This design comes from an exercise in tuning for small area and a short achievable clock period on the open sky130 flow, not from production work. Function was checked by simulation only, so behaviour that the tests miss may differ from the original. The series may have gaps, and a smaller design here may also do less where the tests do not look.

--- design/flow/config.mk ---
export PLATFORM = sky130hd
export DESIGN_NAME = conv1d
export DESIGN_NICKNAME = conv1d
export VERILOG_FILES = /design/flow/design.v
export SDC_FILE = /design/flow/constraint.sdc
export NUM_CORES = 4
export LEC_CHECK = 0
export CAP_MARGIN = 75
export CORE_MARGIN = 2
export CORE_UTILIZATION = 70
export CTS_CLUSTER_DIAMETER = 100
export CTS_CLUSTER_SIZE = 30
export PLACE_DENSITY = 0.8
export SETUP_SLACK_MARGIN = 5
export SLEW_MARGIN = 75
export SYNTH_HIERARCHICAL = 1
export SYNTH_MINIMUM_KEEP_SIZE = 0
--- design/flow/constraint.sdc ---
create_clock -name core_clock -period 10.0 [get_ports {clk}]
set_input_delay 2.0000 -clock core_clock [delete_from_list [all_inputs] [get_ports {clk}]]
set_output_delay 2.0000 -clock core_clock [all_outputs]
set_load 0.01 [all_outputs]
--- design/flow/design.v ---
`timescale 1ns/1ps
module CSA_3_2 (
    input a,
    input b,
    input cin,
    output cout,
    output sum
);
  assign sum = a ^ b ^ cin;
  assign cout = (a & b) | (cin & (a | b));
endmodule
module BOOTH_ENC (
    input [2:0] g,
    output neg,
    output one,
    output two
);
  assign neg = g[2];
  assign one = g[1] ^ g[0];
  assign two = (g[2] & ~g[1] & ~g[0]) | (~g[2] & g[1] & g[0]);
endmodule
module C42_4_2 (
    input x1,
    input x2,
    input x3,
    input x4,
    input cin,
    output sum,
    output carry,
    output cout
);
  wire a = x1 ^ x2;
  wire d = a ^ x3 ^ x4;
  assign cout = a ? x3 : x1;
  assign sum = d ^ cin;
  assign carry = d ? cin : x4;
endmodule
module C42N_4_2 (
    input x1,
    input x2,
    input x3,
    input x4,
    output sum,
    output carry,
    output cout
);
  wire a = x1 ^ x2;
  assign cout = a ? x3 : x1;
  assign sum = a ^ x3 ^ x4;
  assign carry = (a ^ x3) & x4;
endmodule
module HA_2_2 (
    input a,
    input b,
    output cout,
    output sum
);
  assign sum = a ^ b;
  assign cout = a & b;
endmodule
module CPA_32 (
    input [31:0] a,
    input [31:0] b,
    output [31:0] s
);
  wire [31:0] p0 = a ^ b;
  wire [31:0] g0 = a & b;
  wire G0;
  GO_1 u_go0 (.gh(g0[1]), .ph(p0[1]), .gl(g0[0]), .g(G0));
  wire G1, P1;
  GP_1 u_gp1 (.gh(g0[3]), .ph(p0[3]), .gl(g0[2]), .pl(p0[2]), .g(G1), .p(P1));
  wire G2, P2;
  GP_1 u_gp2 (.gh(g0[5]), .ph(p0[5]), .gl(g0[4]), .pl(p0[4]), .g(G2), .p(P2));
  wire G3, P3;
  GP_1 u_gp3 (.gh(g0[7]), .ph(p0[7]), .gl(g0[6]), .pl(p0[6]), .g(G3), .p(P3));
  wire G4, P4;
  GP_1 u_gp4 (.gh(g0[9]), .ph(p0[9]), .gl(g0[8]), .pl(p0[8]), .g(G4), .p(P4));
  wire G5, P5;
  GP_1 u_gp5 (.gh(g0[11]), .ph(p0[11]), .gl(g0[10]), .pl(p0[10]), .g(G5), .p(P5));
  wire G6, P6;
  GP_1 u_gp6 (.gh(g0[13]), .ph(p0[13]), .gl(g0[12]), .pl(p0[12]), .g(G6), .p(P6));
  wire G7, P7;
  GP_1 u_gp7 (.gh(g0[15]), .ph(p0[15]), .gl(g0[14]), .pl(p0[14]), .g(G7), .p(P7));
  wire G8, P8;
  GP_1 u_gp8 (.gh(g0[17]), .ph(p0[17]), .gl(g0[16]), .pl(p0[16]), .g(G8), .p(P8));
  wire G9, P9;
  GP_1 u_gp9 (.gh(g0[19]), .ph(p0[19]), .gl(g0[18]), .pl(p0[18]), .g(G9), .p(P9));
  wire G10, P10;
  GP_1 u_gp10 (.gh(g0[21]), .ph(p0[21]), .gl(g0[20]), .pl(p0[20]), .g(G10), .p(P10));
  wire G11, P11;
  GP_1 u_gp11 (.gh(g0[23]), .ph(p0[23]), .gl(g0[22]), .pl(p0[22]), .g(G11), .p(P11));
  wire G12, P12;
  GP_1 u_gp12 (.gh(g0[25]), .ph(p0[25]), .gl(g0[24]), .pl(p0[24]), .g(G12), .p(P12));
  wire G13, P13;
  GP_1 u_gp13 (.gh(g0[27]), .ph(p0[27]), .gl(g0[26]), .pl(p0[26]), .g(G13), .p(P13));
  wire G14, P14;
  GP_1 u_gp14 (.gh(g0[29]), .ph(p0[29]), .gl(g0[28]), .pl(p0[28]), .g(G14), .p(P14));
  wire G15, P15;
  GP_1 u_gp15 (.gh(g0[31]), .ph(p0[31]), .gl(g0[30]), .pl(p0[30]), .g(G15), .p(P15));
  wire G16;
  GO_1 u_go16 (.gh(g0[2]), .ph(p0[2]), .gl(G0), .g(G16));
  wire G17;
  GO_1 u_go17 (.gh(G1), .ph(P1), .gl(G0), .g(G17));
  wire G18, P18;
  GP_1 u_gp18 (.gh(g0[6]), .ph(p0[6]), .gl(G2), .pl(P2), .g(G18), .p(P18));
  wire G19, P19;
  GP_1 u_gp19 (.gh(G3), .ph(P3), .gl(G2), .pl(P2), .g(G19), .p(P19));
  wire G20, P20;
  GP_1 u_gp20 (.gh(g0[10]), .ph(p0[10]), .gl(G4), .pl(P4), .g(G20), .p(P20));
  wire G21, P21;
  GP_1 u_gp21 (.gh(G5), .ph(P5), .gl(G4), .pl(P4), .g(G21), .p(P21));
  wire G22, P22;
  GP_1 u_gp22 (.gh(g0[14]), .ph(p0[14]), .gl(G6), .pl(P6), .g(G22), .p(P22));
  wire G23, P23;
  GP_1 u_gp23 (.gh(G7), .ph(P7), .gl(G6), .pl(P6), .g(G23), .p(P23));
  wire G24, P24;
  GP_1 u_gp24 (.gh(g0[18]), .ph(p0[18]), .gl(G8), .pl(P8), .g(G24), .p(P24));
  wire G25, P25;
  GP_1 u_gp25 (.gh(G9), .ph(P9), .gl(G8), .pl(P8), .g(G25), .p(P25));
  wire G26, P26;
  GP_1 u_gp26 (.gh(g0[22]), .ph(p0[22]), .gl(G10), .pl(P10), .g(G26), .p(P26));
  wire G27, P27;
  GP_1 u_gp27 (.gh(G11), .ph(P11), .gl(G10), .pl(P10), .g(G27), .p(P27));
  wire G28, P28;
  GP_1 u_gp28 (.gh(g0[26]), .ph(p0[26]), .gl(G12), .pl(P12), .g(G28), .p(P28));
  wire G29, P29;
  GP_1 u_gp29 (.gh(G13), .ph(P13), .gl(G12), .pl(P12), .g(G29), .p(P29));
  wire G30, P30;
  GP_1 u_gp30 (.gh(g0[30]), .ph(p0[30]), .gl(G14), .pl(P14), .g(G30), .p(P30));
  wire G31, P31;
  GP_1 u_gp31 (.gh(G15), .ph(P15), .gl(G14), .pl(P14), .g(G31), .p(P31));
  wire G32;
  GO_1 u_go32 (.gh(g0[4]), .ph(p0[4]), .gl(G17), .g(G32));
  wire G33;
  GO_1 u_go33 (.gh(G2), .ph(P2), .gl(G17), .g(G33));
  wire G34;
  GO_1 u_go34 (.gh(G18), .ph(P18), .gl(G17), .g(G34));
  wire G35;
  GO_1 u_go35 (.gh(G19), .ph(P19), .gl(G17), .g(G35));
  wire G36, P36;
  GP_1 u_gp36 (.gh(g0[12]), .ph(p0[12]), .gl(G21), .pl(P21), .g(G36), .p(P36));
  wire G37, P37;
  GP_1 u_gp37 (.gh(G6), .ph(P6), .gl(G21), .pl(P21), .g(G37), .p(P37));
  wire G38, P38;
  GP_1 u_gp38 (.gh(G22), .ph(P22), .gl(G21), .pl(P21), .g(G38), .p(P38));
  wire G39, P39;
  GP_1 u_gp39 (.gh(G23), .ph(P23), .gl(G21), .pl(P21), .g(G39), .p(P39));
  wire G40, P40;
  GP_1 u_gp40 (.gh(g0[20]), .ph(p0[20]), .gl(G25), .pl(P25), .g(G40), .p(P40));
  wire G41, P41;
  GP_1 u_gp41 (.gh(G10), .ph(P10), .gl(G25), .pl(P25), .g(G41), .p(P41));
  wire G42, P42;
  GP_1 u_gp42 (.gh(G26), .ph(P26), .gl(G25), .pl(P25), .g(G42), .p(P42));
  wire G43, P43;
  GP_1 u_gp43 (.gh(G27), .ph(P27), .gl(G25), .pl(P25), .g(G43), .p(P43));
  wire G44, P44;
  GP_1 u_gp44 (.gh(g0[28]), .ph(p0[28]), .gl(G29), .pl(P29), .g(G44), .p(P44));
  wire G45, P45;
  GP_1 u_gp45 (.gh(G14), .ph(P14), .gl(G29), .pl(P29), .g(G45), .p(P45));
  wire G46, P46;
  GP_1 u_gp46 (.gh(G30), .ph(P30), .gl(G29), .pl(P29), .g(G46), .p(P46));
  wire G47, P47;
  GP_1 u_gp47 (.gh(G31), .ph(P31), .gl(G29), .pl(P29), .g(G47), .p(P47));
  wire G48;
  GO_1 u_go48 (.gh(g0[8]), .ph(p0[8]), .gl(G35), .g(G48));
  wire G49;
  GO_1 u_go49 (.gh(G4), .ph(P4), .gl(G35), .g(G49));
  wire G50;
  GO_1 u_go50 (.gh(G20), .ph(P20), .gl(G35), .g(G50));
  wire G51;
  GO_1 u_go51 (.gh(G21), .ph(P21), .gl(G35), .g(G51));
  wire G52;
  GO_1 u_go52 (.gh(G36), .ph(P36), .gl(G35), .g(G52));
  wire G53;
  GO_1 u_go53 (.gh(G37), .ph(P37), .gl(G35), .g(G53));
  wire G54;
  GO_1 u_go54 (.gh(G38), .ph(P38), .gl(G35), .g(G54));
  wire G55;
  GO_1 u_go55 (.gh(G39), .ph(P39), .gl(G35), .g(G55));
  wire G56, P56;
  GP_1 u_gp56 (.gh(g0[24]), .ph(p0[24]), .gl(G43), .pl(P43), .g(G56), .p(P56));
  wire G57, P57;
  GP_1 u_gp57 (.gh(G12), .ph(P12), .gl(G43), .pl(P43), .g(G57), .p(P57));
  wire G58, P58;
  GP_1 u_gp58 (.gh(G28), .ph(P28), .gl(G43), .pl(P43), .g(G58), .p(P58));
  wire G59, P59;
  GP_1 u_gp59 (.gh(G29), .ph(P29), .gl(G43), .pl(P43), .g(G59), .p(P59));
  wire G60, P60;
  GP_1 u_gp60 (.gh(G44), .ph(P44), .gl(G43), .pl(P43), .g(G60), .p(P60));
  wire G61, P61;
  GP_1 u_gp61 (.gh(G45), .ph(P45), .gl(G43), .pl(P43), .g(G61), .p(P61));
  wire G62, P62;
  GP_1 u_gp62 (.gh(G46), .ph(P46), .gl(G43), .pl(P43), .g(G62), .p(P62));
  wire G63, P63;
  GP_1 u_gp63 (.gh(G47), .ph(P47), .gl(G43), .pl(P43), .g(G63), .p(P63));
  wire G64;
  GO_1 u_go64 (.gh(g0[16]), .ph(p0[16]), .gl(G55), .g(G64));
  wire G65;
  GO_1 u_go65 (.gh(G8), .ph(P8), .gl(G55), .g(G65));
  wire G66;
  GO_1 u_go66 (.gh(G24), .ph(P24), .gl(G55), .g(G66));
  wire G67;
  GO_1 u_go67 (.gh(G25), .ph(P25), .gl(G55), .g(G67));
  wire G68;
  GO_1 u_go68 (.gh(G40), .ph(P40), .gl(G55), .g(G68));
  wire G69;
  GO_1 u_go69 (.gh(G41), .ph(P41), .gl(G55), .g(G69));
  wire G70;
  GO_1 u_go70 (.gh(G42), .ph(P42), .gl(G55), .g(G70));
  wire G71;
  GO_1 u_go71 (.gh(G43), .ph(P43), .gl(G55), .g(G71));
  wire G72;
  GO_1 u_go72 (.gh(G56), .ph(P56), .gl(G55), .g(G72));
  wire G73;
  GO_1 u_go73 (.gh(G57), .ph(P57), .gl(G55), .g(G73));
  wire G74;
  GO_1 u_go74 (.gh(G58), .ph(P58), .gl(G55), .g(G74));
  wire G75;
  GO_1 u_go75 (.gh(G59), .ph(P59), .gl(G55), .g(G75));
  wire G76;
  GO_1 u_go76 (.gh(G60), .ph(P60), .gl(G55), .g(G76));
  wire G77;
  GO_1 u_go77 (.gh(G61), .ph(P61), .gl(G55), .g(G77));
  wire G78;
  GO_1 u_go78 (.gh(G62), .ph(P62), .gl(G55), .g(G78));
  wire G79;
  GO_1 u_go79 (.gh(G63), .ph(P63), .gl(G55), .g(G79));
  assign s[0] = p0[0];
  assign s[1] = p0[1] ^ g0[0];
  assign s[2] = p0[2] ^ G0;
  assign s[3] = p0[3] ^ G16;
  assign s[4] = p0[4] ^ G17;
  assign s[5] = p0[5] ^ G32;
  assign s[6] = p0[6] ^ G33;
  assign s[7] = p0[7] ^ G34;
  assign s[8] = p0[8] ^ G35;
  assign s[9] = p0[9] ^ G48;
  assign s[10] = p0[10] ^ G49;
  assign s[11] = p0[11] ^ G50;
  assign s[12] = p0[12] ^ G51;
  assign s[13] = p0[13] ^ G52;
  assign s[14] = p0[14] ^ G53;
  assign s[15] = p0[15] ^ G54;
  assign s[16] = p0[16] ^ G55;
  assign s[17] = p0[17] ^ G64;
  assign s[18] = p0[18] ^ G65;
  assign s[19] = p0[19] ^ G66;
  assign s[20] = p0[20] ^ G67;
  assign s[21] = p0[21] ^ G68;
  assign s[22] = p0[22] ^ G69;
  assign s[23] = p0[23] ^ G70;
  assign s[24] = p0[24] ^ G71;
  assign s[25] = p0[25] ^ G72;
  assign s[26] = p0[26] ^ G73;
  assign s[27] = p0[27] ^ G74;
  assign s[28] = p0[28] ^ G75;
  assign s[29] = p0[29] ^ G76;
  assign s[30] = p0[30] ^ G77;
  assign s[31] = p0[31] ^ G78;
endmodule
module GP_1 (input gh, input ph, input gl, input pl, output g, output p);
  assign g = gh | (ph & gl);
  assign p = ph & pl;
endmodule
module GO_1 (input gh, input ph, input gl, output g);
  assign g = gh | (ph & gl);
endmodule
module INC_18 (
    input [17:0] a,
    input c,
    output [17:0] s
);
  wire q0 = a[1] & a[0];
  wire q1 = a[2] & a[1];
  wire q2 = a[3] & a[2];
  wire q3 = a[4] & a[3];
  wire q4 = a[5] & a[4];
  wire q5 = a[6] & a[5];
  wire q6 = a[7] & a[6];
  wire q7 = a[8] & a[7];
  wire q8 = a[9] & a[8];
  wire q9 = a[10] & a[9];
  wire q10 = a[11] & a[10];
  wire q11 = a[12] & a[11];
  wire q12 = a[13] & a[12];
  wire q13 = a[14] & a[13];
  wire q14 = a[15] & a[14];
  wire q15 = a[16] & a[15];
  wire q16 = a[17] & a[16];
  wire q17 = q1 & a[0];
  wire q18 = q2 & q0;
  wire q19 = q3 & q1;
  wire q20 = q4 & q2;
  wire q21 = q5 & q3;
  wire q22 = q6 & q4;
  wire q23 = q7 & q5;
  wire q24 = q8 & q6;
  wire q25 = q9 & q7;
  wire q26 = q10 & q8;
  wire q27 = q11 & q9;
  wire q28 = q12 & q10;
  wire q29 = q13 & q11;
  wire q30 = q14 & q12;
  wire q31 = q15 & q13;
  wire q32 = q16 & q14;
  wire q33 = q19 & a[0];
  wire q34 = q20 & q0;
  wire q35 = q21 & q17;
  wire q36 = q22 & q18;
  wire q37 = q23 & q19;
  wire q38 = q24 & q20;
  wire q39 = q25 & q21;
  wire q40 = q26 & q22;
  wire q41 = q27 & q23;
  wire q42 = q28 & q24;
  wire q43 = q29 & q25;
  wire q44 = q30 & q26;
  wire q45 = q31 & q27;
  wire q46 = q32 & q28;
  wire q47 = q37 & a[0];
  wire q48 = q38 & q0;
  wire q49 = q39 & q17;
  wire q50 = q40 & q18;
  wire q51 = q41 & q33;
  wire q52 = q42 & q34;
  wire q53 = q43 & q35;
  wire q54 = q44 & q36;
  wire q55 = q45 & q37;
  wire q56 = q46 & q38;
  wire q57 = q55 & a[0];
  wire q58 = q56 & q0;
  assign s[0] = a[0] ^ c;
  assign s[1] = a[1] ^ (c & a[0]);
  assign s[2] = a[2] ^ (c & q0);
  assign s[3] = a[3] ^ (c & q17);
  assign s[4] = a[4] ^ (c & q18);
  assign s[5] = a[5] ^ (c & q33);
  assign s[6] = a[6] ^ (c & q34);
  assign s[7] = a[7] ^ (c & q35);
  assign s[8] = a[8] ^ (c & q36);
  assign s[9] = a[9] ^ (c & q47);
  assign s[10] = a[10] ^ (c & q48);
  assign s[11] = a[11] ^ (c & q49);
  assign s[12] = a[12] ^ (c & q50);
  assign s[13] = a[13] ^ (c & q51);
  assign s[14] = a[14] ^ (c & q52);
  assign s[15] = a[15] ^ (c & q53);
  assign s[16] = a[16] ^ (c & q54);
  assign s[17] = a[17] ^ (c & q57);
endmodule
`timescale 1ns/1ps
module conv1d (
    input clk,
    input rst_n,
    input w_valid,
    input [47:0] w_in,
    input [15:0] x,
    input [15:0] b,
    output [31:0] y
);
  wire [16:0] xe = {x, 1'b0};
  wire [7:0] nneg, none, ntwo;
  genvar gi;
  generate for (gi = 0; gi < 8; gi = gi + 1) begin : enc
    BOOTH_ENC u_enc (.g(xe[2*gi+2:2*gi]), .neg(nneg[gi]), .one(none[gi]), .two(ntwo[gi]));
  end endgenerate
  reg [7:0] dneg, done, dtwo;
  always @(posedge clk) begin
    done <= none; dtwo <= ntwo;
  end
  reg [15:0] w0, w1, w2;
  wire [15:0] w2n = w_valid ? w_in[47:32] : w2;
  wire [17:0] bn = {1'b0, ~b[15], b[15:0]} + {3'b000, x[15], 14'd0};
  reg [17:0] br;
  always @(posedge clk or negedge rst_n) begin
    if (!rst_n) begin
      dneg <= 8'd0;
      w0 <= 16'd0; w1 <= 16'd0; w2 <= 16'd0;
      br <= 18'h10000;
    end else begin
      dneg <= nneg;
      if (w_valid) begin
        w0 <= w_in[15:0]; w1 <= w_in[31:16];
      end
      w2 <= w2n;
      br <= bn;
    end
  end
  reg ac0_0;
  reg ac1_0;
  reg ac0_1;
  reg ac1_1;
  reg ac0_2;
  reg ac1_2;
  reg ac0_3;
  reg ac1_3;
  reg ac0_4;
  reg ac1_4;
  reg ac0_5;
  reg ac1_5;
  reg ac0_6;
  reg ac1_6;
  reg ac0_7;
  reg ac1_7;
  reg ac0_8;
  reg ac1_8;
  reg ac0_9;
  reg ac1_9;
  reg ac0_10;
  reg ac1_10;
  reg ac0_11;
  reg ac1_11;
  reg ac0_12;
  reg ac1_12;
  reg ac0_13;
  reg ac1_13;
  reg ac0_14;
  reg ac1_14;
  reg ac0_15;
  reg ac1_15;
  reg ac0_16;
  reg ac1_16;
  reg ac0_17;
  reg ac1_17;
  reg ac0_18;
  reg ac1_18;
  reg ac0_19;
  reg ac1_19;
  reg ac0_20;
  reg ac1_20;
  reg ac0_21;
  reg ac1_21;
  reg ac0_22;
  reg ac1_22;
  reg ac0_23;
  reg ac1_23;
  reg ac0_24;
  reg ac1_24;
  reg ac0_25;
  reg ac1_25;
  reg ac0_26;
  reg ac1_26;
  reg ac0_27;
  reg ac1_27;
  reg ac0_28;
  reg ac1_28;
  reg ac0_29;
  reg ac1_29;
  reg ac0_30;
  reg a20_0;
  reg a21_0;
  reg a20_1;
  reg a21_1;
  reg a20_2;
  reg a21_2;
  reg a20_3;
  reg a21_3;
  reg a20_4;
  reg a21_4;
  reg a20_5;
  reg a21_5;
  reg a20_6;
  reg a21_6;
  reg a20_7;
  reg a21_7;
  reg a20_8;
  reg a21_8;
  reg a20_9;
  reg a21_9;
  reg a20_10;
  reg a21_10;
  reg a20_11;
  reg a21_11;
  reg a20_12;
  reg a21_12;
  reg a20_13;
  reg a21_13;
  reg a20_14;
  reg a21_14;
  reg a20_15;
  reg a21_15;
  reg a20_16;
  reg a21_16;
  reg a20_17;
  reg a21_17;
  reg a20_18;
  reg a21_18;
  reg a20_19;
  reg a21_19;
  reg a20_20;
  reg a21_20;
  reg a20_21;
  reg a21_21;
  reg a20_22;
  reg a21_22;
  reg a20_23;
  reg a21_23;
  reg a20_24;
  reg a21_24;
  reg a20_25;
  reg a21_25;
  reg a20_26;
  reg a21_26;
  reg a20_27;
  reg a21_27;
  reg a20_28;
  reg a21_28;
  reg a20_29;
  reg a21_29;
  reg a20_30;
  reg bc0_0;
  reg bc1_0;
  reg bc0_1;
  reg bc1_1;
  reg bc0_2;
  reg bc1_2;
  reg bc0_3;
  reg bc1_3;
  reg bc0_4;
  reg bc1_4;
  reg bc0_5;
  reg bc1_5;
  reg bc0_6;
  reg bc1_6;
  reg bc0_7;
  reg bc1_7;
  reg bc0_8;
  reg bc1_8;
  reg bc0_9;
  reg bc1_9;
  reg bc0_10;
  reg bc1_10;
  reg bc0_11;
  reg bc1_11;
  reg bc0_12;
  reg bc1_12;
  reg bc0_13;
  reg bc1_13;
  reg bc0_14;
  reg bc1_14;
  reg bc0_15;
  reg bc1_15;
  reg bc0_16;
  reg bc1_16;
  reg bc0_17;
  reg bc1_17;
  reg bc0_18;
  reg bc1_18;
  reg bc0_19;
  reg bc1_19;
  reg bc0_20;
  reg bc1_20;
  reg bc0_21;
  reg bc1_21;
  reg bc0_22;
  reg bc1_22;
  reg bc0_23;
  reg bc1_23;
  reg bc0_24;
  reg bc1_24;
  reg bc0_25;
  reg bc1_25;
  reg bc0_26;
  reg bc1_26;
  reg bc0_27;
  reg bc1_27;
  reg bc0_28;
  reg bc1_28;
  reg bc0_29;
  reg bc1_29;
  reg bc0_30;
  reg bc1_30;
  reg bc0_31;
  reg sc0_0;
  reg sc1_0;
  reg sc2_0;
  reg sc3_0;
  reg sc0_1;
  reg sc1_1;
  reg sc2_1;
  reg sc0_2;
  reg sc1_2;
  reg sc2_2;
  reg sc3_2;
  reg sc4_2;
  reg sc0_3;
  reg sc1_3;
  reg sc2_3;
  reg sc3_3;
  reg sc0_4;
  reg sc1_4;
  reg sc2_4;
  reg sc3_4;
  reg sc4_4;
  reg sc5_4;
  reg sc0_5;
  reg sc1_5;
  reg sc2_5;
  reg sc3_5;
  reg sc4_5;
  reg sc0_6;
  reg sc1_6;
  reg sc2_6;
  reg sc3_6;
  reg sc4_6;
  reg sc5_6;
  reg sc0_7;
  reg sc1_7;
  reg sc2_7;
  reg sc3_7;
  reg sc4_7;
  reg sc5_7;
  reg sc0_8;
  reg sc1_8;
  reg sc2_8;
  reg sc3_8;
  reg sc4_8;
  reg sc5_8;
  reg sc0_9;
  reg sc1_9;
  reg sc2_9;
  reg sc3_9;
  reg sc4_9;
  reg sc5_9;
  reg sc0_10;
  reg sc1_10;
  reg sc2_10;
  reg sc3_10;
  reg sc4_10;
  reg sc5_10;
  reg sc0_11;
  reg sc1_11;
  reg sc2_11;
  reg sc3_11;
  reg sc4_11;
  reg sc5_11;
  reg sc0_12;
  reg sc1_12;
  reg sc2_12;
  reg sc3_12;
  reg sc4_12;
  reg sc5_12;
  reg sc0_13;
  reg sc1_13;
  reg sc2_13;
  reg sc3_13;
  reg sc4_13;
  reg sc5_13;
  reg sc0_14;
  reg sc1_14;
  reg sc2_14;
  reg sc3_14;
  reg sc4_14;
  reg sc5_14;
  reg sc0_15;
  reg sc1_15;
  reg sc2_15;
  reg sc3_15;
  reg sc4_15;
  reg sc5_15;
  reg sc0_16;
  reg sc1_16;
  reg sc2_16;
  reg sc3_16;
  reg sc4_16;
  reg sc5_16;
  reg sc0_17;
  reg sc1_17;
  reg sc2_17;
  reg sc3_17;
  reg sc4_17;
  reg sc5_17;
  reg sc0_18;
  reg sc1_18;
  reg sc2_18;
  reg sc3_18;
  reg sc4_18;
  reg sc5_18;
  reg sc0_19;
  reg sc1_19;
  reg sc2_19;
  reg sc3_19;
  reg sc4_19;
  reg sc5_19;
  reg sc0_20;
  reg sc1_20;
  reg sc2_20;
  reg sc3_20;
  reg sc4_20;
  reg sc5_20;
  reg sc0_21;
  reg sc1_21;
  reg sc2_21;
  reg sc3_21;
  reg sc4_21;
  reg sc5_21;
  reg sc0_22;
  reg sc1_22;
  reg sc2_22;
  reg sc3_22;
  reg sc4_22;
  reg sc5_22;
  reg sc0_23;
  reg sc1_23;
  reg sc2_23;
  reg sc3_23;
  reg sc4_23;
  reg sc5_23;
  reg sc0_24;
  reg sc1_24;
  reg sc2_24;
  reg sc3_24;
  reg sc4_24;
  reg sc5_24;
  reg sc0_25;
  reg sc1_25;
  reg sc2_25;
  reg sc3_25;
  reg sc4_25;
  reg sc5_25;
  reg sc0_26;
  reg sc1_26;
  reg sc2_26;
  reg sc3_26;
  reg sc4_26;
  reg sc0_27;
  reg sc1_27;
  reg sc2_27;
  reg sc3_27;
  reg sc0_28;
  reg sc1_28;
  reg sc2_28;
  reg sc3_28;
  reg sc0_29;
  reg sc1_29;
  reg sc2_29;
  reg sc0_30;
  reg sc1_30;
  reg sc2_30;
  reg sc0_31;
  reg [31:0] yr;
  wire m0_0 = (w0[0] & done[0]) ^ dneg[0];
  wire m0_1 = ((w0[1] & done[0]) | (w0[0] & dtwo[0])) ^ dneg[0];
  wire m0_2 = ((w0[2] & done[0]) | (w0[1] & dtwo[0])) ^ dneg[0];
  wire m0_3 = ((w0[3] & done[0]) | (w0[2] & dtwo[0])) ^ dneg[0];
  wire m0_4 = ((w0[4] & done[0]) | (w0[3] & dtwo[0])) ^ dneg[0];
  wire m0_5 = ((w0[5] & done[0]) | (w0[4] & dtwo[0])) ^ dneg[0];
  wire m0_6 = ((w0[6] & done[0]) | (w0[5] & dtwo[0])) ^ dneg[0];
  wire m0_7 = ((w0[7] & done[0]) | (w0[6] & dtwo[0])) ^ dneg[0];
  wire m0_8 = ((w0[8] & done[0]) | (w0[7] & dtwo[0])) ^ dneg[0];
  wire m0_9 = ((w0[9] & done[0]) | (w0[8] & dtwo[0])) ^ dneg[0];
  wire m0_10 = ((w0[10] & done[0]) | (w0[9] & dtwo[0])) ^ dneg[0];
  wire m0_11 = ((w0[11] & done[0]) | (w0[10] & dtwo[0])) ^ dneg[0];
  wire m0_12 = ((w0[12] & done[0]) | (w0[11] & dtwo[0])) ^ dneg[0];
  wire m0_13 = ((w0[13] & done[0]) | (w0[12] & dtwo[0])) ^ dneg[0];
  wire m0_14 = ((w0[14] & done[0]) | (w0[13] & dtwo[0])) ^ dneg[0];
  wire m0_15 = ((w0[15] & done[0]) | (w0[14] & dtwo[0])) ^ dneg[0];
  wire m0_16 = ~(((w0[15] & done[0]) | (w0[15] & dtwo[0])) ^ dneg[0]);
  wire m0_17 = (w0[0] & done[1]) ^ dneg[1];
  wire m0_18 = ((w0[1] & done[1]) | (w0[0] & dtwo[1])) ^ dneg[1];
  wire m0_19 = ((w0[2] & done[1]) | (w0[1] & dtwo[1])) ^ dneg[1];
  wire m0_20 = ((w0[3] & done[1]) | (w0[2] & dtwo[1])) ^ dneg[1];
  wire m0_21 = ((w0[4] & done[1]) | (w0[3] & dtwo[1])) ^ dneg[1];
  wire m0_22 = ((w0[5] & done[1]) | (w0[4] & dtwo[1])) ^ dneg[1];
  wire m0_23 = ((w0[6] & done[1]) | (w0[5] & dtwo[1])) ^ dneg[1];
  wire m0_24 = ((w0[7] & done[1]) | (w0[6] & dtwo[1])) ^ dneg[1];
  wire m0_25 = ((w0[8] & done[1]) | (w0[7] & dtwo[1])) ^ dneg[1];
  wire m0_26 = ((w0[9] & done[1]) | (w0[8] & dtwo[1])) ^ dneg[1];
  wire m0_27 = ((w0[10] & done[1]) | (w0[9] & dtwo[1])) ^ dneg[1];
  wire m0_28 = ((w0[11] & done[1]) | (w0[10] & dtwo[1])) ^ dneg[1];
  wire m0_29 = ((w0[12] & done[1]) | (w0[11] & dtwo[1])) ^ dneg[1];
  wire m0_30 = ((w0[13] & done[1]) | (w0[12] & dtwo[1])) ^ dneg[1];
  wire m0_31 = ((w0[14] & done[1]) | (w0[13] & dtwo[1])) ^ dneg[1];
  wire m0_32 = ((w0[15] & done[1]) | (w0[14] & dtwo[1])) ^ dneg[1];
  wire m0_33 = ~(((w0[15] & done[1]) | (w0[15] & dtwo[1])) ^ dneg[1]);
  wire m0_34 = (w0[0] & done[2]) ^ dneg[2];
  wire m0_35 = ((w0[1] & done[2]) | (w0[0] & dtwo[2])) ^ dneg[2];
  wire m0_36 = ((w0[2] & done[2]) | (w0[1] & dtwo[2])) ^ dneg[2];
  wire m0_37 = ((w0[3] & done[2]) | (w0[2] & dtwo[2])) ^ dneg[2];
  wire m0_38 = ((w0[4] & done[2]) | (w0[3] & dtwo[2])) ^ dneg[2];
  wire m0_39 = ((w0[5] & done[2]) | (w0[4] & dtwo[2])) ^ dneg[2];
  wire m0_40 = ((w0[6] & done[2]) | (w0[5] & dtwo[2])) ^ dneg[2];
  wire m0_41 = ((w0[7] & done[2]) | (w0[6] & dtwo[2])) ^ dneg[2];
  wire m0_42 = ((w0[8] & done[2]) | (w0[7] & dtwo[2])) ^ dneg[2];
  wire m0_43 = ((w0[9] & done[2]) | (w0[8] & dtwo[2])) ^ dneg[2];
  wire m0_44 = ((w0[10] & done[2]) | (w0[9] & dtwo[2])) ^ dneg[2];
  wire m0_45 = ((w0[11] & done[2]) | (w0[10] & dtwo[2])) ^ dneg[2];
  wire m0_46 = ((w0[12] & done[2]) | (w0[11] & dtwo[2])) ^ dneg[2];
  wire m0_47 = ((w0[13] & done[2]) | (w0[12] & dtwo[2])) ^ dneg[2];
  wire m0_48 = ((w0[14] & done[2]) | (w0[13] & dtwo[2])) ^ dneg[2];
  wire m0_49 = ((w0[15] & done[2]) | (w0[14] & dtwo[2])) ^ dneg[2];
  wire m0_50 = ~(((w0[15] & done[2]) | (w0[15] & dtwo[2])) ^ dneg[2]);
  wire m0_51 = (w0[0] & done[3]) ^ dneg[3];
  wire m0_52 = ((w0[1] & done[3]) | (w0[0] & dtwo[3])) ^ dneg[3];
  wire m0_53 = ((w0[2] & done[3]) | (w0[1] & dtwo[3])) ^ dneg[3];
  wire m0_54 = ((w0[3] & done[3]) | (w0[2] & dtwo[3])) ^ dneg[3];
  wire m0_55 = ((w0[4] & done[3]) | (w0[3] & dtwo[3])) ^ dneg[3];
  wire m0_56 = ((w0[5] & done[3]) | (w0[4] & dtwo[3])) ^ dneg[3];
  wire m0_57 = ((w0[6] & done[3]) | (w0[5] & dtwo[3])) ^ dneg[3];
  wire m0_58 = ((w0[7] & done[3]) | (w0[6] & dtwo[3])) ^ dneg[3];
  wire m0_59 = ((w0[8] & done[3]) | (w0[7] & dtwo[3])) ^ dneg[3];
  wire m0_60 = ((w0[9] & done[3]) | (w0[8] & dtwo[3])) ^ dneg[3];
  wire m0_61 = ((w0[10] & done[3]) | (w0[9] & dtwo[3])) ^ dneg[3];
  wire m0_62 = ((w0[11] & done[3]) | (w0[10] & dtwo[3])) ^ dneg[3];
  wire m0_63 = ((w0[12] & done[3]) | (w0[11] & dtwo[3])) ^ dneg[3];
  wire m0_64 = ((w0[13] & done[3]) | (w0[12] & dtwo[3])) ^ dneg[3];
  wire m0_65 = ((w0[14] & done[3]) | (w0[13] & dtwo[3])) ^ dneg[3];
  wire m0_66 = ((w0[15] & done[3]) | (w0[14] & dtwo[3])) ^ dneg[3];
  wire m0_67 = ~(((w0[15] & done[3]) | (w0[15] & dtwo[3])) ^ dneg[3]);
  wire m0_68 = (w0[0] & done[4]) ^ dneg[4];
  wire m0_69 = ((w0[1] & done[4]) | (w0[0] & dtwo[4])) ^ dneg[4];
  wire m0_70 = ((w0[2] & done[4]) | (w0[1] & dtwo[4])) ^ dneg[4];
  wire m0_71 = ((w0[3] & done[4]) | (w0[2] & dtwo[4])) ^ dneg[4];
  wire m0_72 = ((w0[4] & done[4]) | (w0[3] & dtwo[4])) ^ dneg[4];
  wire m0_73 = ((w0[5] & done[4]) | (w0[4] & dtwo[4])) ^ dneg[4];
  wire m0_74 = ((w0[6] & done[4]) | (w0[5] & dtwo[4])) ^ dneg[4];
  wire m0_75 = ((w0[7] & done[4]) | (w0[6] & dtwo[4])) ^ dneg[4];
  wire m0_76 = ((w0[8] & done[4]) | (w0[7] & dtwo[4])) ^ dneg[4];
  wire m0_77 = ((w0[9] & done[4]) | (w0[8] & dtwo[4])) ^ dneg[4];
  wire m0_78 = ((w0[10] & done[4]) | (w0[9] & dtwo[4])) ^ dneg[4];
  wire m0_79 = ((w0[11] & done[4]) | (w0[10] & dtwo[4])) ^ dneg[4];
  wire m0_80 = ((w0[12] & done[4]) | (w0[11] & dtwo[4])) ^ dneg[4];
  wire m0_81 = ((w0[13] & done[4]) | (w0[12] & dtwo[4])) ^ dneg[4];
  wire m0_82 = ((w0[14] & done[4]) | (w0[13] & dtwo[4])) ^ dneg[4];
  wire m0_83 = ((w0[15] & done[4]) | (w0[14] & dtwo[4])) ^ dneg[4];
  wire m0_84 = ~(((w0[15] & done[4]) | (w0[15] & dtwo[4])) ^ dneg[4]);
  wire m0_85 = (w0[0] & done[5]) ^ dneg[5];
  wire m0_86 = ((w0[1] & done[5]) | (w0[0] & dtwo[5])) ^ dneg[5];
  wire m0_87 = ((w0[2] & done[5]) | (w0[1] & dtwo[5])) ^ dneg[5];
  wire m0_88 = ((w0[3] & done[5]) | (w0[2] & dtwo[5])) ^ dneg[5];
  wire m0_89 = ((w0[4] & done[5]) | (w0[3] & dtwo[5])) ^ dneg[5];
  wire m0_90 = ((w0[5] & done[5]) | (w0[4] & dtwo[5])) ^ dneg[5];
  wire m0_91 = ((w0[6] & done[5]) | (w0[5] & dtwo[5])) ^ dneg[5];
  wire m0_92 = ((w0[7] & done[5]) | (w0[6] & dtwo[5])) ^ dneg[5];
  wire m0_93 = ((w0[8] & done[5]) | (w0[7] & dtwo[5])) ^ dneg[5];
  wire m0_94 = ((w0[9] & done[5]) | (w0[8] & dtwo[5])) ^ dneg[5];
  wire m0_95 = ((w0[10] & done[5]) | (w0[9] & dtwo[5])) ^ dneg[5];
  wire m0_96 = ((w0[11] & done[5]) | (w0[10] & dtwo[5])) ^ dneg[5];
  wire m0_97 = ((w0[12] & done[5]) | (w0[11] & dtwo[5])) ^ dneg[5];
  wire m0_98 = ((w0[13] & done[5]) | (w0[12] & dtwo[5])) ^ dneg[5];
  wire m0_99 = ((w0[14] & done[5]) | (w0[13] & dtwo[5])) ^ dneg[5];
  wire m0_100 = ((w0[15] & done[5]) | (w0[14] & dtwo[5])) ^ dneg[5];
  wire m0_101 = ~(((w0[15] & done[5]) | (w0[15] & dtwo[5])) ^ dneg[5]);
  wire m0_102 = (w0[0] & done[6]) ^ dneg[6];
  wire m0_103 = ((w0[1] & done[6]) | (w0[0] & dtwo[6])) ^ dneg[6];
  wire m0_104 = ((w0[2] & done[6]) | (w0[1] & dtwo[6])) ^ dneg[6];
  wire m0_105 = ((w0[3] & done[6]) | (w0[2] & dtwo[6])) ^ dneg[6];
  wire m0_106 = ((w0[4] & done[6]) | (w0[3] & dtwo[6])) ^ dneg[6];
  wire m0_107 = ((w0[5] & done[6]) | (w0[4] & dtwo[6])) ^ dneg[6];
  wire m0_108 = ((w0[6] & done[6]) | (w0[5] & dtwo[6])) ^ dneg[6];
  wire m0_109 = ((w0[7] & done[6]) | (w0[6] & dtwo[6])) ^ dneg[6];
  wire m0_110 = ((w0[8] & done[6]) | (w0[7] & dtwo[6])) ^ dneg[6];
  wire m0_111 = ((w0[9] & done[6]) | (w0[8] & dtwo[6])) ^ dneg[6];
  wire m0_112 = ((w0[10] & done[6]) | (w0[9] & dtwo[6])) ^ dneg[6];
  wire m0_113 = ((w0[11] & done[6]) | (w0[10] & dtwo[6])) ^ dneg[6];
  wire m0_114 = ((w0[12] & done[6]) | (w0[11] & dtwo[6])) ^ dneg[6];
  wire m0_115 = ((w0[13] & done[6]) | (w0[12] & dtwo[6])) ^ dneg[6];
  wire m0_116 = ((w0[14] & done[6]) | (w0[13] & dtwo[6])) ^ dneg[6];
  wire m0_117 = ((w0[15] & done[6]) | (w0[14] & dtwo[6])) ^ dneg[6];
  wire m0_118 = ~(((w0[15] & done[6]) | (w0[15] & dtwo[6])) ^ dneg[6]);
  wire m0_119 = (w0[0] & done[7]) ^ dneg[7];
  wire m0_120 = ((w0[1] & done[7]) | (w0[0] & dtwo[7])) ^ dneg[7];
  wire m0_121 = ((w0[2] & done[7]) | (w0[1] & dtwo[7])) ^ dneg[7];
  wire m0_122 = ((w0[3] & done[7]) | (w0[2] & dtwo[7])) ^ dneg[7];
  wire m0_123 = ((w0[4] & done[7]) | (w0[3] & dtwo[7])) ^ dneg[7];
  wire m0_124 = ((w0[5] & done[7]) | (w0[4] & dtwo[7])) ^ dneg[7];
  wire m0_125 = ((w0[6] & done[7]) | (w0[5] & dtwo[7])) ^ dneg[7];
  wire m0_126 = ((w0[7] & done[7]) | (w0[6] & dtwo[7])) ^ dneg[7];
  wire m0_127 = ((w0[8] & done[7]) | (w0[7] & dtwo[7])) ^ dneg[7];
  wire m0_128 = ((w0[9] & done[7]) | (w0[8] & dtwo[7])) ^ dneg[7];
  wire m0_129 = ((w0[10] & done[7]) | (w0[9] & dtwo[7])) ^ dneg[7];
  wire m0_130 = ((w0[11] & done[7]) | (w0[10] & dtwo[7])) ^ dneg[7];
  wire m0_131 = ((w0[12] & done[7]) | (w0[11] & dtwo[7])) ^ dneg[7];
  wire m0_132 = ((w0[13] & done[7]) | (w0[12] & dtwo[7])) ^ dneg[7];
  wire m0_133 = ((w0[14] & done[7]) | (w0[13] & dtwo[7])) ^ dneg[7];
  wire m0_134 = ((w0[15] & done[7]) | (w0[14] & dtwo[7])) ^ dneg[7];
  wire m0_135 = ~(((w0[15] & done[7]) | (w0[15] & dtwo[7])) ^ dneg[7]);
  wire m0_136, m0_137;
  HA_2_2 u_m0_136 (.a(br[8]), .b(dneg[4]), .cout(m0_137), .sum(m0_136));
  wire m0_138, m0_139;
  HA_2_2 u_m0_138 (.a(br[9]), .b(m0_24), .cout(m0_139), .sum(m0_138));
  wire m0_140, m0_141;
  CSA_3_2 u_m0_140 (.a(br[10]), .b(dneg[5]), .cin(m0_10), .cout(m0_141), .sum(m0_140));
  wire m0_142, m0_143;
  HA_2_2 u_m0_142 (.a(m0_25), .b(m0_40), .cout(m0_143), .sum(m0_142));
  wire m0_144, m0_145;
  CSA_3_2 u_m0_144 (.a(br[11]), .b(m0_11), .cin(m0_26), .cout(m0_145), .sum(m0_144));
  wire m0_146, m0_147;
  HA_2_2 u_m0_146 (.a(m0_41), .b(m0_56), .cout(m0_147), .sum(m0_146));
  wire m0_148, m0_149;
  CSA_3_2 u_m0_148 (.a(br[12]), .b(dneg[6]), .cin(m0_102), .cout(m0_149), .sum(m0_148));
  wire m0_150, m0_151;
  CSA_3_2 u_m0_150 (.a(m0_12), .b(m0_27), .cin(m0_42), .cout(m0_151), .sum(m0_150));
  wire m0_152, m0_153;
  HA_2_2 u_m0_152 (.a(m0_57), .b(m0_72), .cout(m0_153), .sum(m0_152));
  wire m0_154, m0_155;
  CSA_3_2 u_m0_154 (.a(br[13]), .b(m0_103), .cin(m0_13), .cout(m0_155), .sum(m0_154));
  wire m0_156, m0_157;
  CSA_3_2 u_m0_156 (.a(m0_28), .b(m0_43), .cin(m0_58), .cout(m0_157), .sum(m0_156));
  wire m0_158, m0_159;
  HA_2_2 u_m0_158 (.a(m0_73), .b(m0_88), .cout(m0_159), .sum(m0_158));
  wire m0_160, m0_161;
  CSA_3_2 u_m0_160 (.a(br[14]), .b(m0_104), .cin(m0_119), .cout(m0_161), .sum(m0_160));
  wire m0_162, m0_163;
  CSA_3_2 u_m0_162 (.a(m0_14), .b(m0_29), .cin(m0_44), .cout(m0_163), .sum(m0_162));
  wire m0_164, m0_165;
  CSA_3_2 u_m0_164 (.a(m0_59), .b(m0_74), .cin(m0_89), .cout(m0_165), .sum(m0_164));
  wire m0_166, m0_167;
  CSA_3_2 u_m0_166 (.a(br[15]), .b(m0_105), .cin(m0_120), .cout(m0_167), .sum(m0_166));
  wire m0_168, m0_169;
  CSA_3_2 u_m0_168 (.a(m0_15), .b(m0_30), .cin(m0_45), .cout(m0_169), .sum(m0_168));
  wire m0_170, m0_171;
  CSA_3_2 u_m0_170 (.a(m0_60), .b(m0_75), .cin(m0_90), .cout(m0_171), .sum(m0_170));
  wire m0_172, m0_173;
  CSA_3_2 u_m0_172 (.a(br[16]), .b(m0_106), .cin(m0_121), .cout(m0_173), .sum(m0_172));
  wire m0_174, m0_175;
  CSA_3_2 u_m0_174 (.a(m0_16), .b(m0_31), .cin(m0_46), .cout(m0_175), .sum(m0_174));
  wire m0_176, m0_177;
  CSA_3_2 u_m0_176 (.a(m0_61), .b(m0_76), .cin(m0_91), .cout(m0_177), .sum(m0_176));
  wire m0_178, m0_179;
  CSA_3_2 u_m0_178 (.a(br[17]), .b(m0_107), .cin(m0_122), .cout(m0_179), .sum(m0_178));
  wire m0_180, m0_181;
  CSA_3_2 u_m0_180 (.a(m0_32), .b(m0_47), .cin(m0_62), .cout(m0_181), .sum(m0_180));
  wire m0_182, m0_183;
  HA_2_2 u_m0_182 (.a(m0_77), .b(m0_92), .cout(m0_183), .sum(m0_182));
  wire m0_184, m0_185;
  CSA_3_2 u_m0_184 (.a(m0_108), .b(m0_123), .cin(m0_33), .cout(m0_185), .sum(m0_184));
  wire m0_186, m0_187;
  CSA_3_2 u_m0_186 (.a(m0_48), .b(m0_63), .cin(m0_78), .cout(m0_187), .sum(m0_186));
  wire m0_188, m0_189;
  CSA_3_2 u_m0_188 (.a(m0_109), .b(m0_124), .cin(m0_49), .cout(m0_189), .sum(m0_188));
  wire m0_190, m0_191;
  HA_2_2 u_m0_190 (.a(m0_110), .b(m0_125), .cout(m0_191), .sum(m0_190));
  wire m0_192, m0_193;
  HA_2_2 u_m0_192 (.a(br[4]), .b(dneg[2]), .cout(m0_193), .sum(m0_192));
  wire m0_194, m0_195;
  HA_2_2 u_m0_194 (.a(br[5]), .b(m0_20), .cout(m0_195), .sum(m0_194));
  wire m0_196, m0_197;
  CSA_3_2 u_m0_196 (.a(br[6]), .b(dneg[3]), .cin(m0_21), .cout(m0_197), .sum(m0_196));
  wire m0_198, m0_199;
  HA_2_2 u_m0_198 (.a(m0_36), .b(m0_51), .cout(m0_199), .sum(m0_198));
  wire m0_200, m0_201;
  CSA_3_2 u_m0_200 (.a(br[7]), .b(m0_22), .cin(m0_37), .cout(m0_201), .sum(m0_200));
  wire m0_202, m0_203;
  HA_2_2 u_m0_202 (.a(m0_52), .b(m0_7), .cout(m0_203), .sum(m0_202));
  wire m0_204, m0_205;
  CSA_3_2 u_m0_204 (.a(m0_136), .b(m0_23), .cin(m0_38), .cout(m0_205), .sum(m0_204));
  wire m0_206, m0_207;
  CSA_3_2 u_m0_206 (.a(m0_53), .b(m0_68), .cin(m0_8), .cout(m0_207), .sum(m0_206));
  wire m0_208, m0_209;
  CSA_3_2 u_m0_208 (.a(m0_137), .b(m0_39), .cin(m0_54), .cout(m0_209), .sum(m0_208));
  wire m0_210, m0_211;
  CSA_3_2 u_m0_210 (.a(m0_69), .b(m0_9), .cin(m0_138), .cout(m0_211), .sum(m0_210));
  wire m0_212, m0_213;
  CSA_3_2 u_m0_212 (.a(m0_55), .b(m0_70), .cin(m0_85), .cout(m0_213), .sum(m0_212));
  wire m0_214, m0_215;
  CSA_3_2 u_m0_214 (.a(m0_139), .b(m0_142), .cin(m0_140), .cout(m0_215), .sum(m0_214));
  wire m0_216, m0_217;
  CSA_3_2 u_m0_216 (.a(m0_71), .b(m0_86), .cin(m0_143), .cout(m0_217), .sum(m0_216));
  wire m0_218, m0_219;
  CSA_3_2 u_m0_218 (.a(m0_146), .b(m0_141), .cin(m0_144), .cout(m0_219), .sum(m0_218));
  wire m0_220, m0_221;
  CSA_3_2 u_m0_220 (.a(m0_87), .b(m0_147), .cin(m0_152), .cout(m0_221), .sum(m0_220));
  wire m0_222, m0_223;
  CSA_3_2 u_m0_222 (.a(m0_145), .b(m0_148), .cin(m0_150), .cout(m0_223), .sum(m0_222));
  wire m0_224, m0_225;
  CSA_3_2 u_m0_224 (.a(m0_153), .b(m0_158), .cin(m0_149), .cout(m0_225), .sum(m0_224));
  wire m0_226, m0_227;
  CSA_3_2 u_m0_226 (.a(m0_151), .b(m0_154), .cin(m0_156), .cout(m0_227), .sum(m0_226));
  wire m0_228, m0_229;
  CSA_3_2 u_m0_228 (.a(m0_159), .b(m0_155), .cin(m0_157), .cout(m0_229), .sum(m0_228));
  wire m0_230, m0_231;
  CSA_3_2 u_m0_230 (.a(m0_160), .b(m0_162), .cin(m0_164), .cout(m0_231), .sum(m0_230));
  wire m0_232, m0_233;
  CSA_3_2 u_m0_232 (.a(m0_161), .b(m0_163), .cin(m0_165), .cout(m0_233), .sum(m0_232));
  wire m0_234, m0_235;
  CSA_3_2 u_m0_234 (.a(m0_166), .b(m0_168), .cin(m0_170), .cout(m0_235), .sum(m0_234));
  wire m0_236, m0_237;
  CSA_3_2 u_m0_236 (.a(m0_167), .b(m0_169), .cin(m0_171), .cout(m0_237), .sum(m0_236));
  wire m0_238, m0_239;
  CSA_3_2 u_m0_238 (.a(m0_172), .b(m0_174), .cin(m0_176), .cout(m0_239), .sum(m0_238));
  wire m0_240, m0_241;
  CSA_3_2 u_m0_240 (.a(m0_182), .b(m0_173), .cin(m0_175), .cout(m0_241), .sum(m0_240));
  wire m0_242, m0_243;
  CSA_3_2 u_m0_242 (.a(m0_177), .b(m0_178), .cin(m0_180), .cout(m0_243), .sum(m0_242));
  wire m0_244, m0_245;
  CSA_3_2 u_m0_244 (.a(m0_93), .b(m0_183), .cin(m0_179), .cout(m0_245), .sum(m0_244));
  wire m0_246, m0_247;
  CSA_3_2 u_m0_246 (.a(m0_181), .b(m0_184), .cin(m0_186), .cout(m0_247), .sum(m0_246));
  wire m0_248, m0_249;
  CSA_3_2 u_m0_248 (.a(m0_64), .b(m0_79), .cin(m0_94), .cout(m0_249), .sum(m0_248));
  wire m0_250, m0_251;
  CSA_3_2 u_m0_250 (.a(m0_185), .b(m0_187), .cin(m0_188), .cout(m0_251), .sum(m0_250));
  wire m0_252, m0_253;
  CSA_3_2 u_m0_252 (.a(m0_50), .b(m0_65), .cin(m0_80), .cout(m0_253), .sum(m0_252));
  wire m0_254, m0_255;
  CSA_3_2 u_m0_254 (.a(m0_95), .b(m0_190), .cin(m0_189), .cout(m0_255), .sum(m0_254));
  wire m0_256, m0_257;
  CSA_3_2 u_m0_256 (.a(m0_111), .b(m0_126), .cin(m0_66), .cout(m0_257), .sum(m0_256));
  wire m0_258, m0_259;
  CSA_3_2 u_m0_258 (.a(m0_81), .b(m0_96), .cin(m0_191), .cout(m0_259), .sum(m0_258));
  wire m0_260, m0_261;
  CSA_3_2 u_m0_260 (.a(m0_112), .b(m0_127), .cin(m0_67), .cout(m0_261), .sum(m0_260));
  wire m0_262, m0_263;
  HA_2_2 u_m0_262 (.a(m0_82), .b(m0_97), .cout(m0_263), .sum(m0_262));
  wire m0_264, m0_265;
  CSA_3_2 u_m0_264 (.a(m0_113), .b(m0_128), .cin(m0_83), .cout(m0_265), .sum(m0_264));
  wire m0_266, m0_267;
  HA_2_2 u_m0_266 (.a(m0_114), .b(m0_129), .cout(m0_267), .sum(m0_266));
  wire m0_268, m0_269;
  HA_2_2 u_m0_268 (.a(br[2]), .b(dneg[1]), .cout(m0_269), .sum(m0_268));
  wire m0_270, m0_271;
  HA_2_2 u_m0_270 (.a(br[3]), .b(m0_18), .cout(m0_271), .sum(m0_270));
  wire m0_272, m0_273;
  CSA_3_2 u_m0_272 (.a(m0_192), .b(m0_19), .cin(m0_34), .cout(m0_273), .sum(m0_272));
  wire m0_274, m0_275;
  CSA_3_2 u_m0_274 (.a(m0_193), .b(m0_35), .cin(m0_5), .cout(m0_275), .sum(m0_274));
  wire m0_276, m0_277;
  CSA_3_2 u_m0_276 (.a(m0_6), .b(m0_195), .cin(m0_198), .cout(m0_277), .sum(m0_276));
  wire m0_278, m0_279;
  CSA_3_2 u_m0_278 (.a(m0_199), .b(m0_202), .cin(m0_197), .cout(m0_279), .sum(m0_278));
  wire m0_280, m0_281;
  CSA_3_2 u_m0_280 (.a(m0_203), .b(m0_201), .cin(m0_204), .cout(m0_281), .sum(m0_280));
  wire m0_282, m0_283;
  CSA_3_2 u_m0_282 (.a(m0_205), .b(m0_207), .cin(m0_208), .cout(m0_283), .sum(m0_282));
  wire m0_284, m0_285;
  CSA_3_2 u_m0_284 (.a(m0_209), .b(m0_212), .cin(m0_211), .cout(m0_285), .sum(m0_284));
  wire m0_286, m0_287;
  CSA_3_2 u_m0_286 (.a(m0_213), .b(m0_216), .cin(m0_215), .cout(m0_287), .sum(m0_286));
  wire m0_288, m0_289;
  CSA_3_2 u_m0_288 (.a(m0_217), .b(m0_220), .cin(m0_219), .cout(m0_289), .sum(m0_288));
  wire m0_290, m0_291;
  CSA_3_2 u_m0_290 (.a(m0_221), .b(m0_223), .cin(m0_224), .cout(m0_291), .sum(m0_290));
  wire m0_292, m0_293;
  CSA_3_2 u_m0_292 (.a(m0_225), .b(m0_227), .cin(m0_228), .cout(m0_293), .sum(m0_292));
  wire m0_294, m0_295;
  CSA_3_2 u_m0_294 (.a(m0_229), .b(m0_231), .cin(m0_232), .cout(m0_295), .sum(m0_294));
  wire m0_296, m0_297;
  CSA_3_2 u_m0_296 (.a(m0_233), .b(m0_235), .cin(m0_236), .cout(m0_297), .sum(m0_296));
  wire m0_298, m0_299;
  CSA_3_2 u_m0_298 (.a(m0_237), .b(m0_239), .cin(m0_240), .cout(m0_299), .sum(m0_298));
  wire m0_300, m0_301;
  CSA_3_2 u_m0_300 (.a(m0_241), .b(m0_243), .cin(m0_244), .cout(m0_301), .sum(m0_300));
  wire m0_302, m0_303;
  CSA_3_2 u_m0_302 (.a(m0_248), .b(m0_245), .cin(m0_247), .cout(m0_303), .sum(m0_302));
  wire m0_304, m0_305;
  CSA_3_2 u_m0_304 (.a(m0_249), .b(m0_252), .cin(m0_251), .cout(m0_305), .sum(m0_304));
  wire m0_306, m0_307;
  CSA_3_2 u_m0_306 (.a(m0_253), .b(m0_256), .cin(m0_258), .cout(m0_307), .sum(m0_306));
  wire m0_308, m0_309;
  CSA_3_2 u_m0_308 (.a(m0_262), .b(m0_257), .cin(m0_260), .cout(m0_309), .sum(m0_308));
  wire m0_310, m0_311;
  CSA_3_2 u_m0_310 (.a(m0_98), .b(m0_263), .cin(m0_261), .cout(m0_311), .sum(m0_310));
  wire m0_312, m0_313;
  CSA_3_2 u_m0_312 (.a(m0_84), .b(m0_99), .cin(m0_266), .cout(m0_313), .sum(m0_312));
  wire m0_314, m0_315;
  CSA_3_2 u_m0_314 (.a(m0_100), .b(m0_115), .cin(m0_130), .cout(m0_315), .sum(m0_314));
  wire m0_316, m0_317;
  HA_2_2 u_m0_316 (.a(m0_101), .b(m0_116), .cout(m0_317), .sum(m0_316));
  wire m0_318, m0_319;
  HA_2_2 u_m0_318 (.a(br[0]), .b(dneg[0]), .cout(m0_319), .sum(m0_318));
  wire m0_320, m0_321;
  HA_2_2 u_m0_320 (.a(br[1]), .b(m0_1), .cout(m0_321), .sum(m0_320));
  wire m0_322, m0_323;
  CSA_3_2 u_m0_322 (.a(m0_268), .b(m0_17), .cin(m0_2), .cout(m0_323), .sum(m0_322));
  wire m0_324, m0_325;
  CSA_3_2 u_m0_324 (.a(m0_269), .b(m0_3), .cin(m0_270), .cout(m0_325), .sum(m0_324));
  wire m0_326, m0_327;
  CSA_3_2 u_m0_326 (.a(m0_4), .b(m0_271), .cin(m0_272), .cout(m0_327), .sum(m0_326));
  wire m0_328, m0_329;
  CSA_3_2 u_m0_328 (.a(m0_194), .b(m0_273), .cin(m0_274), .cout(m0_329), .sum(m0_328));
  wire m0_330, m0_331;
  CSA_3_2 u_m0_330 (.a(m0_275), .b(m0_196), .cin(m0_276), .cout(m0_331), .sum(m0_330));
  wire m0_332, m0_333;
  CSA_3_2 u_m0_332 (.a(m0_200), .b(m0_277), .cin(m0_278), .cout(m0_333), .sum(m0_332));
  wire m0_334, m0_335;
  CSA_3_2 u_m0_334 (.a(m0_206), .b(m0_279), .cin(m0_280), .cout(m0_335), .sum(m0_334));
  wire m0_336, m0_337;
  CSA_3_2 u_m0_336 (.a(m0_210), .b(m0_281), .cin(m0_282), .cout(m0_337), .sum(m0_336));
  wire m0_338, m0_339;
  CSA_3_2 u_m0_338 (.a(m0_283), .b(m0_214), .cin(m0_284), .cout(m0_339), .sum(m0_338));
  wire m0_340, m0_341;
  CSA_3_2 u_m0_340 (.a(m0_218), .b(m0_285), .cin(m0_286), .cout(m0_341), .sum(m0_340));
  wire m0_342, m0_343;
  CSA_3_2 u_m0_342 (.a(m0_222), .b(m0_287), .cin(m0_288), .cout(m0_343), .sum(m0_342));
  wire m0_344, m0_345;
  CSA_3_2 u_m0_344 (.a(m0_226), .b(m0_289), .cin(m0_290), .cout(m0_345), .sum(m0_344));
  wire m0_346, m0_347;
  CSA_3_2 u_m0_346 (.a(m0_230), .b(m0_291), .cin(m0_292), .cout(m0_347), .sum(m0_346));
  wire m0_348, m0_349;
  CSA_3_2 u_m0_348 (.a(m0_234), .b(m0_293), .cin(m0_294), .cout(m0_349), .sum(m0_348));
  wire m0_350, m0_351;
  CSA_3_2 u_m0_350 (.a(m0_238), .b(m0_295), .cin(m0_296), .cout(m0_351), .sum(m0_350));
  wire m0_352, m0_353;
  CSA_3_2 u_m0_352 (.a(m0_242), .b(m0_297), .cin(m0_298), .cout(m0_353), .sum(m0_352));
  wire m0_354, m0_355;
  CSA_3_2 u_m0_354 (.a(m0_246), .b(m0_299), .cin(m0_300), .cout(m0_355), .sum(m0_354));
  wire m0_356, m0_357;
  CSA_3_2 u_m0_356 (.a(m0_250), .b(m0_301), .cin(m0_302), .cout(m0_357), .sum(m0_356));
  wire m0_358, m0_359;
  CSA_3_2 u_m0_358 (.a(m0_254), .b(m0_303), .cin(m0_304), .cout(m0_359), .sum(m0_358));
  wire m0_360, m0_361;
  CSA_3_2 u_m0_360 (.a(m0_255), .b(m0_306), .cin(m0_305), .cout(m0_361), .sum(m0_360));
  wire m0_362, m0_363;
  CSA_3_2 u_m0_362 (.a(m0_259), .b(m0_308), .cin(m0_307), .cout(m0_363), .sum(m0_362));
  wire m0_364, m0_365;
  CSA_3_2 u_m0_364 (.a(m0_264), .b(m0_309), .cin(m0_310), .cout(m0_365), .sum(m0_364));
  wire m0_366, m0_367;
  CSA_3_2 u_m0_366 (.a(m0_265), .b(m0_312), .cin(m0_311), .cout(m0_367), .sum(m0_366));
  wire m0_368, m0_369;
  CSA_3_2 u_m0_368 (.a(m0_267), .b(m0_314), .cin(m0_313), .cout(m0_369), .sum(m0_368));
  wire m0_370, m0_371;
  CSA_3_2 u_m0_370 (.a(m0_131), .b(m0_316), .cin(m0_315), .cout(m0_371), .sum(m0_370));
  wire m0_372, m0_373;
  CSA_3_2 u_m0_372 (.a(m0_117), .b(m0_132), .cin(m0_317), .cout(m0_373), .sum(m0_372));
  wire m0_374, m0_375;
  HA_2_2 u_m0_374 (.a(m0_118), .b(m0_133), .cout(m0_375), .sum(m0_374));
  wire m1_0 = (w1[0] & done[0]) ^ dneg[0];
  wire m1_1 = ((w1[1] & done[0]) | (w1[0] & dtwo[0])) ^ dneg[0];
  wire m1_2 = ((w1[2] & done[0]) | (w1[1] & dtwo[0])) ^ dneg[0];
  wire m1_3 = ((w1[3] & done[0]) | (w1[2] & dtwo[0])) ^ dneg[0];
  wire m1_4 = ((w1[4] & done[0]) | (w1[3] & dtwo[0])) ^ dneg[0];
  wire m1_5 = ((w1[5] & done[0]) | (w1[4] & dtwo[0])) ^ dneg[0];
  wire m1_6 = ((w1[6] & done[0]) | (w1[5] & dtwo[0])) ^ dneg[0];
  wire m1_7 = ((w1[7] & done[0]) | (w1[6] & dtwo[0])) ^ dneg[0];
  wire m1_8 = ((w1[8] & done[0]) | (w1[7] & dtwo[0])) ^ dneg[0];
  wire m1_9 = ((w1[9] & done[0]) | (w1[8] & dtwo[0])) ^ dneg[0];
  wire m1_10 = ((w1[10] & done[0]) | (w1[9] & dtwo[0])) ^ dneg[0];
  wire m1_11 = ((w1[11] & done[0]) | (w1[10] & dtwo[0])) ^ dneg[0];
  wire m1_12 = ((w1[12] & done[0]) | (w1[11] & dtwo[0])) ^ dneg[0];
  wire m1_13 = ((w1[13] & done[0]) | (w1[12] & dtwo[0])) ^ dneg[0];
  wire m1_14 = ((w1[14] & done[0]) | (w1[13] & dtwo[0])) ^ dneg[0];
  wire m1_15 = ((w1[15] & done[0]) | (w1[14] & dtwo[0])) ^ dneg[0];
  wire m1_16 = ~(((w1[15] & done[0]) | (w1[15] & dtwo[0])) ^ dneg[0]);
  wire m1_17 = (w1[0] & done[1]) ^ dneg[1];
  wire m1_18 = ((w1[1] & done[1]) | (w1[0] & dtwo[1])) ^ dneg[1];
  wire m1_19 = ((w1[2] & done[1]) | (w1[1] & dtwo[1])) ^ dneg[1];
  wire m1_20 = ((w1[3] & done[1]) | (w1[2] & dtwo[1])) ^ dneg[1];
  wire m1_21 = ((w1[4] & done[1]) | (w1[3] & dtwo[1])) ^ dneg[1];
  wire m1_22 = ((w1[5] & done[1]) | (w1[4] & dtwo[1])) ^ dneg[1];
  wire m1_23 = ((w1[6] & done[1]) | (w1[5] & dtwo[1])) ^ dneg[1];
  wire m1_24 = ((w1[7] & done[1]) | (w1[6] & dtwo[1])) ^ dneg[1];
  wire m1_25 = ((w1[8] & done[1]) | (w1[7] & dtwo[1])) ^ dneg[1];
  wire m1_26 = ((w1[9] & done[1]) | (w1[8] & dtwo[1])) ^ dneg[1];
  wire m1_27 = ((w1[10] & done[1]) | (w1[9] & dtwo[1])) ^ dneg[1];
  wire m1_28 = ((w1[11] & done[1]) | (w1[10] & dtwo[1])) ^ dneg[1];
  wire m1_29 = ((w1[12] & done[1]) | (w1[11] & dtwo[1])) ^ dneg[1];
  wire m1_30 = ((w1[13] & done[1]) | (w1[12] & dtwo[1])) ^ dneg[1];
  wire m1_31 = ((w1[14] & done[1]) | (w1[13] & dtwo[1])) ^ dneg[1];
  wire m1_32 = ((w1[15] & done[1]) | (w1[14] & dtwo[1])) ^ dneg[1];
  wire m1_33 = ~(((w1[15] & done[1]) | (w1[15] & dtwo[1])) ^ dneg[1]);
  wire m1_34 = (w1[0] & done[2]) ^ dneg[2];
  wire m1_35 = ((w1[1] & done[2]) | (w1[0] & dtwo[2])) ^ dneg[2];
  wire m1_36 = ((w1[2] & done[2]) | (w1[1] & dtwo[2])) ^ dneg[2];
  wire m1_37 = ((w1[3] & done[2]) | (w1[2] & dtwo[2])) ^ dneg[2];
  wire m1_38 = ((w1[4] & done[2]) | (w1[3] & dtwo[2])) ^ dneg[2];
  wire m1_39 = ((w1[5] & done[2]) | (w1[4] & dtwo[2])) ^ dneg[2];
  wire m1_40 = ((w1[6] & done[2]) | (w1[5] & dtwo[2])) ^ dneg[2];
  wire m1_41 = ((w1[7] & done[2]) | (w1[6] & dtwo[2])) ^ dneg[2];
  wire m1_42 = ((w1[8] & done[2]) | (w1[7] & dtwo[2])) ^ dneg[2];
  wire m1_43 = ((w1[9] & done[2]) | (w1[8] & dtwo[2])) ^ dneg[2];
  wire m1_44 = ((w1[10] & done[2]) | (w1[9] & dtwo[2])) ^ dneg[2];
  wire m1_45 = ((w1[11] & done[2]) | (w1[10] & dtwo[2])) ^ dneg[2];
  wire m1_46 = ((w1[12] & done[2]) | (w1[11] & dtwo[2])) ^ dneg[2];
  wire m1_47 = ((w1[13] & done[2]) | (w1[12] & dtwo[2])) ^ dneg[2];
  wire m1_48 = ((w1[14] & done[2]) | (w1[13] & dtwo[2])) ^ dneg[2];
  wire m1_49 = ((w1[15] & done[2]) | (w1[14] & dtwo[2])) ^ dneg[2];
  wire m1_50 = ~(((w1[15] & done[2]) | (w1[15] & dtwo[2])) ^ dneg[2]);
  wire m1_51 = (w1[0] & done[3]) ^ dneg[3];
  wire m1_52 = ((w1[1] & done[3]) | (w1[0] & dtwo[3])) ^ dneg[3];
  wire m1_53 = ((w1[2] & done[3]) | (w1[1] & dtwo[3])) ^ dneg[3];
  wire m1_54 = ((w1[3] & done[3]) | (w1[2] & dtwo[3])) ^ dneg[3];
  wire m1_55 = ((w1[4] & done[3]) | (w1[3] & dtwo[3])) ^ dneg[3];
  wire m1_56 = ((w1[5] & done[3]) | (w1[4] & dtwo[3])) ^ dneg[3];
  wire m1_57 = ((w1[6] & done[3]) | (w1[5] & dtwo[3])) ^ dneg[3];
  wire m1_58 = ((w1[7] & done[3]) | (w1[6] & dtwo[3])) ^ dneg[3];
  wire m1_59 = ((w1[8] & done[3]) | (w1[7] & dtwo[3])) ^ dneg[3];
  wire m1_60 = ((w1[9] & done[3]) | (w1[8] & dtwo[3])) ^ dneg[3];
  wire m1_61 = ((w1[10] & done[3]) | (w1[9] & dtwo[3])) ^ dneg[3];
  wire m1_62 = ((w1[11] & done[3]) | (w1[10] & dtwo[3])) ^ dneg[3];
  wire m1_63 = ((w1[12] & done[3]) | (w1[11] & dtwo[3])) ^ dneg[3];
  wire m1_64 = ((w1[13] & done[3]) | (w1[12] & dtwo[3])) ^ dneg[3];
  wire m1_65 = ((w1[14] & done[3]) | (w1[13] & dtwo[3])) ^ dneg[3];
  wire m1_66 = ((w1[15] & done[3]) | (w1[14] & dtwo[3])) ^ dneg[3];
  wire m1_67 = ~(((w1[15] & done[3]) | (w1[15] & dtwo[3])) ^ dneg[3]);
  wire m1_68 = (w1[0] & done[4]) ^ dneg[4];
  wire m1_69 = ((w1[1] & done[4]) | (w1[0] & dtwo[4])) ^ dneg[4];
  wire m1_70 = ((w1[2] & done[4]) | (w1[1] & dtwo[4])) ^ dneg[4];
  wire m1_71 = ((w1[3] & done[4]) | (w1[2] & dtwo[4])) ^ dneg[4];
  wire m1_72 = ((w1[4] & done[4]) | (w1[3] & dtwo[4])) ^ dneg[4];
  wire m1_73 = ((w1[5] & done[4]) | (w1[4] & dtwo[4])) ^ dneg[4];
  wire m1_74 = ((w1[6] & done[4]) | (w1[5] & dtwo[4])) ^ dneg[4];
  wire m1_75 = ((w1[7] & done[4]) | (w1[6] & dtwo[4])) ^ dneg[4];
  wire m1_76 = ((w1[8] & done[4]) | (w1[7] & dtwo[4])) ^ dneg[4];
  wire m1_77 = ((w1[9] & done[4]) | (w1[8] & dtwo[4])) ^ dneg[4];
  wire m1_78 = ((w1[10] & done[4]) | (w1[9] & dtwo[4])) ^ dneg[4];
  wire m1_79 = ((w1[11] & done[4]) | (w1[10] & dtwo[4])) ^ dneg[4];
  wire m1_80 = ((w1[12] & done[4]) | (w1[11] & dtwo[4])) ^ dneg[4];
  wire m1_81 = ((w1[13] & done[4]) | (w1[12] & dtwo[4])) ^ dneg[4];
  wire m1_82 = ((w1[14] & done[4]) | (w1[13] & dtwo[4])) ^ dneg[4];
  wire m1_83 = ((w1[15] & done[4]) | (w1[14] & dtwo[4])) ^ dneg[4];
  wire m1_84 = ~(((w1[15] & done[4]) | (w1[15] & dtwo[4])) ^ dneg[4]);
  wire m1_85 = (w1[0] & done[5]) ^ dneg[5];
  wire m1_86 = ((w1[1] & done[5]) | (w1[0] & dtwo[5])) ^ dneg[5];
  wire m1_87 = ((w1[2] & done[5]) | (w1[1] & dtwo[5])) ^ dneg[5];
  wire m1_88 = ((w1[3] & done[5]) | (w1[2] & dtwo[5])) ^ dneg[5];
  wire m1_89 = ((w1[4] & done[5]) | (w1[3] & dtwo[5])) ^ dneg[5];
  wire m1_90 = ((w1[5] & done[5]) | (w1[4] & dtwo[5])) ^ dneg[5];
  wire m1_91 = ((w1[6] & done[5]) | (w1[5] & dtwo[5])) ^ dneg[5];
  wire m1_92 = ((w1[7] & done[5]) | (w1[6] & dtwo[5])) ^ dneg[5];
  wire m1_93 = ((w1[8] & done[5]) | (w1[7] & dtwo[5])) ^ dneg[5];
  wire m1_94 = ((w1[9] & done[5]) | (w1[8] & dtwo[5])) ^ dneg[5];
  wire m1_95 = ((w1[10] & done[5]) | (w1[9] & dtwo[5])) ^ dneg[5];
  wire m1_96 = ((w1[11] & done[5]) | (w1[10] & dtwo[5])) ^ dneg[5];
  wire m1_97 = ((w1[12] & done[5]) | (w1[11] & dtwo[5])) ^ dneg[5];
  wire m1_98 = ((w1[13] & done[5]) | (w1[12] & dtwo[5])) ^ dneg[5];
  wire m1_99 = ((w1[14] & done[5]) | (w1[13] & dtwo[5])) ^ dneg[5];
  wire m1_100 = ((w1[15] & done[5]) | (w1[14] & dtwo[5])) ^ dneg[5];
  wire m1_101 = ~(((w1[15] & done[5]) | (w1[15] & dtwo[5])) ^ dneg[5]);
  wire m1_102 = (w1[0] & done[6]) ^ dneg[6];
  wire m1_103 = ((w1[1] & done[6]) | (w1[0] & dtwo[6])) ^ dneg[6];
  wire m1_104 = ((w1[2] & done[6]) | (w1[1] & dtwo[6])) ^ dneg[6];
  wire m1_105 = ((w1[3] & done[6]) | (w1[2] & dtwo[6])) ^ dneg[6];
  wire m1_106 = ((w1[4] & done[6]) | (w1[3] & dtwo[6])) ^ dneg[6];
  wire m1_107 = ((w1[5] & done[6]) | (w1[4] & dtwo[6])) ^ dneg[6];
  wire m1_108 = ((w1[6] & done[6]) | (w1[5] & dtwo[6])) ^ dneg[6];
  wire m1_109 = ((w1[7] & done[6]) | (w1[6] & dtwo[6])) ^ dneg[6];
  wire m1_110 = ((w1[8] & done[6]) | (w1[7] & dtwo[6])) ^ dneg[6];
  wire m1_111 = ((w1[9] & done[6]) | (w1[8] & dtwo[6])) ^ dneg[6];
  wire m1_112 = ((w1[10] & done[6]) | (w1[9] & dtwo[6])) ^ dneg[6];
  wire m1_113 = ((w1[11] & done[6]) | (w1[10] & dtwo[6])) ^ dneg[6];
  wire m1_114 = ((w1[12] & done[6]) | (w1[11] & dtwo[6])) ^ dneg[6];
  wire m1_115 = ((w1[13] & done[6]) | (w1[12] & dtwo[6])) ^ dneg[6];
  wire m1_116 = ((w1[14] & done[6]) | (w1[13] & dtwo[6])) ^ dneg[6];
  wire m1_117 = ((w1[15] & done[6]) | (w1[14] & dtwo[6])) ^ dneg[6];
  wire m1_118 = ~(((w1[15] & done[6]) | (w1[15] & dtwo[6])) ^ dneg[6]);
  wire m1_119 = (w1[0] & done[7]) ^ dneg[7];
  wire m1_120 = ((w1[1] & done[7]) | (w1[0] & dtwo[7])) ^ dneg[7];
  wire m1_121 = ((w1[2] & done[7]) | (w1[1] & dtwo[7])) ^ dneg[7];
  wire m1_122 = ((w1[3] & done[7]) | (w1[2] & dtwo[7])) ^ dneg[7];
  wire m1_123 = ((w1[4] & done[7]) | (w1[3] & dtwo[7])) ^ dneg[7];
  wire m1_124 = ((w1[5] & done[7]) | (w1[4] & dtwo[7])) ^ dneg[7];
  wire m1_125 = ((w1[6] & done[7]) | (w1[5] & dtwo[7])) ^ dneg[7];
  wire m1_126 = ((w1[7] & done[7]) | (w1[6] & dtwo[7])) ^ dneg[7];
  wire m1_127 = ((w1[8] & done[7]) | (w1[7] & dtwo[7])) ^ dneg[7];
  wire m1_128 = ((w1[9] & done[7]) | (w1[8] & dtwo[7])) ^ dneg[7];
  wire m1_129 = ((w1[10] & done[7]) | (w1[9] & dtwo[7])) ^ dneg[7];
  wire m1_130 = ((w1[11] & done[7]) | (w1[10] & dtwo[7])) ^ dneg[7];
  wire m1_131 = ((w1[12] & done[7]) | (w1[11] & dtwo[7])) ^ dneg[7];
  wire m1_132 = ((w1[13] & done[7]) | (w1[12] & dtwo[7])) ^ dneg[7];
  wire m1_133 = ((w1[14] & done[7]) | (w1[13] & dtwo[7])) ^ dneg[7];
  wire m1_134 = ((w1[15] & done[7]) | (w1[14] & dtwo[7])) ^ dneg[7];
  wire m1_135 = ~(((w1[15] & done[7]) | (w1[15] & dtwo[7])) ^ dneg[7]);
  wire m1_136, m1_137;
  HA_2_2 u_m1_136 (.a(a20_12), .b(a21_12), .cout(m1_137), .sum(m1_136));
  wire m1_138, m1_139;
  HA_2_2 u_m1_138 (.a(a20_13), .b(a21_13), .cout(m1_139), .sum(m1_138));
  wire m1_140, m1_141;
  CSA_3_2 u_m1_140 (.a(a20_14), .b(a21_14), .cin(dneg[7]), .cout(m1_141), .sum(m1_140));
  wire m1_142, m1_143;
  HA_2_2 u_m1_142 (.a(m1_104), .b(m1_119), .cout(m1_143), .sum(m1_142));
  wire m1_144, m1_145;
  CSA_3_2 u_m1_144 (.a(a20_15), .b(a21_15), .cin(m1_105), .cout(m1_145), .sum(m1_144));
  wire m1_146, m1_147;
  HA_2_2 u_m1_146 (.a(m1_120), .b(m1_15), .cout(m1_147), .sum(m1_146));
  wire m1_148, m1_149;
  CSA_3_2 u_m1_148 (.a(a20_16), .b(a21_16), .cin(m1_106), .cout(m1_149), .sum(m1_148));
  wire m1_150, m1_151;
  HA_2_2 u_m1_150 (.a(m1_121), .b(m1_16), .cout(m1_151), .sum(m1_150));
  wire m1_152, m1_153;
  CSA_3_2 u_m1_152 (.a(a20_17), .b(a21_17), .cin(m1_107), .cout(m1_153), .sum(m1_152));
  wire m1_154, m1_155;
  HA_2_2 u_m1_154 (.a(a20_18), .b(a21_18), .cout(m1_155), .sum(m1_154));
  wire m1_156, m1_157;
  HA_2_2 u_m1_156 (.a(a20_6), .b(a21_6), .cout(m1_157), .sum(m1_156));
  wire m1_158, m1_159;
  HA_2_2 u_m1_158 (.a(a20_7), .b(a21_7), .cout(m1_159), .sum(m1_158));
  wire m1_160, m1_161;
  CSA_3_2 u_m1_160 (.a(a20_8), .b(a21_8), .cin(dneg[4]), .cout(m1_161), .sum(m1_160));
  wire m1_162, m1_163;
  HA_2_2 u_m1_162 (.a(m1_23), .b(m1_38), .cout(m1_163), .sum(m1_162));
  wire m1_164, m1_165;
  CSA_3_2 u_m1_164 (.a(a20_9), .b(a21_9), .cin(m1_24), .cout(m1_165), .sum(m1_164));
  wire m1_166, m1_167;
  HA_2_2 u_m1_166 (.a(m1_39), .b(m1_54), .cout(m1_167), .sum(m1_166));
  wire m1_168, m1_169;
  CSA_3_2 u_m1_168 (.a(a20_10), .b(a21_10), .cin(dneg[5]), .cout(m1_169), .sum(m1_168));
  wire m1_170, m1_171;
  CSA_3_2 u_m1_170 (.a(m1_10), .b(m1_25), .cin(m1_40), .cout(m1_171), .sum(m1_170));
  wire m1_172, m1_173;
  HA_2_2 u_m1_172 (.a(m1_55), .b(m1_70), .cout(m1_173), .sum(m1_172));
  wire m1_174, m1_175;
  CSA_3_2 u_m1_174 (.a(a20_11), .b(a21_11), .cin(m1_11), .cout(m1_175), .sum(m1_174));
  wire m1_176, m1_177;
  CSA_3_2 u_m1_176 (.a(m1_26), .b(m1_41), .cin(m1_56), .cout(m1_177), .sum(m1_176));
  wire m1_178, m1_179;
  HA_2_2 u_m1_178 (.a(m1_71), .b(m1_86), .cout(m1_179), .sum(m1_178));
  wire m1_180, m1_181;
  CSA_3_2 u_m1_180 (.a(dneg[6]), .b(m1_136), .cin(m1_102), .cout(m1_181), .sum(m1_180));
  wire m1_182, m1_183;
  CSA_3_2 u_m1_182 (.a(m1_12), .b(m1_27), .cin(m1_42), .cout(m1_183), .sum(m1_182));
  wire m1_184, m1_185;
  CSA_3_2 u_m1_184 (.a(m1_57), .b(m1_72), .cin(m1_87), .cout(m1_185), .sum(m1_184));
  wire m1_186, m1_187;
  CSA_3_2 u_m1_186 (.a(m1_137), .b(m1_138), .cin(m1_103), .cout(m1_187), .sum(m1_186));
  wire m1_188, m1_189;
  CSA_3_2 u_m1_188 (.a(m1_13), .b(m1_28), .cin(m1_43), .cout(m1_189), .sum(m1_188));
  wire m1_190, m1_191;
  CSA_3_2 u_m1_190 (.a(m1_58), .b(m1_73), .cin(m1_88), .cout(m1_191), .sum(m1_190));
  wire m1_192, m1_193;
  CSA_3_2 u_m1_192 (.a(m1_139), .b(m1_140), .cin(m1_14), .cout(m1_193), .sum(m1_192));
  wire m1_194, m1_195;
  CSA_3_2 u_m1_194 (.a(m1_29), .b(m1_44), .cin(m1_59), .cout(m1_195), .sum(m1_194));
  wire m1_196, m1_197;
  CSA_3_2 u_m1_196 (.a(m1_74), .b(m1_89), .cin(m1_142), .cout(m1_197), .sum(m1_196));
  wire m1_198, m1_199;
  CSA_3_2 u_m1_198 (.a(m1_141), .b(m1_30), .cin(m1_45), .cout(m1_199), .sum(m1_198));
  wire m1_200, m1_201;
  CSA_3_2 u_m1_200 (.a(m1_60), .b(m1_75), .cin(m1_90), .cout(m1_201), .sum(m1_200));
  wire m1_202, m1_203;
  CSA_3_2 u_m1_202 (.a(m1_143), .b(m1_146), .cin(m1_144), .cout(m1_203), .sum(m1_202));
  wire m1_204, m1_205;
  CSA_3_2 u_m1_204 (.a(m1_31), .b(m1_46), .cin(m1_61), .cout(m1_205), .sum(m1_204));
  wire m1_206, m1_207;
  CSA_3_2 u_m1_206 (.a(m1_76), .b(m1_91), .cin(m1_147), .cout(m1_207), .sum(m1_206));
  wire m1_208, m1_209;
  CSA_3_2 u_m1_208 (.a(m1_150), .b(m1_145), .cin(m1_148), .cout(m1_209), .sum(m1_208));
  wire m1_210, m1_211;
  CSA_3_2 u_m1_210 (.a(m1_122), .b(m1_32), .cin(m1_47), .cout(m1_211), .sum(m1_210));
  wire m1_212, m1_213;
  CSA_3_2 u_m1_212 (.a(m1_62), .b(m1_77), .cin(m1_92), .cout(m1_213), .sum(m1_212));
  wire m1_214, m1_215;
  CSA_3_2 u_m1_214 (.a(m1_151), .b(m1_149), .cin(m1_152), .cout(m1_215), .sum(m1_214));
  wire m1_216, m1_217;
  CSA_3_2 u_m1_216 (.a(m1_154), .b(m1_108), .cin(m1_123), .cout(m1_217), .sum(m1_216));
  wire m1_218, m1_219;
  CSA_3_2 u_m1_218 (.a(m1_33), .b(m1_48), .cin(m1_63), .cout(m1_219), .sum(m1_218));
  wire m1_220, m1_221;
  CSA_3_2 u_m1_220 (.a(m1_78), .b(m1_93), .cin(m1_153), .cout(m1_221), .sum(m1_220));
  wire m1_222, m1_223;
  CSA_3_2 u_m1_222 (.a(a20_19), .b(a21_19), .cin(m1_155), .cout(m1_223), .sum(m1_222));
  wire m1_224, m1_225;
  CSA_3_2 u_m1_224 (.a(m1_109), .b(m1_124), .cin(m1_49), .cout(m1_225), .sum(m1_224));
  wire m1_226, m1_227;
  CSA_3_2 u_m1_226 (.a(m1_64), .b(m1_79), .cin(m1_94), .cout(m1_227), .sum(m1_226));
  wire m1_228, m1_229;
  CSA_3_2 u_m1_228 (.a(a20_20), .b(a21_20), .cin(m1_110), .cout(m1_229), .sum(m1_228));
  wire m1_230, m1_231;
  CSA_3_2 u_m1_230 (.a(m1_125), .b(m1_50), .cin(m1_65), .cout(m1_231), .sum(m1_230));
  wire m1_232, m1_233;
  HA_2_2 u_m1_232 (.a(m1_80), .b(m1_95), .cout(m1_233), .sum(m1_232));
  wire m1_234, m1_235;
  CSA_3_2 u_m1_234 (.a(a20_21), .b(a21_21), .cin(m1_111), .cout(m1_235), .sum(m1_234));
  wire m1_236, m1_237;
  CSA_3_2 u_m1_236 (.a(m1_126), .b(m1_66), .cin(m1_81), .cout(m1_237), .sum(m1_236));
  wire m1_238, m1_239;
  CSA_3_2 u_m1_238 (.a(a20_22), .b(a21_22), .cin(m1_112), .cout(m1_239), .sum(m1_238));
  wire m1_240, m1_241;
  HA_2_2 u_m1_240 (.a(m1_127), .b(m1_67), .cout(m1_241), .sum(m1_240));
  wire m1_242, m1_243;
  CSA_3_2 u_m1_242 (.a(a20_23), .b(a21_23), .cin(m1_113), .cout(m1_243), .sum(m1_242));
  wire m1_244, m1_245;
  HA_2_2 u_m1_244 (.a(a20_24), .b(a21_24), .cout(m1_245), .sum(m1_244));
  wire m1_246, m1_247;
  HA_2_2 u_m1_246 (.a(a20_2), .b(a21_2), .cout(m1_247), .sum(m1_246));
  wire m1_248, m1_249;
  HA_2_2 u_m1_248 (.a(a20_3), .b(a21_3), .cout(m1_249), .sum(m1_248));
  wire m1_250, m1_251;
  CSA_3_2 u_m1_250 (.a(a20_4), .b(a21_4), .cin(dneg[2]), .cout(m1_251), .sum(m1_250));
  wire m1_252, m1_253;
  HA_2_2 u_m1_252 (.a(m1_19), .b(m1_34), .cout(m1_253), .sum(m1_252));
  wire m1_254, m1_255;
  CSA_3_2 u_m1_254 (.a(a20_5), .b(a21_5), .cin(m1_20), .cout(m1_255), .sum(m1_254));
  wire m1_256, m1_257;
  HA_2_2 u_m1_256 (.a(m1_35), .b(m1_5), .cout(m1_257), .sum(m1_256));
  wire m1_258, m1_259;
  CSA_3_2 u_m1_258 (.a(dneg[3]), .b(m1_156), .cin(m1_21), .cout(m1_259), .sum(m1_258));
  wire m1_260, m1_261;
  CSA_3_2 u_m1_260 (.a(m1_36), .b(m1_51), .cin(m1_6), .cout(m1_261), .sum(m1_260));
  wire m1_262, m1_263;
  CSA_3_2 u_m1_262 (.a(m1_157), .b(m1_158), .cin(m1_22), .cout(m1_263), .sum(m1_262));
  wire m1_264, m1_265;
  CSA_3_2 u_m1_264 (.a(m1_37), .b(m1_52), .cin(m1_7), .cout(m1_265), .sum(m1_264));
  wire m1_266, m1_267;
  CSA_3_2 u_m1_266 (.a(m1_159), .b(m1_160), .cin(m1_53), .cout(m1_267), .sum(m1_266));
  wire m1_268, m1_269;
  CSA_3_2 u_m1_268 (.a(m1_68), .b(m1_8), .cin(m1_162), .cout(m1_269), .sum(m1_268));
  wire m1_270, m1_271;
  CSA_3_2 u_m1_270 (.a(m1_161), .b(m1_69), .cin(m1_9), .cout(m1_271), .sum(m1_270));
  wire m1_272, m1_273;
  CSA_3_2 u_m1_272 (.a(m1_163), .b(m1_166), .cin(m1_164), .cout(m1_273), .sum(m1_272));
  wire m1_274, m1_275;
  CSA_3_2 u_m1_274 (.a(m1_168), .b(m1_85), .cin(m1_167), .cout(m1_275), .sum(m1_274));
  wire m1_276, m1_277;
  CSA_3_2 u_m1_276 (.a(m1_172), .b(m1_165), .cin(m1_170), .cout(m1_277), .sum(m1_276));
  wire m1_278, m1_279;
  CSA_3_2 u_m1_278 (.a(m1_169), .b(m1_173), .cin(m1_178), .cout(m1_279), .sum(m1_278));
  wire m1_280, m1_281;
  CSA_3_2 u_m1_280 (.a(m1_171), .b(m1_174), .cin(m1_176), .cout(m1_281), .sum(m1_280));
  wire m1_282, m1_283;
  CSA_3_2 u_m1_282 (.a(m1_179), .b(m1_175), .cin(m1_177), .cout(m1_283), .sum(m1_282));
  wire m1_284, m1_285;
  CSA_3_2 u_m1_284 (.a(m1_180), .b(m1_182), .cin(m1_184), .cout(m1_285), .sum(m1_284));
  wire m1_286, m1_287;
  CSA_3_2 u_m1_286 (.a(m1_181), .b(m1_183), .cin(m1_185), .cout(m1_287), .sum(m1_286));
  wire m1_288, m1_289;
  CSA_3_2 u_m1_288 (.a(m1_186), .b(m1_188), .cin(m1_190), .cout(m1_289), .sum(m1_288));
  wire m1_290, m1_291;
  CSA_3_2 u_m1_290 (.a(m1_187), .b(m1_189), .cin(m1_191), .cout(m1_291), .sum(m1_290));
  wire m1_292, m1_293;
  CSA_3_2 u_m1_292 (.a(m1_192), .b(m1_194), .cin(m1_196), .cout(m1_293), .sum(m1_292));
  wire m1_294, m1_295;
  CSA_3_2 u_m1_294 (.a(m1_193), .b(m1_195), .cin(m1_198), .cout(m1_295), .sum(m1_294));
  wire m1_296, m1_297;
  CSA_3_2 u_m1_296 (.a(m1_200), .b(m1_197), .cin(m1_202), .cout(m1_297), .sum(m1_296));
  wire m1_298, m1_299;
  CSA_3_2 u_m1_298 (.a(m1_199), .b(m1_201), .cin(m1_204), .cout(m1_299), .sum(m1_298));
  wire m1_300, m1_301;
  CSA_3_2 u_m1_300 (.a(m1_206), .b(m1_203), .cin(m1_208), .cout(m1_301), .sum(m1_300));
  wire m1_302, m1_303;
  CSA_3_2 u_m1_302 (.a(m1_205), .b(m1_210), .cin(m1_212), .cout(m1_303), .sum(m1_302));
  wire m1_304, m1_305;
  CSA_3_2 u_m1_304 (.a(m1_207), .b(m1_209), .cin(m1_214), .cout(m1_305), .sum(m1_304));
  wire m1_306, m1_307;
  CSA_3_2 u_m1_306 (.a(m1_211), .b(m1_213), .cin(m1_216), .cout(m1_307), .sum(m1_306));
  wire m1_308, m1_309;
  CSA_3_2 u_m1_308 (.a(m1_218), .b(m1_215), .cin(m1_220), .cout(m1_309), .sum(m1_308));
  wire m1_310, m1_311;
  CSA_3_2 u_m1_310 (.a(m1_222), .b(m1_217), .cin(m1_219), .cout(m1_311), .sum(m1_310));
  wire m1_312, m1_313;
  CSA_3_2 u_m1_312 (.a(m1_224), .b(m1_226), .cin(m1_221), .cout(m1_313), .sum(m1_312));
  wire m1_314, m1_315;
  CSA_3_2 u_m1_314 (.a(m1_223), .b(m1_232), .cin(m1_225), .cout(m1_315), .sum(m1_314));
  wire m1_316, m1_317;
  CSA_3_2 u_m1_316 (.a(m1_227), .b(m1_228), .cin(m1_230), .cout(m1_317), .sum(m1_316));
  wire m1_318, m1_319;
  CSA_3_2 u_m1_318 (.a(m1_96), .b(m1_233), .cin(m1_229), .cout(m1_319), .sum(m1_318));
  wire m1_320, m1_321;
  CSA_3_2 u_m1_320 (.a(m1_231), .b(m1_234), .cin(m1_236), .cout(m1_321), .sum(m1_320));
  wire m1_322, m1_323;
  CSA_3_2 u_m1_322 (.a(m1_82), .b(m1_97), .cin(m1_240), .cout(m1_323), .sum(m1_322));
  wire m1_324, m1_325;
  CSA_3_2 u_m1_324 (.a(m1_235), .b(m1_237), .cin(m1_238), .cout(m1_325), .sum(m1_324));
  wire m1_326, m1_327;
  CSA_3_2 u_m1_326 (.a(m1_128), .b(m1_83), .cin(m1_98), .cout(m1_327), .sum(m1_326));
  wire m1_328, m1_329;
  CSA_3_2 u_m1_328 (.a(m1_241), .b(m1_239), .cin(m1_242), .cout(m1_329), .sum(m1_328));
  wire m1_330, m1_331;
  CSA_3_2 u_m1_330 (.a(m1_244), .b(m1_114), .cin(m1_129), .cout(m1_331), .sum(m1_330));
  wire m1_332, m1_333;
  CSA_3_2 u_m1_332 (.a(m1_84), .b(m1_99), .cin(m1_243), .cout(m1_333), .sum(m1_332));
  wire m1_334, m1_335;
  CSA_3_2 u_m1_334 (.a(a20_25), .b(a21_25), .cin(m1_245), .cout(m1_335), .sum(m1_334));
  wire m1_336, m1_337;
  CSA_3_2 u_m1_336 (.a(m1_100), .b(m1_115), .cin(m1_130), .cout(m1_337), .sum(m1_336));
  wire m1_338, m1_339;
  CSA_3_2 u_m1_338 (.a(a20_26), .b(a21_26), .cin(m1_101), .cout(m1_339), .sum(m1_338));
  wire m1_340, m1_341;
  HA_2_2 u_m1_340 (.a(m1_116), .b(m1_131), .cout(m1_341), .sum(m1_340));
  wire m1_342, m1_343;
  CSA_3_2 u_m1_342 (.a(a20_27), .b(a21_27), .cin(m1_117), .cout(m1_343), .sum(m1_342));
  wire m1_344, m1_345;
  HA_2_2 u_m1_344 (.a(a20_28), .b(a21_28), .cout(m1_345), .sum(m1_344));
  wire m1_346, m1_347;
  HA_2_2 u_m1_346 (.a(a20_0), .b(a21_0), .cout(m1_347), .sum(m1_346));
  wire m1_348, m1_349;
  HA_2_2 u_m1_348 (.a(a20_1), .b(a21_1), .cout(m1_349), .sum(m1_348));
  wire m1_350, m1_351;
  CSA_3_2 u_m1_350 (.a(dneg[1]), .b(m1_246), .cin(m1_17), .cout(m1_351), .sum(m1_350));
  wire m1_352, m1_353;
  CSA_3_2 u_m1_352 (.a(m1_247), .b(m1_248), .cin(m1_18), .cout(m1_353), .sum(m1_352));
  wire m1_354, m1_355;
  CSA_3_2 u_m1_354 (.a(m1_249), .b(m1_250), .cin(m1_4), .cout(m1_355), .sum(m1_354));
  wire m1_356, m1_357;
  CSA_3_2 u_m1_356 (.a(m1_251), .b(m1_253), .cin(m1_256), .cout(m1_357), .sum(m1_356));
  wire m1_358, m1_359;
  CSA_3_2 u_m1_358 (.a(m1_257), .b(m1_255), .cin(m1_258), .cout(m1_359), .sum(m1_358));
  wire m1_360, m1_361;
  CSA_3_2 u_m1_360 (.a(m1_259), .b(m1_261), .cin(m1_262), .cout(m1_361), .sum(m1_360));
  wire m1_362, m1_363;
  CSA_3_2 u_m1_362 (.a(m1_263), .b(m1_265), .cin(m1_266), .cout(m1_363), .sum(m1_362));
  wire m1_364, m1_365;
  CSA_3_2 u_m1_364 (.a(m1_267), .b(m1_270), .cin(m1_269), .cout(m1_365), .sum(m1_364));
  wire m1_366, m1_367;
  CSA_3_2 u_m1_366 (.a(m1_271), .b(m1_274), .cin(m1_273), .cout(m1_367), .sum(m1_366));
  wire m1_368, m1_369;
  CSA_3_2 u_m1_368 (.a(m1_275), .b(m1_278), .cin(m1_277), .cout(m1_369), .sum(m1_368));
  wire m1_370, m1_371;
  CSA_3_2 u_m1_370 (.a(m1_279), .b(m1_281), .cin(m1_282), .cout(m1_371), .sum(m1_370));
  wire m1_372, m1_373;
  CSA_3_2 u_m1_372 (.a(m1_283), .b(m1_285), .cin(m1_286), .cout(m1_373), .sum(m1_372));
  wire m1_374, m1_375;
  CSA_3_2 u_m1_374 (.a(m1_287), .b(m1_289), .cin(m1_290), .cout(m1_375), .sum(m1_374));
  wire m1_376, m1_377;
  CSA_3_2 u_m1_376 (.a(m1_291), .b(m1_294), .cin(m1_293), .cout(m1_377), .sum(m1_376));
  wire m1_378, m1_379;
  CSA_3_2 u_m1_378 (.a(m1_295), .b(m1_298), .cin(m1_297), .cout(m1_379), .sum(m1_378));
  wire m1_380, m1_381;
  CSA_3_2 u_m1_380 (.a(m1_299), .b(m1_302), .cin(m1_301), .cout(m1_381), .sum(m1_380));
  wire m1_382, m1_383;
  CSA_3_2 u_m1_382 (.a(m1_303), .b(m1_306), .cin(m1_305), .cout(m1_383), .sum(m1_382));
  wire m1_384, m1_385;
  CSA_3_2 u_m1_384 (.a(m1_307), .b(m1_310), .cin(m1_309), .cout(m1_385), .sum(m1_384));
  wire m1_386, m1_387;
  CSA_3_2 u_m1_386 (.a(m1_311), .b(m1_314), .cin(m1_316), .cout(m1_387), .sum(m1_386));
  wire m1_388, m1_389;
  CSA_3_2 u_m1_388 (.a(m1_315), .b(m1_317), .cin(m1_318), .cout(m1_389), .sum(m1_388));
  wire m1_390, m1_391;
  CSA_3_2 u_m1_390 (.a(m1_322), .b(m1_319), .cin(m1_321), .cout(m1_391), .sum(m1_390));
  wire m1_392, m1_393;
  CSA_3_2 u_m1_392 (.a(m1_326), .b(m1_323), .cin(m1_325), .cout(m1_393), .sum(m1_392));
  wire m1_394, m1_395;
  CSA_3_2 u_m1_394 (.a(m1_327), .b(m1_330), .cin(m1_329), .cout(m1_395), .sum(m1_394));
  wire m1_396, m1_397;
  CSA_3_2 u_m1_396 (.a(m1_334), .b(m1_331), .cin(m1_336), .cout(m1_397), .sum(m1_396));
  wire m1_398, m1_399;
  CSA_3_2 u_m1_398 (.a(m1_335), .b(m1_340), .cin(m1_337), .cout(m1_399), .sum(m1_398));
  wire m1_400, m1_401;
  CSA_3_2 u_m1_400 (.a(m1_132), .b(m1_341), .cin(m1_339), .cout(m1_401), .sum(m1_400));
  wire m1_402, m1_403;
  CSA_3_2 u_m1_402 (.a(m1_344), .b(m1_118), .cin(m1_133), .cout(m1_403), .sum(m1_402));
  wire m1_404, m1_405;
  CSA_3_2 u_m1_404 (.a(a20_29), .b(a21_29), .cin(m1_345), .cout(m1_405), .sum(m1_404));
  wire m1_406, m1_407;
  HA_2_2 u_m1_406 (.a(dneg[0]), .b(m1_346), .cout(m1_407), .sum(m1_406));
  wire m1_408, m1_409;
  CSA_3_2 u_m1_408 (.a(m1_347), .b(m1_348), .cin(m1_1), .cout(m1_409), .sum(m1_408));
  wire m1_410, m1_411;
  CSA_3_2 u_m1_410 (.a(m1_349), .b(m1_2), .cin(m1_350), .cout(m1_411), .sum(m1_410));
  wire m1_412, m1_413;
  CSA_3_2 u_m1_412 (.a(m1_3), .b(m1_351), .cin(m1_352), .cout(m1_413), .sum(m1_412));
  wire m1_414, m1_415;
  CSA_3_2 u_m1_414 (.a(m1_252), .b(m1_353), .cin(m1_354), .cout(m1_415), .sum(m1_414));
  wire m1_416, m1_417;
  CSA_3_2 u_m1_416 (.a(m1_355), .b(m1_254), .cin(m1_356), .cout(m1_417), .sum(m1_416));
  wire m1_418, m1_419;
  CSA_3_2 u_m1_418 (.a(m1_260), .b(m1_357), .cin(m1_358), .cout(m1_419), .sum(m1_418));
  wire m1_420, m1_421;
  CSA_3_2 u_m1_420 (.a(m1_264), .b(m1_359), .cin(m1_360), .cout(m1_421), .sum(m1_420));
  wire m1_422, m1_423;
  CSA_3_2 u_m1_422 (.a(m1_268), .b(m1_361), .cin(m1_362), .cout(m1_423), .sum(m1_422));
  wire m1_424, m1_425;
  CSA_3_2 u_m1_424 (.a(m1_363), .b(m1_272), .cin(m1_364), .cout(m1_425), .sum(m1_424));
  wire m1_426, m1_427;
  CSA_3_2 u_m1_426 (.a(m1_276), .b(m1_365), .cin(m1_366), .cout(m1_427), .sum(m1_426));
  wire m1_428, m1_429;
  CSA_3_2 u_m1_428 (.a(m1_280), .b(m1_367), .cin(m1_368), .cout(m1_429), .sum(m1_428));
  wire m1_430, m1_431;
  CSA_3_2 u_m1_430 (.a(m1_284), .b(m1_369), .cin(m1_370), .cout(m1_431), .sum(m1_430));
  wire m1_432, m1_433;
  CSA_3_2 u_m1_432 (.a(m1_288), .b(m1_371), .cin(m1_372), .cout(m1_433), .sum(m1_432));
  wire m1_434, m1_435;
  CSA_3_2 u_m1_434 (.a(m1_292), .b(m1_373), .cin(m1_374), .cout(m1_435), .sum(m1_434));
  wire m1_436, m1_437;
  CSA_3_2 u_m1_436 (.a(m1_375), .b(m1_296), .cin(m1_376), .cout(m1_437), .sum(m1_436));
  wire m1_438, m1_439;
  CSA_3_2 u_m1_438 (.a(m1_300), .b(m1_377), .cin(m1_378), .cout(m1_439), .sum(m1_438));
  wire m1_440, m1_441;
  CSA_3_2 u_m1_440 (.a(m1_304), .b(m1_379), .cin(m1_380), .cout(m1_441), .sum(m1_440));
  wire m1_442, m1_443;
  CSA_3_2 u_m1_442 (.a(m1_308), .b(m1_381), .cin(m1_382), .cout(m1_443), .sum(m1_442));
  wire m1_444, m1_445;
  CSA_3_2 u_m1_444 (.a(m1_312), .b(m1_383), .cin(m1_384), .cout(m1_445), .sum(m1_444));
  wire m1_446, m1_447;
  CSA_3_2 u_m1_446 (.a(m1_313), .b(m1_386), .cin(m1_385), .cout(m1_447), .sum(m1_446));
  wire m1_448, m1_449;
  CSA_3_2 u_m1_448 (.a(m1_320), .b(m1_387), .cin(m1_388), .cout(m1_449), .sum(m1_448));
  wire m1_450, m1_451;
  CSA_3_2 u_m1_450 (.a(m1_324), .b(m1_389), .cin(m1_390), .cout(m1_451), .sum(m1_450));
  wire m1_452, m1_453;
  CSA_3_2 u_m1_452 (.a(m1_328), .b(m1_391), .cin(m1_392), .cout(m1_453), .sum(m1_452));
  wire m1_454, m1_455;
  CSA_3_2 u_m1_454 (.a(m1_332), .b(m1_393), .cin(m1_394), .cout(m1_455), .sum(m1_454));
  wire m1_456, m1_457;
  CSA_3_2 u_m1_456 (.a(m1_333), .b(m1_396), .cin(m1_395), .cout(m1_457), .sum(m1_456));
  wire m1_458, m1_459;
  CSA_3_2 u_m1_458 (.a(m1_338), .b(m1_397), .cin(m1_398), .cout(m1_459), .sum(m1_458));
  wire m1_460, m1_461;
  CSA_3_2 u_m1_460 (.a(m1_342), .b(m1_399), .cin(m1_400), .cout(m1_461), .sum(m1_460));
  wire m1_462, m1_463;
  CSA_3_2 u_m1_462 (.a(m1_343), .b(m1_402), .cin(m1_401), .cout(m1_463), .sum(m1_462));
  wire m1_464, m1_465;
  CSA_3_2 u_m1_464 (.a(m1_134), .b(m1_404), .cin(m1_403), .cout(m1_465), .sum(m1_464));
  wire m1_466, m1_467;
  CSA_3_2 u_m1_466 (.a(a20_30), .b(m1_135), .cin(m1_405), .cout(m1_467), .sum(m1_466));
  wire m2_0 = (w2n[0] & none[0]) ^ nneg[0];
  wire m2_1 = ((w2n[1] & none[0]) | (w2n[0] & ntwo[0])) ^ nneg[0];
  wire m2_2 = ((w2n[2] & none[0]) | (w2n[1] & ntwo[0])) ^ nneg[0];
  wire m2_3 = ((w2n[3] & none[0]) | (w2n[2] & ntwo[0])) ^ nneg[0];
  wire m2_4 = ((w2n[4] & none[0]) | (w2n[3] & ntwo[0])) ^ nneg[0];
  wire m2_5 = ((w2n[5] & none[0]) | (w2n[4] & ntwo[0])) ^ nneg[0];
  wire m2_6 = ((w2n[6] & none[0]) | (w2n[5] & ntwo[0])) ^ nneg[0];
  wire m2_7 = ((w2n[7] & none[0]) | (w2n[6] & ntwo[0])) ^ nneg[0];
  wire m2_8 = ((w2n[8] & none[0]) | (w2n[7] & ntwo[0])) ^ nneg[0];
  wire m2_9 = ((w2n[9] & none[0]) | (w2n[8] & ntwo[0])) ^ nneg[0];
  wire m2_10 = ((w2n[10] & none[0]) | (w2n[9] & ntwo[0])) ^ nneg[0];
  wire m2_11 = ((w2n[11] & none[0]) | (w2n[10] & ntwo[0])) ^ nneg[0];
  wire m2_12 = ((w2n[12] & none[0]) | (w2n[11] & ntwo[0])) ^ nneg[0];
  wire m2_13 = ((w2n[13] & none[0]) | (w2n[12] & ntwo[0])) ^ nneg[0];
  wire m2_14 = ((w2n[14] & none[0]) | (w2n[13] & ntwo[0])) ^ nneg[0];
  wire m2_15 = ((w2n[15] & none[0]) | (w2n[14] & ntwo[0])) ^ nneg[0];
  wire m2_16 = ~(((w2n[15] & none[0]) | (w2n[15] & ntwo[0])) ^ nneg[0]);
  wire m2_17 = (w2n[0] & none[1]) ^ nneg[1];
  wire m2_18 = ((w2n[1] & none[1]) | (w2n[0] & ntwo[1])) ^ nneg[1];
  wire m2_19 = ((w2n[2] & none[1]) | (w2n[1] & ntwo[1])) ^ nneg[1];
  wire m2_20 = ((w2n[3] & none[1]) | (w2n[2] & ntwo[1])) ^ nneg[1];
  wire m2_21 = ((w2n[4] & none[1]) | (w2n[3] & ntwo[1])) ^ nneg[1];
  wire m2_22 = ((w2n[5] & none[1]) | (w2n[4] & ntwo[1])) ^ nneg[1];
  wire m2_23 = ((w2n[6] & none[1]) | (w2n[5] & ntwo[1])) ^ nneg[1];
  wire m2_24 = ((w2n[7] & none[1]) | (w2n[6] & ntwo[1])) ^ nneg[1];
  wire m2_25 = ((w2n[8] & none[1]) | (w2n[7] & ntwo[1])) ^ nneg[1];
  wire m2_26 = ((w2n[9] & none[1]) | (w2n[8] & ntwo[1])) ^ nneg[1];
  wire m2_27 = ((w2n[10] & none[1]) | (w2n[9] & ntwo[1])) ^ nneg[1];
  wire m2_28 = ((w2n[11] & none[1]) | (w2n[10] & ntwo[1])) ^ nneg[1];
  wire m2_29 = ((w2n[12] & none[1]) | (w2n[11] & ntwo[1])) ^ nneg[1];
  wire m2_30 = ((w2n[13] & none[1]) | (w2n[12] & ntwo[1])) ^ nneg[1];
  wire m2_31 = ((w2n[14] & none[1]) | (w2n[13] & ntwo[1])) ^ nneg[1];
  wire m2_32 = ((w2n[15] & none[1]) | (w2n[14] & ntwo[1])) ^ nneg[1];
  wire m2_33 = ~(((w2n[15] & none[1]) | (w2n[15] & ntwo[1])) ^ nneg[1]);
  wire m2_34 = (w2n[0] & none[2]) ^ nneg[2];
  wire m2_35 = ((w2n[1] & none[2]) | (w2n[0] & ntwo[2])) ^ nneg[2];
  wire m2_36 = ((w2n[2] & none[2]) | (w2n[1] & ntwo[2])) ^ nneg[2];
  wire m2_37 = ((w2n[3] & none[2]) | (w2n[2] & ntwo[2])) ^ nneg[2];
  wire m2_38 = ((w2n[4] & none[2]) | (w2n[3] & ntwo[2])) ^ nneg[2];
  wire m2_39 = ((w2n[5] & none[2]) | (w2n[4] & ntwo[2])) ^ nneg[2];
  wire m2_40 = ((w2n[6] & none[2]) | (w2n[5] & ntwo[2])) ^ nneg[2];
  wire m2_41 = ((w2n[7] & none[2]) | (w2n[6] & ntwo[2])) ^ nneg[2];
  wire m2_42 = ((w2n[8] & none[2]) | (w2n[7] & ntwo[2])) ^ nneg[2];
  wire m2_43 = ((w2n[9] & none[2]) | (w2n[8] & ntwo[2])) ^ nneg[2];
  wire m2_44 = ((w2n[10] & none[2]) | (w2n[9] & ntwo[2])) ^ nneg[2];
  wire m2_45 = ((w2n[11] & none[2]) | (w2n[10] & ntwo[2])) ^ nneg[2];
  wire m2_46 = ((w2n[12] & none[2]) | (w2n[11] & ntwo[2])) ^ nneg[2];
  wire m2_47 = ((w2n[13] & none[2]) | (w2n[12] & ntwo[2])) ^ nneg[2];
  wire m2_48 = ((w2n[14] & none[2]) | (w2n[13] & ntwo[2])) ^ nneg[2];
  wire m2_49 = ((w2n[15] & none[2]) | (w2n[14] & ntwo[2])) ^ nneg[2];
  wire m2_50 = ~(((w2n[15] & none[2]) | (w2n[15] & ntwo[2])) ^ nneg[2]);
  wire m2_51 = (w2n[0] & none[3]) ^ nneg[3];
  wire m2_52 = ((w2n[1] & none[3]) | (w2n[0] & ntwo[3])) ^ nneg[3];
  wire m2_53 = ((w2n[2] & none[3]) | (w2n[1] & ntwo[3])) ^ nneg[3];
  wire m2_54 = ((w2n[3] & none[3]) | (w2n[2] & ntwo[3])) ^ nneg[3];
  wire m2_55 = ((w2n[4] & none[3]) | (w2n[3] & ntwo[3])) ^ nneg[3];
  wire m2_56 = ((w2n[5] & none[3]) | (w2n[4] & ntwo[3])) ^ nneg[3];
  wire m2_57 = ((w2n[6] & none[3]) | (w2n[5] & ntwo[3])) ^ nneg[3];
  wire m2_58 = ((w2n[7] & none[3]) | (w2n[6] & ntwo[3])) ^ nneg[3];
  wire m2_59 = ((w2n[8] & none[3]) | (w2n[7] & ntwo[3])) ^ nneg[3];
  wire m2_60 = ((w2n[9] & none[3]) | (w2n[8] & ntwo[3])) ^ nneg[3];
  wire m2_61 = ((w2n[10] & none[3]) | (w2n[9] & ntwo[3])) ^ nneg[3];
  wire m2_62 = ((w2n[11] & none[3]) | (w2n[10] & ntwo[3])) ^ nneg[3];
  wire m2_63 = ((w2n[12] & none[3]) | (w2n[11] & ntwo[3])) ^ nneg[3];
  wire m2_64 = ((w2n[13] & none[3]) | (w2n[12] & ntwo[3])) ^ nneg[3];
  wire m2_65 = ((w2n[14] & none[3]) | (w2n[13] & ntwo[3])) ^ nneg[3];
  wire m2_66 = ((w2n[15] & none[3]) | (w2n[14] & ntwo[3])) ^ nneg[3];
  wire m2_67 = ~(((w2n[15] & none[3]) | (w2n[15] & ntwo[3])) ^ nneg[3]);
  wire m2_68 = (w2n[0] & none[4]) ^ nneg[4];
  wire m2_69 = ((w2n[1] & none[4]) | (w2n[0] & ntwo[4])) ^ nneg[4];
  wire m2_70 = ((w2n[2] & none[4]) | (w2n[1] & ntwo[4])) ^ nneg[4];
  wire m2_71 = ((w2n[3] & none[4]) | (w2n[2] & ntwo[4])) ^ nneg[4];
  wire m2_72 = ((w2n[4] & none[4]) | (w2n[3] & ntwo[4])) ^ nneg[4];
  wire m2_73 = ((w2n[5] & none[4]) | (w2n[4] & ntwo[4])) ^ nneg[4];
  wire m2_74 = ((w2n[6] & none[4]) | (w2n[5] & ntwo[4])) ^ nneg[4];
  wire m2_75 = ((w2n[7] & none[4]) | (w2n[6] & ntwo[4])) ^ nneg[4];
  wire m2_76 = ((w2n[8] & none[4]) | (w2n[7] & ntwo[4])) ^ nneg[4];
  wire m2_77 = ((w2n[9] & none[4]) | (w2n[8] & ntwo[4])) ^ nneg[4];
  wire m2_78 = ((w2n[10] & none[4]) | (w2n[9] & ntwo[4])) ^ nneg[4];
  wire m2_79 = ((w2n[11] & none[4]) | (w2n[10] & ntwo[4])) ^ nneg[4];
  wire m2_80 = ((w2n[12] & none[4]) | (w2n[11] & ntwo[4])) ^ nneg[4];
  wire m2_81 = ((w2n[13] & none[4]) | (w2n[12] & ntwo[4])) ^ nneg[4];
  wire m2_82 = ((w2n[14] & none[4]) | (w2n[13] & ntwo[4])) ^ nneg[4];
  wire m2_83 = ((w2n[15] & none[4]) | (w2n[14] & ntwo[4])) ^ nneg[4];
  wire m2_84 = ~(((w2n[15] & none[4]) | (w2n[15] & ntwo[4])) ^ nneg[4]);
  wire m2_85 = (w2n[0] & none[5]) ^ nneg[5];
  wire m2_86 = ((w2n[1] & none[5]) | (w2n[0] & ntwo[5])) ^ nneg[5];
  wire m2_87 = ((w2n[2] & none[5]) | (w2n[1] & ntwo[5])) ^ nneg[5];
  wire m2_88 = ((w2n[3] & none[5]) | (w2n[2] & ntwo[5])) ^ nneg[5];
  wire m2_89 = ((w2n[4] & none[5]) | (w2n[3] & ntwo[5])) ^ nneg[5];
  wire m2_90 = ((w2n[5] & none[5]) | (w2n[4] & ntwo[5])) ^ nneg[5];
  wire m2_91 = ((w2n[6] & none[5]) | (w2n[5] & ntwo[5])) ^ nneg[5];
  wire m2_92 = ((w2n[7] & none[5]) | (w2n[6] & ntwo[5])) ^ nneg[5];
  wire m2_93 = ((w2n[8] & none[5]) | (w2n[7] & ntwo[5])) ^ nneg[5];
  wire m2_94 = ((w2n[9] & none[5]) | (w2n[8] & ntwo[5])) ^ nneg[5];
  wire m2_95 = ((w2n[10] & none[5]) | (w2n[9] & ntwo[5])) ^ nneg[5];
  wire m2_96 = ((w2n[11] & none[5]) | (w2n[10] & ntwo[5])) ^ nneg[5];
  wire m2_97 = ((w2n[12] & none[5]) | (w2n[11] & ntwo[5])) ^ nneg[5];
  wire m2_98 = ((w2n[13] & none[5]) | (w2n[12] & ntwo[5])) ^ nneg[5];
  wire m2_99 = ((w2n[14] & none[5]) | (w2n[13] & ntwo[5])) ^ nneg[5];
  wire m2_100 = ((w2n[15] & none[5]) | (w2n[14] & ntwo[5])) ^ nneg[5];
  wire m2_101 = ~(((w2n[15] & none[5]) | (w2n[15] & ntwo[5])) ^ nneg[5]);
  wire m2_102 = (w2n[0] & none[6]) ^ nneg[6];
  wire m2_103 = ((w2n[1] & none[6]) | (w2n[0] & ntwo[6])) ^ nneg[6];
  wire m2_104 = ((w2n[2] & none[6]) | (w2n[1] & ntwo[6])) ^ nneg[6];
  wire m2_105 = ((w2n[3] & none[6]) | (w2n[2] & ntwo[6])) ^ nneg[6];
  wire m2_106 = ((w2n[4] & none[6]) | (w2n[3] & ntwo[6])) ^ nneg[6];
  wire m2_107 = ((w2n[5] & none[6]) | (w2n[4] & ntwo[6])) ^ nneg[6];
  wire m2_108 = ((w2n[6] & none[6]) | (w2n[5] & ntwo[6])) ^ nneg[6];
  wire m2_109 = ((w2n[7] & none[6]) | (w2n[6] & ntwo[6])) ^ nneg[6];
  wire m2_110 = ((w2n[8] & none[6]) | (w2n[7] & ntwo[6])) ^ nneg[6];
  wire m2_111 = ((w2n[9] & none[6]) | (w2n[8] & ntwo[6])) ^ nneg[6];
  wire m2_112 = ((w2n[10] & none[6]) | (w2n[9] & ntwo[6])) ^ nneg[6];
  wire m2_113 = ((w2n[11] & none[6]) | (w2n[10] & ntwo[6])) ^ nneg[6];
  wire m2_114 = ((w2n[12] & none[6]) | (w2n[11] & ntwo[6])) ^ nneg[6];
  wire m2_115 = ((w2n[13] & none[6]) | (w2n[12] & ntwo[6])) ^ nneg[6];
  wire m2_116 = ((w2n[14] & none[6]) | (w2n[13] & ntwo[6])) ^ nneg[6];
  wire m2_117 = ((w2n[15] & none[6]) | (w2n[14] & ntwo[6])) ^ nneg[6];
  wire m2_118 = ~(((w2n[15] & none[6]) | (w2n[15] & ntwo[6])) ^ nneg[6]);
  wire m2_119 = (w2n[0] & none[7]) ^ nneg[7];
  wire m2_120 = ((w2n[1] & none[7]) | (w2n[0] & ntwo[7])) ^ nneg[7];
  wire m2_121 = ((w2n[2] & none[7]) | (w2n[1] & ntwo[7])) ^ nneg[7];
  wire m2_122 = ((w2n[3] & none[7]) | (w2n[2] & ntwo[7])) ^ nneg[7];
  wire m2_123 = ((w2n[4] & none[7]) | (w2n[3] & ntwo[7])) ^ nneg[7];
  wire m2_124 = ((w2n[5] & none[7]) | (w2n[4] & ntwo[7])) ^ nneg[7];
  wire m2_125 = ((w2n[6] & none[7]) | (w2n[5] & ntwo[7])) ^ nneg[7];
  wire m2_126 = ((w2n[7] & none[7]) | (w2n[6] & ntwo[7])) ^ nneg[7];
  wire m2_127 = ((w2n[8] & none[7]) | (w2n[7] & ntwo[7])) ^ nneg[7];
  wire m2_128 = ((w2n[9] & none[7]) | (w2n[8] & ntwo[7])) ^ nneg[7];
  wire m2_129 = ((w2n[10] & none[7]) | (w2n[9] & ntwo[7])) ^ nneg[7];
  wire m2_130 = ((w2n[11] & none[7]) | (w2n[10] & ntwo[7])) ^ nneg[7];
  wire m2_131 = ((w2n[12] & none[7]) | (w2n[11] & ntwo[7])) ^ nneg[7];
  wire m2_132 = ((w2n[13] & none[7]) | (w2n[12] & ntwo[7])) ^ nneg[7];
  wire m2_133 = ((w2n[14] & none[7]) | (w2n[13] & ntwo[7])) ^ nneg[7];
  wire m2_134 = ((w2n[15] & none[7]) | (w2n[14] & ntwo[7])) ^ nneg[7];
  wire m2_135 = ~(((w2n[15] & none[7]) | (w2n[15] & ntwo[7])) ^ nneg[7]);
  wire m2_136, m2_137;
  HA_2_2 u_m2_136 (.a(nneg[6]), .b(bc0_12), .cout(m2_137), .sum(m2_136));
  wire m2_138, m2_139;
  HA_2_2 u_m2_138 (.a(bc0_13), .b(bc1_13), .cout(m2_139), .sum(m2_138));
  wire m2_140, m2_141;
  CSA_3_2 u_m2_140 (.a(bc0_14), .b(bc1_14), .cin(nneg[7]), .cout(m2_141), .sum(m2_140));
  wire m2_142, m2_143;
  HA_2_2 u_m2_142 (.a(m2_104), .b(m2_119), .cout(m2_143), .sum(m2_142));
  wire m2_144, m2_145;
  CSA_3_2 u_m2_144 (.a(bc0_15), .b(bc1_15), .cin(m2_105), .cout(m2_145), .sum(m2_144));
  wire m2_146, m2_147;
  HA_2_2 u_m2_146 (.a(m2_120), .b(m2_15), .cout(m2_147), .sum(m2_146));
  wire m2_148, m2_149;
  CSA_3_2 u_m2_148 (.a(bc0_16), .b(bc1_16), .cin(m2_106), .cout(m2_149), .sum(m2_148));
  wire m2_150, m2_151;
  HA_2_2 u_m2_150 (.a(m2_121), .b(m2_16), .cout(m2_151), .sum(m2_150));
  wire m2_152, m2_153;
  CSA_3_2 u_m2_152 (.a(bc0_17), .b(bc1_17), .cin(m2_107), .cout(m2_153), .sum(m2_152));
  wire m2_154, m2_155;
  HA_2_2 u_m2_154 (.a(bc0_18), .b(bc1_18), .cout(m2_155), .sum(m2_154));
  wire m2_156, m2_157;
  HA_2_2 u_m2_156 (.a(nneg[3]), .b(bc0_6), .cout(m2_157), .sum(m2_156));
  wire m2_158, m2_159;
  HA_2_2 u_m2_158 (.a(bc0_7), .b(bc1_7), .cout(m2_159), .sum(m2_158));
  wire m2_160, m2_161;
  CSA_3_2 u_m2_160 (.a(nneg[4]), .b(bc0_8), .cin(bc1_8), .cout(m2_161), .sum(m2_160));
  wire m2_162, m2_163;
  HA_2_2 u_m2_162 (.a(m2_23), .b(m2_38), .cout(m2_163), .sum(m2_162));
  wire m2_164, m2_165;
  CSA_3_2 u_m2_164 (.a(bc0_9), .b(bc1_9), .cin(m2_24), .cout(m2_165), .sum(m2_164));
  wire m2_166, m2_167;
  HA_2_2 u_m2_166 (.a(m2_39), .b(m2_54), .cout(m2_167), .sum(m2_166));
  wire m2_168, m2_169;
  CSA_3_2 u_m2_168 (.a(nneg[5]), .b(bc0_10), .cin(bc1_10), .cout(m2_169), .sum(m2_168));
  wire m2_170, m2_171;
  CSA_3_2 u_m2_170 (.a(m2_10), .b(m2_25), .cin(m2_40), .cout(m2_171), .sum(m2_170));
  wire m2_172, m2_173;
  HA_2_2 u_m2_172 (.a(m2_55), .b(m2_70), .cout(m2_173), .sum(m2_172));
  wire m2_174, m2_175;
  CSA_3_2 u_m2_174 (.a(bc0_11), .b(bc1_11), .cin(m2_11), .cout(m2_175), .sum(m2_174));
  wire m2_176, m2_177;
  CSA_3_2 u_m2_176 (.a(m2_26), .b(m2_41), .cin(m2_56), .cout(m2_177), .sum(m2_176));
  wire m2_178, m2_179;
  HA_2_2 u_m2_178 (.a(m2_71), .b(m2_86), .cout(m2_179), .sum(m2_178));
  wire m2_180, m2_181;
  CSA_3_2 u_m2_180 (.a(bc1_12), .b(m2_136), .cin(m2_102), .cout(m2_181), .sum(m2_180));
  wire m2_182, m2_183;
  CSA_3_2 u_m2_182 (.a(m2_12), .b(m2_27), .cin(m2_42), .cout(m2_183), .sum(m2_182));
  wire m2_184, m2_185;
  CSA_3_2 u_m2_184 (.a(m2_57), .b(m2_72), .cin(m2_87), .cout(m2_185), .sum(m2_184));
  wire m2_186, m2_187;
  CSA_3_2 u_m2_186 (.a(m2_137), .b(m2_138), .cin(m2_103), .cout(m2_187), .sum(m2_186));
  wire m2_188, m2_189;
  CSA_3_2 u_m2_188 (.a(m2_13), .b(m2_28), .cin(m2_43), .cout(m2_189), .sum(m2_188));
  wire m2_190, m2_191;
  CSA_3_2 u_m2_190 (.a(m2_58), .b(m2_73), .cin(m2_88), .cout(m2_191), .sum(m2_190));
  wire m2_192, m2_193;
  CSA_3_2 u_m2_192 (.a(m2_139), .b(m2_140), .cin(m2_14), .cout(m2_193), .sum(m2_192));
  wire m2_194, m2_195;
  CSA_3_2 u_m2_194 (.a(m2_29), .b(m2_44), .cin(m2_59), .cout(m2_195), .sum(m2_194));
  wire m2_196, m2_197;
  CSA_3_2 u_m2_196 (.a(m2_74), .b(m2_89), .cin(m2_142), .cout(m2_197), .sum(m2_196));
  wire m2_198, m2_199;
  CSA_3_2 u_m2_198 (.a(m2_141), .b(m2_30), .cin(m2_45), .cout(m2_199), .sum(m2_198));
  wire m2_200, m2_201;
  CSA_3_2 u_m2_200 (.a(m2_60), .b(m2_75), .cin(m2_90), .cout(m2_201), .sum(m2_200));
  wire m2_202, m2_203;
  CSA_3_2 u_m2_202 (.a(m2_143), .b(m2_146), .cin(m2_144), .cout(m2_203), .sum(m2_202));
  wire m2_204, m2_205;
  CSA_3_2 u_m2_204 (.a(m2_31), .b(m2_46), .cin(m2_61), .cout(m2_205), .sum(m2_204));
  wire m2_206, m2_207;
  CSA_3_2 u_m2_206 (.a(m2_76), .b(m2_91), .cin(m2_147), .cout(m2_207), .sum(m2_206));
  wire m2_208, m2_209;
  CSA_3_2 u_m2_208 (.a(m2_150), .b(m2_145), .cin(m2_148), .cout(m2_209), .sum(m2_208));
  wire m2_210, m2_211;
  CSA_3_2 u_m2_210 (.a(m2_122), .b(m2_32), .cin(m2_47), .cout(m2_211), .sum(m2_210));
  wire m2_212, m2_213;
  CSA_3_2 u_m2_212 (.a(m2_62), .b(m2_77), .cin(m2_92), .cout(m2_213), .sum(m2_212));
  wire m2_214, m2_215;
  CSA_3_2 u_m2_214 (.a(m2_151), .b(m2_149), .cin(m2_152), .cout(m2_215), .sum(m2_214));
  wire m2_216, m2_217;
  CSA_3_2 u_m2_216 (.a(m2_154), .b(m2_108), .cin(m2_123), .cout(m2_217), .sum(m2_216));
  wire m2_218, m2_219;
  CSA_3_2 u_m2_218 (.a(m2_33), .b(m2_48), .cin(m2_63), .cout(m2_219), .sum(m2_218));
  wire m2_220, m2_221;
  CSA_3_2 u_m2_220 (.a(m2_78), .b(m2_93), .cin(m2_153), .cout(m2_221), .sum(m2_220));
  wire m2_222, m2_223;
  CSA_3_2 u_m2_222 (.a(bc0_19), .b(bc1_19), .cin(m2_155), .cout(m2_223), .sum(m2_222));
  wire m2_224, m2_225;
  CSA_3_2 u_m2_224 (.a(m2_109), .b(m2_124), .cin(m2_49), .cout(m2_225), .sum(m2_224));
  wire m2_226, m2_227;
  CSA_3_2 u_m2_226 (.a(m2_64), .b(m2_79), .cin(m2_94), .cout(m2_227), .sum(m2_226));
  wire m2_228, m2_229;
  CSA_3_2 u_m2_228 (.a(bc0_20), .b(bc1_20), .cin(m2_110), .cout(m2_229), .sum(m2_228));
  wire m2_230, m2_231;
  CSA_3_2 u_m2_230 (.a(m2_125), .b(m2_50), .cin(m2_65), .cout(m2_231), .sum(m2_230));
  wire m2_232, m2_233;
  HA_2_2 u_m2_232 (.a(m2_80), .b(m2_95), .cout(m2_233), .sum(m2_232));
  wire m2_234, m2_235;
  CSA_3_2 u_m2_234 (.a(bc0_21), .b(bc1_21), .cin(m2_111), .cout(m2_235), .sum(m2_234));
  wire m2_236, m2_237;
  CSA_3_2 u_m2_236 (.a(m2_126), .b(m2_66), .cin(m2_81), .cout(m2_237), .sum(m2_236));
  wire m2_238, m2_239;
  CSA_3_2 u_m2_238 (.a(bc0_22), .b(bc1_22), .cin(m2_112), .cout(m2_239), .sum(m2_238));
  wire m2_240, m2_241;
  HA_2_2 u_m2_240 (.a(m2_127), .b(m2_67), .cout(m2_241), .sum(m2_240));
  wire m2_242, m2_243;
  CSA_3_2 u_m2_242 (.a(bc0_23), .b(bc1_23), .cin(m2_113), .cout(m2_243), .sum(m2_242));
  wire m2_244, m2_245;
  HA_2_2 u_m2_244 (.a(bc0_24), .b(bc1_24), .cout(m2_245), .sum(m2_244));
  wire m3_0, m3_1;
  HA_2_2 u_m3_0 (.a(sc0_2), .b(sc1_2), .cout(m3_1), .sum(m3_0));
  wire m3_2, m3_3;
  HA_2_2 u_m3_2 (.a(sc0_3), .b(sc1_3), .cout(m3_3), .sum(m3_2));
  wire m3_4, m3_5;
  CSA_3_2 u_m3_4 (.a(sc0_4), .b(sc1_4), .cin(sc2_4), .cout(m3_5), .sum(m3_4));
  wire m3_6, m3_7;
  HA_2_2 u_m3_6 (.a(sc3_4), .b(sc4_4), .cout(m3_7), .sum(m3_6));
  wire m3_8, m3_9;
  CSA_3_2 u_m3_8 (.a(sc0_5), .b(sc1_5), .cin(sc2_5), .cout(m3_9), .sum(m3_8));
  wire m3_10, m3_11;
  HA_2_2 u_m3_10 (.a(sc3_5), .b(sc4_5), .cout(m3_11), .sum(m3_10));
  wire m3_12, m3_13;
  CSA_3_2 u_m3_12 (.a(sc0_6), .b(sc1_6), .cin(sc2_6), .cout(m3_13), .sum(m3_12));
  wire m3_14, m3_15;
  CSA_3_2 u_m3_14 (.a(sc3_6), .b(sc4_6), .cin(sc5_6), .cout(m3_15), .sum(m3_14));
  wire m3_16, m3_17;
  CSA_3_2 u_m3_16 (.a(sc0_7), .b(sc1_7), .cin(sc2_7), .cout(m3_17), .sum(m3_16));
  wire m3_18, m3_19;
  CSA_3_2 u_m3_18 (.a(sc3_7), .b(sc4_7), .cin(sc5_7), .cout(m3_19), .sum(m3_18));
  wire m3_20, m3_21;
  CSA_3_2 u_m3_20 (.a(sc0_8), .b(sc1_8), .cin(sc2_8), .cout(m3_21), .sum(m3_20));
  wire m3_22, m3_23;
  CSA_3_2 u_m3_22 (.a(sc3_8), .b(sc4_8), .cin(sc5_8), .cout(m3_23), .sum(m3_22));
  wire m3_24, m3_25;
  CSA_3_2 u_m3_24 (.a(sc0_9), .b(sc1_9), .cin(sc2_9), .cout(m3_25), .sum(m3_24));
  wire m3_26, m3_27;
  CSA_3_2 u_m3_26 (.a(sc3_9), .b(sc4_9), .cin(sc5_9), .cout(m3_27), .sum(m3_26));
  wire m3_28, m3_29;
  CSA_3_2 u_m3_28 (.a(sc0_10), .b(sc1_10), .cin(sc2_10), .cout(m3_29), .sum(m3_28));
  wire m3_30, m3_31;
  CSA_3_2 u_m3_30 (.a(sc3_10), .b(sc4_10), .cin(sc5_10), .cout(m3_31), .sum(m3_30));
  wire m3_32, m3_33;
  CSA_3_2 u_m3_32 (.a(sc0_11), .b(sc1_11), .cin(sc2_11), .cout(m3_33), .sum(m3_32));
  wire m3_34, m3_35;
  CSA_3_2 u_m3_34 (.a(sc3_11), .b(sc4_11), .cin(sc5_11), .cout(m3_35), .sum(m3_34));
  wire m3_36, m3_37;
  CSA_3_2 u_m3_36 (.a(sc0_12), .b(sc1_12), .cin(sc2_12), .cout(m3_37), .sum(m3_36));
  wire m3_38, m3_39;
  CSA_3_2 u_m3_38 (.a(sc3_12), .b(sc4_12), .cin(sc5_12), .cout(m3_39), .sum(m3_38));
  wire m3_40, m3_41;
  CSA_3_2 u_m3_40 (.a(sc0_13), .b(sc1_13), .cin(sc2_13), .cout(m3_41), .sum(m3_40));
  wire m3_42, m3_43;
  CSA_3_2 u_m3_42 (.a(sc3_13), .b(sc4_13), .cin(sc5_13), .cout(m3_43), .sum(m3_42));
  wire m3_44, m3_45;
  CSA_3_2 u_m3_44 (.a(sc0_14), .b(sc1_14), .cin(sc2_14), .cout(m3_45), .sum(m3_44));
  wire m3_46, m3_47;
  CSA_3_2 u_m3_46 (.a(sc3_14), .b(sc4_14), .cin(sc5_14), .cout(m3_47), .sum(m3_46));
  wire m3_48, m3_49;
  CSA_3_2 u_m3_48 (.a(sc0_15), .b(sc1_15), .cin(sc2_15), .cout(m3_49), .sum(m3_48));
  wire m3_50, m3_51;
  CSA_3_2 u_m3_50 (.a(sc3_15), .b(sc4_15), .cin(sc5_15), .cout(m3_51), .sum(m3_50));
  wire m3_52, m3_53;
  CSA_3_2 u_m3_52 (.a(sc0_16), .b(sc1_16), .cin(sc2_16), .cout(m3_53), .sum(m3_52));
  wire m3_54, m3_55;
  CSA_3_2 u_m3_54 (.a(sc3_16), .b(sc4_16), .cin(sc5_16), .cout(m3_55), .sum(m3_54));
  wire m3_56, m3_57;
  CSA_3_2 u_m3_56 (.a(sc0_17), .b(sc1_17), .cin(sc2_17), .cout(m3_57), .sum(m3_56));
  wire m3_58, m3_59;
  CSA_3_2 u_m3_58 (.a(sc3_17), .b(sc4_17), .cin(sc5_17), .cout(m3_59), .sum(m3_58));
  wire m3_60, m3_61;
  CSA_3_2 u_m3_60 (.a(sc0_18), .b(sc1_18), .cin(sc2_18), .cout(m3_61), .sum(m3_60));
  wire m3_62, m3_63;
  CSA_3_2 u_m3_62 (.a(sc3_18), .b(sc4_18), .cin(sc5_18), .cout(m3_63), .sum(m3_62));
  wire m3_64, m3_65;
  CSA_3_2 u_m3_64 (.a(sc0_19), .b(sc1_19), .cin(sc2_19), .cout(m3_65), .sum(m3_64));
  wire m3_66, m3_67;
  CSA_3_2 u_m3_66 (.a(sc3_19), .b(sc4_19), .cin(sc5_19), .cout(m3_67), .sum(m3_66));
  wire m3_68, m3_69;
  CSA_3_2 u_m3_68 (.a(sc0_20), .b(sc1_20), .cin(sc2_20), .cout(m3_69), .sum(m3_68));
  wire m3_70, m3_71;
  CSA_3_2 u_m3_70 (.a(sc3_20), .b(sc4_20), .cin(sc5_20), .cout(m3_71), .sum(m3_70));
  wire m3_72, m3_73;
  CSA_3_2 u_m3_72 (.a(sc0_21), .b(sc1_21), .cin(sc2_21), .cout(m3_73), .sum(m3_72));
  wire m3_74, m3_75;
  CSA_3_2 u_m3_74 (.a(sc3_21), .b(sc4_21), .cin(sc5_21), .cout(m3_75), .sum(m3_74));
  wire m3_76, m3_77;
  CSA_3_2 u_m3_76 (.a(sc0_22), .b(sc1_22), .cin(sc2_22), .cout(m3_77), .sum(m3_76));
  wire m3_78, m3_79;
  CSA_3_2 u_m3_78 (.a(sc3_22), .b(sc4_22), .cin(sc5_22), .cout(m3_79), .sum(m3_78));
  wire m3_80, m3_81;
  CSA_3_2 u_m3_80 (.a(sc0_23), .b(sc1_23), .cin(sc2_23), .cout(m3_81), .sum(m3_80));
  wire m3_82, m3_83;
  CSA_3_2 u_m3_82 (.a(sc3_23), .b(sc4_23), .cin(sc5_23), .cout(m3_83), .sum(m3_82));
  wire m3_84, m3_85;
  CSA_3_2 u_m3_84 (.a(sc0_24), .b(sc1_24), .cin(sc2_24), .cout(m3_85), .sum(m3_84));
  wire m3_86, m3_87;
  CSA_3_2 u_m3_86 (.a(sc3_24), .b(sc4_24), .cin(sc5_24), .cout(m3_87), .sum(m3_86));
  wire m3_88, m3_89;
  CSA_3_2 u_m3_88 (.a(sc0_25), .b(sc1_25), .cin(sc2_25), .cout(m3_89), .sum(m3_88));
  wire m3_90, m3_91;
  CSA_3_2 u_m3_90 (.a(sc3_25), .b(sc4_25), .cin(sc5_25), .cout(m3_91), .sum(m3_90));
  wire m3_92, m3_93;
  CSA_3_2 u_m3_92 (.a(sc0_26), .b(sc1_26), .cin(sc2_26), .cout(m3_93), .sum(m3_92));
  wire m3_94, m3_95;
  HA_2_2 u_m3_94 (.a(sc3_26), .b(sc4_26), .cout(m3_95), .sum(m3_94));
  wire m3_96, m3_97;
  CSA_3_2 u_m3_96 (.a(sc0_27), .b(sc1_27), .cin(sc2_27), .cout(m3_97), .sum(m3_96));
  wire m3_98, m3_99;
  HA_2_2 u_m3_98 (.a(sc0_28), .b(sc1_28), .cout(m3_99), .sum(m3_98));
  wire m3_100, m3_101;
  HA_2_2 u_m3_100 (.a(sc0_0), .b(sc1_0), .cout(m3_101), .sum(m3_100));
  wire m3_102, m3_103;
  HA_2_2 u_m3_102 (.a(sc0_1), .b(sc1_1), .cout(m3_103), .sum(m3_102));
  wire m3_104, m3_105;
  CSA_3_2 u_m3_104 (.a(sc2_2), .b(sc3_2), .cin(sc4_2), .cout(m3_105), .sum(m3_104));
  wire m3_106, m3_107;
  CSA_3_2 u_m3_106 (.a(sc2_3), .b(sc3_3), .cin(m3_1), .cout(m3_107), .sum(m3_106));
  wire m3_108, m3_109;
  CSA_3_2 u_m3_108 (.a(sc5_4), .b(m3_3), .cin(m3_6), .cout(m3_109), .sum(m3_108));
  wire m3_110, m3_111;
  CSA_3_2 u_m3_110 (.a(m3_7), .b(m3_10), .cin(m3_5), .cout(m3_111), .sum(m3_110));
  wire m3_112, m3_113;
  CSA_3_2 u_m3_112 (.a(m3_11), .b(m3_9), .cin(m3_12), .cout(m3_113), .sum(m3_112));
  wire m3_114, m3_115;
  CSA_3_2 u_m3_114 (.a(m3_13), .b(m3_15), .cin(m3_16), .cout(m3_115), .sum(m3_114));
  wire m3_116, m3_117;
  CSA_3_2 u_m3_116 (.a(m3_17), .b(m3_19), .cin(m3_20), .cout(m3_117), .sum(m3_116));
  wire m3_118, m3_119;
  CSA_3_2 u_m3_118 (.a(m3_21), .b(m3_23), .cin(m3_24), .cout(m3_119), .sum(m3_118));
  wire m3_120, m3_121;
  CSA_3_2 u_m3_120 (.a(m3_25), .b(m3_27), .cin(m3_28), .cout(m3_121), .sum(m3_120));
  wire m3_122, m3_123;
  CSA_3_2 u_m3_122 (.a(m3_29), .b(m3_31), .cin(m3_32), .cout(m3_123), .sum(m3_122));
  wire m3_124, m3_125;
  CSA_3_2 u_m3_124 (.a(m3_33), .b(m3_35), .cin(m3_36), .cout(m3_125), .sum(m3_124));
  wire m3_126, m3_127;
  CSA_3_2 u_m3_126 (.a(m3_37), .b(m3_39), .cin(m3_40), .cout(m3_127), .sum(m3_126));
  wire m3_128, m3_129;
  CSA_3_2 u_m3_128 (.a(m3_41), .b(m3_43), .cin(m3_44), .cout(m3_129), .sum(m3_128));
  wire m3_130, m3_131;
  CSA_3_2 u_m3_130 (.a(m3_45), .b(m3_47), .cin(m3_48), .cout(m3_131), .sum(m3_130));
  wire m3_132, m3_133;
  CSA_3_2 u_m3_132 (.a(m3_49), .b(m3_51), .cin(m3_52), .cout(m3_133), .sum(m3_132));
  wire m3_134, m3_135;
  CSA_3_2 u_m3_134 (.a(m3_53), .b(m3_55), .cin(m3_56), .cout(m3_135), .sum(m3_134));
  wire m3_136, m3_137;
  CSA_3_2 u_m3_136 (.a(m3_57), .b(m3_59), .cin(m3_60), .cout(m3_137), .sum(m3_136));
  wire m3_138, m3_139;
  CSA_3_2 u_m3_138 (.a(m3_61), .b(m3_63), .cin(m3_64), .cout(m3_139), .sum(m3_138));
  wire m3_140, m3_141;
  CSA_3_2 u_m3_140 (.a(m3_65), .b(m3_67), .cin(m3_68), .cout(m3_141), .sum(m3_140));
  wire m3_142, m3_143;
  CSA_3_2 u_m3_142 (.a(m3_69), .b(m3_71), .cin(m3_72), .cout(m3_143), .sum(m3_142));
  wire m3_144, m3_145;
  CSA_3_2 u_m3_144 (.a(m3_73), .b(m3_75), .cin(m3_76), .cout(m3_145), .sum(m3_144));
  wire m3_146, m3_147;
  CSA_3_2 u_m3_146 (.a(m3_77), .b(m3_79), .cin(m3_80), .cout(m3_147), .sum(m3_146));
  wire m3_148, m3_149;
  CSA_3_2 u_m3_148 (.a(m3_81), .b(m3_83), .cin(m3_84), .cout(m3_149), .sum(m3_148));
  wire m3_150, m3_151;
  CSA_3_2 u_m3_150 (.a(m3_85), .b(m3_87), .cin(m3_88), .cout(m3_151), .sum(m3_150));
  wire m3_152, m3_153;
  CSA_3_2 u_m3_152 (.a(m3_94), .b(m3_89), .cin(m3_91), .cout(m3_153), .sum(m3_152));
  wire m3_154, m3_155;
  CSA_3_2 u_m3_154 (.a(sc3_27), .b(m3_95), .cin(m3_93), .cout(m3_155), .sum(m3_154));
  wire m3_156, m3_157;
  CSA_3_2 u_m3_156 (.a(sc2_28), .b(sc3_28), .cin(m3_98), .cout(m3_157), .sum(m3_156));
  wire m3_158, m3_159;
  CSA_3_2 u_m3_158 (.a(sc0_29), .b(sc1_29), .cin(sc2_29), .cout(m3_159), .sum(m3_158));
  wire m3_160, m3_161;
  HA_2_2 u_m3_160 (.a(sc0_30), .b(sc1_30), .cout(m3_161), .sum(m3_160));
  wire m3_162, m3_163;
  HA_2_2 u_m3_162 (.a(sc2_0), .b(sc3_0), .cout(m3_163), .sum(m3_162));
  wire m3_164, m3_165;
  CSA_3_2 u_m3_164 (.a(sc2_1), .b(m3_101), .cin(m3_102), .cout(m3_165), .sum(m3_164));
  wire m3_166, m3_167;
  CSA_3_2 u_m3_166 (.a(m3_103), .b(m3_0), .cin(m3_104), .cout(m3_167), .sum(m3_166));
  wire m3_168, m3_169;
  CSA_3_2 u_m3_168 (.a(m3_2), .b(m3_105), .cin(m3_106), .cout(m3_169), .sum(m3_168));
  wire m3_170, m3_171;
  CSA_3_2 u_m3_170 (.a(m3_4), .b(m3_107), .cin(m3_108), .cout(m3_171), .sum(m3_170));
  wire m3_172, m3_173;
  CSA_3_2 u_m3_172 (.a(m3_8), .b(m3_109), .cin(m3_110), .cout(m3_173), .sum(m3_172));
  wire m3_174, m3_175;
  CSA_3_2 u_m3_174 (.a(m3_14), .b(m3_111), .cin(m3_112), .cout(m3_175), .sum(m3_174));
  wire m3_176, m3_177;
  CSA_3_2 u_m3_176 (.a(m3_18), .b(m3_113), .cin(m3_114), .cout(m3_177), .sum(m3_176));
  wire m3_178, m3_179;
  CSA_3_2 u_m3_178 (.a(m3_22), .b(m3_115), .cin(m3_116), .cout(m3_179), .sum(m3_178));
  wire m3_180, m3_181;
  CSA_3_2 u_m3_180 (.a(m3_26), .b(m3_117), .cin(m3_118), .cout(m3_181), .sum(m3_180));
  wire m3_182, m3_183;
  CSA_3_2 u_m3_182 (.a(m3_30), .b(m3_119), .cin(m3_120), .cout(m3_183), .sum(m3_182));
  wire m3_184, m3_185;
  CSA_3_2 u_m3_184 (.a(m3_34), .b(m3_121), .cin(m3_122), .cout(m3_185), .sum(m3_184));
  wire m3_186, m3_187;
  CSA_3_2 u_m3_186 (.a(m3_38), .b(m3_123), .cin(m3_124), .cout(m3_187), .sum(m3_186));
  wire m3_188, m3_189;
  CSA_3_2 u_m3_188 (.a(m3_42), .b(m3_125), .cin(m3_126), .cout(m3_189), .sum(m3_188));
  wire m3_190, m3_191;
  CSA_3_2 u_m3_190 (.a(m3_46), .b(m3_127), .cin(m3_128), .cout(m3_191), .sum(m3_190));
  wire m3_192, m3_193;
  CSA_3_2 u_m3_192 (.a(m3_50), .b(m3_129), .cin(m3_130), .cout(m3_193), .sum(m3_192));
  wire m3_194, m3_195;
  CSA_3_2 u_m3_194 (.a(m3_54), .b(m3_131), .cin(m3_132), .cout(m3_195), .sum(m3_194));
  wire m3_196, m3_197;
  CSA_3_2 u_m3_196 (.a(m3_58), .b(m3_133), .cin(m3_134), .cout(m3_197), .sum(m3_196));
  wire m3_198, m3_199;
  CSA_3_2 u_m3_198 (.a(m3_62), .b(m3_135), .cin(m3_136), .cout(m3_199), .sum(m3_198));
  wire m3_200, m3_201;
  CSA_3_2 u_m3_200 (.a(m3_66), .b(m3_137), .cin(m3_138), .cout(m3_201), .sum(m3_200));
  wire m3_202, m3_203;
  CSA_3_2 u_m3_202 (.a(m3_70), .b(m3_139), .cin(m3_140), .cout(m3_203), .sum(m3_202));
  wire m3_204, m3_205;
  CSA_3_2 u_m3_204 (.a(m3_74), .b(m3_141), .cin(m3_142), .cout(m3_205), .sum(m3_204));
  wire m3_206, m3_207;
  CSA_3_2 u_m3_206 (.a(m3_78), .b(m3_143), .cin(m3_144), .cout(m3_207), .sum(m3_206));
  wire m3_208, m3_209;
  CSA_3_2 u_m3_208 (.a(m3_82), .b(m3_145), .cin(m3_146), .cout(m3_209), .sum(m3_208));
  wire m3_210, m3_211;
  CSA_3_2 u_m3_210 (.a(m3_86), .b(m3_147), .cin(m3_148), .cout(m3_211), .sum(m3_210));
  wire m3_212, m3_213;
  CSA_3_2 u_m3_212 (.a(m3_90), .b(m3_149), .cin(m3_150), .cout(m3_213), .sum(m3_212));
  wire m3_214, m3_215;
  CSA_3_2 u_m3_214 (.a(m3_92), .b(m3_151), .cin(m3_152), .cout(m3_215), .sum(m3_214));
  wire m3_216, m3_217;
  CSA_3_2 u_m3_216 (.a(m3_96), .b(m3_153), .cin(m3_154), .cout(m3_217), .sum(m3_216));
  wire m3_218, m3_219;
  CSA_3_2 u_m3_218 (.a(m3_97), .b(m3_156), .cin(m3_155), .cout(m3_219), .sum(m3_218));
  wire m3_220, m3_221;
  CSA_3_2 u_m3_220 (.a(m3_99), .b(m3_158), .cin(m3_157), .cout(m3_221), .sum(m3_220));
  wire m3_222, m3_223;
  CSA_3_2 u_m3_222 (.a(sc2_30), .b(m3_160), .cin(m3_159), .cout(m3_223), .sum(m3_222));
  wire m3_224, m3_225;
  HA_2_2 u_m3_224 (.a(sc0_31), .b(m3_161), .cout(m3_225), .sum(m3_224));
  wire [31:0] m3_226 = {m3_224, m3_222, m3_220, m3_217, m3_215, m3_214, m3_211, m3_209, m3_207, m3_205, m3_203, m3_201, m3_199, m3_197, m3_195, m3_193, m3_191, m3_189, m3_187, m3_185, m3_183, m3_181, m3_179, m3_177, m3_175, m3_173, m3_171, m3_169, m3_167, m3_165, m3_163, m3_100};
  wire [31:0] m3_227 = {m3_223, m3_221, m3_219, m3_218, m3_216, m3_213, m3_212, m3_210, m3_208, m3_206, m3_204, m3_202, m3_200, m3_198, m3_196, m3_194, m3_192, m3_190, m3_188, m3_186, m3_184, m3_182, m3_180, m3_178, m3_176, m3_174, m3_172, m3_170, m3_168, m3_166, m3_164, m3_162};
  wire [31:0] y_s;
  CPA_32 u_cpa_y (.a(m3_226), .b(m3_227), .s(y_s));
  always @(posedge clk or negedge rst_n) begin
    if (!rst_n) begin
      ac0_0 <= 1'b0;
      ac1_0 <= 1'b0;
      ac0_1 <= 1'b0;
      ac1_1 <= 1'b0;
      ac0_2 <= 1'b0;
      ac1_2 <= 1'b0;
      ac0_3 <= 1'b0;
      ac1_3 <= 1'b0;
      ac0_4 <= 1'b0;
      ac1_4 <= 1'b0;
      ac0_5 <= 1'b0;
      ac1_5 <= 1'b0;
      ac0_6 <= 1'b0;
      ac1_6 <= 1'b0;
      ac0_7 <= 1'b0;
      ac1_7 <= 1'b0;
      ac0_8 <= 1'b0;
      ac1_8 <= 1'b0;
      ac0_9 <= 1'b0;
      ac1_9 <= 1'b0;
      ac0_10 <= 1'b0;
      ac1_10 <= 1'b0;
      ac0_11 <= 1'b0;
      ac1_11 <= 1'b0;
      ac0_12 <= 1'b0;
      ac1_12 <= 1'b0;
      ac0_13 <= 1'b0;
      ac1_13 <= 1'b0;
      ac0_14 <= 1'b0;
      ac1_14 <= 1'b0;
      ac0_15 <= 1'b0;
      ac1_15 <= 1'b0;
      ac0_16 <= 1'b0;
      ac1_16 <= 1'b0;
      ac0_17 <= 1'b1;
      ac1_17 <= 1'b0;
      ac0_18 <= 1'b1;
      ac1_18 <= 1'b0;
      ac0_19 <= 1'b0;
      ac1_19 <= 1'b0;
      ac0_20 <= 1'b1;
      ac1_20 <= 1'b0;
      ac0_21 <= 1'b0;
      ac1_21 <= 1'b0;
      ac0_22 <= 1'b1;
      ac1_22 <= 1'b0;
      ac0_23 <= 1'b0;
      ac1_23 <= 1'b0;
      ac0_24 <= 1'b1;
      ac1_24 <= 1'b0;
      ac0_25 <= 1'b0;
      ac1_25 <= 1'b0;
      ac0_26 <= 1'b1;
      ac1_26 <= 1'b0;
      ac0_27 <= 1'b0;
      ac1_27 <= 1'b0;
      ac0_28 <= 1'b1;
      ac1_28 <= 1'b0;
      ac0_29 <= 1'b0;
      ac1_29 <= 1'b0;
      ac0_30 <= 1'b1;
      a20_0 <= 1'b0;
      a21_0 <= 1'b0;
      a20_1 <= 1'b0;
      a21_1 <= 1'b0;
      a20_2 <= 1'b0;
      a21_2 <= 1'b0;
      a20_3 <= 1'b0;
      a21_3 <= 1'b0;
      a20_4 <= 1'b0;
      a21_4 <= 1'b0;
      a20_5 <= 1'b0;
      a21_5 <= 1'b0;
      a20_6 <= 1'b0;
      a21_6 <= 1'b0;
      a20_7 <= 1'b0;
      a21_7 <= 1'b0;
      a20_8 <= 1'b0;
      a21_8 <= 1'b0;
      a20_9 <= 1'b0;
      a21_9 <= 1'b0;
      a20_10 <= 1'b0;
      a21_10 <= 1'b0;
      a20_11 <= 1'b0;
      a21_11 <= 1'b0;
      a20_12 <= 1'b0;
      a21_12 <= 1'b0;
      a20_13 <= 1'b0;
      a21_13 <= 1'b0;
      a20_14 <= 1'b0;
      a21_14 <= 1'b0;
      a20_15 <= 1'b0;
      a21_15 <= 1'b0;
      a20_16 <= 1'b0;
      a21_16 <= 1'b0;
      a20_17 <= 1'b1;
      a21_17 <= 1'b0;
      a20_18 <= 1'b1;
      a21_18 <= 1'b0;
      a20_19 <= 1'b0;
      a21_19 <= 1'b0;
      a20_20 <= 1'b1;
      a21_20 <= 1'b0;
      a20_21 <= 1'b0;
      a21_21 <= 1'b0;
      a20_22 <= 1'b1;
      a21_22 <= 1'b0;
      a20_23 <= 1'b0;
      a21_23 <= 1'b0;
      a20_24 <= 1'b1;
      a21_24 <= 1'b0;
      a20_25 <= 1'b0;
      a21_25 <= 1'b0;
      a20_26 <= 1'b1;
      a21_26 <= 1'b0;
      a20_27 <= 1'b0;
      a21_27 <= 1'b0;
      a20_28 <= 1'b1;
      a21_28 <= 1'b0;
      a20_29 <= 1'b0;
      a21_29 <= 1'b0;
      a20_30 <= 1'b1;
      bc0_0 <= 1'b0;
      bc1_0 <= 1'b0;
      bc0_1 <= 1'b0;
      bc1_1 <= 1'b0;
      bc0_2 <= 1'b0;
      bc1_2 <= 1'b0;
      bc0_3 <= 1'b0;
      bc1_3 <= 1'b0;
      bc0_4 <= 1'b0;
      bc1_4 <= 1'b0;
      bc0_5 <= 1'b0;
      bc1_5 <= 1'b0;
      bc0_6 <= 1'b0;
      bc1_6 <= 1'b0;
      bc0_7 <= 1'b0;
      bc1_7 <= 1'b0;
      bc0_8 <= 1'b0;
      bc1_8 <= 1'b0;
      bc0_9 <= 1'b0;
      bc1_9 <= 1'b0;
      bc0_10 <= 1'b0;
      bc1_10 <= 1'b0;
      bc0_11 <= 1'b0;
      bc1_11 <= 1'b0;
      bc0_12 <= 1'b0;
      bc1_12 <= 1'b0;
      bc0_13 <= 1'b0;
      bc1_13 <= 1'b0;
      bc0_14 <= 1'b0;
      bc1_14 <= 1'b0;
      bc0_15 <= 1'b0;
      bc1_15 <= 1'b0;
      bc0_16 <= 1'b1;
      bc1_16 <= 1'b0;
      bc0_17 <= 1'b1;
      bc1_17 <= 1'b0;
      bc0_18 <= 1'b0;
      bc1_18 <= 1'b0;
      bc0_19 <= 1'b1;
      bc1_19 <= 1'b0;
      bc0_20 <= 1'b0;
      bc1_20 <= 1'b0;
      bc0_21 <= 1'b1;
      bc1_21 <= 1'b0;
      bc0_22 <= 1'b0;
      bc1_22 <= 1'b0;
      bc0_23 <= 1'b1;
      bc1_23 <= 1'b0;
      bc0_24 <= 1'b0;
      bc1_24 <= 1'b0;
      bc0_25 <= 1'b1;
      bc1_25 <= 1'b0;
      bc0_26 <= 1'b0;
      bc1_26 <= 1'b0;
      bc0_27 <= 1'b1;
      bc1_27 <= 1'b0;
      bc0_28 <= 1'b0;
      bc1_28 <= 1'b0;
      bc0_29 <= 1'b1;
      bc1_29 <= 1'b0;
      bc0_30 <= 1'b0;
      bc1_30 <= 1'b0;
      bc0_31 <= 1'b1;
      sc0_0 <= 1'b0;
      sc1_0 <= 1'b0;
      sc2_0 <= 1'b0;
      sc3_0 <= 1'b0;
      sc0_1 <= 1'b0;
      sc1_1 <= 1'b0;
      sc2_1 <= 1'b0;
      sc0_2 <= 1'b0;
      sc1_2 <= 1'b0;
      sc2_2 <= 1'b0;
      sc3_2 <= 1'b0;
      sc4_2 <= 1'b0;
      sc0_3 <= 1'b0;
      sc1_3 <= 1'b0;
      sc2_3 <= 1'b0;
      sc3_3 <= 1'b0;
      sc0_4 <= 1'b0;
      sc1_4 <= 1'b0;
      sc2_4 <= 1'b0;
      sc3_4 <= 1'b0;
      sc4_4 <= 1'b0;
      sc5_4 <= 1'b0;
      sc0_5 <= 1'b0;
      sc1_5 <= 1'b0;
      sc2_5 <= 1'b0;
      sc3_5 <= 1'b0;
      sc4_5 <= 1'b0;
      sc0_6 <= 1'b0;
      sc1_6 <= 1'b0;
      sc2_6 <= 1'b0;
      sc3_6 <= 1'b0;
      sc4_6 <= 1'b0;
      sc5_6 <= 1'b0;
      sc0_7 <= 1'b0;
      sc1_7 <= 1'b0;
      sc2_7 <= 1'b0;
      sc3_7 <= 1'b0;
      sc4_7 <= 1'b0;
      sc5_7 <= 1'b0;
      sc0_8 <= 1'b0;
      sc1_8 <= 1'b0;
      sc2_8 <= 1'b0;
      sc3_8 <= 1'b0;
      sc4_8 <= 1'b0;
      sc5_8 <= 1'b0;
      sc0_9 <= 1'b0;
      sc1_9 <= 1'b0;
      sc2_9 <= 1'b0;
      sc3_9 <= 1'b0;
      sc4_9 <= 1'b0;
      sc5_9 <= 1'b0;
      sc0_10 <= 1'b0;
      sc1_10 <= 1'b0;
      sc2_10 <= 1'b0;
      sc3_10 <= 1'b0;
      sc4_10 <= 1'b0;
      sc5_10 <= 1'b0;
      sc0_11 <= 1'b0;
      sc1_11 <= 1'b0;
      sc2_11 <= 1'b0;
      sc3_11 <= 1'b0;
      sc4_11 <= 1'b0;
      sc5_11 <= 1'b0;
      sc0_12 <= 1'b0;
      sc1_12 <= 1'b0;
      sc2_12 <= 1'b0;
      sc3_12 <= 1'b0;
      sc4_12 <= 1'b0;
      sc5_12 <= 1'b0;
      sc0_13 <= 1'b0;
      sc1_13 <= 1'b0;
      sc2_13 <= 1'b0;
      sc3_13 <= 1'b0;
      sc4_13 <= 1'b0;
      sc5_13 <= 1'b0;
      sc0_14 <= 1'b0;
      sc1_14 <= 1'b0;
      sc2_14 <= 1'b0;
      sc3_14 <= 1'b0;
      sc4_14 <= 1'b0;
      sc5_14 <= 1'b0;
      sc0_15 <= 1'b0;
      sc1_15 <= 1'b0;
      sc2_15 <= 1'b0;
      sc3_15 <= 1'b0;
      sc4_15 <= 1'b0;
      sc5_15 <= 1'b0;
      sc0_16 <= 1'b0;
      sc1_16 <= 1'b0;
      sc2_16 <= 1'b0;
      sc3_16 <= 1'b0;
      sc4_16 <= 1'b0;
      sc5_16 <= 1'b0;
      sc0_17 <= 1'b0;
      sc1_17 <= 1'b0;
      sc2_17 <= 1'b0;
      sc3_17 <= 1'b0;
      sc4_17 <= 1'b0;
      sc5_17 <= 1'b0;
      sc0_18 <= 1'b0;
      sc1_18 <= 1'b0;
      sc2_18 <= 1'b0;
      sc3_18 <= 1'b0;
      sc4_18 <= 1'b0;
      sc5_18 <= 1'b0;
      sc0_19 <= 1'b0;
      sc1_19 <= 1'b0;
      sc2_19 <= 1'b0;
      sc3_19 <= 1'b0;
      sc4_19 <= 1'b0;
      sc5_19 <= 1'b0;
      sc0_20 <= 1'b0;
      sc1_20 <= 1'b0;
      sc2_20 <= 1'b0;
      sc3_20 <= 1'b0;
      sc4_20 <= 1'b0;
      sc5_20 <= 1'b0;
      sc0_21 <= 1'b0;
      sc1_21 <= 1'b0;
      sc2_21 <= 1'b0;
      sc3_21 <= 1'b0;
      sc4_21 <= 1'b0;
      sc5_21 <= 1'b0;
      sc0_22 <= 1'b0;
      sc1_22 <= 1'b0;
      sc2_22 <= 1'b0;
      sc3_22 <= 1'b0;
      sc4_22 <= 1'b0;
      sc5_22 <= 1'b0;
      sc0_23 <= 1'b0;
      sc1_23 <= 1'b0;
      sc2_23 <= 1'b0;
      sc3_23 <= 1'b0;
      sc4_23 <= 1'b0;
      sc5_23 <= 1'b0;
      sc0_24 <= 1'b0;
      sc1_24 <= 1'b0;
      sc2_24 <= 1'b0;
      sc3_24 <= 1'b0;
      sc4_24 <= 1'b0;
      sc5_24 <= 1'b0;
      sc0_25 <= 1'b0;
      sc1_25 <= 1'b0;
      sc2_25 <= 1'b0;
      sc3_25 <= 1'b0;
      sc4_25 <= 1'b0;
      sc5_25 <= 1'b0;
      sc0_26 <= 1'b0;
      sc1_26 <= 1'b0;
      sc2_26 <= 1'b0;
      sc3_26 <= 1'b0;
      sc4_26 <= 1'b0;
      sc0_27 <= 1'b0;
      sc1_27 <= 1'b0;
      sc2_27 <= 1'b0;
      sc3_27 <= 1'b0;
      sc0_28 <= 1'b0;
      sc1_28 <= 1'b0;
      sc2_28 <= 1'b0;
      sc3_28 <= 1'b0;
      sc0_29 <= 1'b0;
      sc1_29 <= 1'b0;
      sc2_29 <= 1'b0;
      sc0_30 <= 1'b0;
      sc1_30 <= 1'b0;
      sc2_30 <= 1'b0;
      sc0_31 <= 1'b0;
      yr <= 32'd0;
    end else begin
      ac0_0 <= m0_318;
      ac1_0 <= m0_0;
      ac0_1 <= m0_319;
      ac1_1 <= m0_320;
      ac0_2 <= m0_321;
      ac1_2 <= m0_322;
      ac0_3 <= m0_323;
      ac1_3 <= m0_324;
      ac0_4 <= m0_325;
      ac1_4 <= m0_326;
      ac0_5 <= m0_327;
      ac1_5 <= m0_328;
      ac0_6 <= m0_329;
      ac1_6 <= m0_330;
      ac0_7 <= m0_331;
      ac1_7 <= m0_332;
      ac0_8 <= m0_333;
      ac1_8 <= m0_334;
      ac0_9 <= m0_335;
      ac1_9 <= m0_336;
      ac0_10 <= m0_337;
      ac1_10 <= m0_338;
      ac0_11 <= m0_339;
      ac1_11 <= m0_340;
      ac0_12 <= m0_341;
      ac1_12 <= m0_342;
      ac0_13 <= m0_343;
      ac1_13 <= m0_344;
      ac0_14 <= m0_345;
      ac1_14 <= m0_346;
      ac0_15 <= m0_347;
      ac1_15 <= m0_348;
      ac0_16 <= m0_349;
      ac1_16 <= m0_350;
      ac0_17 <= m0_351;
      ac1_17 <= m0_352;
      ac0_18 <= m0_353;
      ac1_18 <= m0_354;
      ac0_19 <= m0_355;
      ac1_19 <= m0_356;
      ac0_20 <= m0_357;
      ac1_20 <= m0_358;
      ac0_21 <= m0_359;
      ac1_21 <= m0_360;
      ac0_22 <= m0_362;
      ac1_22 <= m0_361;
      ac0_23 <= m0_364;
      ac1_23 <= m0_363;
      ac0_24 <= m0_365;
      ac1_24 <= m0_366;
      ac0_25 <= m0_368;
      ac1_25 <= m0_367;
      ac0_26 <= m0_370;
      ac1_26 <= m0_369;
      ac0_27 <= m0_372;
      ac1_27 <= m0_371;
      ac0_28 <= m0_374;
      ac1_28 <= m0_373;
      ac0_29 <= m0_134;
      ac1_29 <= m0_375;
      ac0_30 <= m0_135;
      a20_0 <= ac0_0;
      a21_0 <= ac1_0;
      a20_1 <= ac0_1;
      a21_1 <= ac1_1;
      a20_2 <= ac0_2;
      a21_2 <= ac1_2;
      a20_3 <= ac0_3;
      a21_3 <= ac1_3;
      a20_4 <= ac0_4;
      a21_4 <= ac1_4;
      a20_5 <= ac0_5;
      a21_5 <= ac1_5;
      a20_6 <= ac0_6;
      a21_6 <= ac1_6;
      a20_7 <= ac0_7;
      a21_7 <= ac1_7;
      a20_8 <= ac0_8;
      a21_8 <= ac1_8;
      a20_9 <= ac0_9;
      a21_9 <= ac1_9;
      a20_10 <= ac0_10;
      a21_10 <= ac1_10;
      a20_11 <= ac0_11;
      a21_11 <= ac1_11;
      a20_12 <= ac0_12;
      a21_12 <= ac1_12;
      a20_13 <= ac0_13;
      a21_13 <= ac1_13;
      a20_14 <= ac0_14;
      a21_14 <= ac1_14;
      a20_15 <= ac0_15;
      a21_15 <= ac1_15;
      a20_16 <= ac0_16;
      a21_16 <= ac1_16;
      a20_17 <= ac0_17;
      a21_17 <= ac1_17;
      a20_18 <= ac0_18;
      a21_18 <= ac1_18;
      a20_19 <= ac0_19;
      a21_19 <= ac1_19;
      a20_20 <= ac0_20;
      a21_20 <= ac1_20;
      a20_21 <= ac0_21;
      a21_21 <= ac1_21;
      a20_22 <= ac0_22;
      a21_22 <= ac1_22;
      a20_23 <= ac0_23;
      a21_23 <= ac1_23;
      a20_24 <= ac0_24;
      a21_24 <= ac1_24;
      a20_25 <= ac0_25;
      a21_25 <= ac1_25;
      a20_26 <= ac0_26;
      a21_26 <= ac1_26;
      a20_27 <= ac0_27;
      a21_27 <= ac1_27;
      a20_28 <= ac0_28;
      a21_28 <= ac1_28;
      a20_29 <= ac0_29;
      a21_29 <= ac1_29;
      a20_30 <= ac0_30;
      bc0_0 <= m1_0;
      bc1_0 <= m1_406;
      bc0_1 <= m1_407;
      bc1_1 <= m1_408;
      bc0_2 <= m1_409;
      bc1_2 <= m1_410;
      bc0_3 <= m1_411;
      bc1_3 <= m1_412;
      bc0_4 <= m1_413;
      bc1_4 <= m1_414;
      bc0_5 <= m1_415;
      bc1_5 <= m1_416;
      bc0_6 <= m1_417;
      bc1_6 <= m1_418;
      bc0_7 <= m1_419;
      bc1_7 <= m1_420;
      bc0_8 <= m1_421;
      bc1_8 <= m1_422;
      bc0_9 <= m1_423;
      bc1_9 <= m1_424;
      bc0_10 <= m1_425;
      bc1_10 <= m1_426;
      bc0_11 <= m1_427;
      bc1_11 <= m1_428;
      bc0_12 <= m1_429;
      bc1_12 <= m1_430;
      bc0_13 <= m1_431;
      bc1_13 <= m1_432;
      bc0_14 <= m1_433;
      bc1_14 <= m1_434;
      bc0_15 <= m1_435;
      bc1_15 <= m1_436;
      bc0_16 <= m1_437;
      bc1_16 <= m1_438;
      bc0_17 <= m1_439;
      bc1_17 <= m1_440;
      bc0_18 <= m1_441;
      bc1_18 <= m1_442;
      bc0_19 <= m1_443;
      bc1_19 <= m1_444;
      bc0_20 <= m1_445;
      bc1_20 <= m1_446;
      bc0_21 <= m1_448;
      bc1_21 <= m1_447;
      bc0_22 <= m1_449;
      bc1_22 <= m1_450;
      bc0_23 <= m1_451;
      bc1_23 <= m1_452;
      bc0_24 <= m1_453;
      bc1_24 <= m1_454;
      bc0_25 <= m1_455;
      bc1_25 <= m1_456;
      bc0_26 <= m1_458;
      bc1_26 <= m1_457;
      bc0_27 <= m1_459;
      bc1_27 <= m1_460;
      bc0_28 <= m1_461;
      bc1_28 <= m1_462;
      bc0_29 <= m1_464;
      bc1_29 <= m1_463;
      bc0_30 <= m1_466;
      bc1_30 <= m1_465;
      bc0_31 <= m1_467;
      sc0_0 <= nneg[0];
      sc1_0 <= bc0_0;
      sc2_0 <= bc1_0;
      sc3_0 <= m2_0;
      sc0_1 <= bc0_1;
      sc1_1 <= bc1_1;
      sc2_1 <= m2_1;
      sc0_2 <= nneg[1];
      sc1_2 <= bc0_2;
      sc2_2 <= bc1_2;
      sc3_2 <= m2_17;
      sc4_2 <= m2_2;
      sc0_3 <= bc0_3;
      sc1_3 <= bc1_3;
      sc2_3 <= m2_18;
      sc3_3 <= m2_3;
      sc0_4 <= nneg[2];
      sc1_4 <= bc0_4;
      sc2_4 <= bc1_4;
      sc3_4 <= m2_19;
      sc4_4 <= m2_34;
      sc5_4 <= m2_4;
      sc0_5 <= bc0_5;
      sc1_5 <= bc1_5;
      sc2_5 <= m2_20;
      sc3_5 <= m2_35;
      sc4_5 <= m2_5;
      sc0_6 <= bc1_6;
      sc1_6 <= m2_156;
      sc2_6 <= m2_21;
      sc3_6 <= m2_36;
      sc4_6 <= m2_51;
      sc5_6 <= m2_6;
      sc0_7 <= m2_157;
      sc1_7 <= m2_158;
      sc2_7 <= m2_22;
      sc3_7 <= m2_37;
      sc4_7 <= m2_52;
      sc5_7 <= m2_7;
      sc0_8 <= m2_159;
      sc1_8 <= m2_160;
      sc2_8 <= m2_53;
      sc3_8 <= m2_68;
      sc4_8 <= m2_8;
      sc5_8 <= m2_162;
      sc0_9 <= m2_161;
      sc1_9 <= m2_69;
      sc2_9 <= m2_9;
      sc3_9 <= m2_163;
      sc4_9 <= m2_166;
      sc5_9 <= m2_164;
      sc0_10 <= m2_168;
      sc1_10 <= m2_85;
      sc2_10 <= m2_167;
      sc3_10 <= m2_172;
      sc4_10 <= m2_165;
      sc5_10 <= m2_170;
      sc0_11 <= m2_169;
      sc1_11 <= m2_173;
      sc2_11 <= m2_178;
      sc3_11 <= m2_171;
      sc4_11 <= m2_174;
      sc5_11 <= m2_176;
      sc0_12 <= m2_179;
      sc1_12 <= m2_175;
      sc2_12 <= m2_177;
      sc3_12 <= m2_180;
      sc4_12 <= m2_182;
      sc5_12 <= m2_184;
      sc0_13 <= m2_181;
      sc1_13 <= m2_183;
      sc2_13 <= m2_185;
      sc3_13 <= m2_186;
      sc4_13 <= m2_188;
      sc5_13 <= m2_190;
      sc0_14 <= m2_187;
      sc1_14 <= m2_189;
      sc2_14 <= m2_191;
      sc3_14 <= m2_192;
      sc4_14 <= m2_194;
      sc5_14 <= m2_196;
      sc0_15 <= m2_193;
      sc1_15 <= m2_195;
      sc2_15 <= m2_198;
      sc3_15 <= m2_200;
      sc4_15 <= m2_197;
      sc5_15 <= m2_202;
      sc0_16 <= m2_199;
      sc1_16 <= m2_201;
      sc2_16 <= m2_204;
      sc3_16 <= m2_206;
      sc4_16 <= m2_203;
      sc5_16 <= m2_208;
      sc0_17 <= m2_205;
      sc1_17 <= m2_210;
      sc2_17 <= m2_212;
      sc3_17 <= m2_207;
      sc4_17 <= m2_209;
      sc5_17 <= m2_214;
      sc0_18 <= m2_211;
      sc1_18 <= m2_213;
      sc2_18 <= m2_216;
      sc3_18 <= m2_218;
      sc4_18 <= m2_215;
      sc5_18 <= m2_220;
      sc0_19 <= m2_222;
      sc1_19 <= m2_217;
      sc2_19 <= m2_219;
      sc3_19 <= m2_224;
      sc4_19 <= m2_226;
      sc5_19 <= m2_221;
      sc0_20 <= m2_223;
      sc1_20 <= m2_232;
      sc2_20 <= m2_225;
      sc3_20 <= m2_227;
      sc4_20 <= m2_228;
      sc5_20 <= m2_230;
      sc0_21 <= m2_96;
      sc1_21 <= m2_233;
      sc2_21 <= m2_229;
      sc3_21 <= m2_231;
      sc4_21 <= m2_234;
      sc5_21 <= m2_236;
      sc0_22 <= m2_82;
      sc1_22 <= m2_97;
      sc2_22 <= m2_240;
      sc3_22 <= m2_235;
      sc4_22 <= m2_237;
      sc5_22 <= m2_238;
      sc0_23 <= m2_128;
      sc1_23 <= m2_83;
      sc2_23 <= m2_98;
      sc3_23 <= m2_241;
      sc4_23 <= m2_239;
      sc5_23 <= m2_242;
      sc0_24 <= m2_244;
      sc1_24 <= m2_114;
      sc2_24 <= m2_129;
      sc3_24 <= m2_84;
      sc4_24 <= m2_99;
      sc5_24 <= m2_243;
      sc0_25 <= bc0_25;
      sc1_25 <= bc1_25;
      sc2_25 <= m2_245;
      sc3_25 <= m2_100;
      sc4_25 <= m2_115;
      sc5_25 <= m2_130;
      sc0_26 <= bc0_26;
      sc1_26 <= bc1_26;
      sc2_26 <= m2_101;
      sc3_26 <= m2_116;
      sc4_26 <= m2_131;
      sc0_27 <= bc0_27;
      sc1_27 <= bc1_27;
      sc2_27 <= m2_117;
      sc3_27 <= m2_132;
      sc0_28 <= bc0_28;
      sc1_28 <= bc1_28;
      sc2_28 <= m2_118;
      sc3_28 <= m2_133;
      sc0_29 <= bc0_29;
      sc1_29 <= bc1_29;
      sc2_29 <= m2_134;
      sc0_30 <= bc0_30;
      sc1_30 <= bc1_30;
      sc2_30 <= m2_135;
      sc0_31 <= bc0_31;
      yr <= y_s;
    end
  end
  assign y = yr;
endmodule
--- design/flow/flow/run.sh ---
#!/bin/bash
# The standard layout (standard.sh, unchanged), with plain buf_1
# cells as the port buffers instead of the delay buffers that ORFS's
# buffer_ports picks by default.  standard.sh's full output goes to
# standard.log; ORFS writes each step's log under orfs/logs/.
export BUFFER_PORTS_ARGS="-buffer_cell sky130_fd_sc_hd__buf_1"
bash standard.sh > standard.log 2>&1
--- design/flow/standard.sh ---
#!/bin/bash
# synth_recipe.tcl (not shown) runs the flow's synth.tcl, then flattens the netlist and writes it again
# the make line also repeats each setting of config.mk as NAME=value (left out here)
make -C /OpenROAD-flow-scripts/flow DESIGN_CONFIG=/design/flow/config.mk WORK_HOME=/design/flow/orfs CLKGATE_MAP_FILE= SYNTH_SCRIPT=/design/flow/synth_recipe.tcl "${@:-finish}"
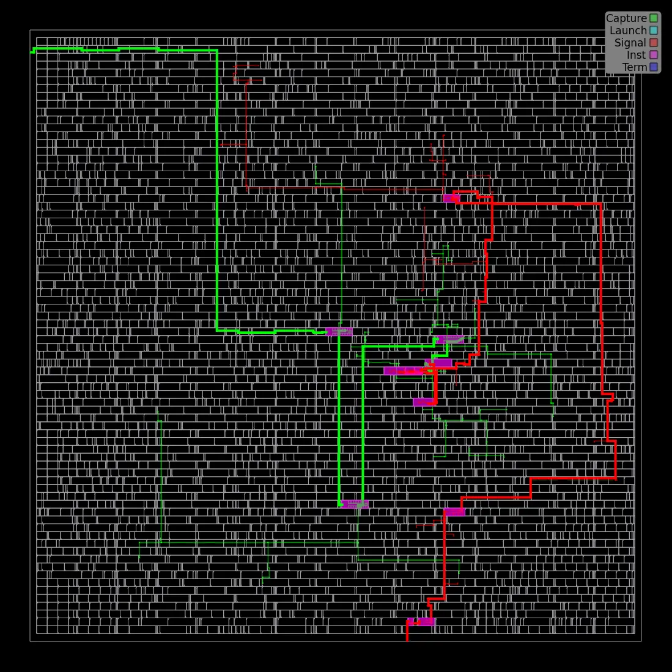
Fig. 1. Worst path highlighted (run 1).
post-route setup TNS: 0 ps
Tmin final: 3810 ps

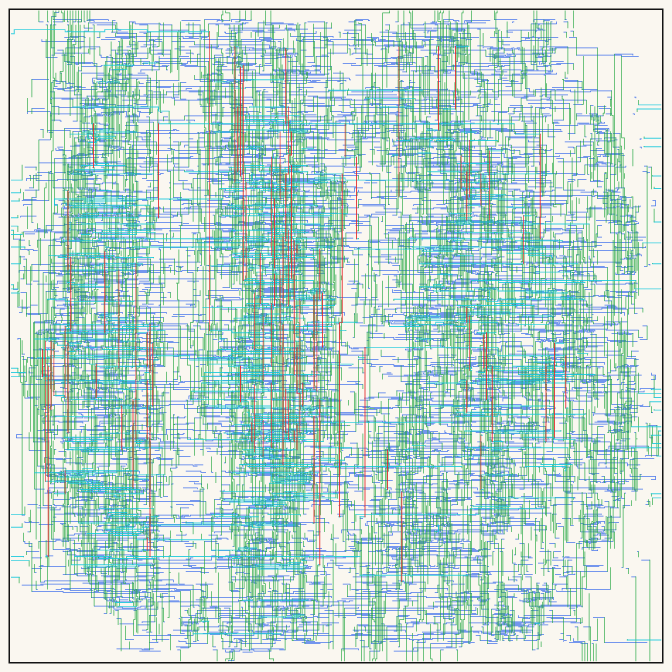
Fig. 2. Metal layers overlaid (run 1).
Cyan is metal 3, wire length 6350 um. Green is metal 2, wire length 34.2 mm. Blue is metal 1, wire length 27.5 mm. Red is metal 4, wire length 2340 um.

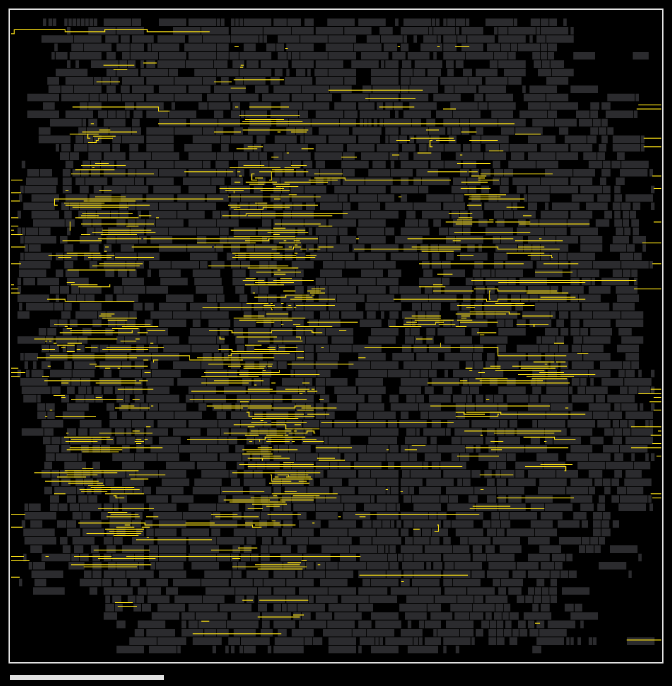
Fig. 3. Signal wires on met3 (run 1).
Bar = 50 um. Cells faint in the background.
The layer carries 6350 um of wire. The wires run mostly horizontal. The longest straight run is 116 um. The layer holds 9.0% of the routed length.

run 1: per-module statistics from Yosys (local to each module, per instance):
module / copies in the design / area, um^2 / flops+latches / cells
CSA_3_2: 384 / 20.0 / 0 / 1
GO_1: 30 / 7.51 / 0 / 1
HA_2_2: 70 / 12.5 / 0 / 1
CPA_32: 1 / 682 / 0 / 63
conv1d: 1 / 19900 / 470 / 1554
BOOTH_ENC: 8 / 38.8 / 0 / 5
GP_1: 45 / 13.8 / 0 / 2
run 1: worst register-to-register path, stage by stage, from the launching register on:
cell and delay (ps):
dfrtp_2 450, fa_1 510, fa_1 530, fa_1 420
ha_1 330, a21o_1 200, a21o_1 190, a21o_2 270
a21o_4 310, a21o_1 230, xor3_1 200
run 1: state kept, by name (all words and copies together), names as in the netlist, 8 cells and up:
signal and count:
yr 32, br 17, w0 16, w1 16, w2 16, dneg 8
done 8, dtwo 8
run 1: final timing paths:
| path | to | cells after the start | slack [ps] | startpoint |
|---|---|---|---|---|
| min in group asynchronous | yr[24] | 1 | 1310 | rst_n |
| min reg2reg | a21_21 | 0 | 350 | ac1_21 |
| max in group asynchronous | a20_17 | 6 | 7150 | rst_n |
| max | sc5_17 | 8 | 6190 | w_valid |
| max reg2reg | yr[31] | 10 | 6260 | dneg[2] |
| min | a21_21 | 0 | 350 | ac1_21 |
run 1: routing by layer:
metal,up-vias,GRT usage (%),wire length (um)
met4,0,10.9,2340
li1,7484,-,-
met3,215,5.13,6350
met5,-,0,0
met1,9579,46.3,27500
met2,1095,53.0,34200
run 1: area by class of cell:
class	instances	area, um^2
clock buffer	31	531
clock inverter	2	35.0
fill	2604	10500
inverter	3	11.3
multi-input combinational	1538	17700
sequential	470	11800
tap	585	732
timing repair buffer	195	1570
run 1: per-stage QoR:
stage | hold WS [ps] | worst slack [ps]
after global placement | 331 | 5260
final | 350 | 6190
after floorplan | 331 | 5970
after global routing | 360 | 6130
after detailed placement | 335 | 5640
after CTS | 357 | 6120
==> impl_metrics.env, run 1 <==
export IMPL_start_util_pct=70.7
export IMPL_post_cts_setup_buffers=0
export IMPL_clk_pin_slew_worst_paths_ps=120
export IMPL_cp_top_family="adder cells"
export IMPL_gr_total_overflow=0
export IMPL_status="timing/DRC/antenna clean"
export IMPL_synth_top_family_by_area="adder cells"
export IMPL_rows=76
export IMPL_timing_hold_violations_final=0
export IMPL_path_cells="buf_2 -> buf_8 -> buf_12 -> mux2_4 -> a22oi_1 -> xnor2_1 -> fa_1 -> fa_1"
export IMPL_final_instance_count_excl_fill=2824
export IMPL_gp_congestion=0.884
export IMPL_synthArstFlopShare_pct=96.6
export IMPL_finalSetupViolations=0
export IMPL_drtIter0Drc=1849
export IMPL_yosysSeqAreaShare_pct=38.6
export IMPL_clockBufferDepth=3
export IMPL_placed_cells=2790
export IMPL_dp_hpwl_um=49200
export IMPL_stdcell_area_um2=32400
export IMPL_synth_area_um2=30300
export IMPL_yosysMostFrequentCell="dfrtp_1"
export IMPL_mostFrequentLayoutCells="dfrtp_1 (390), xnor2_1 (384), fa_1 (384)"
export IMPL_root_buffer="clkbuf_16"
export IMPL_grt_setup_unrepaired="no"
export IMPL_synthSimpleGateAreaFrac_pct=1.49
export IMPL_port_buffer_count=114
Fig. 4: run 1, cell density map
Bar = 50 um. 21 x 21 tiles, from black (low) to pale yellow (high), 0 to 100% covered.
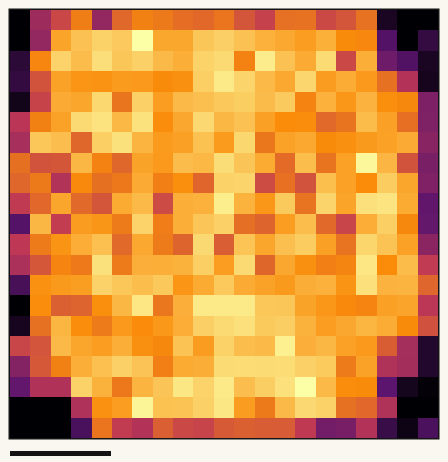

==> run 2: changes to the inputs <==
--- a/design/flow/config.mk
+++ b/design/flow/config.mk
@@ -9,6 +9,6 @@
 export CORE_MARGIN = 2
-export CORE_UTILIZATION = 70
+export CORE_UTILIZATION = 60
 export CTS_CLUSTER_DIAMETER = 100
 export CTS_CLUSTER_SIZE = 30
-export PLACE_DENSITY = 0.8
+export PLACE_DENSITY = 0.7
 export SETUP_SLACK_MARGIN = 5
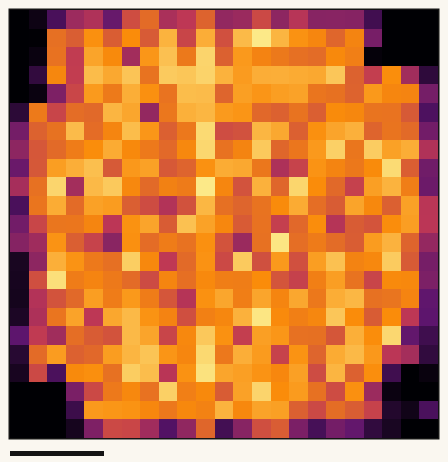
Fig. 5. Cell density map (run 2).
Bar = 50 um. 23 x 23 tiles, from black (low) to pale yellow (high), 0 to 100% covered.
The mean over all tiles is 61%. The fullest tile reaches 95%. 5.7% of the tiles are nearly empty.

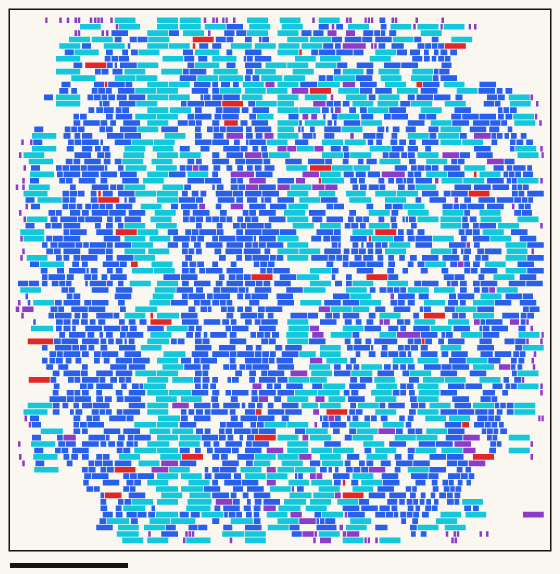
Fig. 6. Cells coloured by class (run 2).
Bar = 50 um.
Blue is combinational and other logic, cells 1541. Cyan is flops, cells 470. Red is clock drivers and dummy loads, cells 38. Purple is other buffers and delay cells, cells 190.

==> run 2 against run 1 <==
Effect of this change:
- hold slack worse by 21 ps
- utilization down 10 points
- final cell count grew 3.1%
- via count shrank 1.6%
- non-clock buffer count is 5 lower
- wire length increased by 1.4%
- synthesized cell count unchanged
- critical path type is now reg -> reg
- sequential cell count did not move
- clock skew up 29 ps
==> impl_metrics.env, run 2 <==
export IMPL_status="timing/DRC/antenna clean"
export IMPL_drv_slew=0
export IMPL_worstSkewPairLatency_ps=600
export IMPL_yosysSeqAreaShare_pct=38.6
export IMPL_yosysMostFrequentCell="dfrtp_1"
export IMPL_top_regs="yr: 32 flops, br: 17 flops"
export IMPL_timing_hold_violations_final=0
export IMPL_synth_cell_type_count=26
export IMPL_dp_slack_ps=5610
export IMPL_hold_ws_ps=329
export IMPL_synth_area_um2=30300
export IMPL_regMostFlops="yr"
export IMPL_start_util_pct=60.7
export IMPL_root_buffer="clkbuf_16"
export IMPL_clk_pin_slew_worst_paths_ps=120
export IMPL_antenna_found_initial=0
export IMPL_finalWorstSetupSlack_ps=6170
export IMPL_drive_above_1_share_pct=11.5
export IMPL_period_share_pct=38.3
export IMPL_placed_cells=2873
export IMPL_largest_reg_flops=32
export IMPL_numCtsBuffers=21
export IMPL_dp_hpwl_um=49500
export IMPL_gr_total_overflow=0
export IMPL_final_instance_count_excl_fill=2911
export IMPL_finalSetupViolations=0
export IMPL_cts_resized=0
export IMPL_drtIter0Drc=1849
export IMPL_stdcell_area_um2=32500
export IMPL_post_cts_setup_buffers=0
export IMPL_grt_setup_unrepaired="no"
export IMPL_htree_levels=1
export IMPL_antenna_cells=0
export IMPL_gp_congestion=0.887
export IMPL_final_nets=2794
export IMPL_mostFrequentLayoutCells="dfrtp_1 (390), xnor2_1 (384), fa_1 (384)"
export IMPL_fin_crit_ps=3830
export IMPL_rows=82
export IMPL_final_setup_tns_ps=0
export IMPL_grt_pass1_vias=20000
export IMPL_synthArstFlopShare_pct=96.6
export IMPL_clockBufferDepth=3
export IMPL_mostFrequentLayoutCell="dfrtp_1"
export IMPL_port_buffer_count=114
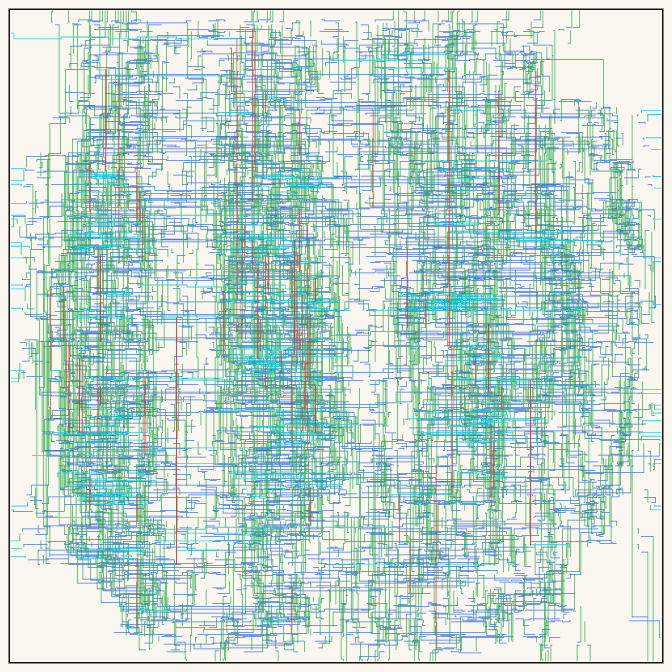
Fig. 7. Metal layers overlaid (run 2).
Green is metal 2, wire length 34.6 mm. Red is metal 4, wire length 1890 um. Blue is metal 1, wire length 29.3 mm. Cyan is metal 3, wire length 5610 um.

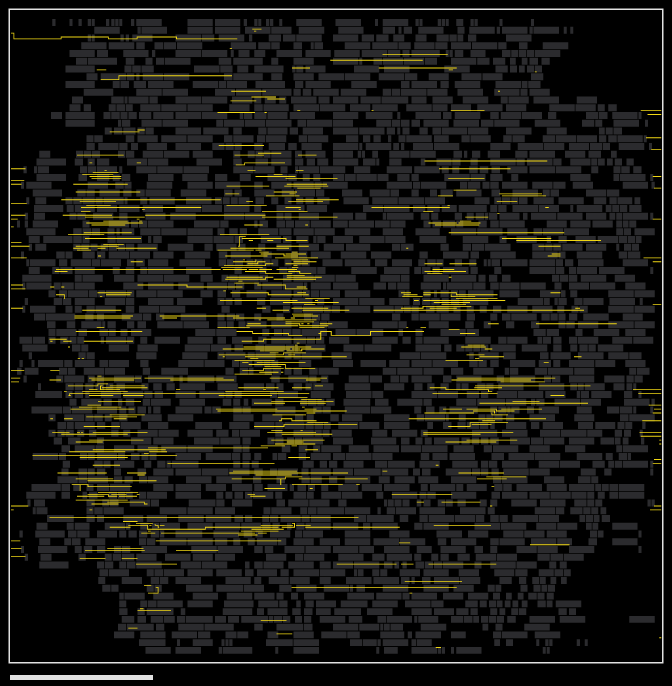
Fig. 8. Signal wires on met3 (run 2).
Bar = 50 um. Cells faint in the background.
220 nets have wire on it. The wires run mostly horizontal. The longest straight run is 108 um. The layer carries 5610 um of wire.

[run 2: cell counts after synthesis]
No cell type changed its count.
[run 2: layout make-up]
type                            count  area (um^2)
Fill cell                        3691        17400
Tap cell                          672          841
Sequential cell                   470        11800
Inverter                            3         11.3
Timing Repair Buffer              190         1550
Multi-Input combinational cell   1538        17600
Clock buffer                       31          563
Clock inverter                      7         98.8
[run 2: final timing paths]
check,start,endpoint,slack (ps),depth (start not counted)
worst max register to register,dneg[2],yr[31],6170,11
worst min register to register,ac1_20,a21_20,330,0
min in group asynchronous,rst_n,sc2_17,1270,1
max in group asynchronous,rst_n,w0[0],7490,5
worst min-delay path,ac1_20,a21_20,330,0
worst max-delay path,dneg[2],yr[31],6170,11
[run 2: logic make-up after synthesis]
logic type	after synthesis	synth area share [%]
buffers and inverters	226	3.47
adders and majority gates	487	29.6
muxes	48	1.97
and+or+nand+nor	85	1.49
xor gates and xnor gates	447	13.0
AOI/OAI and AO/OA	467	11.8
DFF	470	38.6
other	1	0.0124
[run 2: routing by layer]
| layer | up-vias | part of all wire (%) | wire length [um] | GRT usage, % |
|---|---|---|---|---|
| met4 | 0 | 2.6 | 1890 | 8.62 |
| met2 | 875 | 48 | 34600 | 45.5 |
| met5 | - | 0 | 0 | 0 |
| met3 | 175 | 7.9 | 5610 | 4.49 |
| li1 | 7468 | - | - | - |
| met1 | 9562 | 41 | 29300 | 40.1 |
[run 2: critical path: stages, from the launching register on]
cell	delay [ps]
dfrtp_2	430
buf_8	130
fa_1	490
fa_1	550
fa_1	420
ha_1	330
a21o_1	200
a21o_1	180
a21o_2	270
a21o_4	310
a21o_1	220
xor3_1	190
[run 2: per-module statistics from Yosys, one instance, submodules excluded]
module	cells	flops+latches	times used
conv1d	1554	470	1
CPA_32	63	0	1
BOOTH_ENC	5	0	8
CSA_3_2	1	0	384
GP_1	2	0	45
HA_2_2	1	0	70
GO_1	1	0	30
Fig. 9: run 2, worst path highlighted
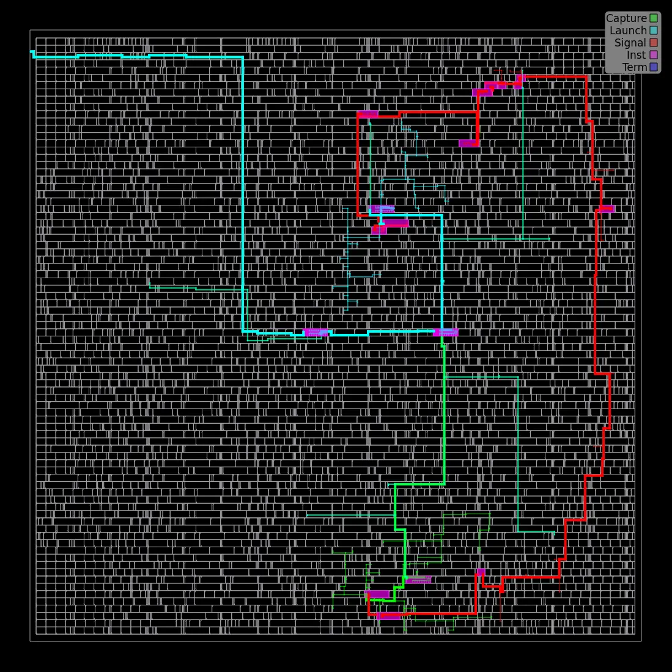

==> run 3: changes to the inputs <==
--- a/design/flow/design.v
+++ b/design/flow/design.v
@@ -1932,131 +1932,69 @@
   wire m3_100, m3_101;
-  HA_2_2 u_m3_100 (.a(sc0_0), .b(sc1_0), .cout(m3_101), .sum(m3_100));
+  CSA_3_2 u_m3_100 (.a(sc0_0), .b(sc1_0), .cin(sc2_0), .cout(m3_101), .sum(m3_100));
   wire m3_102, m3_103;
-  HA_2_2 u_m3_102 (.a(sc0_1), .b(sc1_1), .cout(m3_103), .sum(m3_102));
-  wire m3_104, m3_105;
-  CSA_3_2 u_m3_104 (.a(sc2_2), .b(sc3_2), .cin(sc4_2), .cout(m3_105), .sum(m3_104));
-  wire m3_106, m3_107;
-  CSA_3_2 u_m3_106 (.a(sc2_3), .b(sc3_3), .cin(m3_1), .cout(m3_107), .sum(m3_106));
-  wire m3_108, m3_109;
-  CSA_3_2 u_m3_108 (.a(sc5_4), .b(m3_3), .cin(m3_6), .cout(m3_109), .sum(m3_108));
-  wire m3_110, m3_111;
-  CSA_3_2 u_m3_110 (.a(m3_7), .b(m3_10), .cin(m3_5), .cout(m3_111), .sum(m3_110));
-  wire m3_112, m3_113;
-  CSA_3_2 u_m3_112 (.a(m3_11), .b(m3_9), .cin(m3_12), .cout(m3_113), .sum(m3_112));
-  wire m3_114, m3_115;
-  CSA_3_2 u_m3_114 (.a(m3_13), .b(m3_15), .cin(m3_16), .cout(m3_115), .sum(m3_114));
-  wire m3_116, m3_117;
-  CSA_3_2 u_m3_116 (.a(m3_17), .b(m3_19), .cin(m3_20), .cout(m3_117), .sum(m3_116));
-  wire m3_118, m3_119;
-  CSA_3_2 u_m3_118 (.a(m3_21), .b(m3_23), .cin(m3_24), .cout(m3_119), .sum(m3_118));
-  wire m3_120, m3_121;
-  CSA_3_2 u_m3_120 (.a(m3_25), .b(m3_27), .cin(m3_28), .cout(m3_121), .sum(m3_120));
-  wire m3_122, m3_123;
-  CSA_3_2 u_m3_122 (.a(m3_29), .b(m3_31), .cin(m3_32), .cout(m3_123), .sum(m3_122));
-  wire m3_124, m3_125;
-  CSA_3_2 u_m3_124 (.a(m3_33), .b(m3_35), .cin(m3_36), .cout(m3_125), .sum(m3_124));
-  wire m3_126, m3_127;
-  CSA_3_2 u_m3_126 (.a(m3_37), .b(m3_39), .cin(m3_40), .cout(m3_127), .sum(m3_126));
-  wire m3_128, m3_129;
-  CSA_3_2 u_m3_128 (.a(m3_41), .b(m3_43), .cin(m3_44), .cout(m3_129), .sum(m3_128));
-  wire m3_130, m3_131;
-  CSA_3_2 u_m3_130 (.a(m3_45), .b(m3_47), .cin(m3_48), .cout(m3_131), .sum(m3_130));
-  wire m3_132, m3_133;
-  CSA_3_2 u_m3_132 (.a(m3_49), .b(m3_51), .cin(m3_52), .cout(m3_133), .sum(m3_132));
-  wire m3_134, m3_135;
-  CSA_3_2 u_m3_134 (.a(m3_53), .b(m3_55), .cin(m3_56), .cout(m3_135), .sum(m3_134));
-  wire m3_136, m3_137;
-  CSA_3_2 u_m3_136 (.a(m3_57), .b(m3_59), .cin(m3_60), .cout(m3_137), .sum(m3_136));
-  wire m3_138, m3_139;
-  CSA_3_2 u_m3_138 (.a(m3_61), .b(m3_63), .cin(m3_64), .cout(m3_139), .sum(m3_138));
-  wire m3_140, m3_141;
-  CSA_3_2 u_m3_140 (.a(m3_65), .b(m3_67), .cin(m3_68), .cout(m3_141), .sum(m3_140));
-  wire m3_142, m3_143;
-  CSA_3_2 u_m3_142 (.a(m3_69), .b(m3_71), .cin(m3_72), .cout(m3_143), .sum(m3_142));
-  wire m3_144, m3_145;
-  CSA_3_2 u_m3_144 (.a(m3_73), .b(m3_75), .cin(m3_76), .cout(m3_145), .sum(m3_144));
-  wire m3_146, m3_147;
-  CSA_3_2 u_m3_146 (.a(m3_77), .b(m3_79), .cin(m3_80), .cout(m3_147), .sum(m3_146));
-  wire m3_148, m3_149;
-  CSA_3_2 u_m3_148 (.a(m3_81), .b(m3_83), .cin(m3_84), .cout(m3_149), .sum(m3_148));
-  wire m3_150, m3_151;
-  CSA_3_2 u_m3_150 (.a(m3_85), .b(m3_87), .cin(m3_88), .cout(m3_151), .sum(m3_150));
-  wire m3_152, m3_153;
-  CSA_3_2 u_m3_152 (.a(m3_94), .b(m3_89), .cin(m3_91), .cout(m3_153), .sum(m3_152));
-  wire m3_154, m3_155;
-  CSA_3_2 u_m3_154 (.a(sc3_27), .b(m3_95), .cin(m3_93), .cout(m3_155), .sum(m3_154));
-  wire m3_156, m3_157;
-  CSA_3_2 u_m3_156 (.a(sc2_28), .b(sc3_28), .cin(m3_98), .cout(m3_157), .sum(m3_156));
-  wire m3_158, m3_159;
-  CSA_3_2 u_m3_158 (.a(sc0_29), .b(sc1_29), .cin(sc2_29), .cout(m3_159), .sum(m3_158));
-  wire m3_160, m3_161;
-  HA_2_2 u_m3_160 (.a(sc0_30), .b(sc1_30), .cout(m3_161), .sum(m3_160));
-  wire m3_162, m3_163;
-  HA_2_2 u_m3_162 (.a(sc2_0), .b(sc3_0), .cout(m3_163), .sum(m3_162));
-  wire m3_164, m3_165;
-  CSA_3_2 u_m3_164 (.a(sc2_1), .b(m3_101), .cin(m3_102), .cout(m3_165), .sum(m3_164));
-  wire m3_166, m3_167;
-  CSA_3_2 u_m3_166 (.a(m3_103), .b(m3_0), .cin(m3_104), .cout(m3_167), .sum(m3_166));
-  wire m3_168, m3_169;
-  CSA_3_2 u_m3_168 (.a(m3_2), .b(m3_105), .cin(m3_106), .cout(m3_169), .sum(m3_168));
-  wire m3_170, m3_171;
-  CSA_3_2 u_m3_170 (.a(m3_4), .b(m3_107), .cin(m3_108), .cout(m3_171), .sum(m3_170));
-  wire m3_172, m3_173;
-  CSA_3_2 u_m3_172 (.a(m3_8), .b(m3_109), .cin(m3_110), .cout(m3_173), .sum(m3_172));
-  wire m3_174, m3_175;
-  CSA_3_2 u_m3_174 (.a(m3_14), .b(m3_111), .cin(m3_112), .cout(m3_175), .sum(m3_174));
-  wire m3_176, m3_177;
-  CSA_3_2 u_m3_176 (.a(m3_18), .b(m3_113), .cin(m3_114), .cout(m3_177), .sum(m3_176));
-  wire m3_178, m3_179;
-  CSA_3_2 u_m3_178 (.a(m3_22), .b(m3_115), .cin(m3_116), .cout(m3_179), .sum(m3_178));
-  wire m3_180, m3_181;
-  CSA_3_2 u_m3_180 (.a(m3_26), .b(m3_117), .cin(m3_118), .cout(m3_181), .sum(m3_180));
-  wire m3_182, m3_183;
-  CSA_3_2 u_m3_182 (.a(m3_30), .b(m3_119), .cin(m3_120), .cout(m3_183), .sum(m3_182));
-  wire m3_184, m3_185;
-  CSA_3_2 u_m3_184 (.a(m3_34), .b(m3_121), .cin(m3_122), .cout(m3_185), .sum(m3_184));
-  wire m3_186, m3_187;
-  CSA_3_2 u_m3_186 (.a(m3_38), .b(m3_123), .cin(m3_124), .cout(m3_187), .sum(m3_186));
-  wire m3_188, m3_189;
-  CSA_3_2 u_m3_188 (.a(m3_42), .b(m3_125), .cin(m3_126), .cout(m3_189), .sum(m3_188));
-  wire m3_190, m3_191;
-  CSA_3_2 u_m3_190 (.a(m3_46), .b(m3_127), .cin(m3_128), .cout(m3_191), .sum(m3_190));
-  wire m3_192, m3_193;
-  CSA_3_2 u_m3_192 (.a(m3_50), .b(m3_129), .cin(m3_130), .cout(m3_193), .sum(m3_192));
-  wire m3_194, m3_195;
-  CSA_3_2 u_m3_194 (.a(m3_54), .b(m3_131), .cin(m3_132), .cout(m3_195), .sum(m3_194));
-  wire m3_196, m3_197;
-  CSA_3_2 u_m3_196 (.a(m3_58), .b(m3_133), .cin(m3_134), .cout(m3_197), .sum(m3_196));
-  wire m3_198, m3_199;
-  CSA_3_2 u_m3_198 (.a(m3_62), .b(m3_135), .cin(m3_136), .cout(m3_199), .sum(m3_198));
-  wire m3_200, m3_201;
-  CSA_3_2 u_m3_200 (.a(m3_66), .b(m3_137), .cin(m3_138), .cout(m3_201), .sum(m3_200));
-  wire m3_202, m3_203;
-  CSA_3_2 u_m3_202 (.a(m3_70), .b(m3_139), .cin(m3_140), .cout(m3_203), .sum(m3_202));
-  wire m3_204, m3_205;
-  CSA_3_2 u_m3_204 (.a(m3_74), .b(m3_141), .cin(m3_142), .cout(m3_205), .sum(m3_204));
-  wire m3_206, m3_207;
-  CSA_3_2 u_m3_206 (.a(m3_78), .b(m3_143), .cin(m3_144), .cout(m3_207), .sum(m3_206));
-  wire m3_208, m3_209;
-  CSA_3_2 u_m3_208 (.a(m3_82), .b(m3_145), .cin(m3_146), .cout(m3_209), .sum(m3_208));
-  wire m3_210, m3_211;
-  CSA_3_2 u_m3_210 (.a(m3_86), .b(m3_147), .cin(m3_148), .cout(m3_211), .sum(m3_210));
-  wire m3_212, m3_213;
-  CSA_3_2 u_m3_212 (.a(m3_90), .b(m3_149), .cin(m3_150), .cout(m3_213), .sum(m3_212));
-  wire m3_214, m3_215;
-  CSA_3_2 u_m3_214 (.a(m3_92), .b(m3_151), .cin(m3_152), .cout(m3_215), .sum(m3_214));
-  wire m3_216, m3_217;
-  CSA_3_2 u_m3_216 (.a(m3_96), .b(m3_153), .cin(m3_154), .cout(m3_217), .sum(m3_216));
-  wire m3_218, m3_219;
-  CSA_3_2 u_m3_218 (.a(m3_97), .b(m3_156), .cin(m3_155), .cout(m3_219), .sum(m3_218));
-  wire m3_220, m3_221;
-  CSA_3_2 u_m3_220 (.a(m3_99), .b(m3_158), .cin(m3_157), .cout(m3_221), .sum(m3_220));
-  wire m3_222, m3_223;
-  CSA_3_2 u_m3_222 (.a(sc2_30), .b(m3_160), .cin(m3_159), .cout(m3_223), .sum(m3_222));
-  wire m3_224, m3_225;
-  HA_2_2 u_m3_224 (.a(sc0_31), .b(m3_161), .cout(m3_225), .sum(m3_224));
-  wire [31:0] m3_226 = {m3_224, m3_222, m3_220, m3_217, m3_215, m3_214, m3_211, m3_209, m3_207, m3_205, m3_203, m3_201, m3_199, m3_197, m3_195, m3_193, m3_191, m3_189, m3_187, m3_185, m3_183, m3_181, m3_179, m3_177, m3_175, m3_173, m3_171, m3_169, m3_167, m3_165, m3_163, m3_100};
-  wire [31:0] m3_227 = {m3_223, m3_221, m3_219, m3_218, m3_216, m3_213, m3_212, m3_210, m3_208, m3_206, m3_204, m3_202, m3_200, m3_198, m3_196, m3_194, m3_192, m3_190, m3_188, m3_186, m3_184, m3_182, m3_180, m3_178, m3_176, m3_174, m3_172, m3_170, m3_168, m3_166, m3_164, m3_162};
+  CSA_3_2 u_m3_102 (.a(sc0_1), .b(sc1_1), .cin(sc2_1), .cout(m3_103), .sum(m3_102));
+  wire m3_104, m3_105, m3_106;
+  C42N_4_2 u_m3_104 (.x1(sc2_2), .x2(sc3_2), .x3(sc4_2), .x4(m3_0), .sum(m3_104), .carry(m3_105), .cout(m3_106));
+  wire m3_107, m3_108, m3_109;
+  C42_4_2 u_m3_107 (.x1(sc2_3), .x2(sc3_3), .x3(m3_1), .x4(m3_2), .cin(m3_106), .sum(m3_107), .carry(m3_108), .cout(m3_109));
+  wire m3_110, m3_111, m3_112;
+  C42_4_2 u_m3_110 (.x1(sc5_4), .x2(m3_3), .x3(m3_6), .x4(m3_4), .cin(m3_109), .sum(m3_110), .carry(m3_111), .cout(m3_112));
+  wire m3_113, m3_114, m3_115;
+  C42_4_2 u_m3_113 (.x1(m3_7), .x2(m3_10), .x3(m3_5), .x4(m3_8), .cin(m3_112), .sum(m3_113), .carry(m3_114), .cout(m3_115));
+  wire m3_116, m3_117, m3_118;
+  C42_4_2 u_m3_116 (.x1(m3_11), .x2(m3_9), .x3(m3_12), .x4(m3_14), .cin(m3_115), .sum(m3_116), .carry(m3_117), .cout(m3_118));
+  wire m3_119, m3_120, m3_121;
+  C42_4_2 u_m3_119 (.x1(m3_13), .x2(m3_15), .x3(m3_16), .x4(m3_18), .cin(m3_118), .sum(m3_119), .carry(m3_120), .cout(m3_121));
+  wire m3_122, m3_123, m3_124;
+  C42_4_2 u_m3_122 (.x1(m3_17), .x2(m3_19), .x3(m3_20), .x4(m3_22), .cin(m3_121), .sum(m3_122), .carry(m3_123), .cout(m3_124));
+  wire m3_125, m3_126, m3_127;
+  C42_4_2 u_m3_125 (.x1(m3_21), .x2(m3_23), .x3(m3_24), .x4(m3_26), .cin(m3_124), .sum(m3_125), .carry(m3_126), .cout(m3_127));
+  wire m3_128, m3_129, m3_130;
+  C42_4_2 u_m3_128 (.x1(m3_25), .x2(m3_27), .x3(m3_28), .x4(m3_30), .cin(m3_127), .sum(m3_128), .carry(m3_129), .cout(m3_130));
+  wire m3_131, m3_132, m3_133;
+  C42_4_2 u_m3_131 (.x1(m3_29), .x2(m3_31), .x3(m3_32), .x4(m3_34), .cin(m3_130), .sum(m3_131), .carry(m3_132), .cout(m3_133));
+  wire m3_134, m3_135, m3_136;
+  C42_4_2 u_m3_134 (.x1(m3_33), .x2(m3_35), .x3(m3_36), .x4(m3_38), .cin(m3_133), .sum(m3_134), .carry(m3_135), .cout(m3_136));
+  wire m3_137, m3_138, m3_139;
+  C42_4_2 u_m3_137 (.x1(m3_37), .x2(m3_39), .x3(m3_40), .x4(m3_42), .cin(m3_136), .sum(m3_137), .carry(m3_138), .cout(m3_139));
+  wire m3_140, m3_141, m3_142;
+  C42_4_2 u_m3_140 (.x1(m3_41), .x2(m3_43), .x3(m3_44), .x4(m3_46), .cin(m3_139), .sum(m3_140), .carry(m3_141), .cout(m3_142));
+  wire m3_143, m3_144, m3_145;
+  C42_4_2 u_m3_143 (.x1(m3_45), .x2(m3_47), .x3(m3_48), .x4(m3_50), .cin(m3_142), .sum(m3_143), .carry(m3_144), .cout(m3_145));
+  wire m3_146, m3_147, m3_148;
+  C42_4_2 u_m3_146 (.x1(m3_49), .x2(m3_51), .x3(m3_52), .x4(m3_54), .cin(m3_145), .sum(m3_146), .carry(m3_147), .cout(m3_148));
+  wire m3_149, m3_150, m3_151;
+  C42_4_2 u_m3_149 (.x1(m3_53), .x2(m3_55), .x3(m3_56), .x4(m3_58), .cin(m3_148), .sum(m3_149), .carry(m3_150), .cout(m3_151));
+  wire m3_152, m3_153, m3_154;
+  C42_4_2 u_m3_152 (.x1(m3_57), .x2(m3_59), .x3(m3_60), .x4(m3_62), .cin(m3_151), .sum(m3_152), .carry(m3_153), .cout(m3_154));
+  wire m3_155, m3_156, m3_157;
+  C42_4_2 u_m3_155 (.x1(m3_61), .x2(m3_63), .x3(m3_64), .x4(m3_66), .cin(m3_154), .sum(m3_155), .carry(m3_156), .cout(m3_157));
+  wire m3_158, m3_159, m3_160;
+  C42_4_2 u_m3_158 (.x1(m3_65), .x2(m3_67), .x3(m3_68), .x4(m3_70), .cin(m3_157), .sum(m3_158), .carry(m3_159), .cout(m3_160));
+  wire m3_161, m3_162, m3_163;
+  C42_4_2 u_m3_161 (.x1(m3_69), .x2(m3_71), .x3(m3_72), .x4(m3_74), .cin(m3_160), .sum(m3_161), .carry(m3_162), .cout(m3_163));
+  wire m3_164, m3_165, m3_166;
+  C42_4_2 u_m3_164 (.x1(m3_73), .x2(m3_75), .x3(m3_76), .x4(m3_78), .cin(m3_163), .sum(m3_164), .carry(m3_165), .cout(m3_166));
+  wire m3_167, m3_168, m3_169;
+  C42_4_2 u_m3_167 (.x1(m3_77), .x2(m3_79), .x3(m3_80), .x4(m3_82), .cin(m3_166), .sum(m3_167), .carry(m3_168), .cout(m3_169));
+  wire m3_170, m3_171, m3_172;
+  C42_4_2 u_m3_170 (.x1(m3_81), .x2(m3_83), .x3(m3_84), .x4(m3_86), .cin(m3_169), .sum(m3_170), .carry(m3_171), .cout(m3_172));
+  wire m3_173, m3_174, m3_175;
+  C42_4_2 u_m3_173 (.x1(m3_85), .x2(m3_87), .x3(m3_88), .x4(m3_90), .cin(m3_172), .sum(m3_173), .carry(m3_174), .cout(m3_175));
+  wire m3_176, m3_177, m3_178;
+  C42_4_2 u_m3_176 (.x1(m3_94), .x2(m3_89), .x3(m3_91), .x4(m3_92), .cin(m3_175), .sum(m3_176), .carry(m3_177), .cout(m3_178));
+  wire m3_179, m3_180, m3_181;
+  C42_4_2 u_m3_179 (.x1(sc3_27), .x2(m3_95), .x3(m3_93), .x4(m3_96), .cin(m3_178), .sum(m3_179), .carry(m3_180), .cout(m3_181));
+  wire m3_182, m3_183, m3_184;
+  C42_4_2 u_m3_182 (.x1(sc2_28), .x2(sc3_28), .x3(m3_98), .x4(m3_97), .cin(m3_181), .sum(m3_182), .carry(m3_183), .cout(m3_184));
+  wire m3_185, m3_186, m3_187;
+  C42_4_2 u_m3_185 (.x1(sc0_29), .x2(sc1_29), .x3(sc2_29), .x4(m3_99), .cin(m3_184), .sum(m3_185), .carry(m3_186), .cout(m3_187));
+  wire m3_188, m3_189, m3_190;
+  C42N_4_2 u_m3_188 (.x1(sc0_30), .x2(sc1_30), .x3(sc2_30), .x4(m3_187), .sum(m3_188), .carry(m3_189), .cout(m3_190));
+  wire m3_191, m3_192;
+  HA_2_2 u_m3_191 (.a(sc0_31), .b(m3_190), .cout(m3_192), .sum(m3_191));
+  wire [31:0] m3_193 = {m3_189, m3_186, m3_183, m3_180, m3_177, m3_174, m3_171, m3_168, m3_165, m3_162, m3_159, m3_156, m3_153, m3_150, m3_147, m3_144, m3_141, m3_138, m3_135, m3_132, m3_129, m3_126, m3_123, m3_120, m3_117, m3_114, m3_111, m3_108, m3_105, m3_103, m3_101, m3_100};
+  wire [31:0] m3_194 = {m3_191, m3_188, m3_185, m3_182, m3_179, m3_176, m3_173, m3_170, m3_167, m3_164, m3_161, m3_158, m3_155, m3_152, m3_149, m3_146, m3_143, m3_140, m3_137, m3_134, m3_131, m3_128, m3_125, m3_122, m3_119, m3_116, m3_113, m3_110, m3_107, m3_104, m3_102, sc3_0};
   wire [31:0] y_s;
-  CPA_32 u_cpa_y (.a(m3_226), .b(m3_227), .s(y_s));
+  CPA_32 u_cpa_y (.a(m3_193), .b(m3_194), .s(y_s));
   always @(posedge clk or negedge rst_n) begin
--- a/design/flow/config.mk
+++ b/design/flow/config.mk
@@ -9,6 +9,4 @@
 export CORE_MARGIN = 2
-export CORE_UTILIZATION = 60
-export CTS_CLUSTER_DIAMETER = 100
-export CTS_CLUSTER_SIZE = 30
-export PLACE_DENSITY = 0.7
+export CORE_UTILIZATION = 65
+export PLACE_DENSITY = 0.75
 export SETUP_SLACK_MARGIN = 5
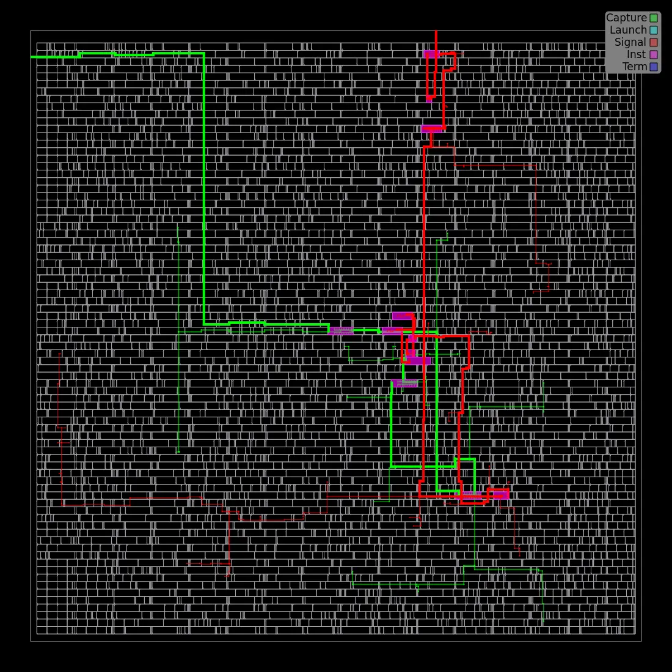
Fig. 10. Worst path highlighted (run 3).
post-layout util: 72.9%
Cell Count, Final, Fillers Out: 3042
Final WS setup: 6140 ps
Tmin final: 3860 ps

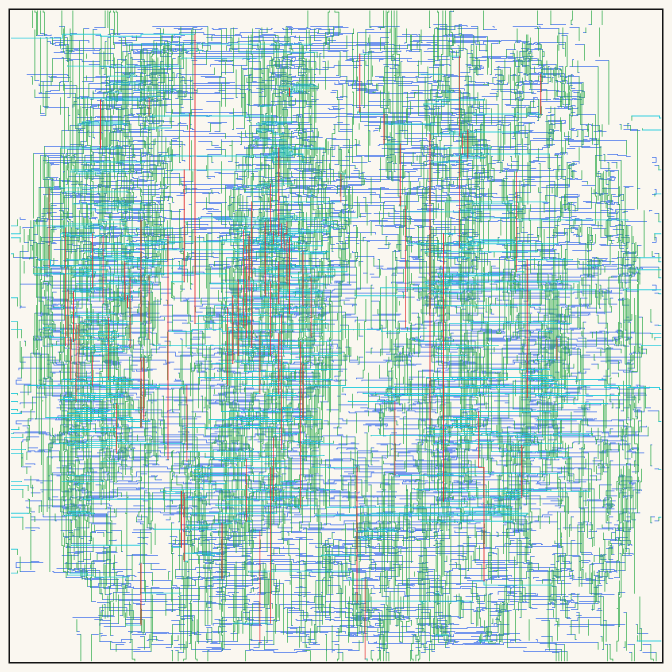
Fig. 11. Metal layers overlaid (run 3).
Green is metal 2, wire length 35.5 mm. Cyan is metal 3, wire length 6610 um. Red is metal 4, wire length 2120 um. Blue is metal 1, wire length 28.9 mm.

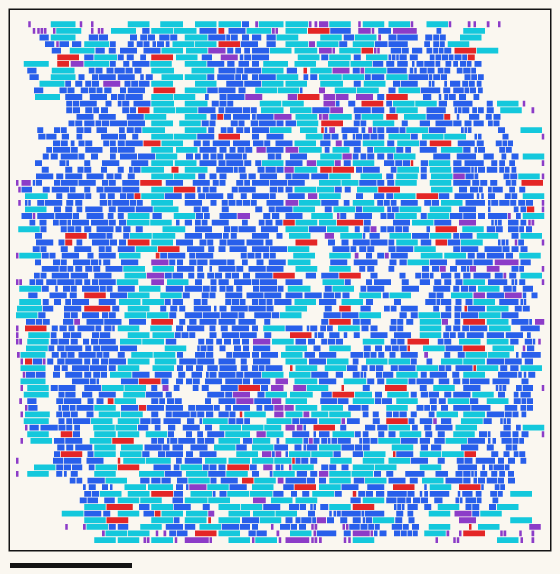
Fig. 12. Cells coloured by class (run 3).
Bar = 50 um.
Cyan is flops, cells 470. Purple is other buffers and delay cells, cells 195. Blue is combinational and other logic, cells 1676. Red is clock drivers and dummy loads, cells 94.

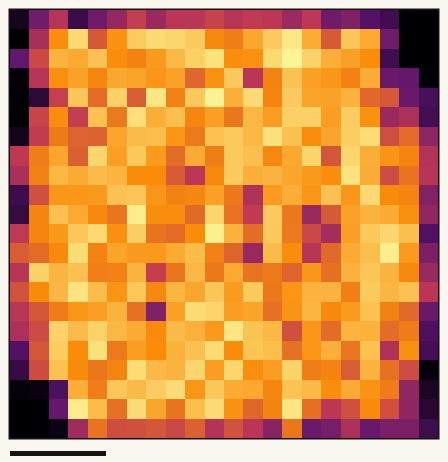
Fig. 13. Cell density map (run 3).
Bar = 50 um. 22 x 22 tiles, from black (low) to pale yellow (high), 0 to 100% covered.
3.5% of the tiles are nearly empty. The mean over all tiles is 68%. The fullest tile reaches 98%. 52% of the tiles are over 75% full.

==> run 3 against run 2 <==
Effect of this change:
- utilization increased by 7.8 points
- non-clock buffer count increased by 5
- wire length increased by 2.5%
- first-iteration DRC count increased by 0.16%
- highest routed layer unchanged
- final area increased by 4.8%
- register-to-register slack improved by 200 ps
- clock-buffer cell count increased by 44
- critical path depth decreased by 3
- still clean on timing, DRC and antenna
==> impl_metrics.env, run 3 <==
export IMPL_worstSkewPairLatency_ps=590
export IMPL_top_regs="yr: 32 flops, br: 17 flops"
export IMPL_mostFrequentLayoutCells="xnor2_1 (411), dfrtp_1 (390), a22oi_1 (340)"
export IMPL_drtIter0Drc=1852
export IMPL_reg2reg_slack_ps=6370
export IMPL_htree_levels=2
export IMPL_gp_congestion=0.895
export IMPL_root_buffer="clkbuf_16"
export IMPL_dp_hpwl_um=50100
export IMPL_antenna_cells=0
export IMPL_antenna_found_initial=0
export IMPL_period_share_pct=38.6
export IMPL_largest_reg_flops=32
export IMPL_synthArstFlopShare_pct=96.6
export IMPL_areaGrowthSynthToFinish_pct=10.3
export IMPL_clk_pin_slew_worst_paths_ps=60
export IMPL_numCtsBuffers=50
export IMPL_grt_pass1_wl_um=119000
export IMPL_grt_pass1_vias=21500
export IMPL_final_setup_tns_ps=0
export IMPL_status="timing/DRC/antenna clean"
export IMPL_start_util_pct=66.1
export IMPL_mostFrequentLayoutCell="xnor2_1"
export IMPL_ant_nets=0
export IMPL_yosys_top_cells_area="dfrtp_1 (35%), fa_1 (21%), xnor2_1 (12%)"
export IMPL_synth_cell_type_count=29
export IMPL_cts_resized=0
export IMPL_synth_commonest_cells="dfrtp_1 (428), xnor2_1 (411), a22oi_1 (340), fa_1 (328), clkbuf_1 (141)"
export IMPL_worstHoldPathCells=0
export IMPL_rows=79
export IMPL_r2r_worst_path_cells=12
export IMPL_gr_total_overflow=0
export IMPL_regMostFlops="yr"
export IMPL_grt_setup_unrepaired="no"
export IMPL_drive_above_1_share_pct=12.8
export IMPL_synth_area_um2=30900
export IMPL_startpoint_type="input port"
export IMPL_yosysMostFrequentCell="dfrtp_1"
export IMPL_drv_slew=0
export IMPL_required_ps=10450
export IMPL_port_buffer_count=114
export IMPL_final_nets=2905
export IMPL_clockBufferDepth=3
export IMPL_finalSetupViolations=0
export IMPL_post_cts_setup_buffers=0
export IMPL_yosysSeqAreaShare_pct=37.9
export IMPL_placed_cells=2945
export IMPL_timing_hold_violations_final=0
## run 3: cell types whose count changed in the layout (fill, tap and decap cells not counted), sizes merged, moves of 3 or more
cell      delta
fa          -56
clkbuf      +40
maj3        +29
nand2       +27
nor2        +27
o21ai       +27
xnor2       +27
xnor3       +27
xor2        +27
buf          +9
clkinvlp     +4
bufinv       +3
clkinv       +3
## run 3: final timing paths
check | end | from
worst max-delay path | sc5_17 | w_valid
worst min-delay path | sc1_25 | bc1_25
worst max register to register | yr[31] | dneg[2]
worst min register to register | sc1_25 | bc1_25
max in group asynchronous | ac0_28 | rst_n
min in group asynchronous | yr[13] | rst_n
## run 3: through the flow
step                      area [um^2]  util [%]  hold WS, ps  setup slack [ps]
after floorplan                 30900         -          331              5970
after global placement          31500      67.3          332              5310
after detailed placement        32300      69.1          335              5560
after CTS                       34000      72.8          327              6150
after global routing            34100      72.9          335              6060
final                           34100      72.9          333              6140
## run 3: area by class of cell
class	instances	area [um^2]
inverter	3	11.3
sequential	470	11800
clock buffer	75	1480
clock inverter	19	223
tap	607	759
timing repair buffer	195	1550
fill	3048	12700
multi-input combinational	1673	18200
## run 3: critical path, cell delays in order
cell,delay (ps)
buf_2,100
buf_8,190
buf_12,240
mux2_4,420
a22oi_1,250
xnor2_1,170
fa_1,470
fa_1,450
## run 3: routing by layer
layer  share of wire (%)  vias up  global-route usage (%)
met5                   0        -                       0
met4                 2.9        0                    10.9
met3                 9.0      192                    6.92
met2                  49      988                    50.2
met1                  39    10100                    41.7
li1                    -     8075                       -
## run 3: logic make-up after synthesis
logic type      after synthesis  synth area share [%]
mux                          48                  1.93
compound gates              494                  12.0
flops                       470                  37.9
fa+ha+maj                   458                  26.3
simple gates                139                  2.12
other cells                   1                0.0121
xor+xnor                    530                  16.4
buf+inv                     226                  3.40
Fig. 14: run 3, signal wires on met3
Bar = 50 um. Cells faint in the background.
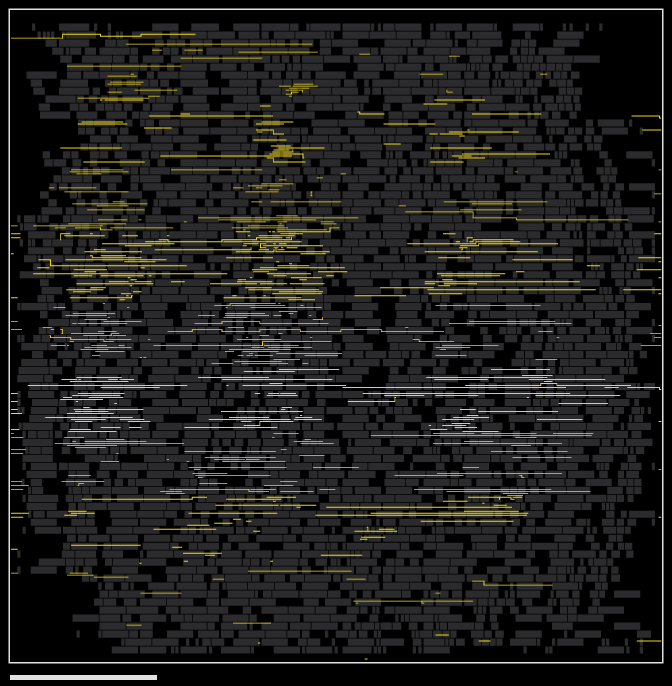

==> run 4: changes to the inputs <==
--- a/design/flow/config.mk
+++ b/design/flow/config.mk
@@ -10,2 +10,4 @@
 export CORE_UTILIZATION = 65
+export CTS_CLUSTER_DIAMETER = 100
+export CTS_CLUSTER_SIZE = 30
 export PLACE_DENSITY = 0.75
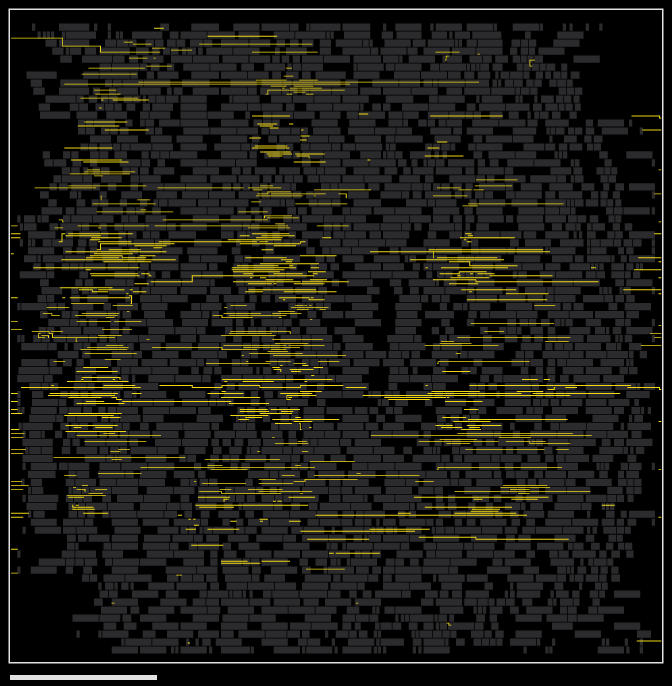
Fig. 15. Signal wires on met3 (run 4).
Bar = 50 um. Cells faint in the background.
The layer holds 8.3% of the routed length. 241 nets have wire on it. The wires run mostly horizontal. The layer carries 5850 um of wire. The longest straight run is 116 um.

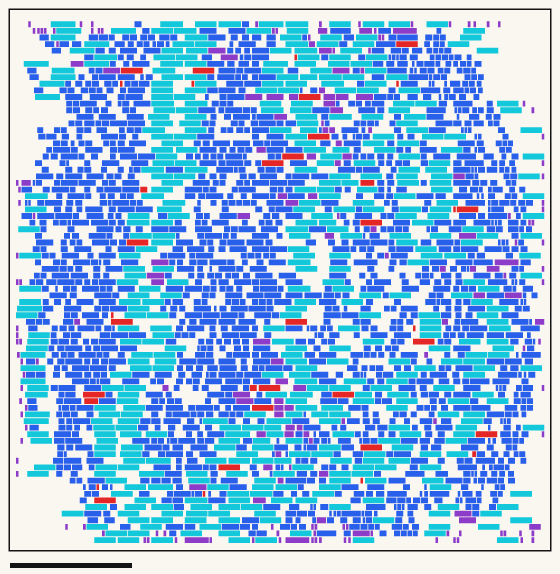
Fig. 16. Cells coloured by class (run 4).
Bar = 50 um.
Purple is other buffers and delay cells, cells 193. Red is clock drivers and dummy loads, cells 36. Blue is combinational and other logic, cells 1676. Cyan is flops, cells 470.

==> run 4 against run 3 <==
Effect of this change:
- global-route usage decreased by 0.93 points
- worst setup slack improved by 4.9 ps
- first-iteration DRC count fell by 5.9%
- via count down 2.1%
- non-clock buffer count down 2
- synthesized cell count stayed put
- die area unchanged
- critical path type unchanged
- critical endpoint unchanged
- largest cell class unchanged
- highest routed layer unchanged
==> impl_metrics.env, run 4 <==
export IMPL_cpPeakStageDelay_ps=460
export IMPL_gr_total_overflow=0
export IMPL_status="timing/DRC/antenna clean"
export IMPL_reg2reg_slack_ps=6350
export IMPL_mostFrequentLayoutCells="xnor2_1 (411), dfrtp_1 (390), a22oi_1 (340)"
export IMPL_areaGrowthSynthToFinish_pct=6.74
export IMPL_regMostFlops="yr"
export IMPL_grt_pass1_vias=21000
export IMPL_r2r_worst_path_cells=12
export IMPL_timing_hold_violations_final=0
export IMPL_cp_slowest_cell="fa_1"
export IMPL_min_delay_start="ac0_5"
export IMPL_dpl_instance_area_um2=32300
export IMPL_finalSetupViolations=0
export IMPL_required_ps=10460
export IMPL_worstSkewPairLatency_ps=570
export IMPL_htree_levels=1
export IMPL_drv_slew=0
export IMPL_port_buffer_count=114
export IMPL_synth_area_um2=30900
export IMPL_start_util_pct=66.1
export IMPL_rows=79
export IMPL_top_regs="yr: 32 flops, br: 17 flops"
export IMPL_dp_hpwl_um=50100
export IMPL_drtIter0Drc=1743
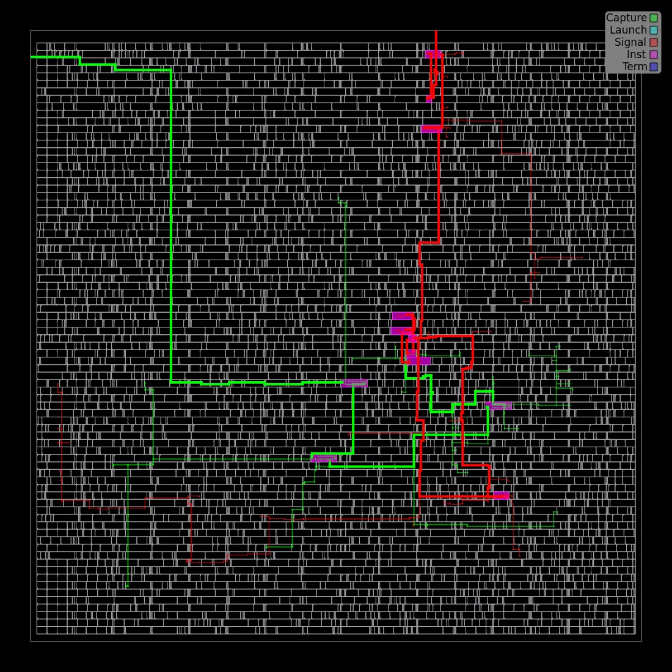
Fig. 17. Worst path highlighted (run 4).
Tmin final: 3860 ps
Final WS setup: 6140 ps
Cell Count, Final, Fillers Out: 2982
post-layout util: 70.6%

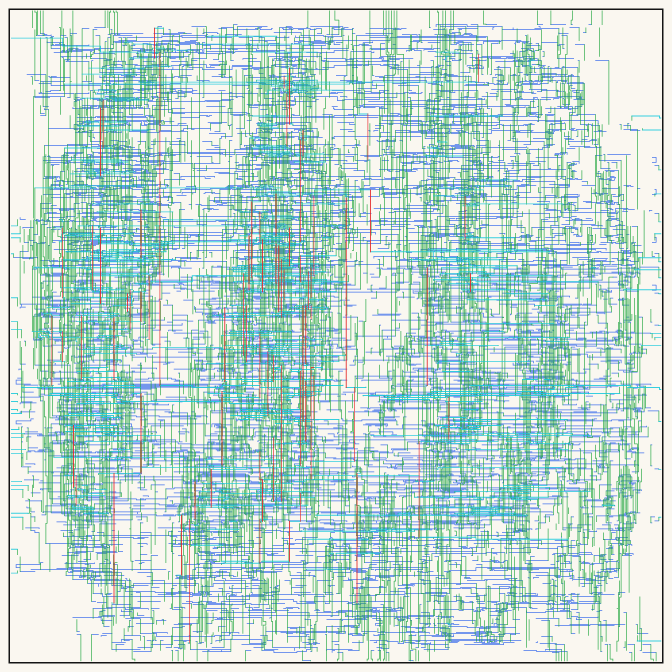
Fig. 18. Metal layers overlaid (run 4).
Blue is metal 1, wire length 28.9 mm. Green is metal 2, wire length 34.6 mm. Cyan is metal 3, wire length 5850 um. Red is metal 4, wire length 1620 um.

## run 4: cell counts after synthesis
Identical to the previous run, type by type.
## run 4: worst max-delay path by stage
stage | depth (start not counted) | endpoint | slack (ps) | from
final | 8 | sc5_17 | 6140 | w_valid
after global routing | 8 | sc5_17 | 6030 | w_valid
after CTS | 8 | sc5_17 | 6150 | w_valid
after detailed placement | 8 | sc5_17 | 5560 | w_valid
after global placement | 7 | sc5_17 | 5310 | w_valid
after floorplan | 8 | sc5_15 | 5970 | w_valid
## run 4: worst max-delay path, delay by kind of cell
| family | cells | cell delay, ps |
|---|---|---|
| AO/OA/AOI/OAI | 1 | 250 |
| XOR/XNOR | 1 | 170 |
| adder cells (fa/ha/maj) | 2 | 910 |
| buffers and inverters | 3 | 510 |
| multiplexers | 1 | 430 |
## run 4: metrics by stage
step	setup WS, ps	utilization [%]
after floorplan	5970	-
after global placement	5310	67.3
after detailed placement	5560	69.1
after CTS	6150	70.5
after global routing	6030	70.6
final	6140	70.6
## run 4: metal layers
metal | track usage, % | up-vias | part of all wire [%]
met5 | 0 | - | 0
met4 | 8.39 | 0 | 2.3
met3 | 5.25 | 161 | 8.3
met2 | 49.3 | 940 | 49
met1 | 41.9 | 9833 | 41
li1 | - | 7983 | -
## run 4: final cells by class
| cell class | count | area [um^2] |
|---|---|---|
| inverters | 3 | 11.3 |
| clock buffers | 31 | 563 |
| flip-flops and latches | 470 | 11800 |
| repair buffers | 193 | 1540 |
| multi-input cells | 1673 | 18200 |
| well taps | 607 | 759 |
| fillers | 3199 | 13800 |
| clock inverters | 5 | 55.1 |
## run 4: kinds of logic after synthesis
| group | synth area share, % |
|---|---|
| xor gates and xnor gates | 16.4 |
| AOI/OAI and AO/OA | 12.0 |
| DFF | 37.9 |
| adders and majority gates | 26.3 |
| buffers and inverters | 3.40 |
| and+or+nand+nor | 2.12 |
| muxes | 1.93 |
| other | 0.0121 |
Fig. 19: run 4, cell density map
Bar = 50 um. 22 x 22 tiles, from black (low) to pale yellow (high), 0 to 100% covered.
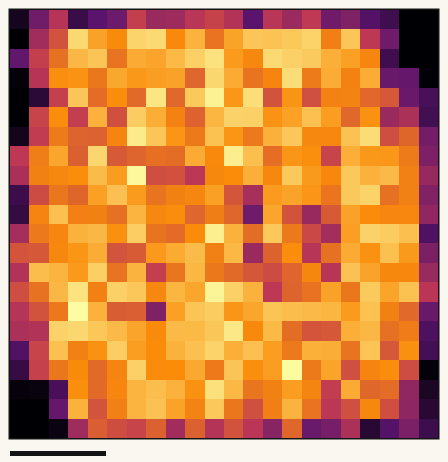

==> run 5: changes to the inputs <==
--- a/design/flow/config.mk
+++ b/design/flow/config.mk
@@ -10,3 +10,3 @@
 export CORE_UTILIZATION = 65
-export CTS_CLUSTER_DIAMETER = 100
+export CTS_CLUSTER_DIAMETER = 60
 export CTS_CLUSTER_SIZE = 30
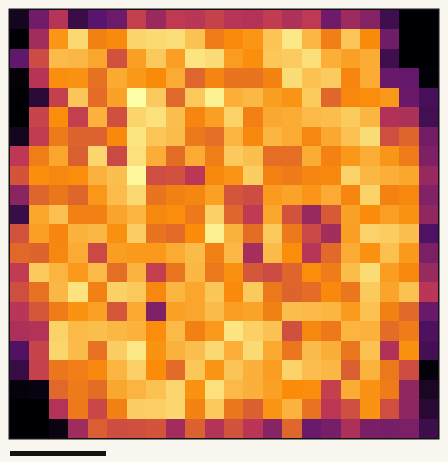
Fig. 20. Cell density map (run 5).
Bar = 50 um. 22 x 22 tiles, from black (low) to pale yellow (high), 0 to 100% covered.
48% of the tiles are over 75% full. The mean over all tiles is 67%. The fullest tile reaches 100%. 3.5% of the tiles are nearly empty.

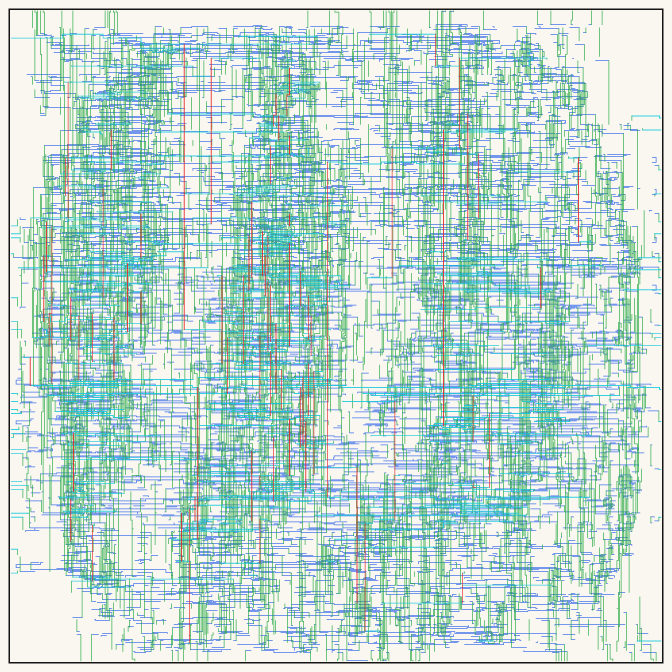
Fig. 21. Metal layers overlaid (run 5).
Blue is metal 1, wire length 28.9 mm. Red is metal 4, wire length 1880 um. Green is metal 2, wire length 34.7 mm. Cyan is metal 3, wire length 6100 um.

==> run 5 against run 4 <==
Effect of this change:
- highest routed layer unchanged
- still clean on timing, DRC and antenna
- via count grew 0.85%
- die area is the same
- non-clock buffer count is the same
- first-iteration DRC count grew 9.0%
- fmax grew 0.34%
- final area grew 2.5%
- worst setup slack gained 13 ps
==> impl_metrics.env, run 5 <==
export IMPL_status="timing/DRC/antenna clean"
export IMPL_regMostFlops="yr"
export IMPL_ant_nets=0
export IMPL_drtIter0Drc=1899
export IMPL_clk_pin_slew_worst_paths_ps=90
export IMPL_final_setup_tns_ps=0
export IMPL_stdcell_area_um2=33800
export IMPL_grt_pass1_wl_um=117000
export IMPL_yosysSeqAreaShare_pct=37.9
export IMPL_dpl_instance_area_um2=32300
export IMPL_period_share_pct=38.5
export IMPL_synth_commonest_cells="dfrtp_1 (428), xnor2_1 (411), a22oi_1 (340), fa_1 (328), clkbuf_1 (141)"
export IMPL_worstSkewPairLatency_ps=600
export IMPL_rows=79
export IMPL_gr_total_overflow=0
export IMPL_gp_congestion=0.895
export IMPL_required_ps=10450
export IMPL_synth_cell_type_count=29
export IMPL_antenna_found_initial=0
export IMPL_start_util_pct=66.1
export IMPL_root_buffer="clkbuf_16"
export IMPL_htree_levels=2
export IMPL_drv_slew=0
export IMPL_clockBufferDepth=3
export IMPL_port_buffer_count=114
export IMPL_end_kind="flop"
export IMPL_numCtsBuffers=38
export IMPL_largest_reg_flops=32
export IMPL_mostFrequentLayoutCell="xnor2_1"
export IMPL_areaGrowthSynthToFinish_pct=9.36
export IMPL_startpoint_type="input port"
export IMPL_post_cts_setup_buffers=0
export IMPL_yosysMostFrequentCell="dfrtp_1"
export IMPL_cts_resized=0
export IMPL_cp_max_fo=23
export IMPL_drive_above_1_share_pct=12.4
export IMPL_yosys_top_cells_area="dfrtp_1 (35%), fa_1 (21%), xnor2_1 (12%)"
export IMPL_antenna_cells=0
export IMPL_grt_pass1_vias=21100
export IMPL_top_regs="yr: 32 flops, br: 17 flops"
export IMPL_die_h_um=222
export IMPL_finalSetupViolations=0
export IMPL_synthArstFlopShare_pct=96.6
export IMPL_dp_hpwl_um=50100
export IMPL_final_nets=2891
export IMPL_timing_hold_violations_final=0
export IMPL_synth_area_um2=30900
export IMPL_die_w_um=222
export IMPL_final_setup_skew_ps=33.9
export IMPL_grt_setup_unrepaired="no"
export IMPL_mostFrequentLayoutCells="xnor2_1 (411), dfrtp_1 (390), a22oi_1 (340)"
export IMPL_placed_cells=2945
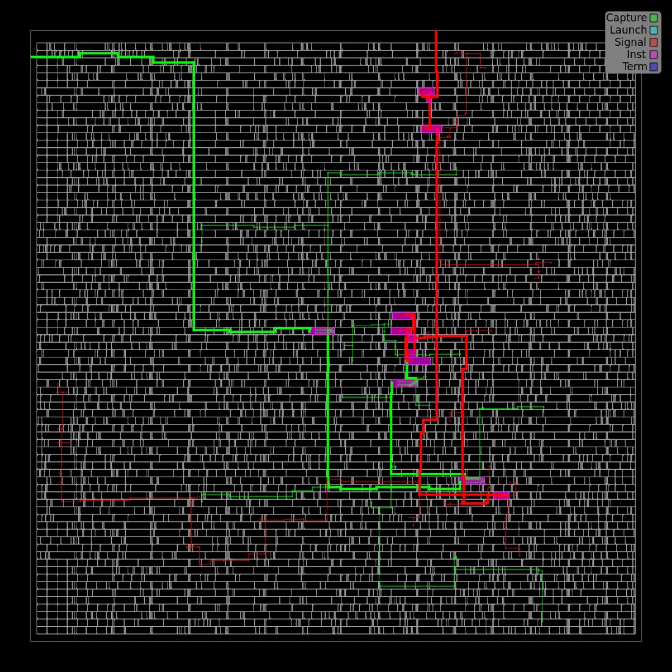
Fig. 22. Worst path highlighted (run 5).
Cell Count, Final, Fillers Out: 3016
Final WS setup: 6150 ps
post-layout util: 72.3%
Tmin final: 3850 ps

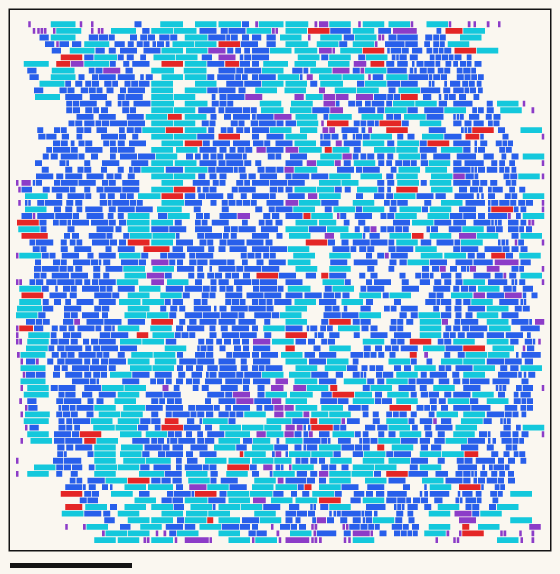
Fig. 23. Cells coloured by class (run 5).
Bar = 50 um.
Cyan is flops, cells 470. Red is clock drivers and dummy loads, cells 70. Purple is other buffers and delay cells, cells 193. Blue is combinational and other logic, cells 1676.

## run 5: cell families (layout without fill, tap and decap cells)
family / Yosys count / in the layout / synth area share [%]
flip-flops: 470 / 470 / 37.9
buffers and inverters: 226 / 266 / 3.40
multiplexers: 48 / 48 / 1.93
XOR/XNOR: 530 / 530 / 16.4
AO/OA/AOI/OAI: 494 / 494 / 12.0
other: 1 / 4 / 0.0121
adder cells (fa/ha/maj): 458 / 458 / 26.3
AND/OR/NAND/NOR: 139 / 139 / 2.12
## run 5: final timing paths
path                              start     end  slack, ps  cells past startpoint
worst min register to register   bc0_26  sc0_26        330                      0
worst max register to register  dneg[2]  yr[31]       6360                     12
worst max-delay path            w_valid  sc5_17       6150                      8
max in group asynchronous         rst_n  ac0_28       7410                      5
worst min-delay path             bc0_26  sc0_26        330                      0
min in group asynchronous         rst_n  yr[17]       1290                      1
## run 5: per-layer routing
metal / up-vias / GRT usage (%) / share of wire [%]
met1: 9927 / 41.6 / 40
met4: 0 / 9.44 / 2.6
met5: - / 0 / 0
met2: 929 / 49.3 / 48
li1: 8047 / - / -
met3: 175 / 6.37 / 8.5
## run 5: area by class of cell
type | instances | area (um^2)
multi-input cells | 1673 | 18200
fillers | 3082 | 12900
flip-flops and latches | 470 | 11800
repair buffers | 193 | 1540
clock buffers | 42 | 1020
well taps | 607 | 759
clock inverters | 28 | 409
inverters | 3 | 11.3
## run 5: per-stage QoR
stage               hold WS (ps)  utilization (%)  setup slack (ps)
global placement             332             67.3              5310
CTS                          329             72.2              6170
finish                       330             72.3              6150
floorplan                    331                -              5970
detailed placement           335             69.1              5560
global route                 340             72.3              6060
## run 5: critical path: stages
cell	delay, ps
buf_2	90
buf_8	190
buf_12	240
mux2_4	420
a22oi_1	250
xnor2_1	170
fa_1	460
fa_1	450
## run 5: modules after synthesis, one instance, submodules excluded, excerpt
module | copies in the design | flops+latches | area (um^2)
conv1d | 1 | 470 | 19900
GO_1 | 30 | 0 | 7.51
GP_1 | 45 | 0 | 13.8
CPA_32 | 1 | 0 | 682
CSA_3_2 | 328 | 0 | 20.0
C42N_4_2 | 2 | 0 | 46.3
HA_2_2 | 66 | 0 | 12.5
Fig. 24: run 5, signal wires on met3
Bar = 50 um. Cells faint in the background.
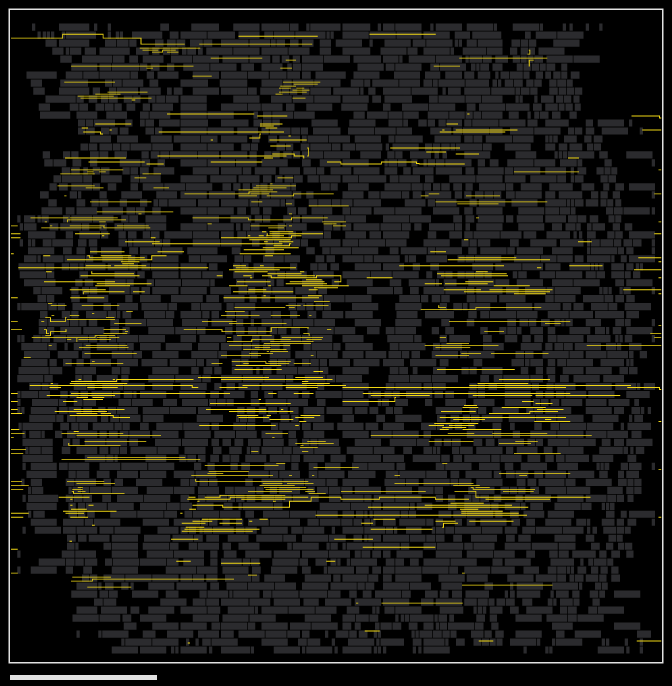

==> run 6: changes to the inputs <==
--- a/design/flow/design.v
+++ b/design/flow/design.v
@@ -67,162 +67,162 @@
   wire [31:0] g0 = a & b;
-  wire G0;
-  GO_1 u_go0 (.gh(g0[1]), .ph(p0[1]), .gl(g0[0]), .g(G0));
-  wire G1, P1;
-  GP_1 u_gp1 (.gh(g0[3]), .ph(p0[3]), .gl(g0[2]), .pl(p0[2]), .g(G1), .p(P1));
-  wire G2, P2;
-  GP_1 u_gp2 (.gh(g0[5]), .ph(p0[5]), .gl(g0[4]), .pl(p0[4]), .g(G2), .p(P2));
-  wire G3, P3;
-  GP_1 u_gp3 (.gh(g0[7]), .ph(p0[7]), .gl(g0[6]), .pl(p0[6]), .g(G3), .p(P3));
-  wire G4, P4;
-  GP_1 u_gp4 (.gh(g0[9]), .ph(p0[9]), .gl(g0[8]), .pl(p0[8]), .g(G4), .p(P4));
-  wire G5, P5;
-  GP_1 u_gp5 (.gh(g0[11]), .ph(p0[11]), .gl(g0[10]), .pl(p0[10]), .g(G5), .p(P5));
-  wire G6, P6;
-  GP_1 u_gp6 (.gh(g0[13]), .ph(p0[13]), .gl(g0[12]), .pl(p0[12]), .g(G6), .p(P6));
-  wire G7, P7;
-  GP_1 u_gp7 (.gh(g0[15]), .ph(p0[15]), .gl(g0[14]), .pl(p0[14]), .g(G7), .p(P7));
-  wire G8, P8;
-  GP_1 u_gp8 (.gh(g0[17]), .ph(p0[17]), .gl(g0[16]), .pl(p0[16]), .g(G8), .p(P8));
-  wire G9, P9;
-  GP_1 u_gp9 (.gh(g0[19]), .ph(p0[19]), .gl(g0[18]), .pl(p0[18]), .g(G9), .p(P9));
-  wire G10, P10;
-  GP_1 u_gp10 (.gh(g0[21]), .ph(p0[21]), .gl(g0[20]), .pl(p0[20]), .g(G10), .p(P10));
-  wire G11, P11;
-  GP_1 u_gp11 (.gh(g0[23]), .ph(p0[23]), .gl(g0[22]), .pl(p0[22]), .g(G11), .p(P11));
-  wire G12, P12;
-  GP_1 u_gp12 (.gh(g0[25]), .ph(p0[25]), .gl(g0[24]), .pl(p0[24]), .g(G12), .p(P12));
-  wire G13, P13;
-  GP_1 u_gp13 (.gh(g0[27]), .ph(p0[27]), .gl(g0[26]), .pl(p0[26]), .g(G13), .p(P13));
-  wire G14, P14;
-  GP_1 u_gp14 (.gh(g0[29]), .ph(p0[29]), .gl(g0[28]), .pl(p0[28]), .g(G14), .p(P14));
-  wire G15, P15;
-  GP_1 u_gp15 (.gh(g0[31]), .ph(p0[31]), .gl(g0[30]), .pl(p0[30]), .g(G15), .p(P15));
-  wire G16;
-  GO_1 u_go16 (.gh(g0[2]), .ph(p0[2]), .gl(G0), .g(G16));
-  wire G17;
-  GO_1 u_go17 (.gh(G1), .ph(P1), .gl(G0), .g(G17));
-  wire G18, P18;
-  GP_1 u_gp18 (.gh(g0[6]), .ph(p0[6]), .gl(G2), .pl(P2), .g(G18), .p(P18));
-  wire G19, P19;
-  GP_1 u_gp19 (.gh(G3), .ph(P3), .gl(G2), .pl(P2), .g(G19), .p(P19));
-  wire G20, P20;
-  GP_1 u_gp20 (.gh(g0[10]), .ph(p0[10]), .gl(G4), .pl(P4), .g(G20), .p(P20));
-  wire G21, P21;
-  GP_1 u_gp21 (.gh(G5), .ph(P5), .gl(G4), .pl(P4), .g(G21), .p(P21));
-  wire G22, P22;
-  GP_1 u_gp22 (.gh(g0[14]), .ph(p0[14]), .gl(G6), .pl(P6), .g(G22), .p(P22));
-  wire G23, P23;
-  GP_1 u_gp23 (.gh(G7), .ph(P7), .gl(G6), .pl(P6), .g(G23), .p(P23));
-  wire G24, P24;
-  GP_1 u_gp24 (.gh(g0[18]), .ph(p0[18]), .gl(G8), .pl(P8), .g(G24), .p(P24));
-  wire G25, P25;
-  GP_1 u_gp25 (.gh(G9), .ph(P9), .gl(G8), .pl(P8), .g(G25), .p(P25));
-  wire G26, P26;
-  GP_1 u_gp26 (.gh(g0[22]), .ph(p0[22]), .gl(G10), .pl(P10), .g(G26), .p(P26));
-  wire G27, P27;
-  GP_1 u_gp27 (.gh(G11), .ph(P11), .gl(G10), .pl(P10), .g(G27), .p(P27));
-  wire G28, P28;
-  GP_1 u_gp28 (.gh(g0[26]), .ph(p0[26]), .gl(G12), .pl(P12), .g(G28), .p(P28));
-  wire G29, P29;
-  GP_1 u_gp29 (.gh(G13), .ph(P13), .gl(G12), .pl(P12), .g(G29), .p(P29));
-  wire G30, P30;
-  GP_1 u_gp30 (.gh(g0[30]), .ph(p0[30]), .gl(G14), .pl(P14), .g(G30), .p(P30));
-  wire G31, P31;
-  GP_1 u_gp31 (.gh(G15), .ph(P15), .gl(G14), .pl(P14), .g(G31), .p(P31));
-  wire G32;
-  GO_1 u_go32 (.gh(g0[4]), .ph(p0[4]), .gl(G17), .g(G32));
-  wire G33;
-  GO_1 u_go33 (.gh(G2), .ph(P2), .gl(G17), .g(G33));
-  wire G34;
-  GO_1 u_go34 (.gh(G18), .ph(P18), .gl(G17), .g(G34));
-  wire G35;
-  GO_1 u_go35 (.gh(G19), .ph(P19), .gl(G17), .g(G35));
-  wire G36, P36;
-  GP_1 u_gp36 (.gh(g0[12]), .ph(p0[12]), .gl(G21), .pl(P21), .g(G36), .p(P36));
-  wire G37, P37;
-  GP_1 u_gp37 (.gh(G6), .ph(P6), .gl(G21), .pl(P21), .g(G37), .p(P37));
-  wire G38, P38;
-  GP_1 u_gp38 (.gh(G22), .ph(P22), .gl(G21), .pl(P21), .g(G38), .p(P38));
-  wire G39, P39;
-  GP_1 u_gp39 (.gh(G23), .ph(P23), .gl(G21), .pl(P21), .g(G39), .p(P39));
-  wire G40, P40;
-  GP_1 u_gp40 (.gh(g0[20]), .ph(p0[20]), .gl(G25), .pl(P25), .g(G40), .p(P40));
-  wire G41, P41;
-  GP_1 u_gp41 (.gh(G10), .ph(P10), .gl(G25), .pl(P25), .g(G41), .p(P41));
-  wire G42, P42;
-  GP_1 u_gp42 (.gh(G26), .ph(P26), .gl(G25), .pl(P25), .g(G42), .p(P42));
-  wire G43, P43;
-  GP_1 u_gp43 (.gh(G27), .ph(P27), .gl(G25), .pl(P25), .g(G43), .p(P43));
-  wire G44, P44;
-  GP_1 u_gp44 (.gh(g0[28]), .ph(p0[28]), .gl(G29), .pl(P29), .g(G44), .p(P44));
-  wire G45, P45;
-  GP_1 u_gp45 (.gh(G14), .ph(P14), .gl(G29), .pl(P29), .g(G45), .p(P45));
-  wire G46, P46;
-  GP_1 u_gp46 (.gh(G30), .ph(P30), .gl(G29), .pl(P29), .g(G46), .p(P46));
-  wire G47, P47;
-  GP_1 u_gp47 (.gh(G31), .ph(P31), .gl(G29), .pl(P29), .g(G47), .p(P47));
-  wire G48;
-  GO_1 u_go48 (.gh(g0[8]), .ph(p0[8]), .gl(G35), .g(G48));
-  wire G49;
-  GO_1 u_go49 (.gh(G4), .ph(P4), .gl(G35), .g(G49));
-  wire G50;
-  GO_1 u_go50 (.gh(G20), .ph(P20), .gl(G35), .g(G50));
-  wire G51;
-  GO_1 u_go51 (.gh(G21), .ph(P21), .gl(G35), .g(G51));
-  wire G52;
-  GO_1 u_go52 (.gh(G36), .ph(P36), .gl(G35), .g(G52));
-  wire G53;
-  GO_1 u_go53 (.gh(G37), .ph(P37), .gl(G35), .g(G53));
-  wire G54;
-  GO_1 u_go54 (.gh(G38), .ph(P38), .gl(G35), .g(G54));
-  wire G55;
-  GO_1 u_go55 (.gh(G39), .ph(P39), .gl(G35), .g(G55));
-  wire G56, P56;
-  GP_1 u_gp56 (.gh(g0[24]), .ph(p0[24]), .gl(G43), .pl(P43), .g(G56), .p(P56));
-  wire G57, P57;
-  GP_1 u_gp57 (.gh(G12), .ph(P12), .gl(G43), .pl(P43), .g(G57), .p(P57));
-  wire G58, P58;
-  GP_1 u_gp58 (.gh(G28), .ph(P28), .gl(G43), .pl(P43), .g(G58), .p(P58));
-  wire G59, P59;
-  GP_1 u_gp59 (.gh(G29), .ph(P29), .gl(G43), .pl(P43), .g(G59), .p(P59));
-  wire G60, P60;
-  GP_1 u_gp60 (.gh(G44), .ph(P44), .gl(G43), .pl(P43), .g(G60), .p(P60));
-  wire G61, P61;
-  GP_1 u_gp61 (.gh(G45), .ph(P45), .gl(G43), .pl(P43), .g(G61), .p(P61));
-  wire G62, P62;
-  GP_1 u_gp62 (.gh(G46), .ph(P46), .gl(G43), .pl(P43), .g(G62), .p(P62));
-  wire G63, P63;
-  GP_1 u_gp63 (.gh(G47), .ph(P47), .gl(G43), .pl(P43), .g(G63), .p(P63));
-  wire G64;
-  GO_1 u_go64 (.gh(g0[16]), .ph(p0[16]), .gl(G55), .g(G64));
-  wire G65;
-  GO_1 u_go65 (.gh(G8), .ph(P8), .gl(G55), .g(G65));
-  wire G66;
-  GO_1 u_go66 (.gh(G24), .ph(P24), .gl(G55), .g(G66));
-  wire G67;
-  GO_1 u_go67 (.gh(G25), .ph(P25), .gl(G55), .g(G67));
-  wire G68;
-  GO_1 u_go68 (.gh(G40), .ph(P40), .gl(G55), .g(G68));
-  wire G69;
-  GO_1 u_go69 (.gh(G41), .ph(P41), .gl(G55), .g(G69));
-  wire G70;
-  GO_1 u_go70 (.gh(G42), .ph(P42), .gl(G55), .g(G70));
-  wire G71;
-  GO_1 u_go71 (.gh(G43), .ph(P43), .gl(G55), .g(G71));
-  wire G72;
-  GO_1 u_go72 (.gh(G56), .ph(P56), .gl(G55), .g(G72));
-  wire G73;
-  GO_1 u_go73 (.gh(G57), .ph(P57), .gl(G55), .g(G73));
-  wire G74;
-  GO_1 u_go74 (.gh(G58), .ph(P58), .gl(G55), .g(G74));
-  wire G75;
-  GO_1 u_go75 (.gh(G59), .ph(P59), .gl(G55), .g(G75));
-  wire G76;
-  GO_1 u_go76 (.gh(G60), .ph(P60), .gl(G55), .g(G76));
-  wire G77;
-  GO_1 u_go77 (.gh(G61), .ph(P61), .gl(G55), .g(G77));
-  wire G78;
-  GO_1 u_go78 (.gh(G62), .ph(P62), .gl(G55), .g(G78));
-  wire G79;
-  GO_1 u_go79 (.gh(G63), .ph(P63), .gl(G55), .g(G79));
+  wire G0 = g0[1] | (p0[1] & g0[0]);
+  wire P0 = p0[1] & p0[0];
+  wire G1 = g0[3] | (p0[3] & g0[2]);
+  wire P1 = p0[3] & p0[2];
+  wire G2 = g0[5] | (p0[5] & g0[4]);
+  wire P2 = p0[5] & p0[4];
+  wire G3 = g0[7] | (p0[7] & g0[6]);
+  wire P3 = p0[7] & p0[6];
+  wire G4 = g0[9] | (p0[9] & g0[8]);
+  wire P4 = p0[9] & p0[8];
+  wire G5 = g0[11] | (p0[11] & g0[10]);
+  wire P5 = p0[11] & p0[10];
+  wire G6 = g0[13] | (p0[13] & g0[12]);
+  wire P6 = p0[13] & p0[12];
+  wire G7 = g0[15] | (p0[15] & g0[14]);
+  wire P7 = p0[15] & p0[14];
+  wire G8 = g0[17] | (p0[17] & g0[16]);
+  wire P8 = p0[17] & p0[16];
+  wire G9 = g0[19] | (p0[19] & g0[18]);
+  wire P9 = p0[19] & p0[18];
+  wire G10 = g0[21] | (p0[21] & g0[20]);
+  wire P10 = p0[21] & p0[20];
+  wire G11 = g0[23] | (p0[23] & g0[22]);
+  wire P11 = p0[23] & p0[22];
+  wire G12 = g0[25] | (p0[25] & g0[24]);
+  wire P12 = p0[25] & p0[24];
+  wire G13 = g0[27] | (p0[27] & g0[26]);
+  wire P13 = p0[27] & p0[26];
+  wire G14 = g0[29] | (p0[29] & g0[28]);
+  wire P14 = p0[29] & p0[28];
+  wire G15 = g0[31] | (p0[31] & g0[30]);
+  wire P15 = p0[31] & p0[30];
+  wire G16 = g0[2] | (p0[2] & G0);
+  wire P16 = p0[2] & P0;
+  wire G17 = G1 | (P1 & G0);
+  wire P17 = P1 & P0;
+  wire G18 = g0[6] | (p0[6] & G2);
+  wire P18 = p0[6] & P2;
+  wire G19 = G3 | (P3 & G2);
+  wire P19 = P3 & P2;
+  wire G20 = g0[10] | (p0[10] & G4);
+  wire P20 = p0[10] & P4;
+  wire G21 = G5 | (P5 & G4);
+  wire P21 = P5 & P4;
+  wire G22 = g0[14] | (p0[14] & G6);
+  wire P22 = p0[14] & P6;
+  wire G23 = G7 | (P7 & G6);
+  wire P23 = P7 & P6;
+  wire G24 = g0[18] | (p0[18] & G8);
+  wire P24 = p0[18] & P8;
+  wire G25 = G9 | (P9 & G8);
+  wire P25 = P9 & P8;
+  wire G26 = g0[22] | (p0[22] & G10);
+  wire P26 = p0[22] & P10;
+  wire G27 = G11 | (P11 & G10);
+  wire P27 = P11 & P10;
+  wire G28 = g0[26] | (p0[26] & G12);
+  wire P28 = p0[26] & P12;
+  wire G29 = G13 | (P13 & G12);
+  wire P29 = P13 & P12;
+  wire G30 = g0[30] | (p0[30] & G14);
+  wire P30 = p0[30] & P14;
+  wire G31 = G15 | (P15 & G14);
+  wire P31 = P15 & P14;
+  wire G32 = g0[4] | (p0[4] & G17);
+  wire P32 = p0[4] & P17;
+  wire G33 = G2 | (P2 & G17);
+  wire P33 = P2 & P17;
+  wire G34 = G18 | (P18 & G17);
+  wire P34 = P18 & P17;
+  wire G35 = G19 | (P19 & G17);
+  wire P35 = P19 & P17;
+  wire G36 = g0[12] | (p0[12] & G21);
+  wire P36 = p0[12] & P21;
+  wire G37 = G6 | (P6 & G21);
+  wire P37 = P6 & P21;
+  wire G38 = G22 | (P22 & G21);
+  wire P38 = P22 & P21;
+  wire G39 = G23 | (P23 & G21);
+  wire P39 = P23 & P21;
+  wire G40 = g0[20] | (p0[20] & G25);
+  wire P40 = p0[20] & P25;
+  wire G41 = G10 | (P10 & G25);
+  wire P41 = P10 & P25;
+  wire G42 = G26 | (P26 & G25);
+  wire P42 = P26 & P25;
+  wire G43 = G27 | (P27 & G25);
+  wire P43 = P27 & P25;
+  wire G44 = g0[28] | (p0[28] & G29);
+  wire P44 = p0[28] & P29;
+  wire G45 = G14 | (P14 & G29);
+  wire P45 = P14 & P29;
+  wire G46 = G30 | (P30 & G29);
+  wire P46 = P30 & P29;
+  wire G47 = G31 | (P31 & G29);
+  wire P47 = P31 & P29;
+  wire G48 = g0[8] | (p0[8] & G35);
+  wire P48 = p0[8] & P35;
+  wire G49 = G4 | (P4 & G35);
+  wire P49 = P4 & P35;
+  wire G50 = G20 | (P20 & G35);
+  wire P50 = P20 & P35;
+  wire G51 = G21 | (P21 & G35);
+  wire P51 = P21 & P35;
+  wire G52 = G36 | (P36 & G35);
+  wire P52 = P36 & P35;
+  wire G53 = G37 | (P37 & G35);
+  wire P53 = P37 & P35;
+  wire G54 = G38 | (P38 & G35);
+  wire P54 = P38 & P35;
+  wire G55 = G39 | (P39 & G35);
+  wire P55 = P39 & P35;
+  wire G56 = g0[24] | (p0[24] & G43);
+  wire P56 = p0[24] & P43;
+  wire G57 = G12 | (P12 & G43);
+  wire P57 = P12 & P43;
+  wire G58 = G28 | (P28 & G43);
+  wire P58 = P28 & P43;
+  wire G59 = G29 | (P29 & G43);
+  wire P59 = P29 & P43;
+  wire G60 = G44 | (P44 & G43);
+  wire P60 = P44 & P43;
+  wire G61 = G45 | (P45 & G43);
+  wire P61 = P45 & P43;
+  wire G62 = G46 | (P46 & G43);
+  wire P62 = P46 & P43;
+  wire G63 = G47 | (P47 & G43);
+  wire P63 = P47 & P43;
+  wire G64 = g0[16] | (p0[16] & G55);
+  wire P64 = p0[16] & P55;
+  wire G65 = G8 | (P8 & G55);
+  wire P65 = P8 & P55;
+  wire G66 = G24 | (P24 & G55);
+  wire P66 = P24 & P55;
+  wire G67 = G25 | (P25 & G55);
+  wire P67 = P25 & P55;
+  wire G68 = G40 | (P40 & G55);
+  wire P68 = P40 & P55;
+  wire G69 = G41 | (P41 & G55);
+  wire P69 = P41 & P55;
+  wire G70 = G42 | (P42 & G55);
+  wire P70 = P42 & P55;
+  wire G71 = G43 | (P43 & G55);
+  wire P71 = P43 & P55;
+  wire G72 = G56 | (P56 & G55);
+  wire P72 = P56 & P55;
+  wire G73 = G57 | (P57 & G55);
+  wire P73 = P57 & P55;
+  wire G74 = G58 | (P58 & G55);
+  wire P74 = P58 & P55;
+  wire G75 = G59 | (P59 & G55);
+  wire P75 = P59 & P55;
+  wire G76 = G60 | (P60 & G55);
+  wire P76 = P60 & P55;
+  wire G77 = G61 | (P61 & G55);
+  wire P77 = P61 & P55;
+  wire G78 = G62 | (P62 & G55);
+  wire P78 = P62 & P55;
+  wire G79 = G63 | (P63 & G55);
+  wire P79 = P63 & P55;
   assign s[0] = p0[0];
@@ -260,9 +260,2 @@
 endmodule
-module GP_1 (input gh, input ph, input gl, input pl, output g, output p);
-  assign g = gh | (ph & gl);
-  assign p = ph & pl;
-endmodule
-module GO_1 (input gh, input ph, input gl, output g);
-  assign g = gh | (ph & gl);
-endmodule
 module INC_18 (
--- a/design/flow/config.mk
+++ b/design/flow/config.mk
@@ -10,4 +10,2 @@
 export CORE_UTILIZATION = 65
-export CTS_CLUSTER_DIAMETER = 60
-export CTS_CLUSTER_SIZE = 30
 export PLACE_DENSITY = 0.75
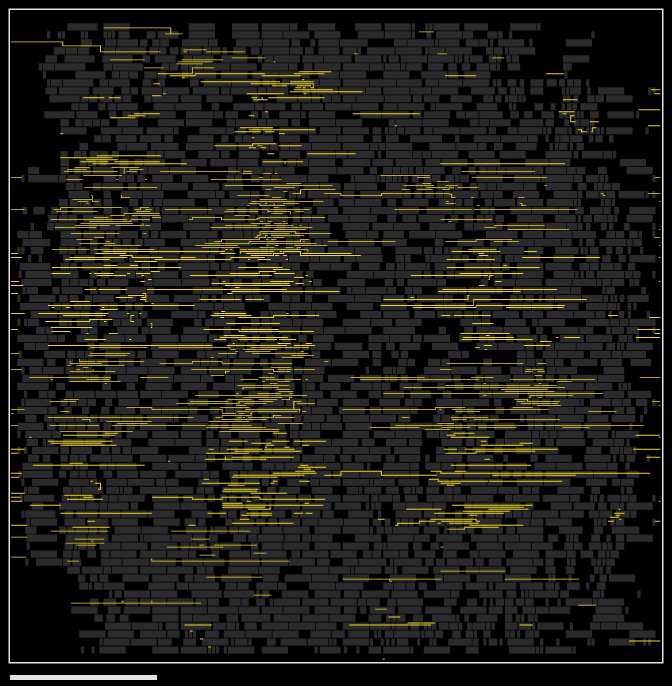
Fig. 25. Signal wires on met3 (run 6).
Bar = 50 um. Cells faint in the background.
The layer holds 9.4% of the routed length. 305 nets have wire on it. The layer carries 7120 um of wire. The wires run mostly horizontal.

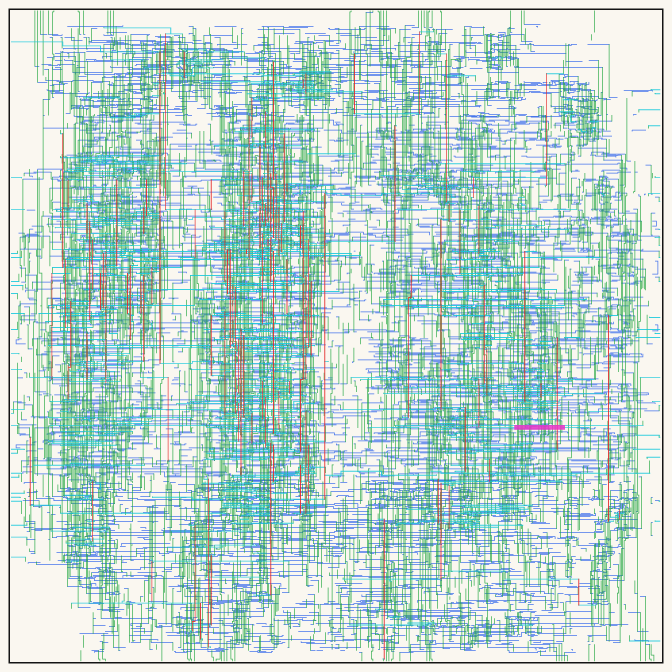
Fig. 26. Metal layers overlaid (run 6).
Red is metal 4, wire length 2840 um. Cyan is metal 3, wire length 7120 um. Blue is metal 1, wire length 29.5 mm. Magenta is metal 5, wire length 15.6 um. Green is metal 2, wire length 35.9 mm.

==> run 6 against run 5 <==
Effect of this change:
- hold slack about the same
- area after synthesis shrank 0.11%
- sequential share of layout area shrank 0.57 points
- critical path depth rose by 8
- register-to-register slack worse by 340 ps
- non-clock buffer count up 12
- synthesized cell count rose by 0.80%
- first-iteration DRC count rose by 21%
- critical endpoint is now yr[31]
==> impl_metrics.env, run 6 <==
export IMPL_status="timing/DRC/antenna clean"
export IMPL_crit_end="yr[31]"
export IMPL_yosysSeqAreaShare_pct=37.9
export IMPL_startpoint="sc0_6"
export IMPL_grt_pass1_wl_um=121000
export IMPL_start_util_pct=66.1
export IMPL_timing_hold_violations_final=0
export IMPL_highest_layer="met5"
export IMPL_port_buffer_count=114
export IMPL_gr_total_overflow=0
export IMPL_synthAdderAreaFrac_pct=26.6
export IMPL_mostFrequentLayoutCells="xnor2_1 (424), dfrtp_1 (390), a22oi_1 (340)"
export IMPL_grt_pass1_vias=21700
export IMPL_gp_congestion=0.877
export IMPL_ant_nets=0
export IMPL_mostFrequentLayoutCell="xnor2_1"
export IMPL_synth_compound_area_share_pct=11.7
export IMPL_yosysMostFrequentCell="dfrtp_1"
export IMPL_grt_setup_unrepaired="no"
export IMPL_numCtsBuffers=51
export IMPL_drtIter0Drc=2295
export IMPL_cts_resized=0
export IMPL_cp_slowest_cell="fa_1"
export IMPL_path_buf_inv=5
export IMPL_path_cells="fa_1 -> maj3_1 -> xor2_1 -> xnor2_1 -> ha_1 -> nand3_1 -> a211oi_2 -> o211ai_1 -> buf_2 -> buf_1 -> buf_1 -> buf_1 -> a211oi_4 -> buf_2 -> nor3_1 -> a211oi_2"
export IMPL_top_regs="yr: 32 flops, br: 17 flops"
export IMPL_clockBufferDepth=3
export IMPL_synth_top_family_by_area="adder cells"
export IMPL_stdcell_area_um2=34400
export IMPL_synthArstFlopShare_pct=96.6
export IMPL_fillers=2980
export IMPL_cp_max_fo=5
export IMPL_drt_met1_wl_um=29500
export IMPL_startpoint_type="flop"
export IMPL_synth_xor_area_share_pct=15.9
export IMPL_register_area_um2=11900
export IMPL_dpl_instance_area_um2=32500
export IMPL_cp_top_family="adder cells"
export IMPL_rr_startpoint="sc0_6"
export IMPL_root_buffer="clkbuf_16"
export IMPL_synth_commonest_cells="dfrtp_1 (428), xnor2_1 (424), a22oi_1 (340), fa_1 (333), clkbuf_1 (141)"
export IMPL_die_w_um=222
export IMPL_cpPeakStageDelay_ps=530
export IMPL_wl_met3_um=7120
export IMPL_end_kind="flop"
export IMPL_largest_reg_flops=32
export IMPL_reg2reg_slack_ps=6020
export IMPL_clk_pin_slew_worst_paths_ps=60
export IMPL_final_nets=2940
export IMPL_htree_levels=2
export IMPL_areaGrowthSynthToFinish_pct=11.4
export IMPL_path_depth=16
export IMPL_yosys_top_cells_area="dfrtp_1 (35%), fa_1 (22%), xnor2_1 (12%)"
export IMPL_finalSetupViolations=0
export IMPL_r2r_worst_path_cells=16
export IMPL_wl_met2_um=35900
export IMPL_rows=79
export IMPL_synth_area_um2=30900
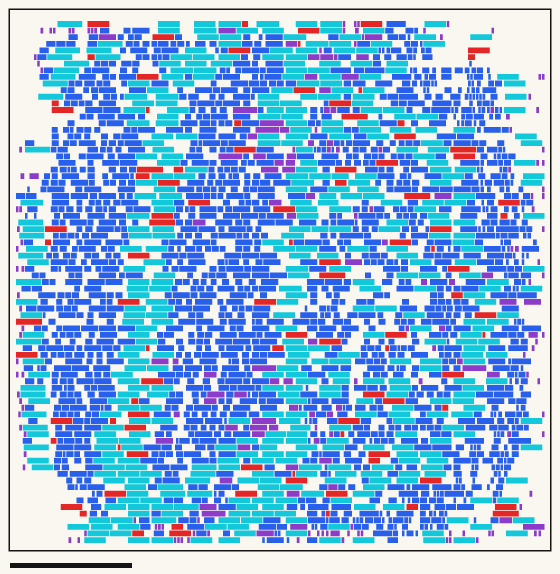
Fig. 27. Cells coloured by class (run 6).
Bar = 50 um.
Red is clock drivers and dummy loads, cells 94. Purple is other buffers and delay cells, cells 205. Cyan is flops, cells 470. Blue is combinational and other logic, cells 1696.

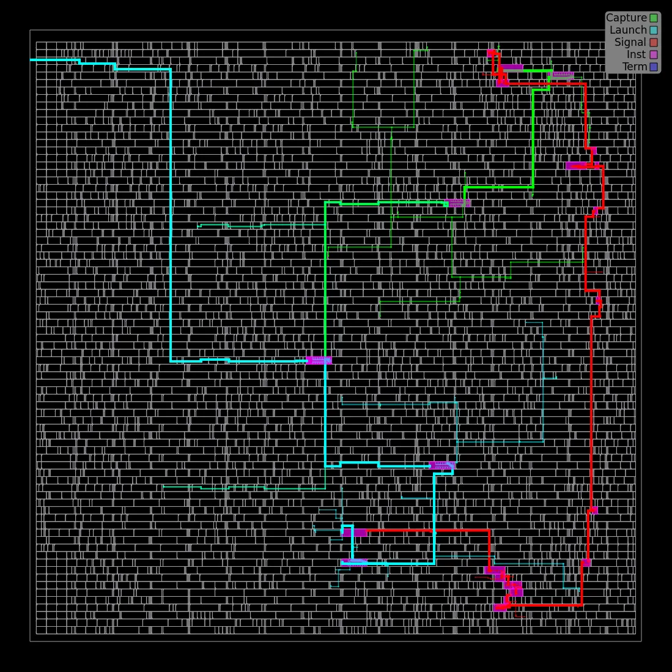
Fig. 28. Worst path highlighted (run 6).
Cell Count, Final, Fillers Out: 3072
post-layout util: 73.6%
Final WS setup: 6020 ps
Tmin final: 3980 ps

-- run 6: cell count changes after synthesis, sizes merged, moves of 5 or more --
cell / delta
a21o: -71
and2: -43
xor2: -26
inv: +25
a21oi: +19
nor2: +15
xnor2: +13
nand2: +11
nor3: +8
nand3: +7
fa: +5
o21a: +5
o21ai: +5
-- run 6: Yosys stat by module, one instance, submodules excluded --
| module | times used | cells inside | flip-flops and latches |
|---|---|---|---|
| BOOTH_ENC | 8 | 5 | 0 |
| C42_4_2 | 27 | 7 | 0 |
| HA_2_2 | 66 | 1 | 0 |
| C42N_4_2 | 2 | 3 | 0 |
| conv1d | 1 | 1554 | 470 |
| CSA_3_2 | 328 | 1 | 0 |
| CPA_32 | 1 | 202 | 0 |
-- run 6: worst min-delay path by stage --
stage                        end  slack, ps  cells after the start
after global placement    a21_12        330                      0
after global routing      sc1_25        340                      0
final                      sc2_2        330                      0
after floorplan            a20_0        330                      0
after detailed placement  a20_21        330                      0
after CTS                 sc1_25        330                      0
-- run 6: area by class of cell --
| type | count | share of cell area, % |
|---|---|---|
| well taps | 607 | 2.21 |
| repair buffers | 205 | 4.92 |
| flip-flops and latches | 470 | 34.4 |
| clock inverters | 31 | 1.21 |
| inverters | 28 | 0.305 |
| clock buffers | 63 | 4.10 |
| multi-input cells | 1668 | 52.8 |
-- run 6: kinds of logic (layout without fill, tap and decap cells) --
group,count (synthesis),after routing
other,1,4
buffers and inverters,250,327
and+or+nand+nor,155,155
xor gates and xnor gates,516,516
DFF,470,470
adders and majority gates,462,462
AOI/OAI and AO/OA,483,483
muxes,48,48
-- run 6: layer usage --
| layer | global-route usage, % | vias to the layer above |
|---|---|---|
| li1 | - | 8191 |
| met1 | 43.0 | 10000 |
| met2 | 51.1 | 1186 |
| met3 | 6.20 | 273 |
| met4 | 12.3 | 2 |
| met5 | 0 | - |
-- run 6: metrics by stage --
step / hold slack [ps] / std cells
final: 330 / 3072
after global routing: 335 / 3072
after CTS: 333 / 3071
after detailed placement: 335 / 2977
after global placement: 332 / 2927
after floorplan: 331 / 2388
Fig. 29: run 6, cell density map
Bar = 50 um. 22 x 22 tiles, from black (low) to pale yellow (high), 0 to 100% covered.
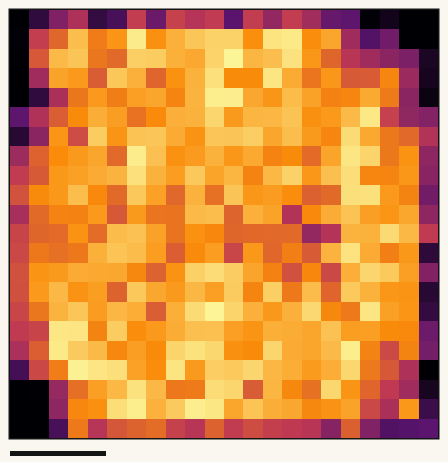

==> run 7: changes to the inputs <==
--- a/design/flow/design.v
+++ b/design/flow/design.v
@@ -1715,3 +1715,3 @@
   wire m2_136, m2_137;
-  HA_2_2 u_m2_136 (.a(nneg[6]), .b(bc0_12), .cout(m2_137), .sum(m2_136));
+  HA_2_2 u_m2_136 (.a(bc0_12), .b(bc1_12), .cout(m2_137), .sum(m2_136));
   wire m2_138, m2_139;
@@ -1735,3 +1735,3 @@
   wire m2_156, m2_157;
-  HA_2_2 u_m2_156 (.a(nneg[3]), .b(bc0_6), .cout(m2_157), .sum(m2_156));
+  HA_2_2 u_m2_156 (.a(bc0_6), .b(bc1_6), .cout(m2_157), .sum(m2_156));
   wire m2_158, m2_159;
@@ -1739,3 +1739,3 @@
   wire m2_160, m2_161;
-  CSA_3_2 u_m2_160 (.a(nneg[4]), .b(bc0_8), .cin(bc1_8), .cout(m2_161), .sum(m2_160));
+  CSA_3_2 u_m2_160 (.a(bc0_8), .b(bc1_8), .cin(nneg[4]), .cout(m2_161), .sum(m2_160));
   wire m2_162, m2_163;
@@ -1747,3 +1747,3 @@
   wire m2_168, m2_169;
-  CSA_3_2 u_m2_168 (.a(nneg[5]), .b(bc0_10), .cin(bc1_10), .cout(m2_169), .sum(m2_168));
+  CSA_3_2 u_m2_168 (.a(bc0_10), .b(bc1_10), .cin(nneg[5]), .cout(m2_169), .sum(m2_168));
   wire m2_170, m2_171;
@@ -1759,3 +1759,3 @@
   wire m2_180, m2_181;
-  CSA_3_2 u_m2_180 (.a(bc1_12), .b(m2_136), .cin(m2_102), .cout(m2_181), .sum(m2_180));
+  CSA_3_2 u_m2_180 (.a(m2_136), .b(nneg[6]), .cin(m2_102), .cout(m2_181), .sum(m2_180));
   wire m2_182, m2_183;
@@ -2533,5 +2533,5 @@
       bc0_31 <= m1_467;
-      sc0_0 <= nneg[0];
-      sc1_0 <= bc0_0;
-      sc2_0 <= bc1_0;
+      sc0_0 <= bc0_0;
+      sc1_0 <= bc1_0;
+      sc2_0 <= nneg[0];
       sc3_0 <= m2_0;
@@ -2540,5 +2540,5 @@
       sc2_1 <= m2_1;
-      sc0_2 <= nneg[1];
-      sc1_2 <= bc0_2;
-      sc2_2 <= bc1_2;
+      sc0_2 <= bc0_2;
+      sc1_2 <= bc1_2;
+      sc2_2 <= nneg[1];
       sc3_2 <= m2_17;
@@ -2549,5 +2549,5 @@
       sc3_3 <= m2_3;
-      sc0_4 <= nneg[2];
-      sc1_4 <= bc0_4;
-      sc2_4 <= bc1_4;
+      sc0_4 <= bc0_4;
+      sc1_4 <= bc1_4;
+      sc2_4 <= nneg[2];
       sc3_4 <= m2_19;
@@ -2560,4 +2560,4 @@
       sc4_5 <= m2_5;
-      sc0_6 <= bc1_6;
-      sc1_6 <= m2_156;
+      sc0_6 <= m2_156;
+      sc1_6 <= nneg[3];
       sc2_6 <= m2_21;
--- a/design/flow/config.mk
+++ b/design/flow/config.mk
@@ -7,3 +7,3 @@
 export LEC_CHECK = 0
-export CAP_MARGIN = 75
+export CAP_MARGIN = 70
 export CORE_MARGIN = 2
@@ -12,3 +12,3 @@
 export SETUP_SLACK_MARGIN = 5
-export SLEW_MARGIN = 75
+export SLEW_MARGIN = 70
 export SYNTH_HIERARCHICAL = 1
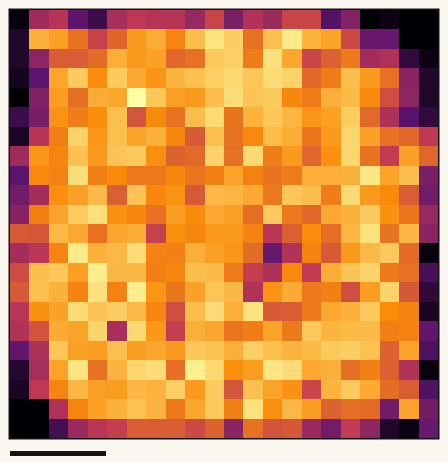
Fig. 30. Cell density map (run 7).
Bar = 50 um. 22 x 22 tiles, from black (low) to pale yellow (high), 0 to 100% covered.
2.3% of the tiles are nearly empty. The mean over all tiles is 67%. 49% of the tiles are over 75% full. The fullest tile reaches 100%. The emptiest ninth of the die: top right.

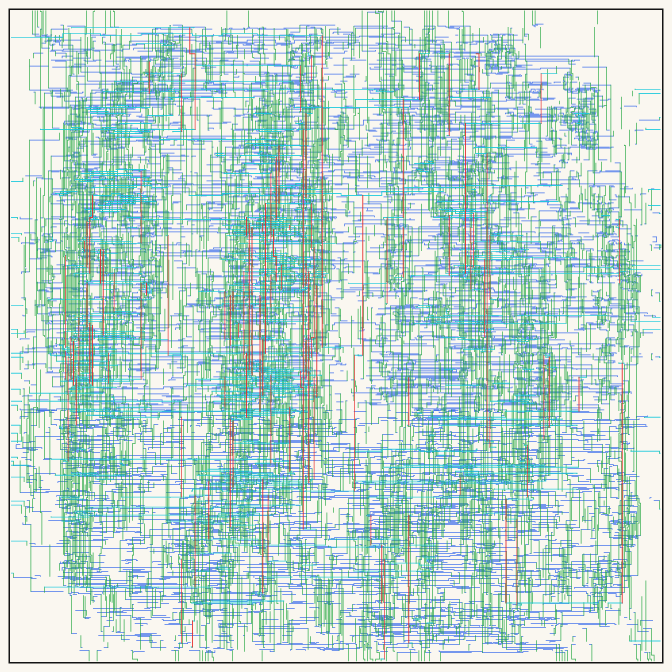
Fig. 31. Metal layers overlaid (run 7).
Green is metal 2, wire length 35.8 mm. Blue is metal 1, wire length 29.9 mm. Cyan is metal 3, wire length 5750 um. Red is metal 4, wire length 2610 um.

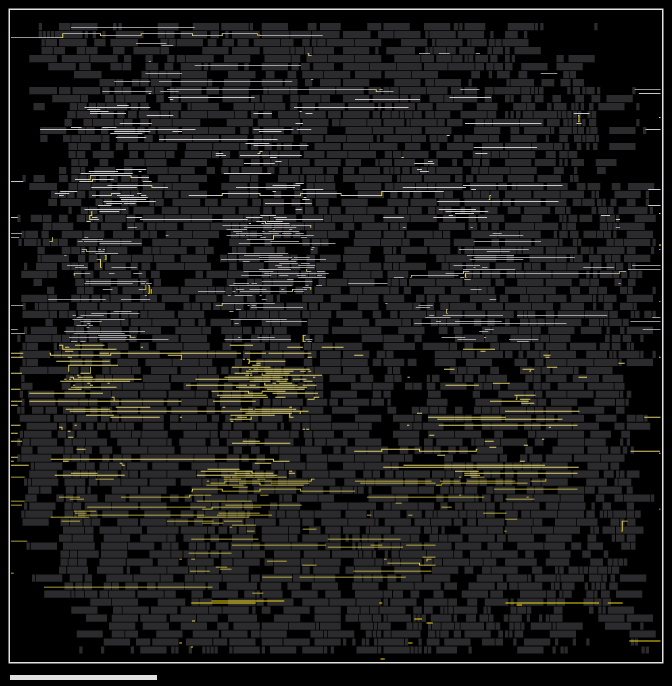
Fig. 32. Signal wires on met3 (run 7).
Bar = 50 um. Cells faint in the background.
The layer holds 7.8% of the routed length. The longest straight run is 81.0 um. 242 nets have wire on it.

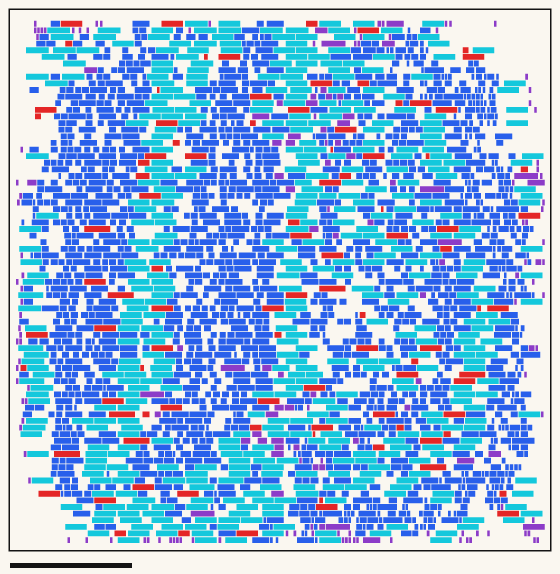
Fig. 33. Cells coloured by class (run 7).
Bar = 50 um.
Cyan is flops, cells 469. Purple is other buffers and delay cells, cells 180. Red is clock drivers and dummy loads, cells 94. Blue is combinational and other logic, cells 1696.

==> run 7 against run 6 <==
Effect of this change:
- still clean
- area after synthesis about the same
- non-clock buffer count down 25
- critical path type unchanged
- final cell count down 0.85%
- utilization down 1.2 points
==> impl_metrics.env, run 7 <==
export IMPL_end_kind="flop"
export IMPL_status="timing/DRC/antenna clean"
export IMPL_worstSkewPairLatency_ps=600
export IMPL_path_buf_inv=3
export IMPL_largest_cell_class="multi-input combinational cells"
export IMPL_final_setup_tns_ps=0
export IMPL_mostFrequentLayoutCells="xnor2_1 (424), dfrtp_1 (389), a22oi_1 (340)"
export IMPL_rows=79
export IMPL_synthSimpleGateAreaFrac_pct=2.21
export IMPL_rr_startpoint="dneg[3]"
export IMPL_htree_levels=2
export IMPL_final_instance_count_excl_fill=3046
export IMPL_yosysSeqAreaShare_pct=37.9
==> run 7: metrics by stage <==
| step | util [%] | cell area, um^2 | setup slack [ps] |
|---|---|---|---|
| floorplan | - | 30900 | 5970 |
| global placement | 67.2 | 31400 | 5350 |
| detailed placement | 68.3 | 31900 | 5450 |
| CTS | 72.2 | 33800 | 5890 |
| global route | 72.5 | 33900 | 5670 |
| finish | 72.5 | 33900 | 5860 |
==> run 7: per-layer routing <==
metal  up-vias  global-route usage, %
met5         -                      0
met4         0                   12.2
met3       246                   5.76
met2      1009                   50.2
met1     10000                   41.9
li1       8147                      -

==> separate check: timing with driven ports <==
In the flow no input, the clock included, has a driving cell. The finished layouts below were timed again as built, in two steps. Step 1, drivers: a clkbuf_16 drives clk and a buf_2 each remaining input, both assumed. Step 2 also shifts input and output timing later by t, the mid clock arrival at the registers, as if the neighbouring blocks saw the same clock. Slacks: no drivers / after step 1 / after step 2; pairs: no drivers / after step 1.
run	t (ns)	slack for setup (ns)	latest minus earliest clock arrival (ns)	worst slew at a driven data input, ns
run 1	0.607	6.190 / 6.227 / 5.621	0.028 / 0.027	0.06
run 2	0.631	6.171 / 6.171 / 5.631	0.053 / 0.053	0.06
run 3	0.639	6.136 / 6.154 / 5.515	0.024 / 0.024	0.08
run 4	0.625	6.141 / 6.166 / 5.541	0.025 / 0.025	0.08
run 5	0.639	6.154 / 6.170 / 5.531	0.035 / 0.035	0.07
run 6	0.653	6.025 / 6.025 / 5.562	0.036 / 0.036	0.07
run 7	0.649	5.856 / 5.856 / 5.466	0.025 / 0.024	0.08
After both steps setup and hold are still met in every run listed. The setup slack of run 5, which loses most, moves by +0.016 ns with the drivers and by -0.623 ns with both steps.
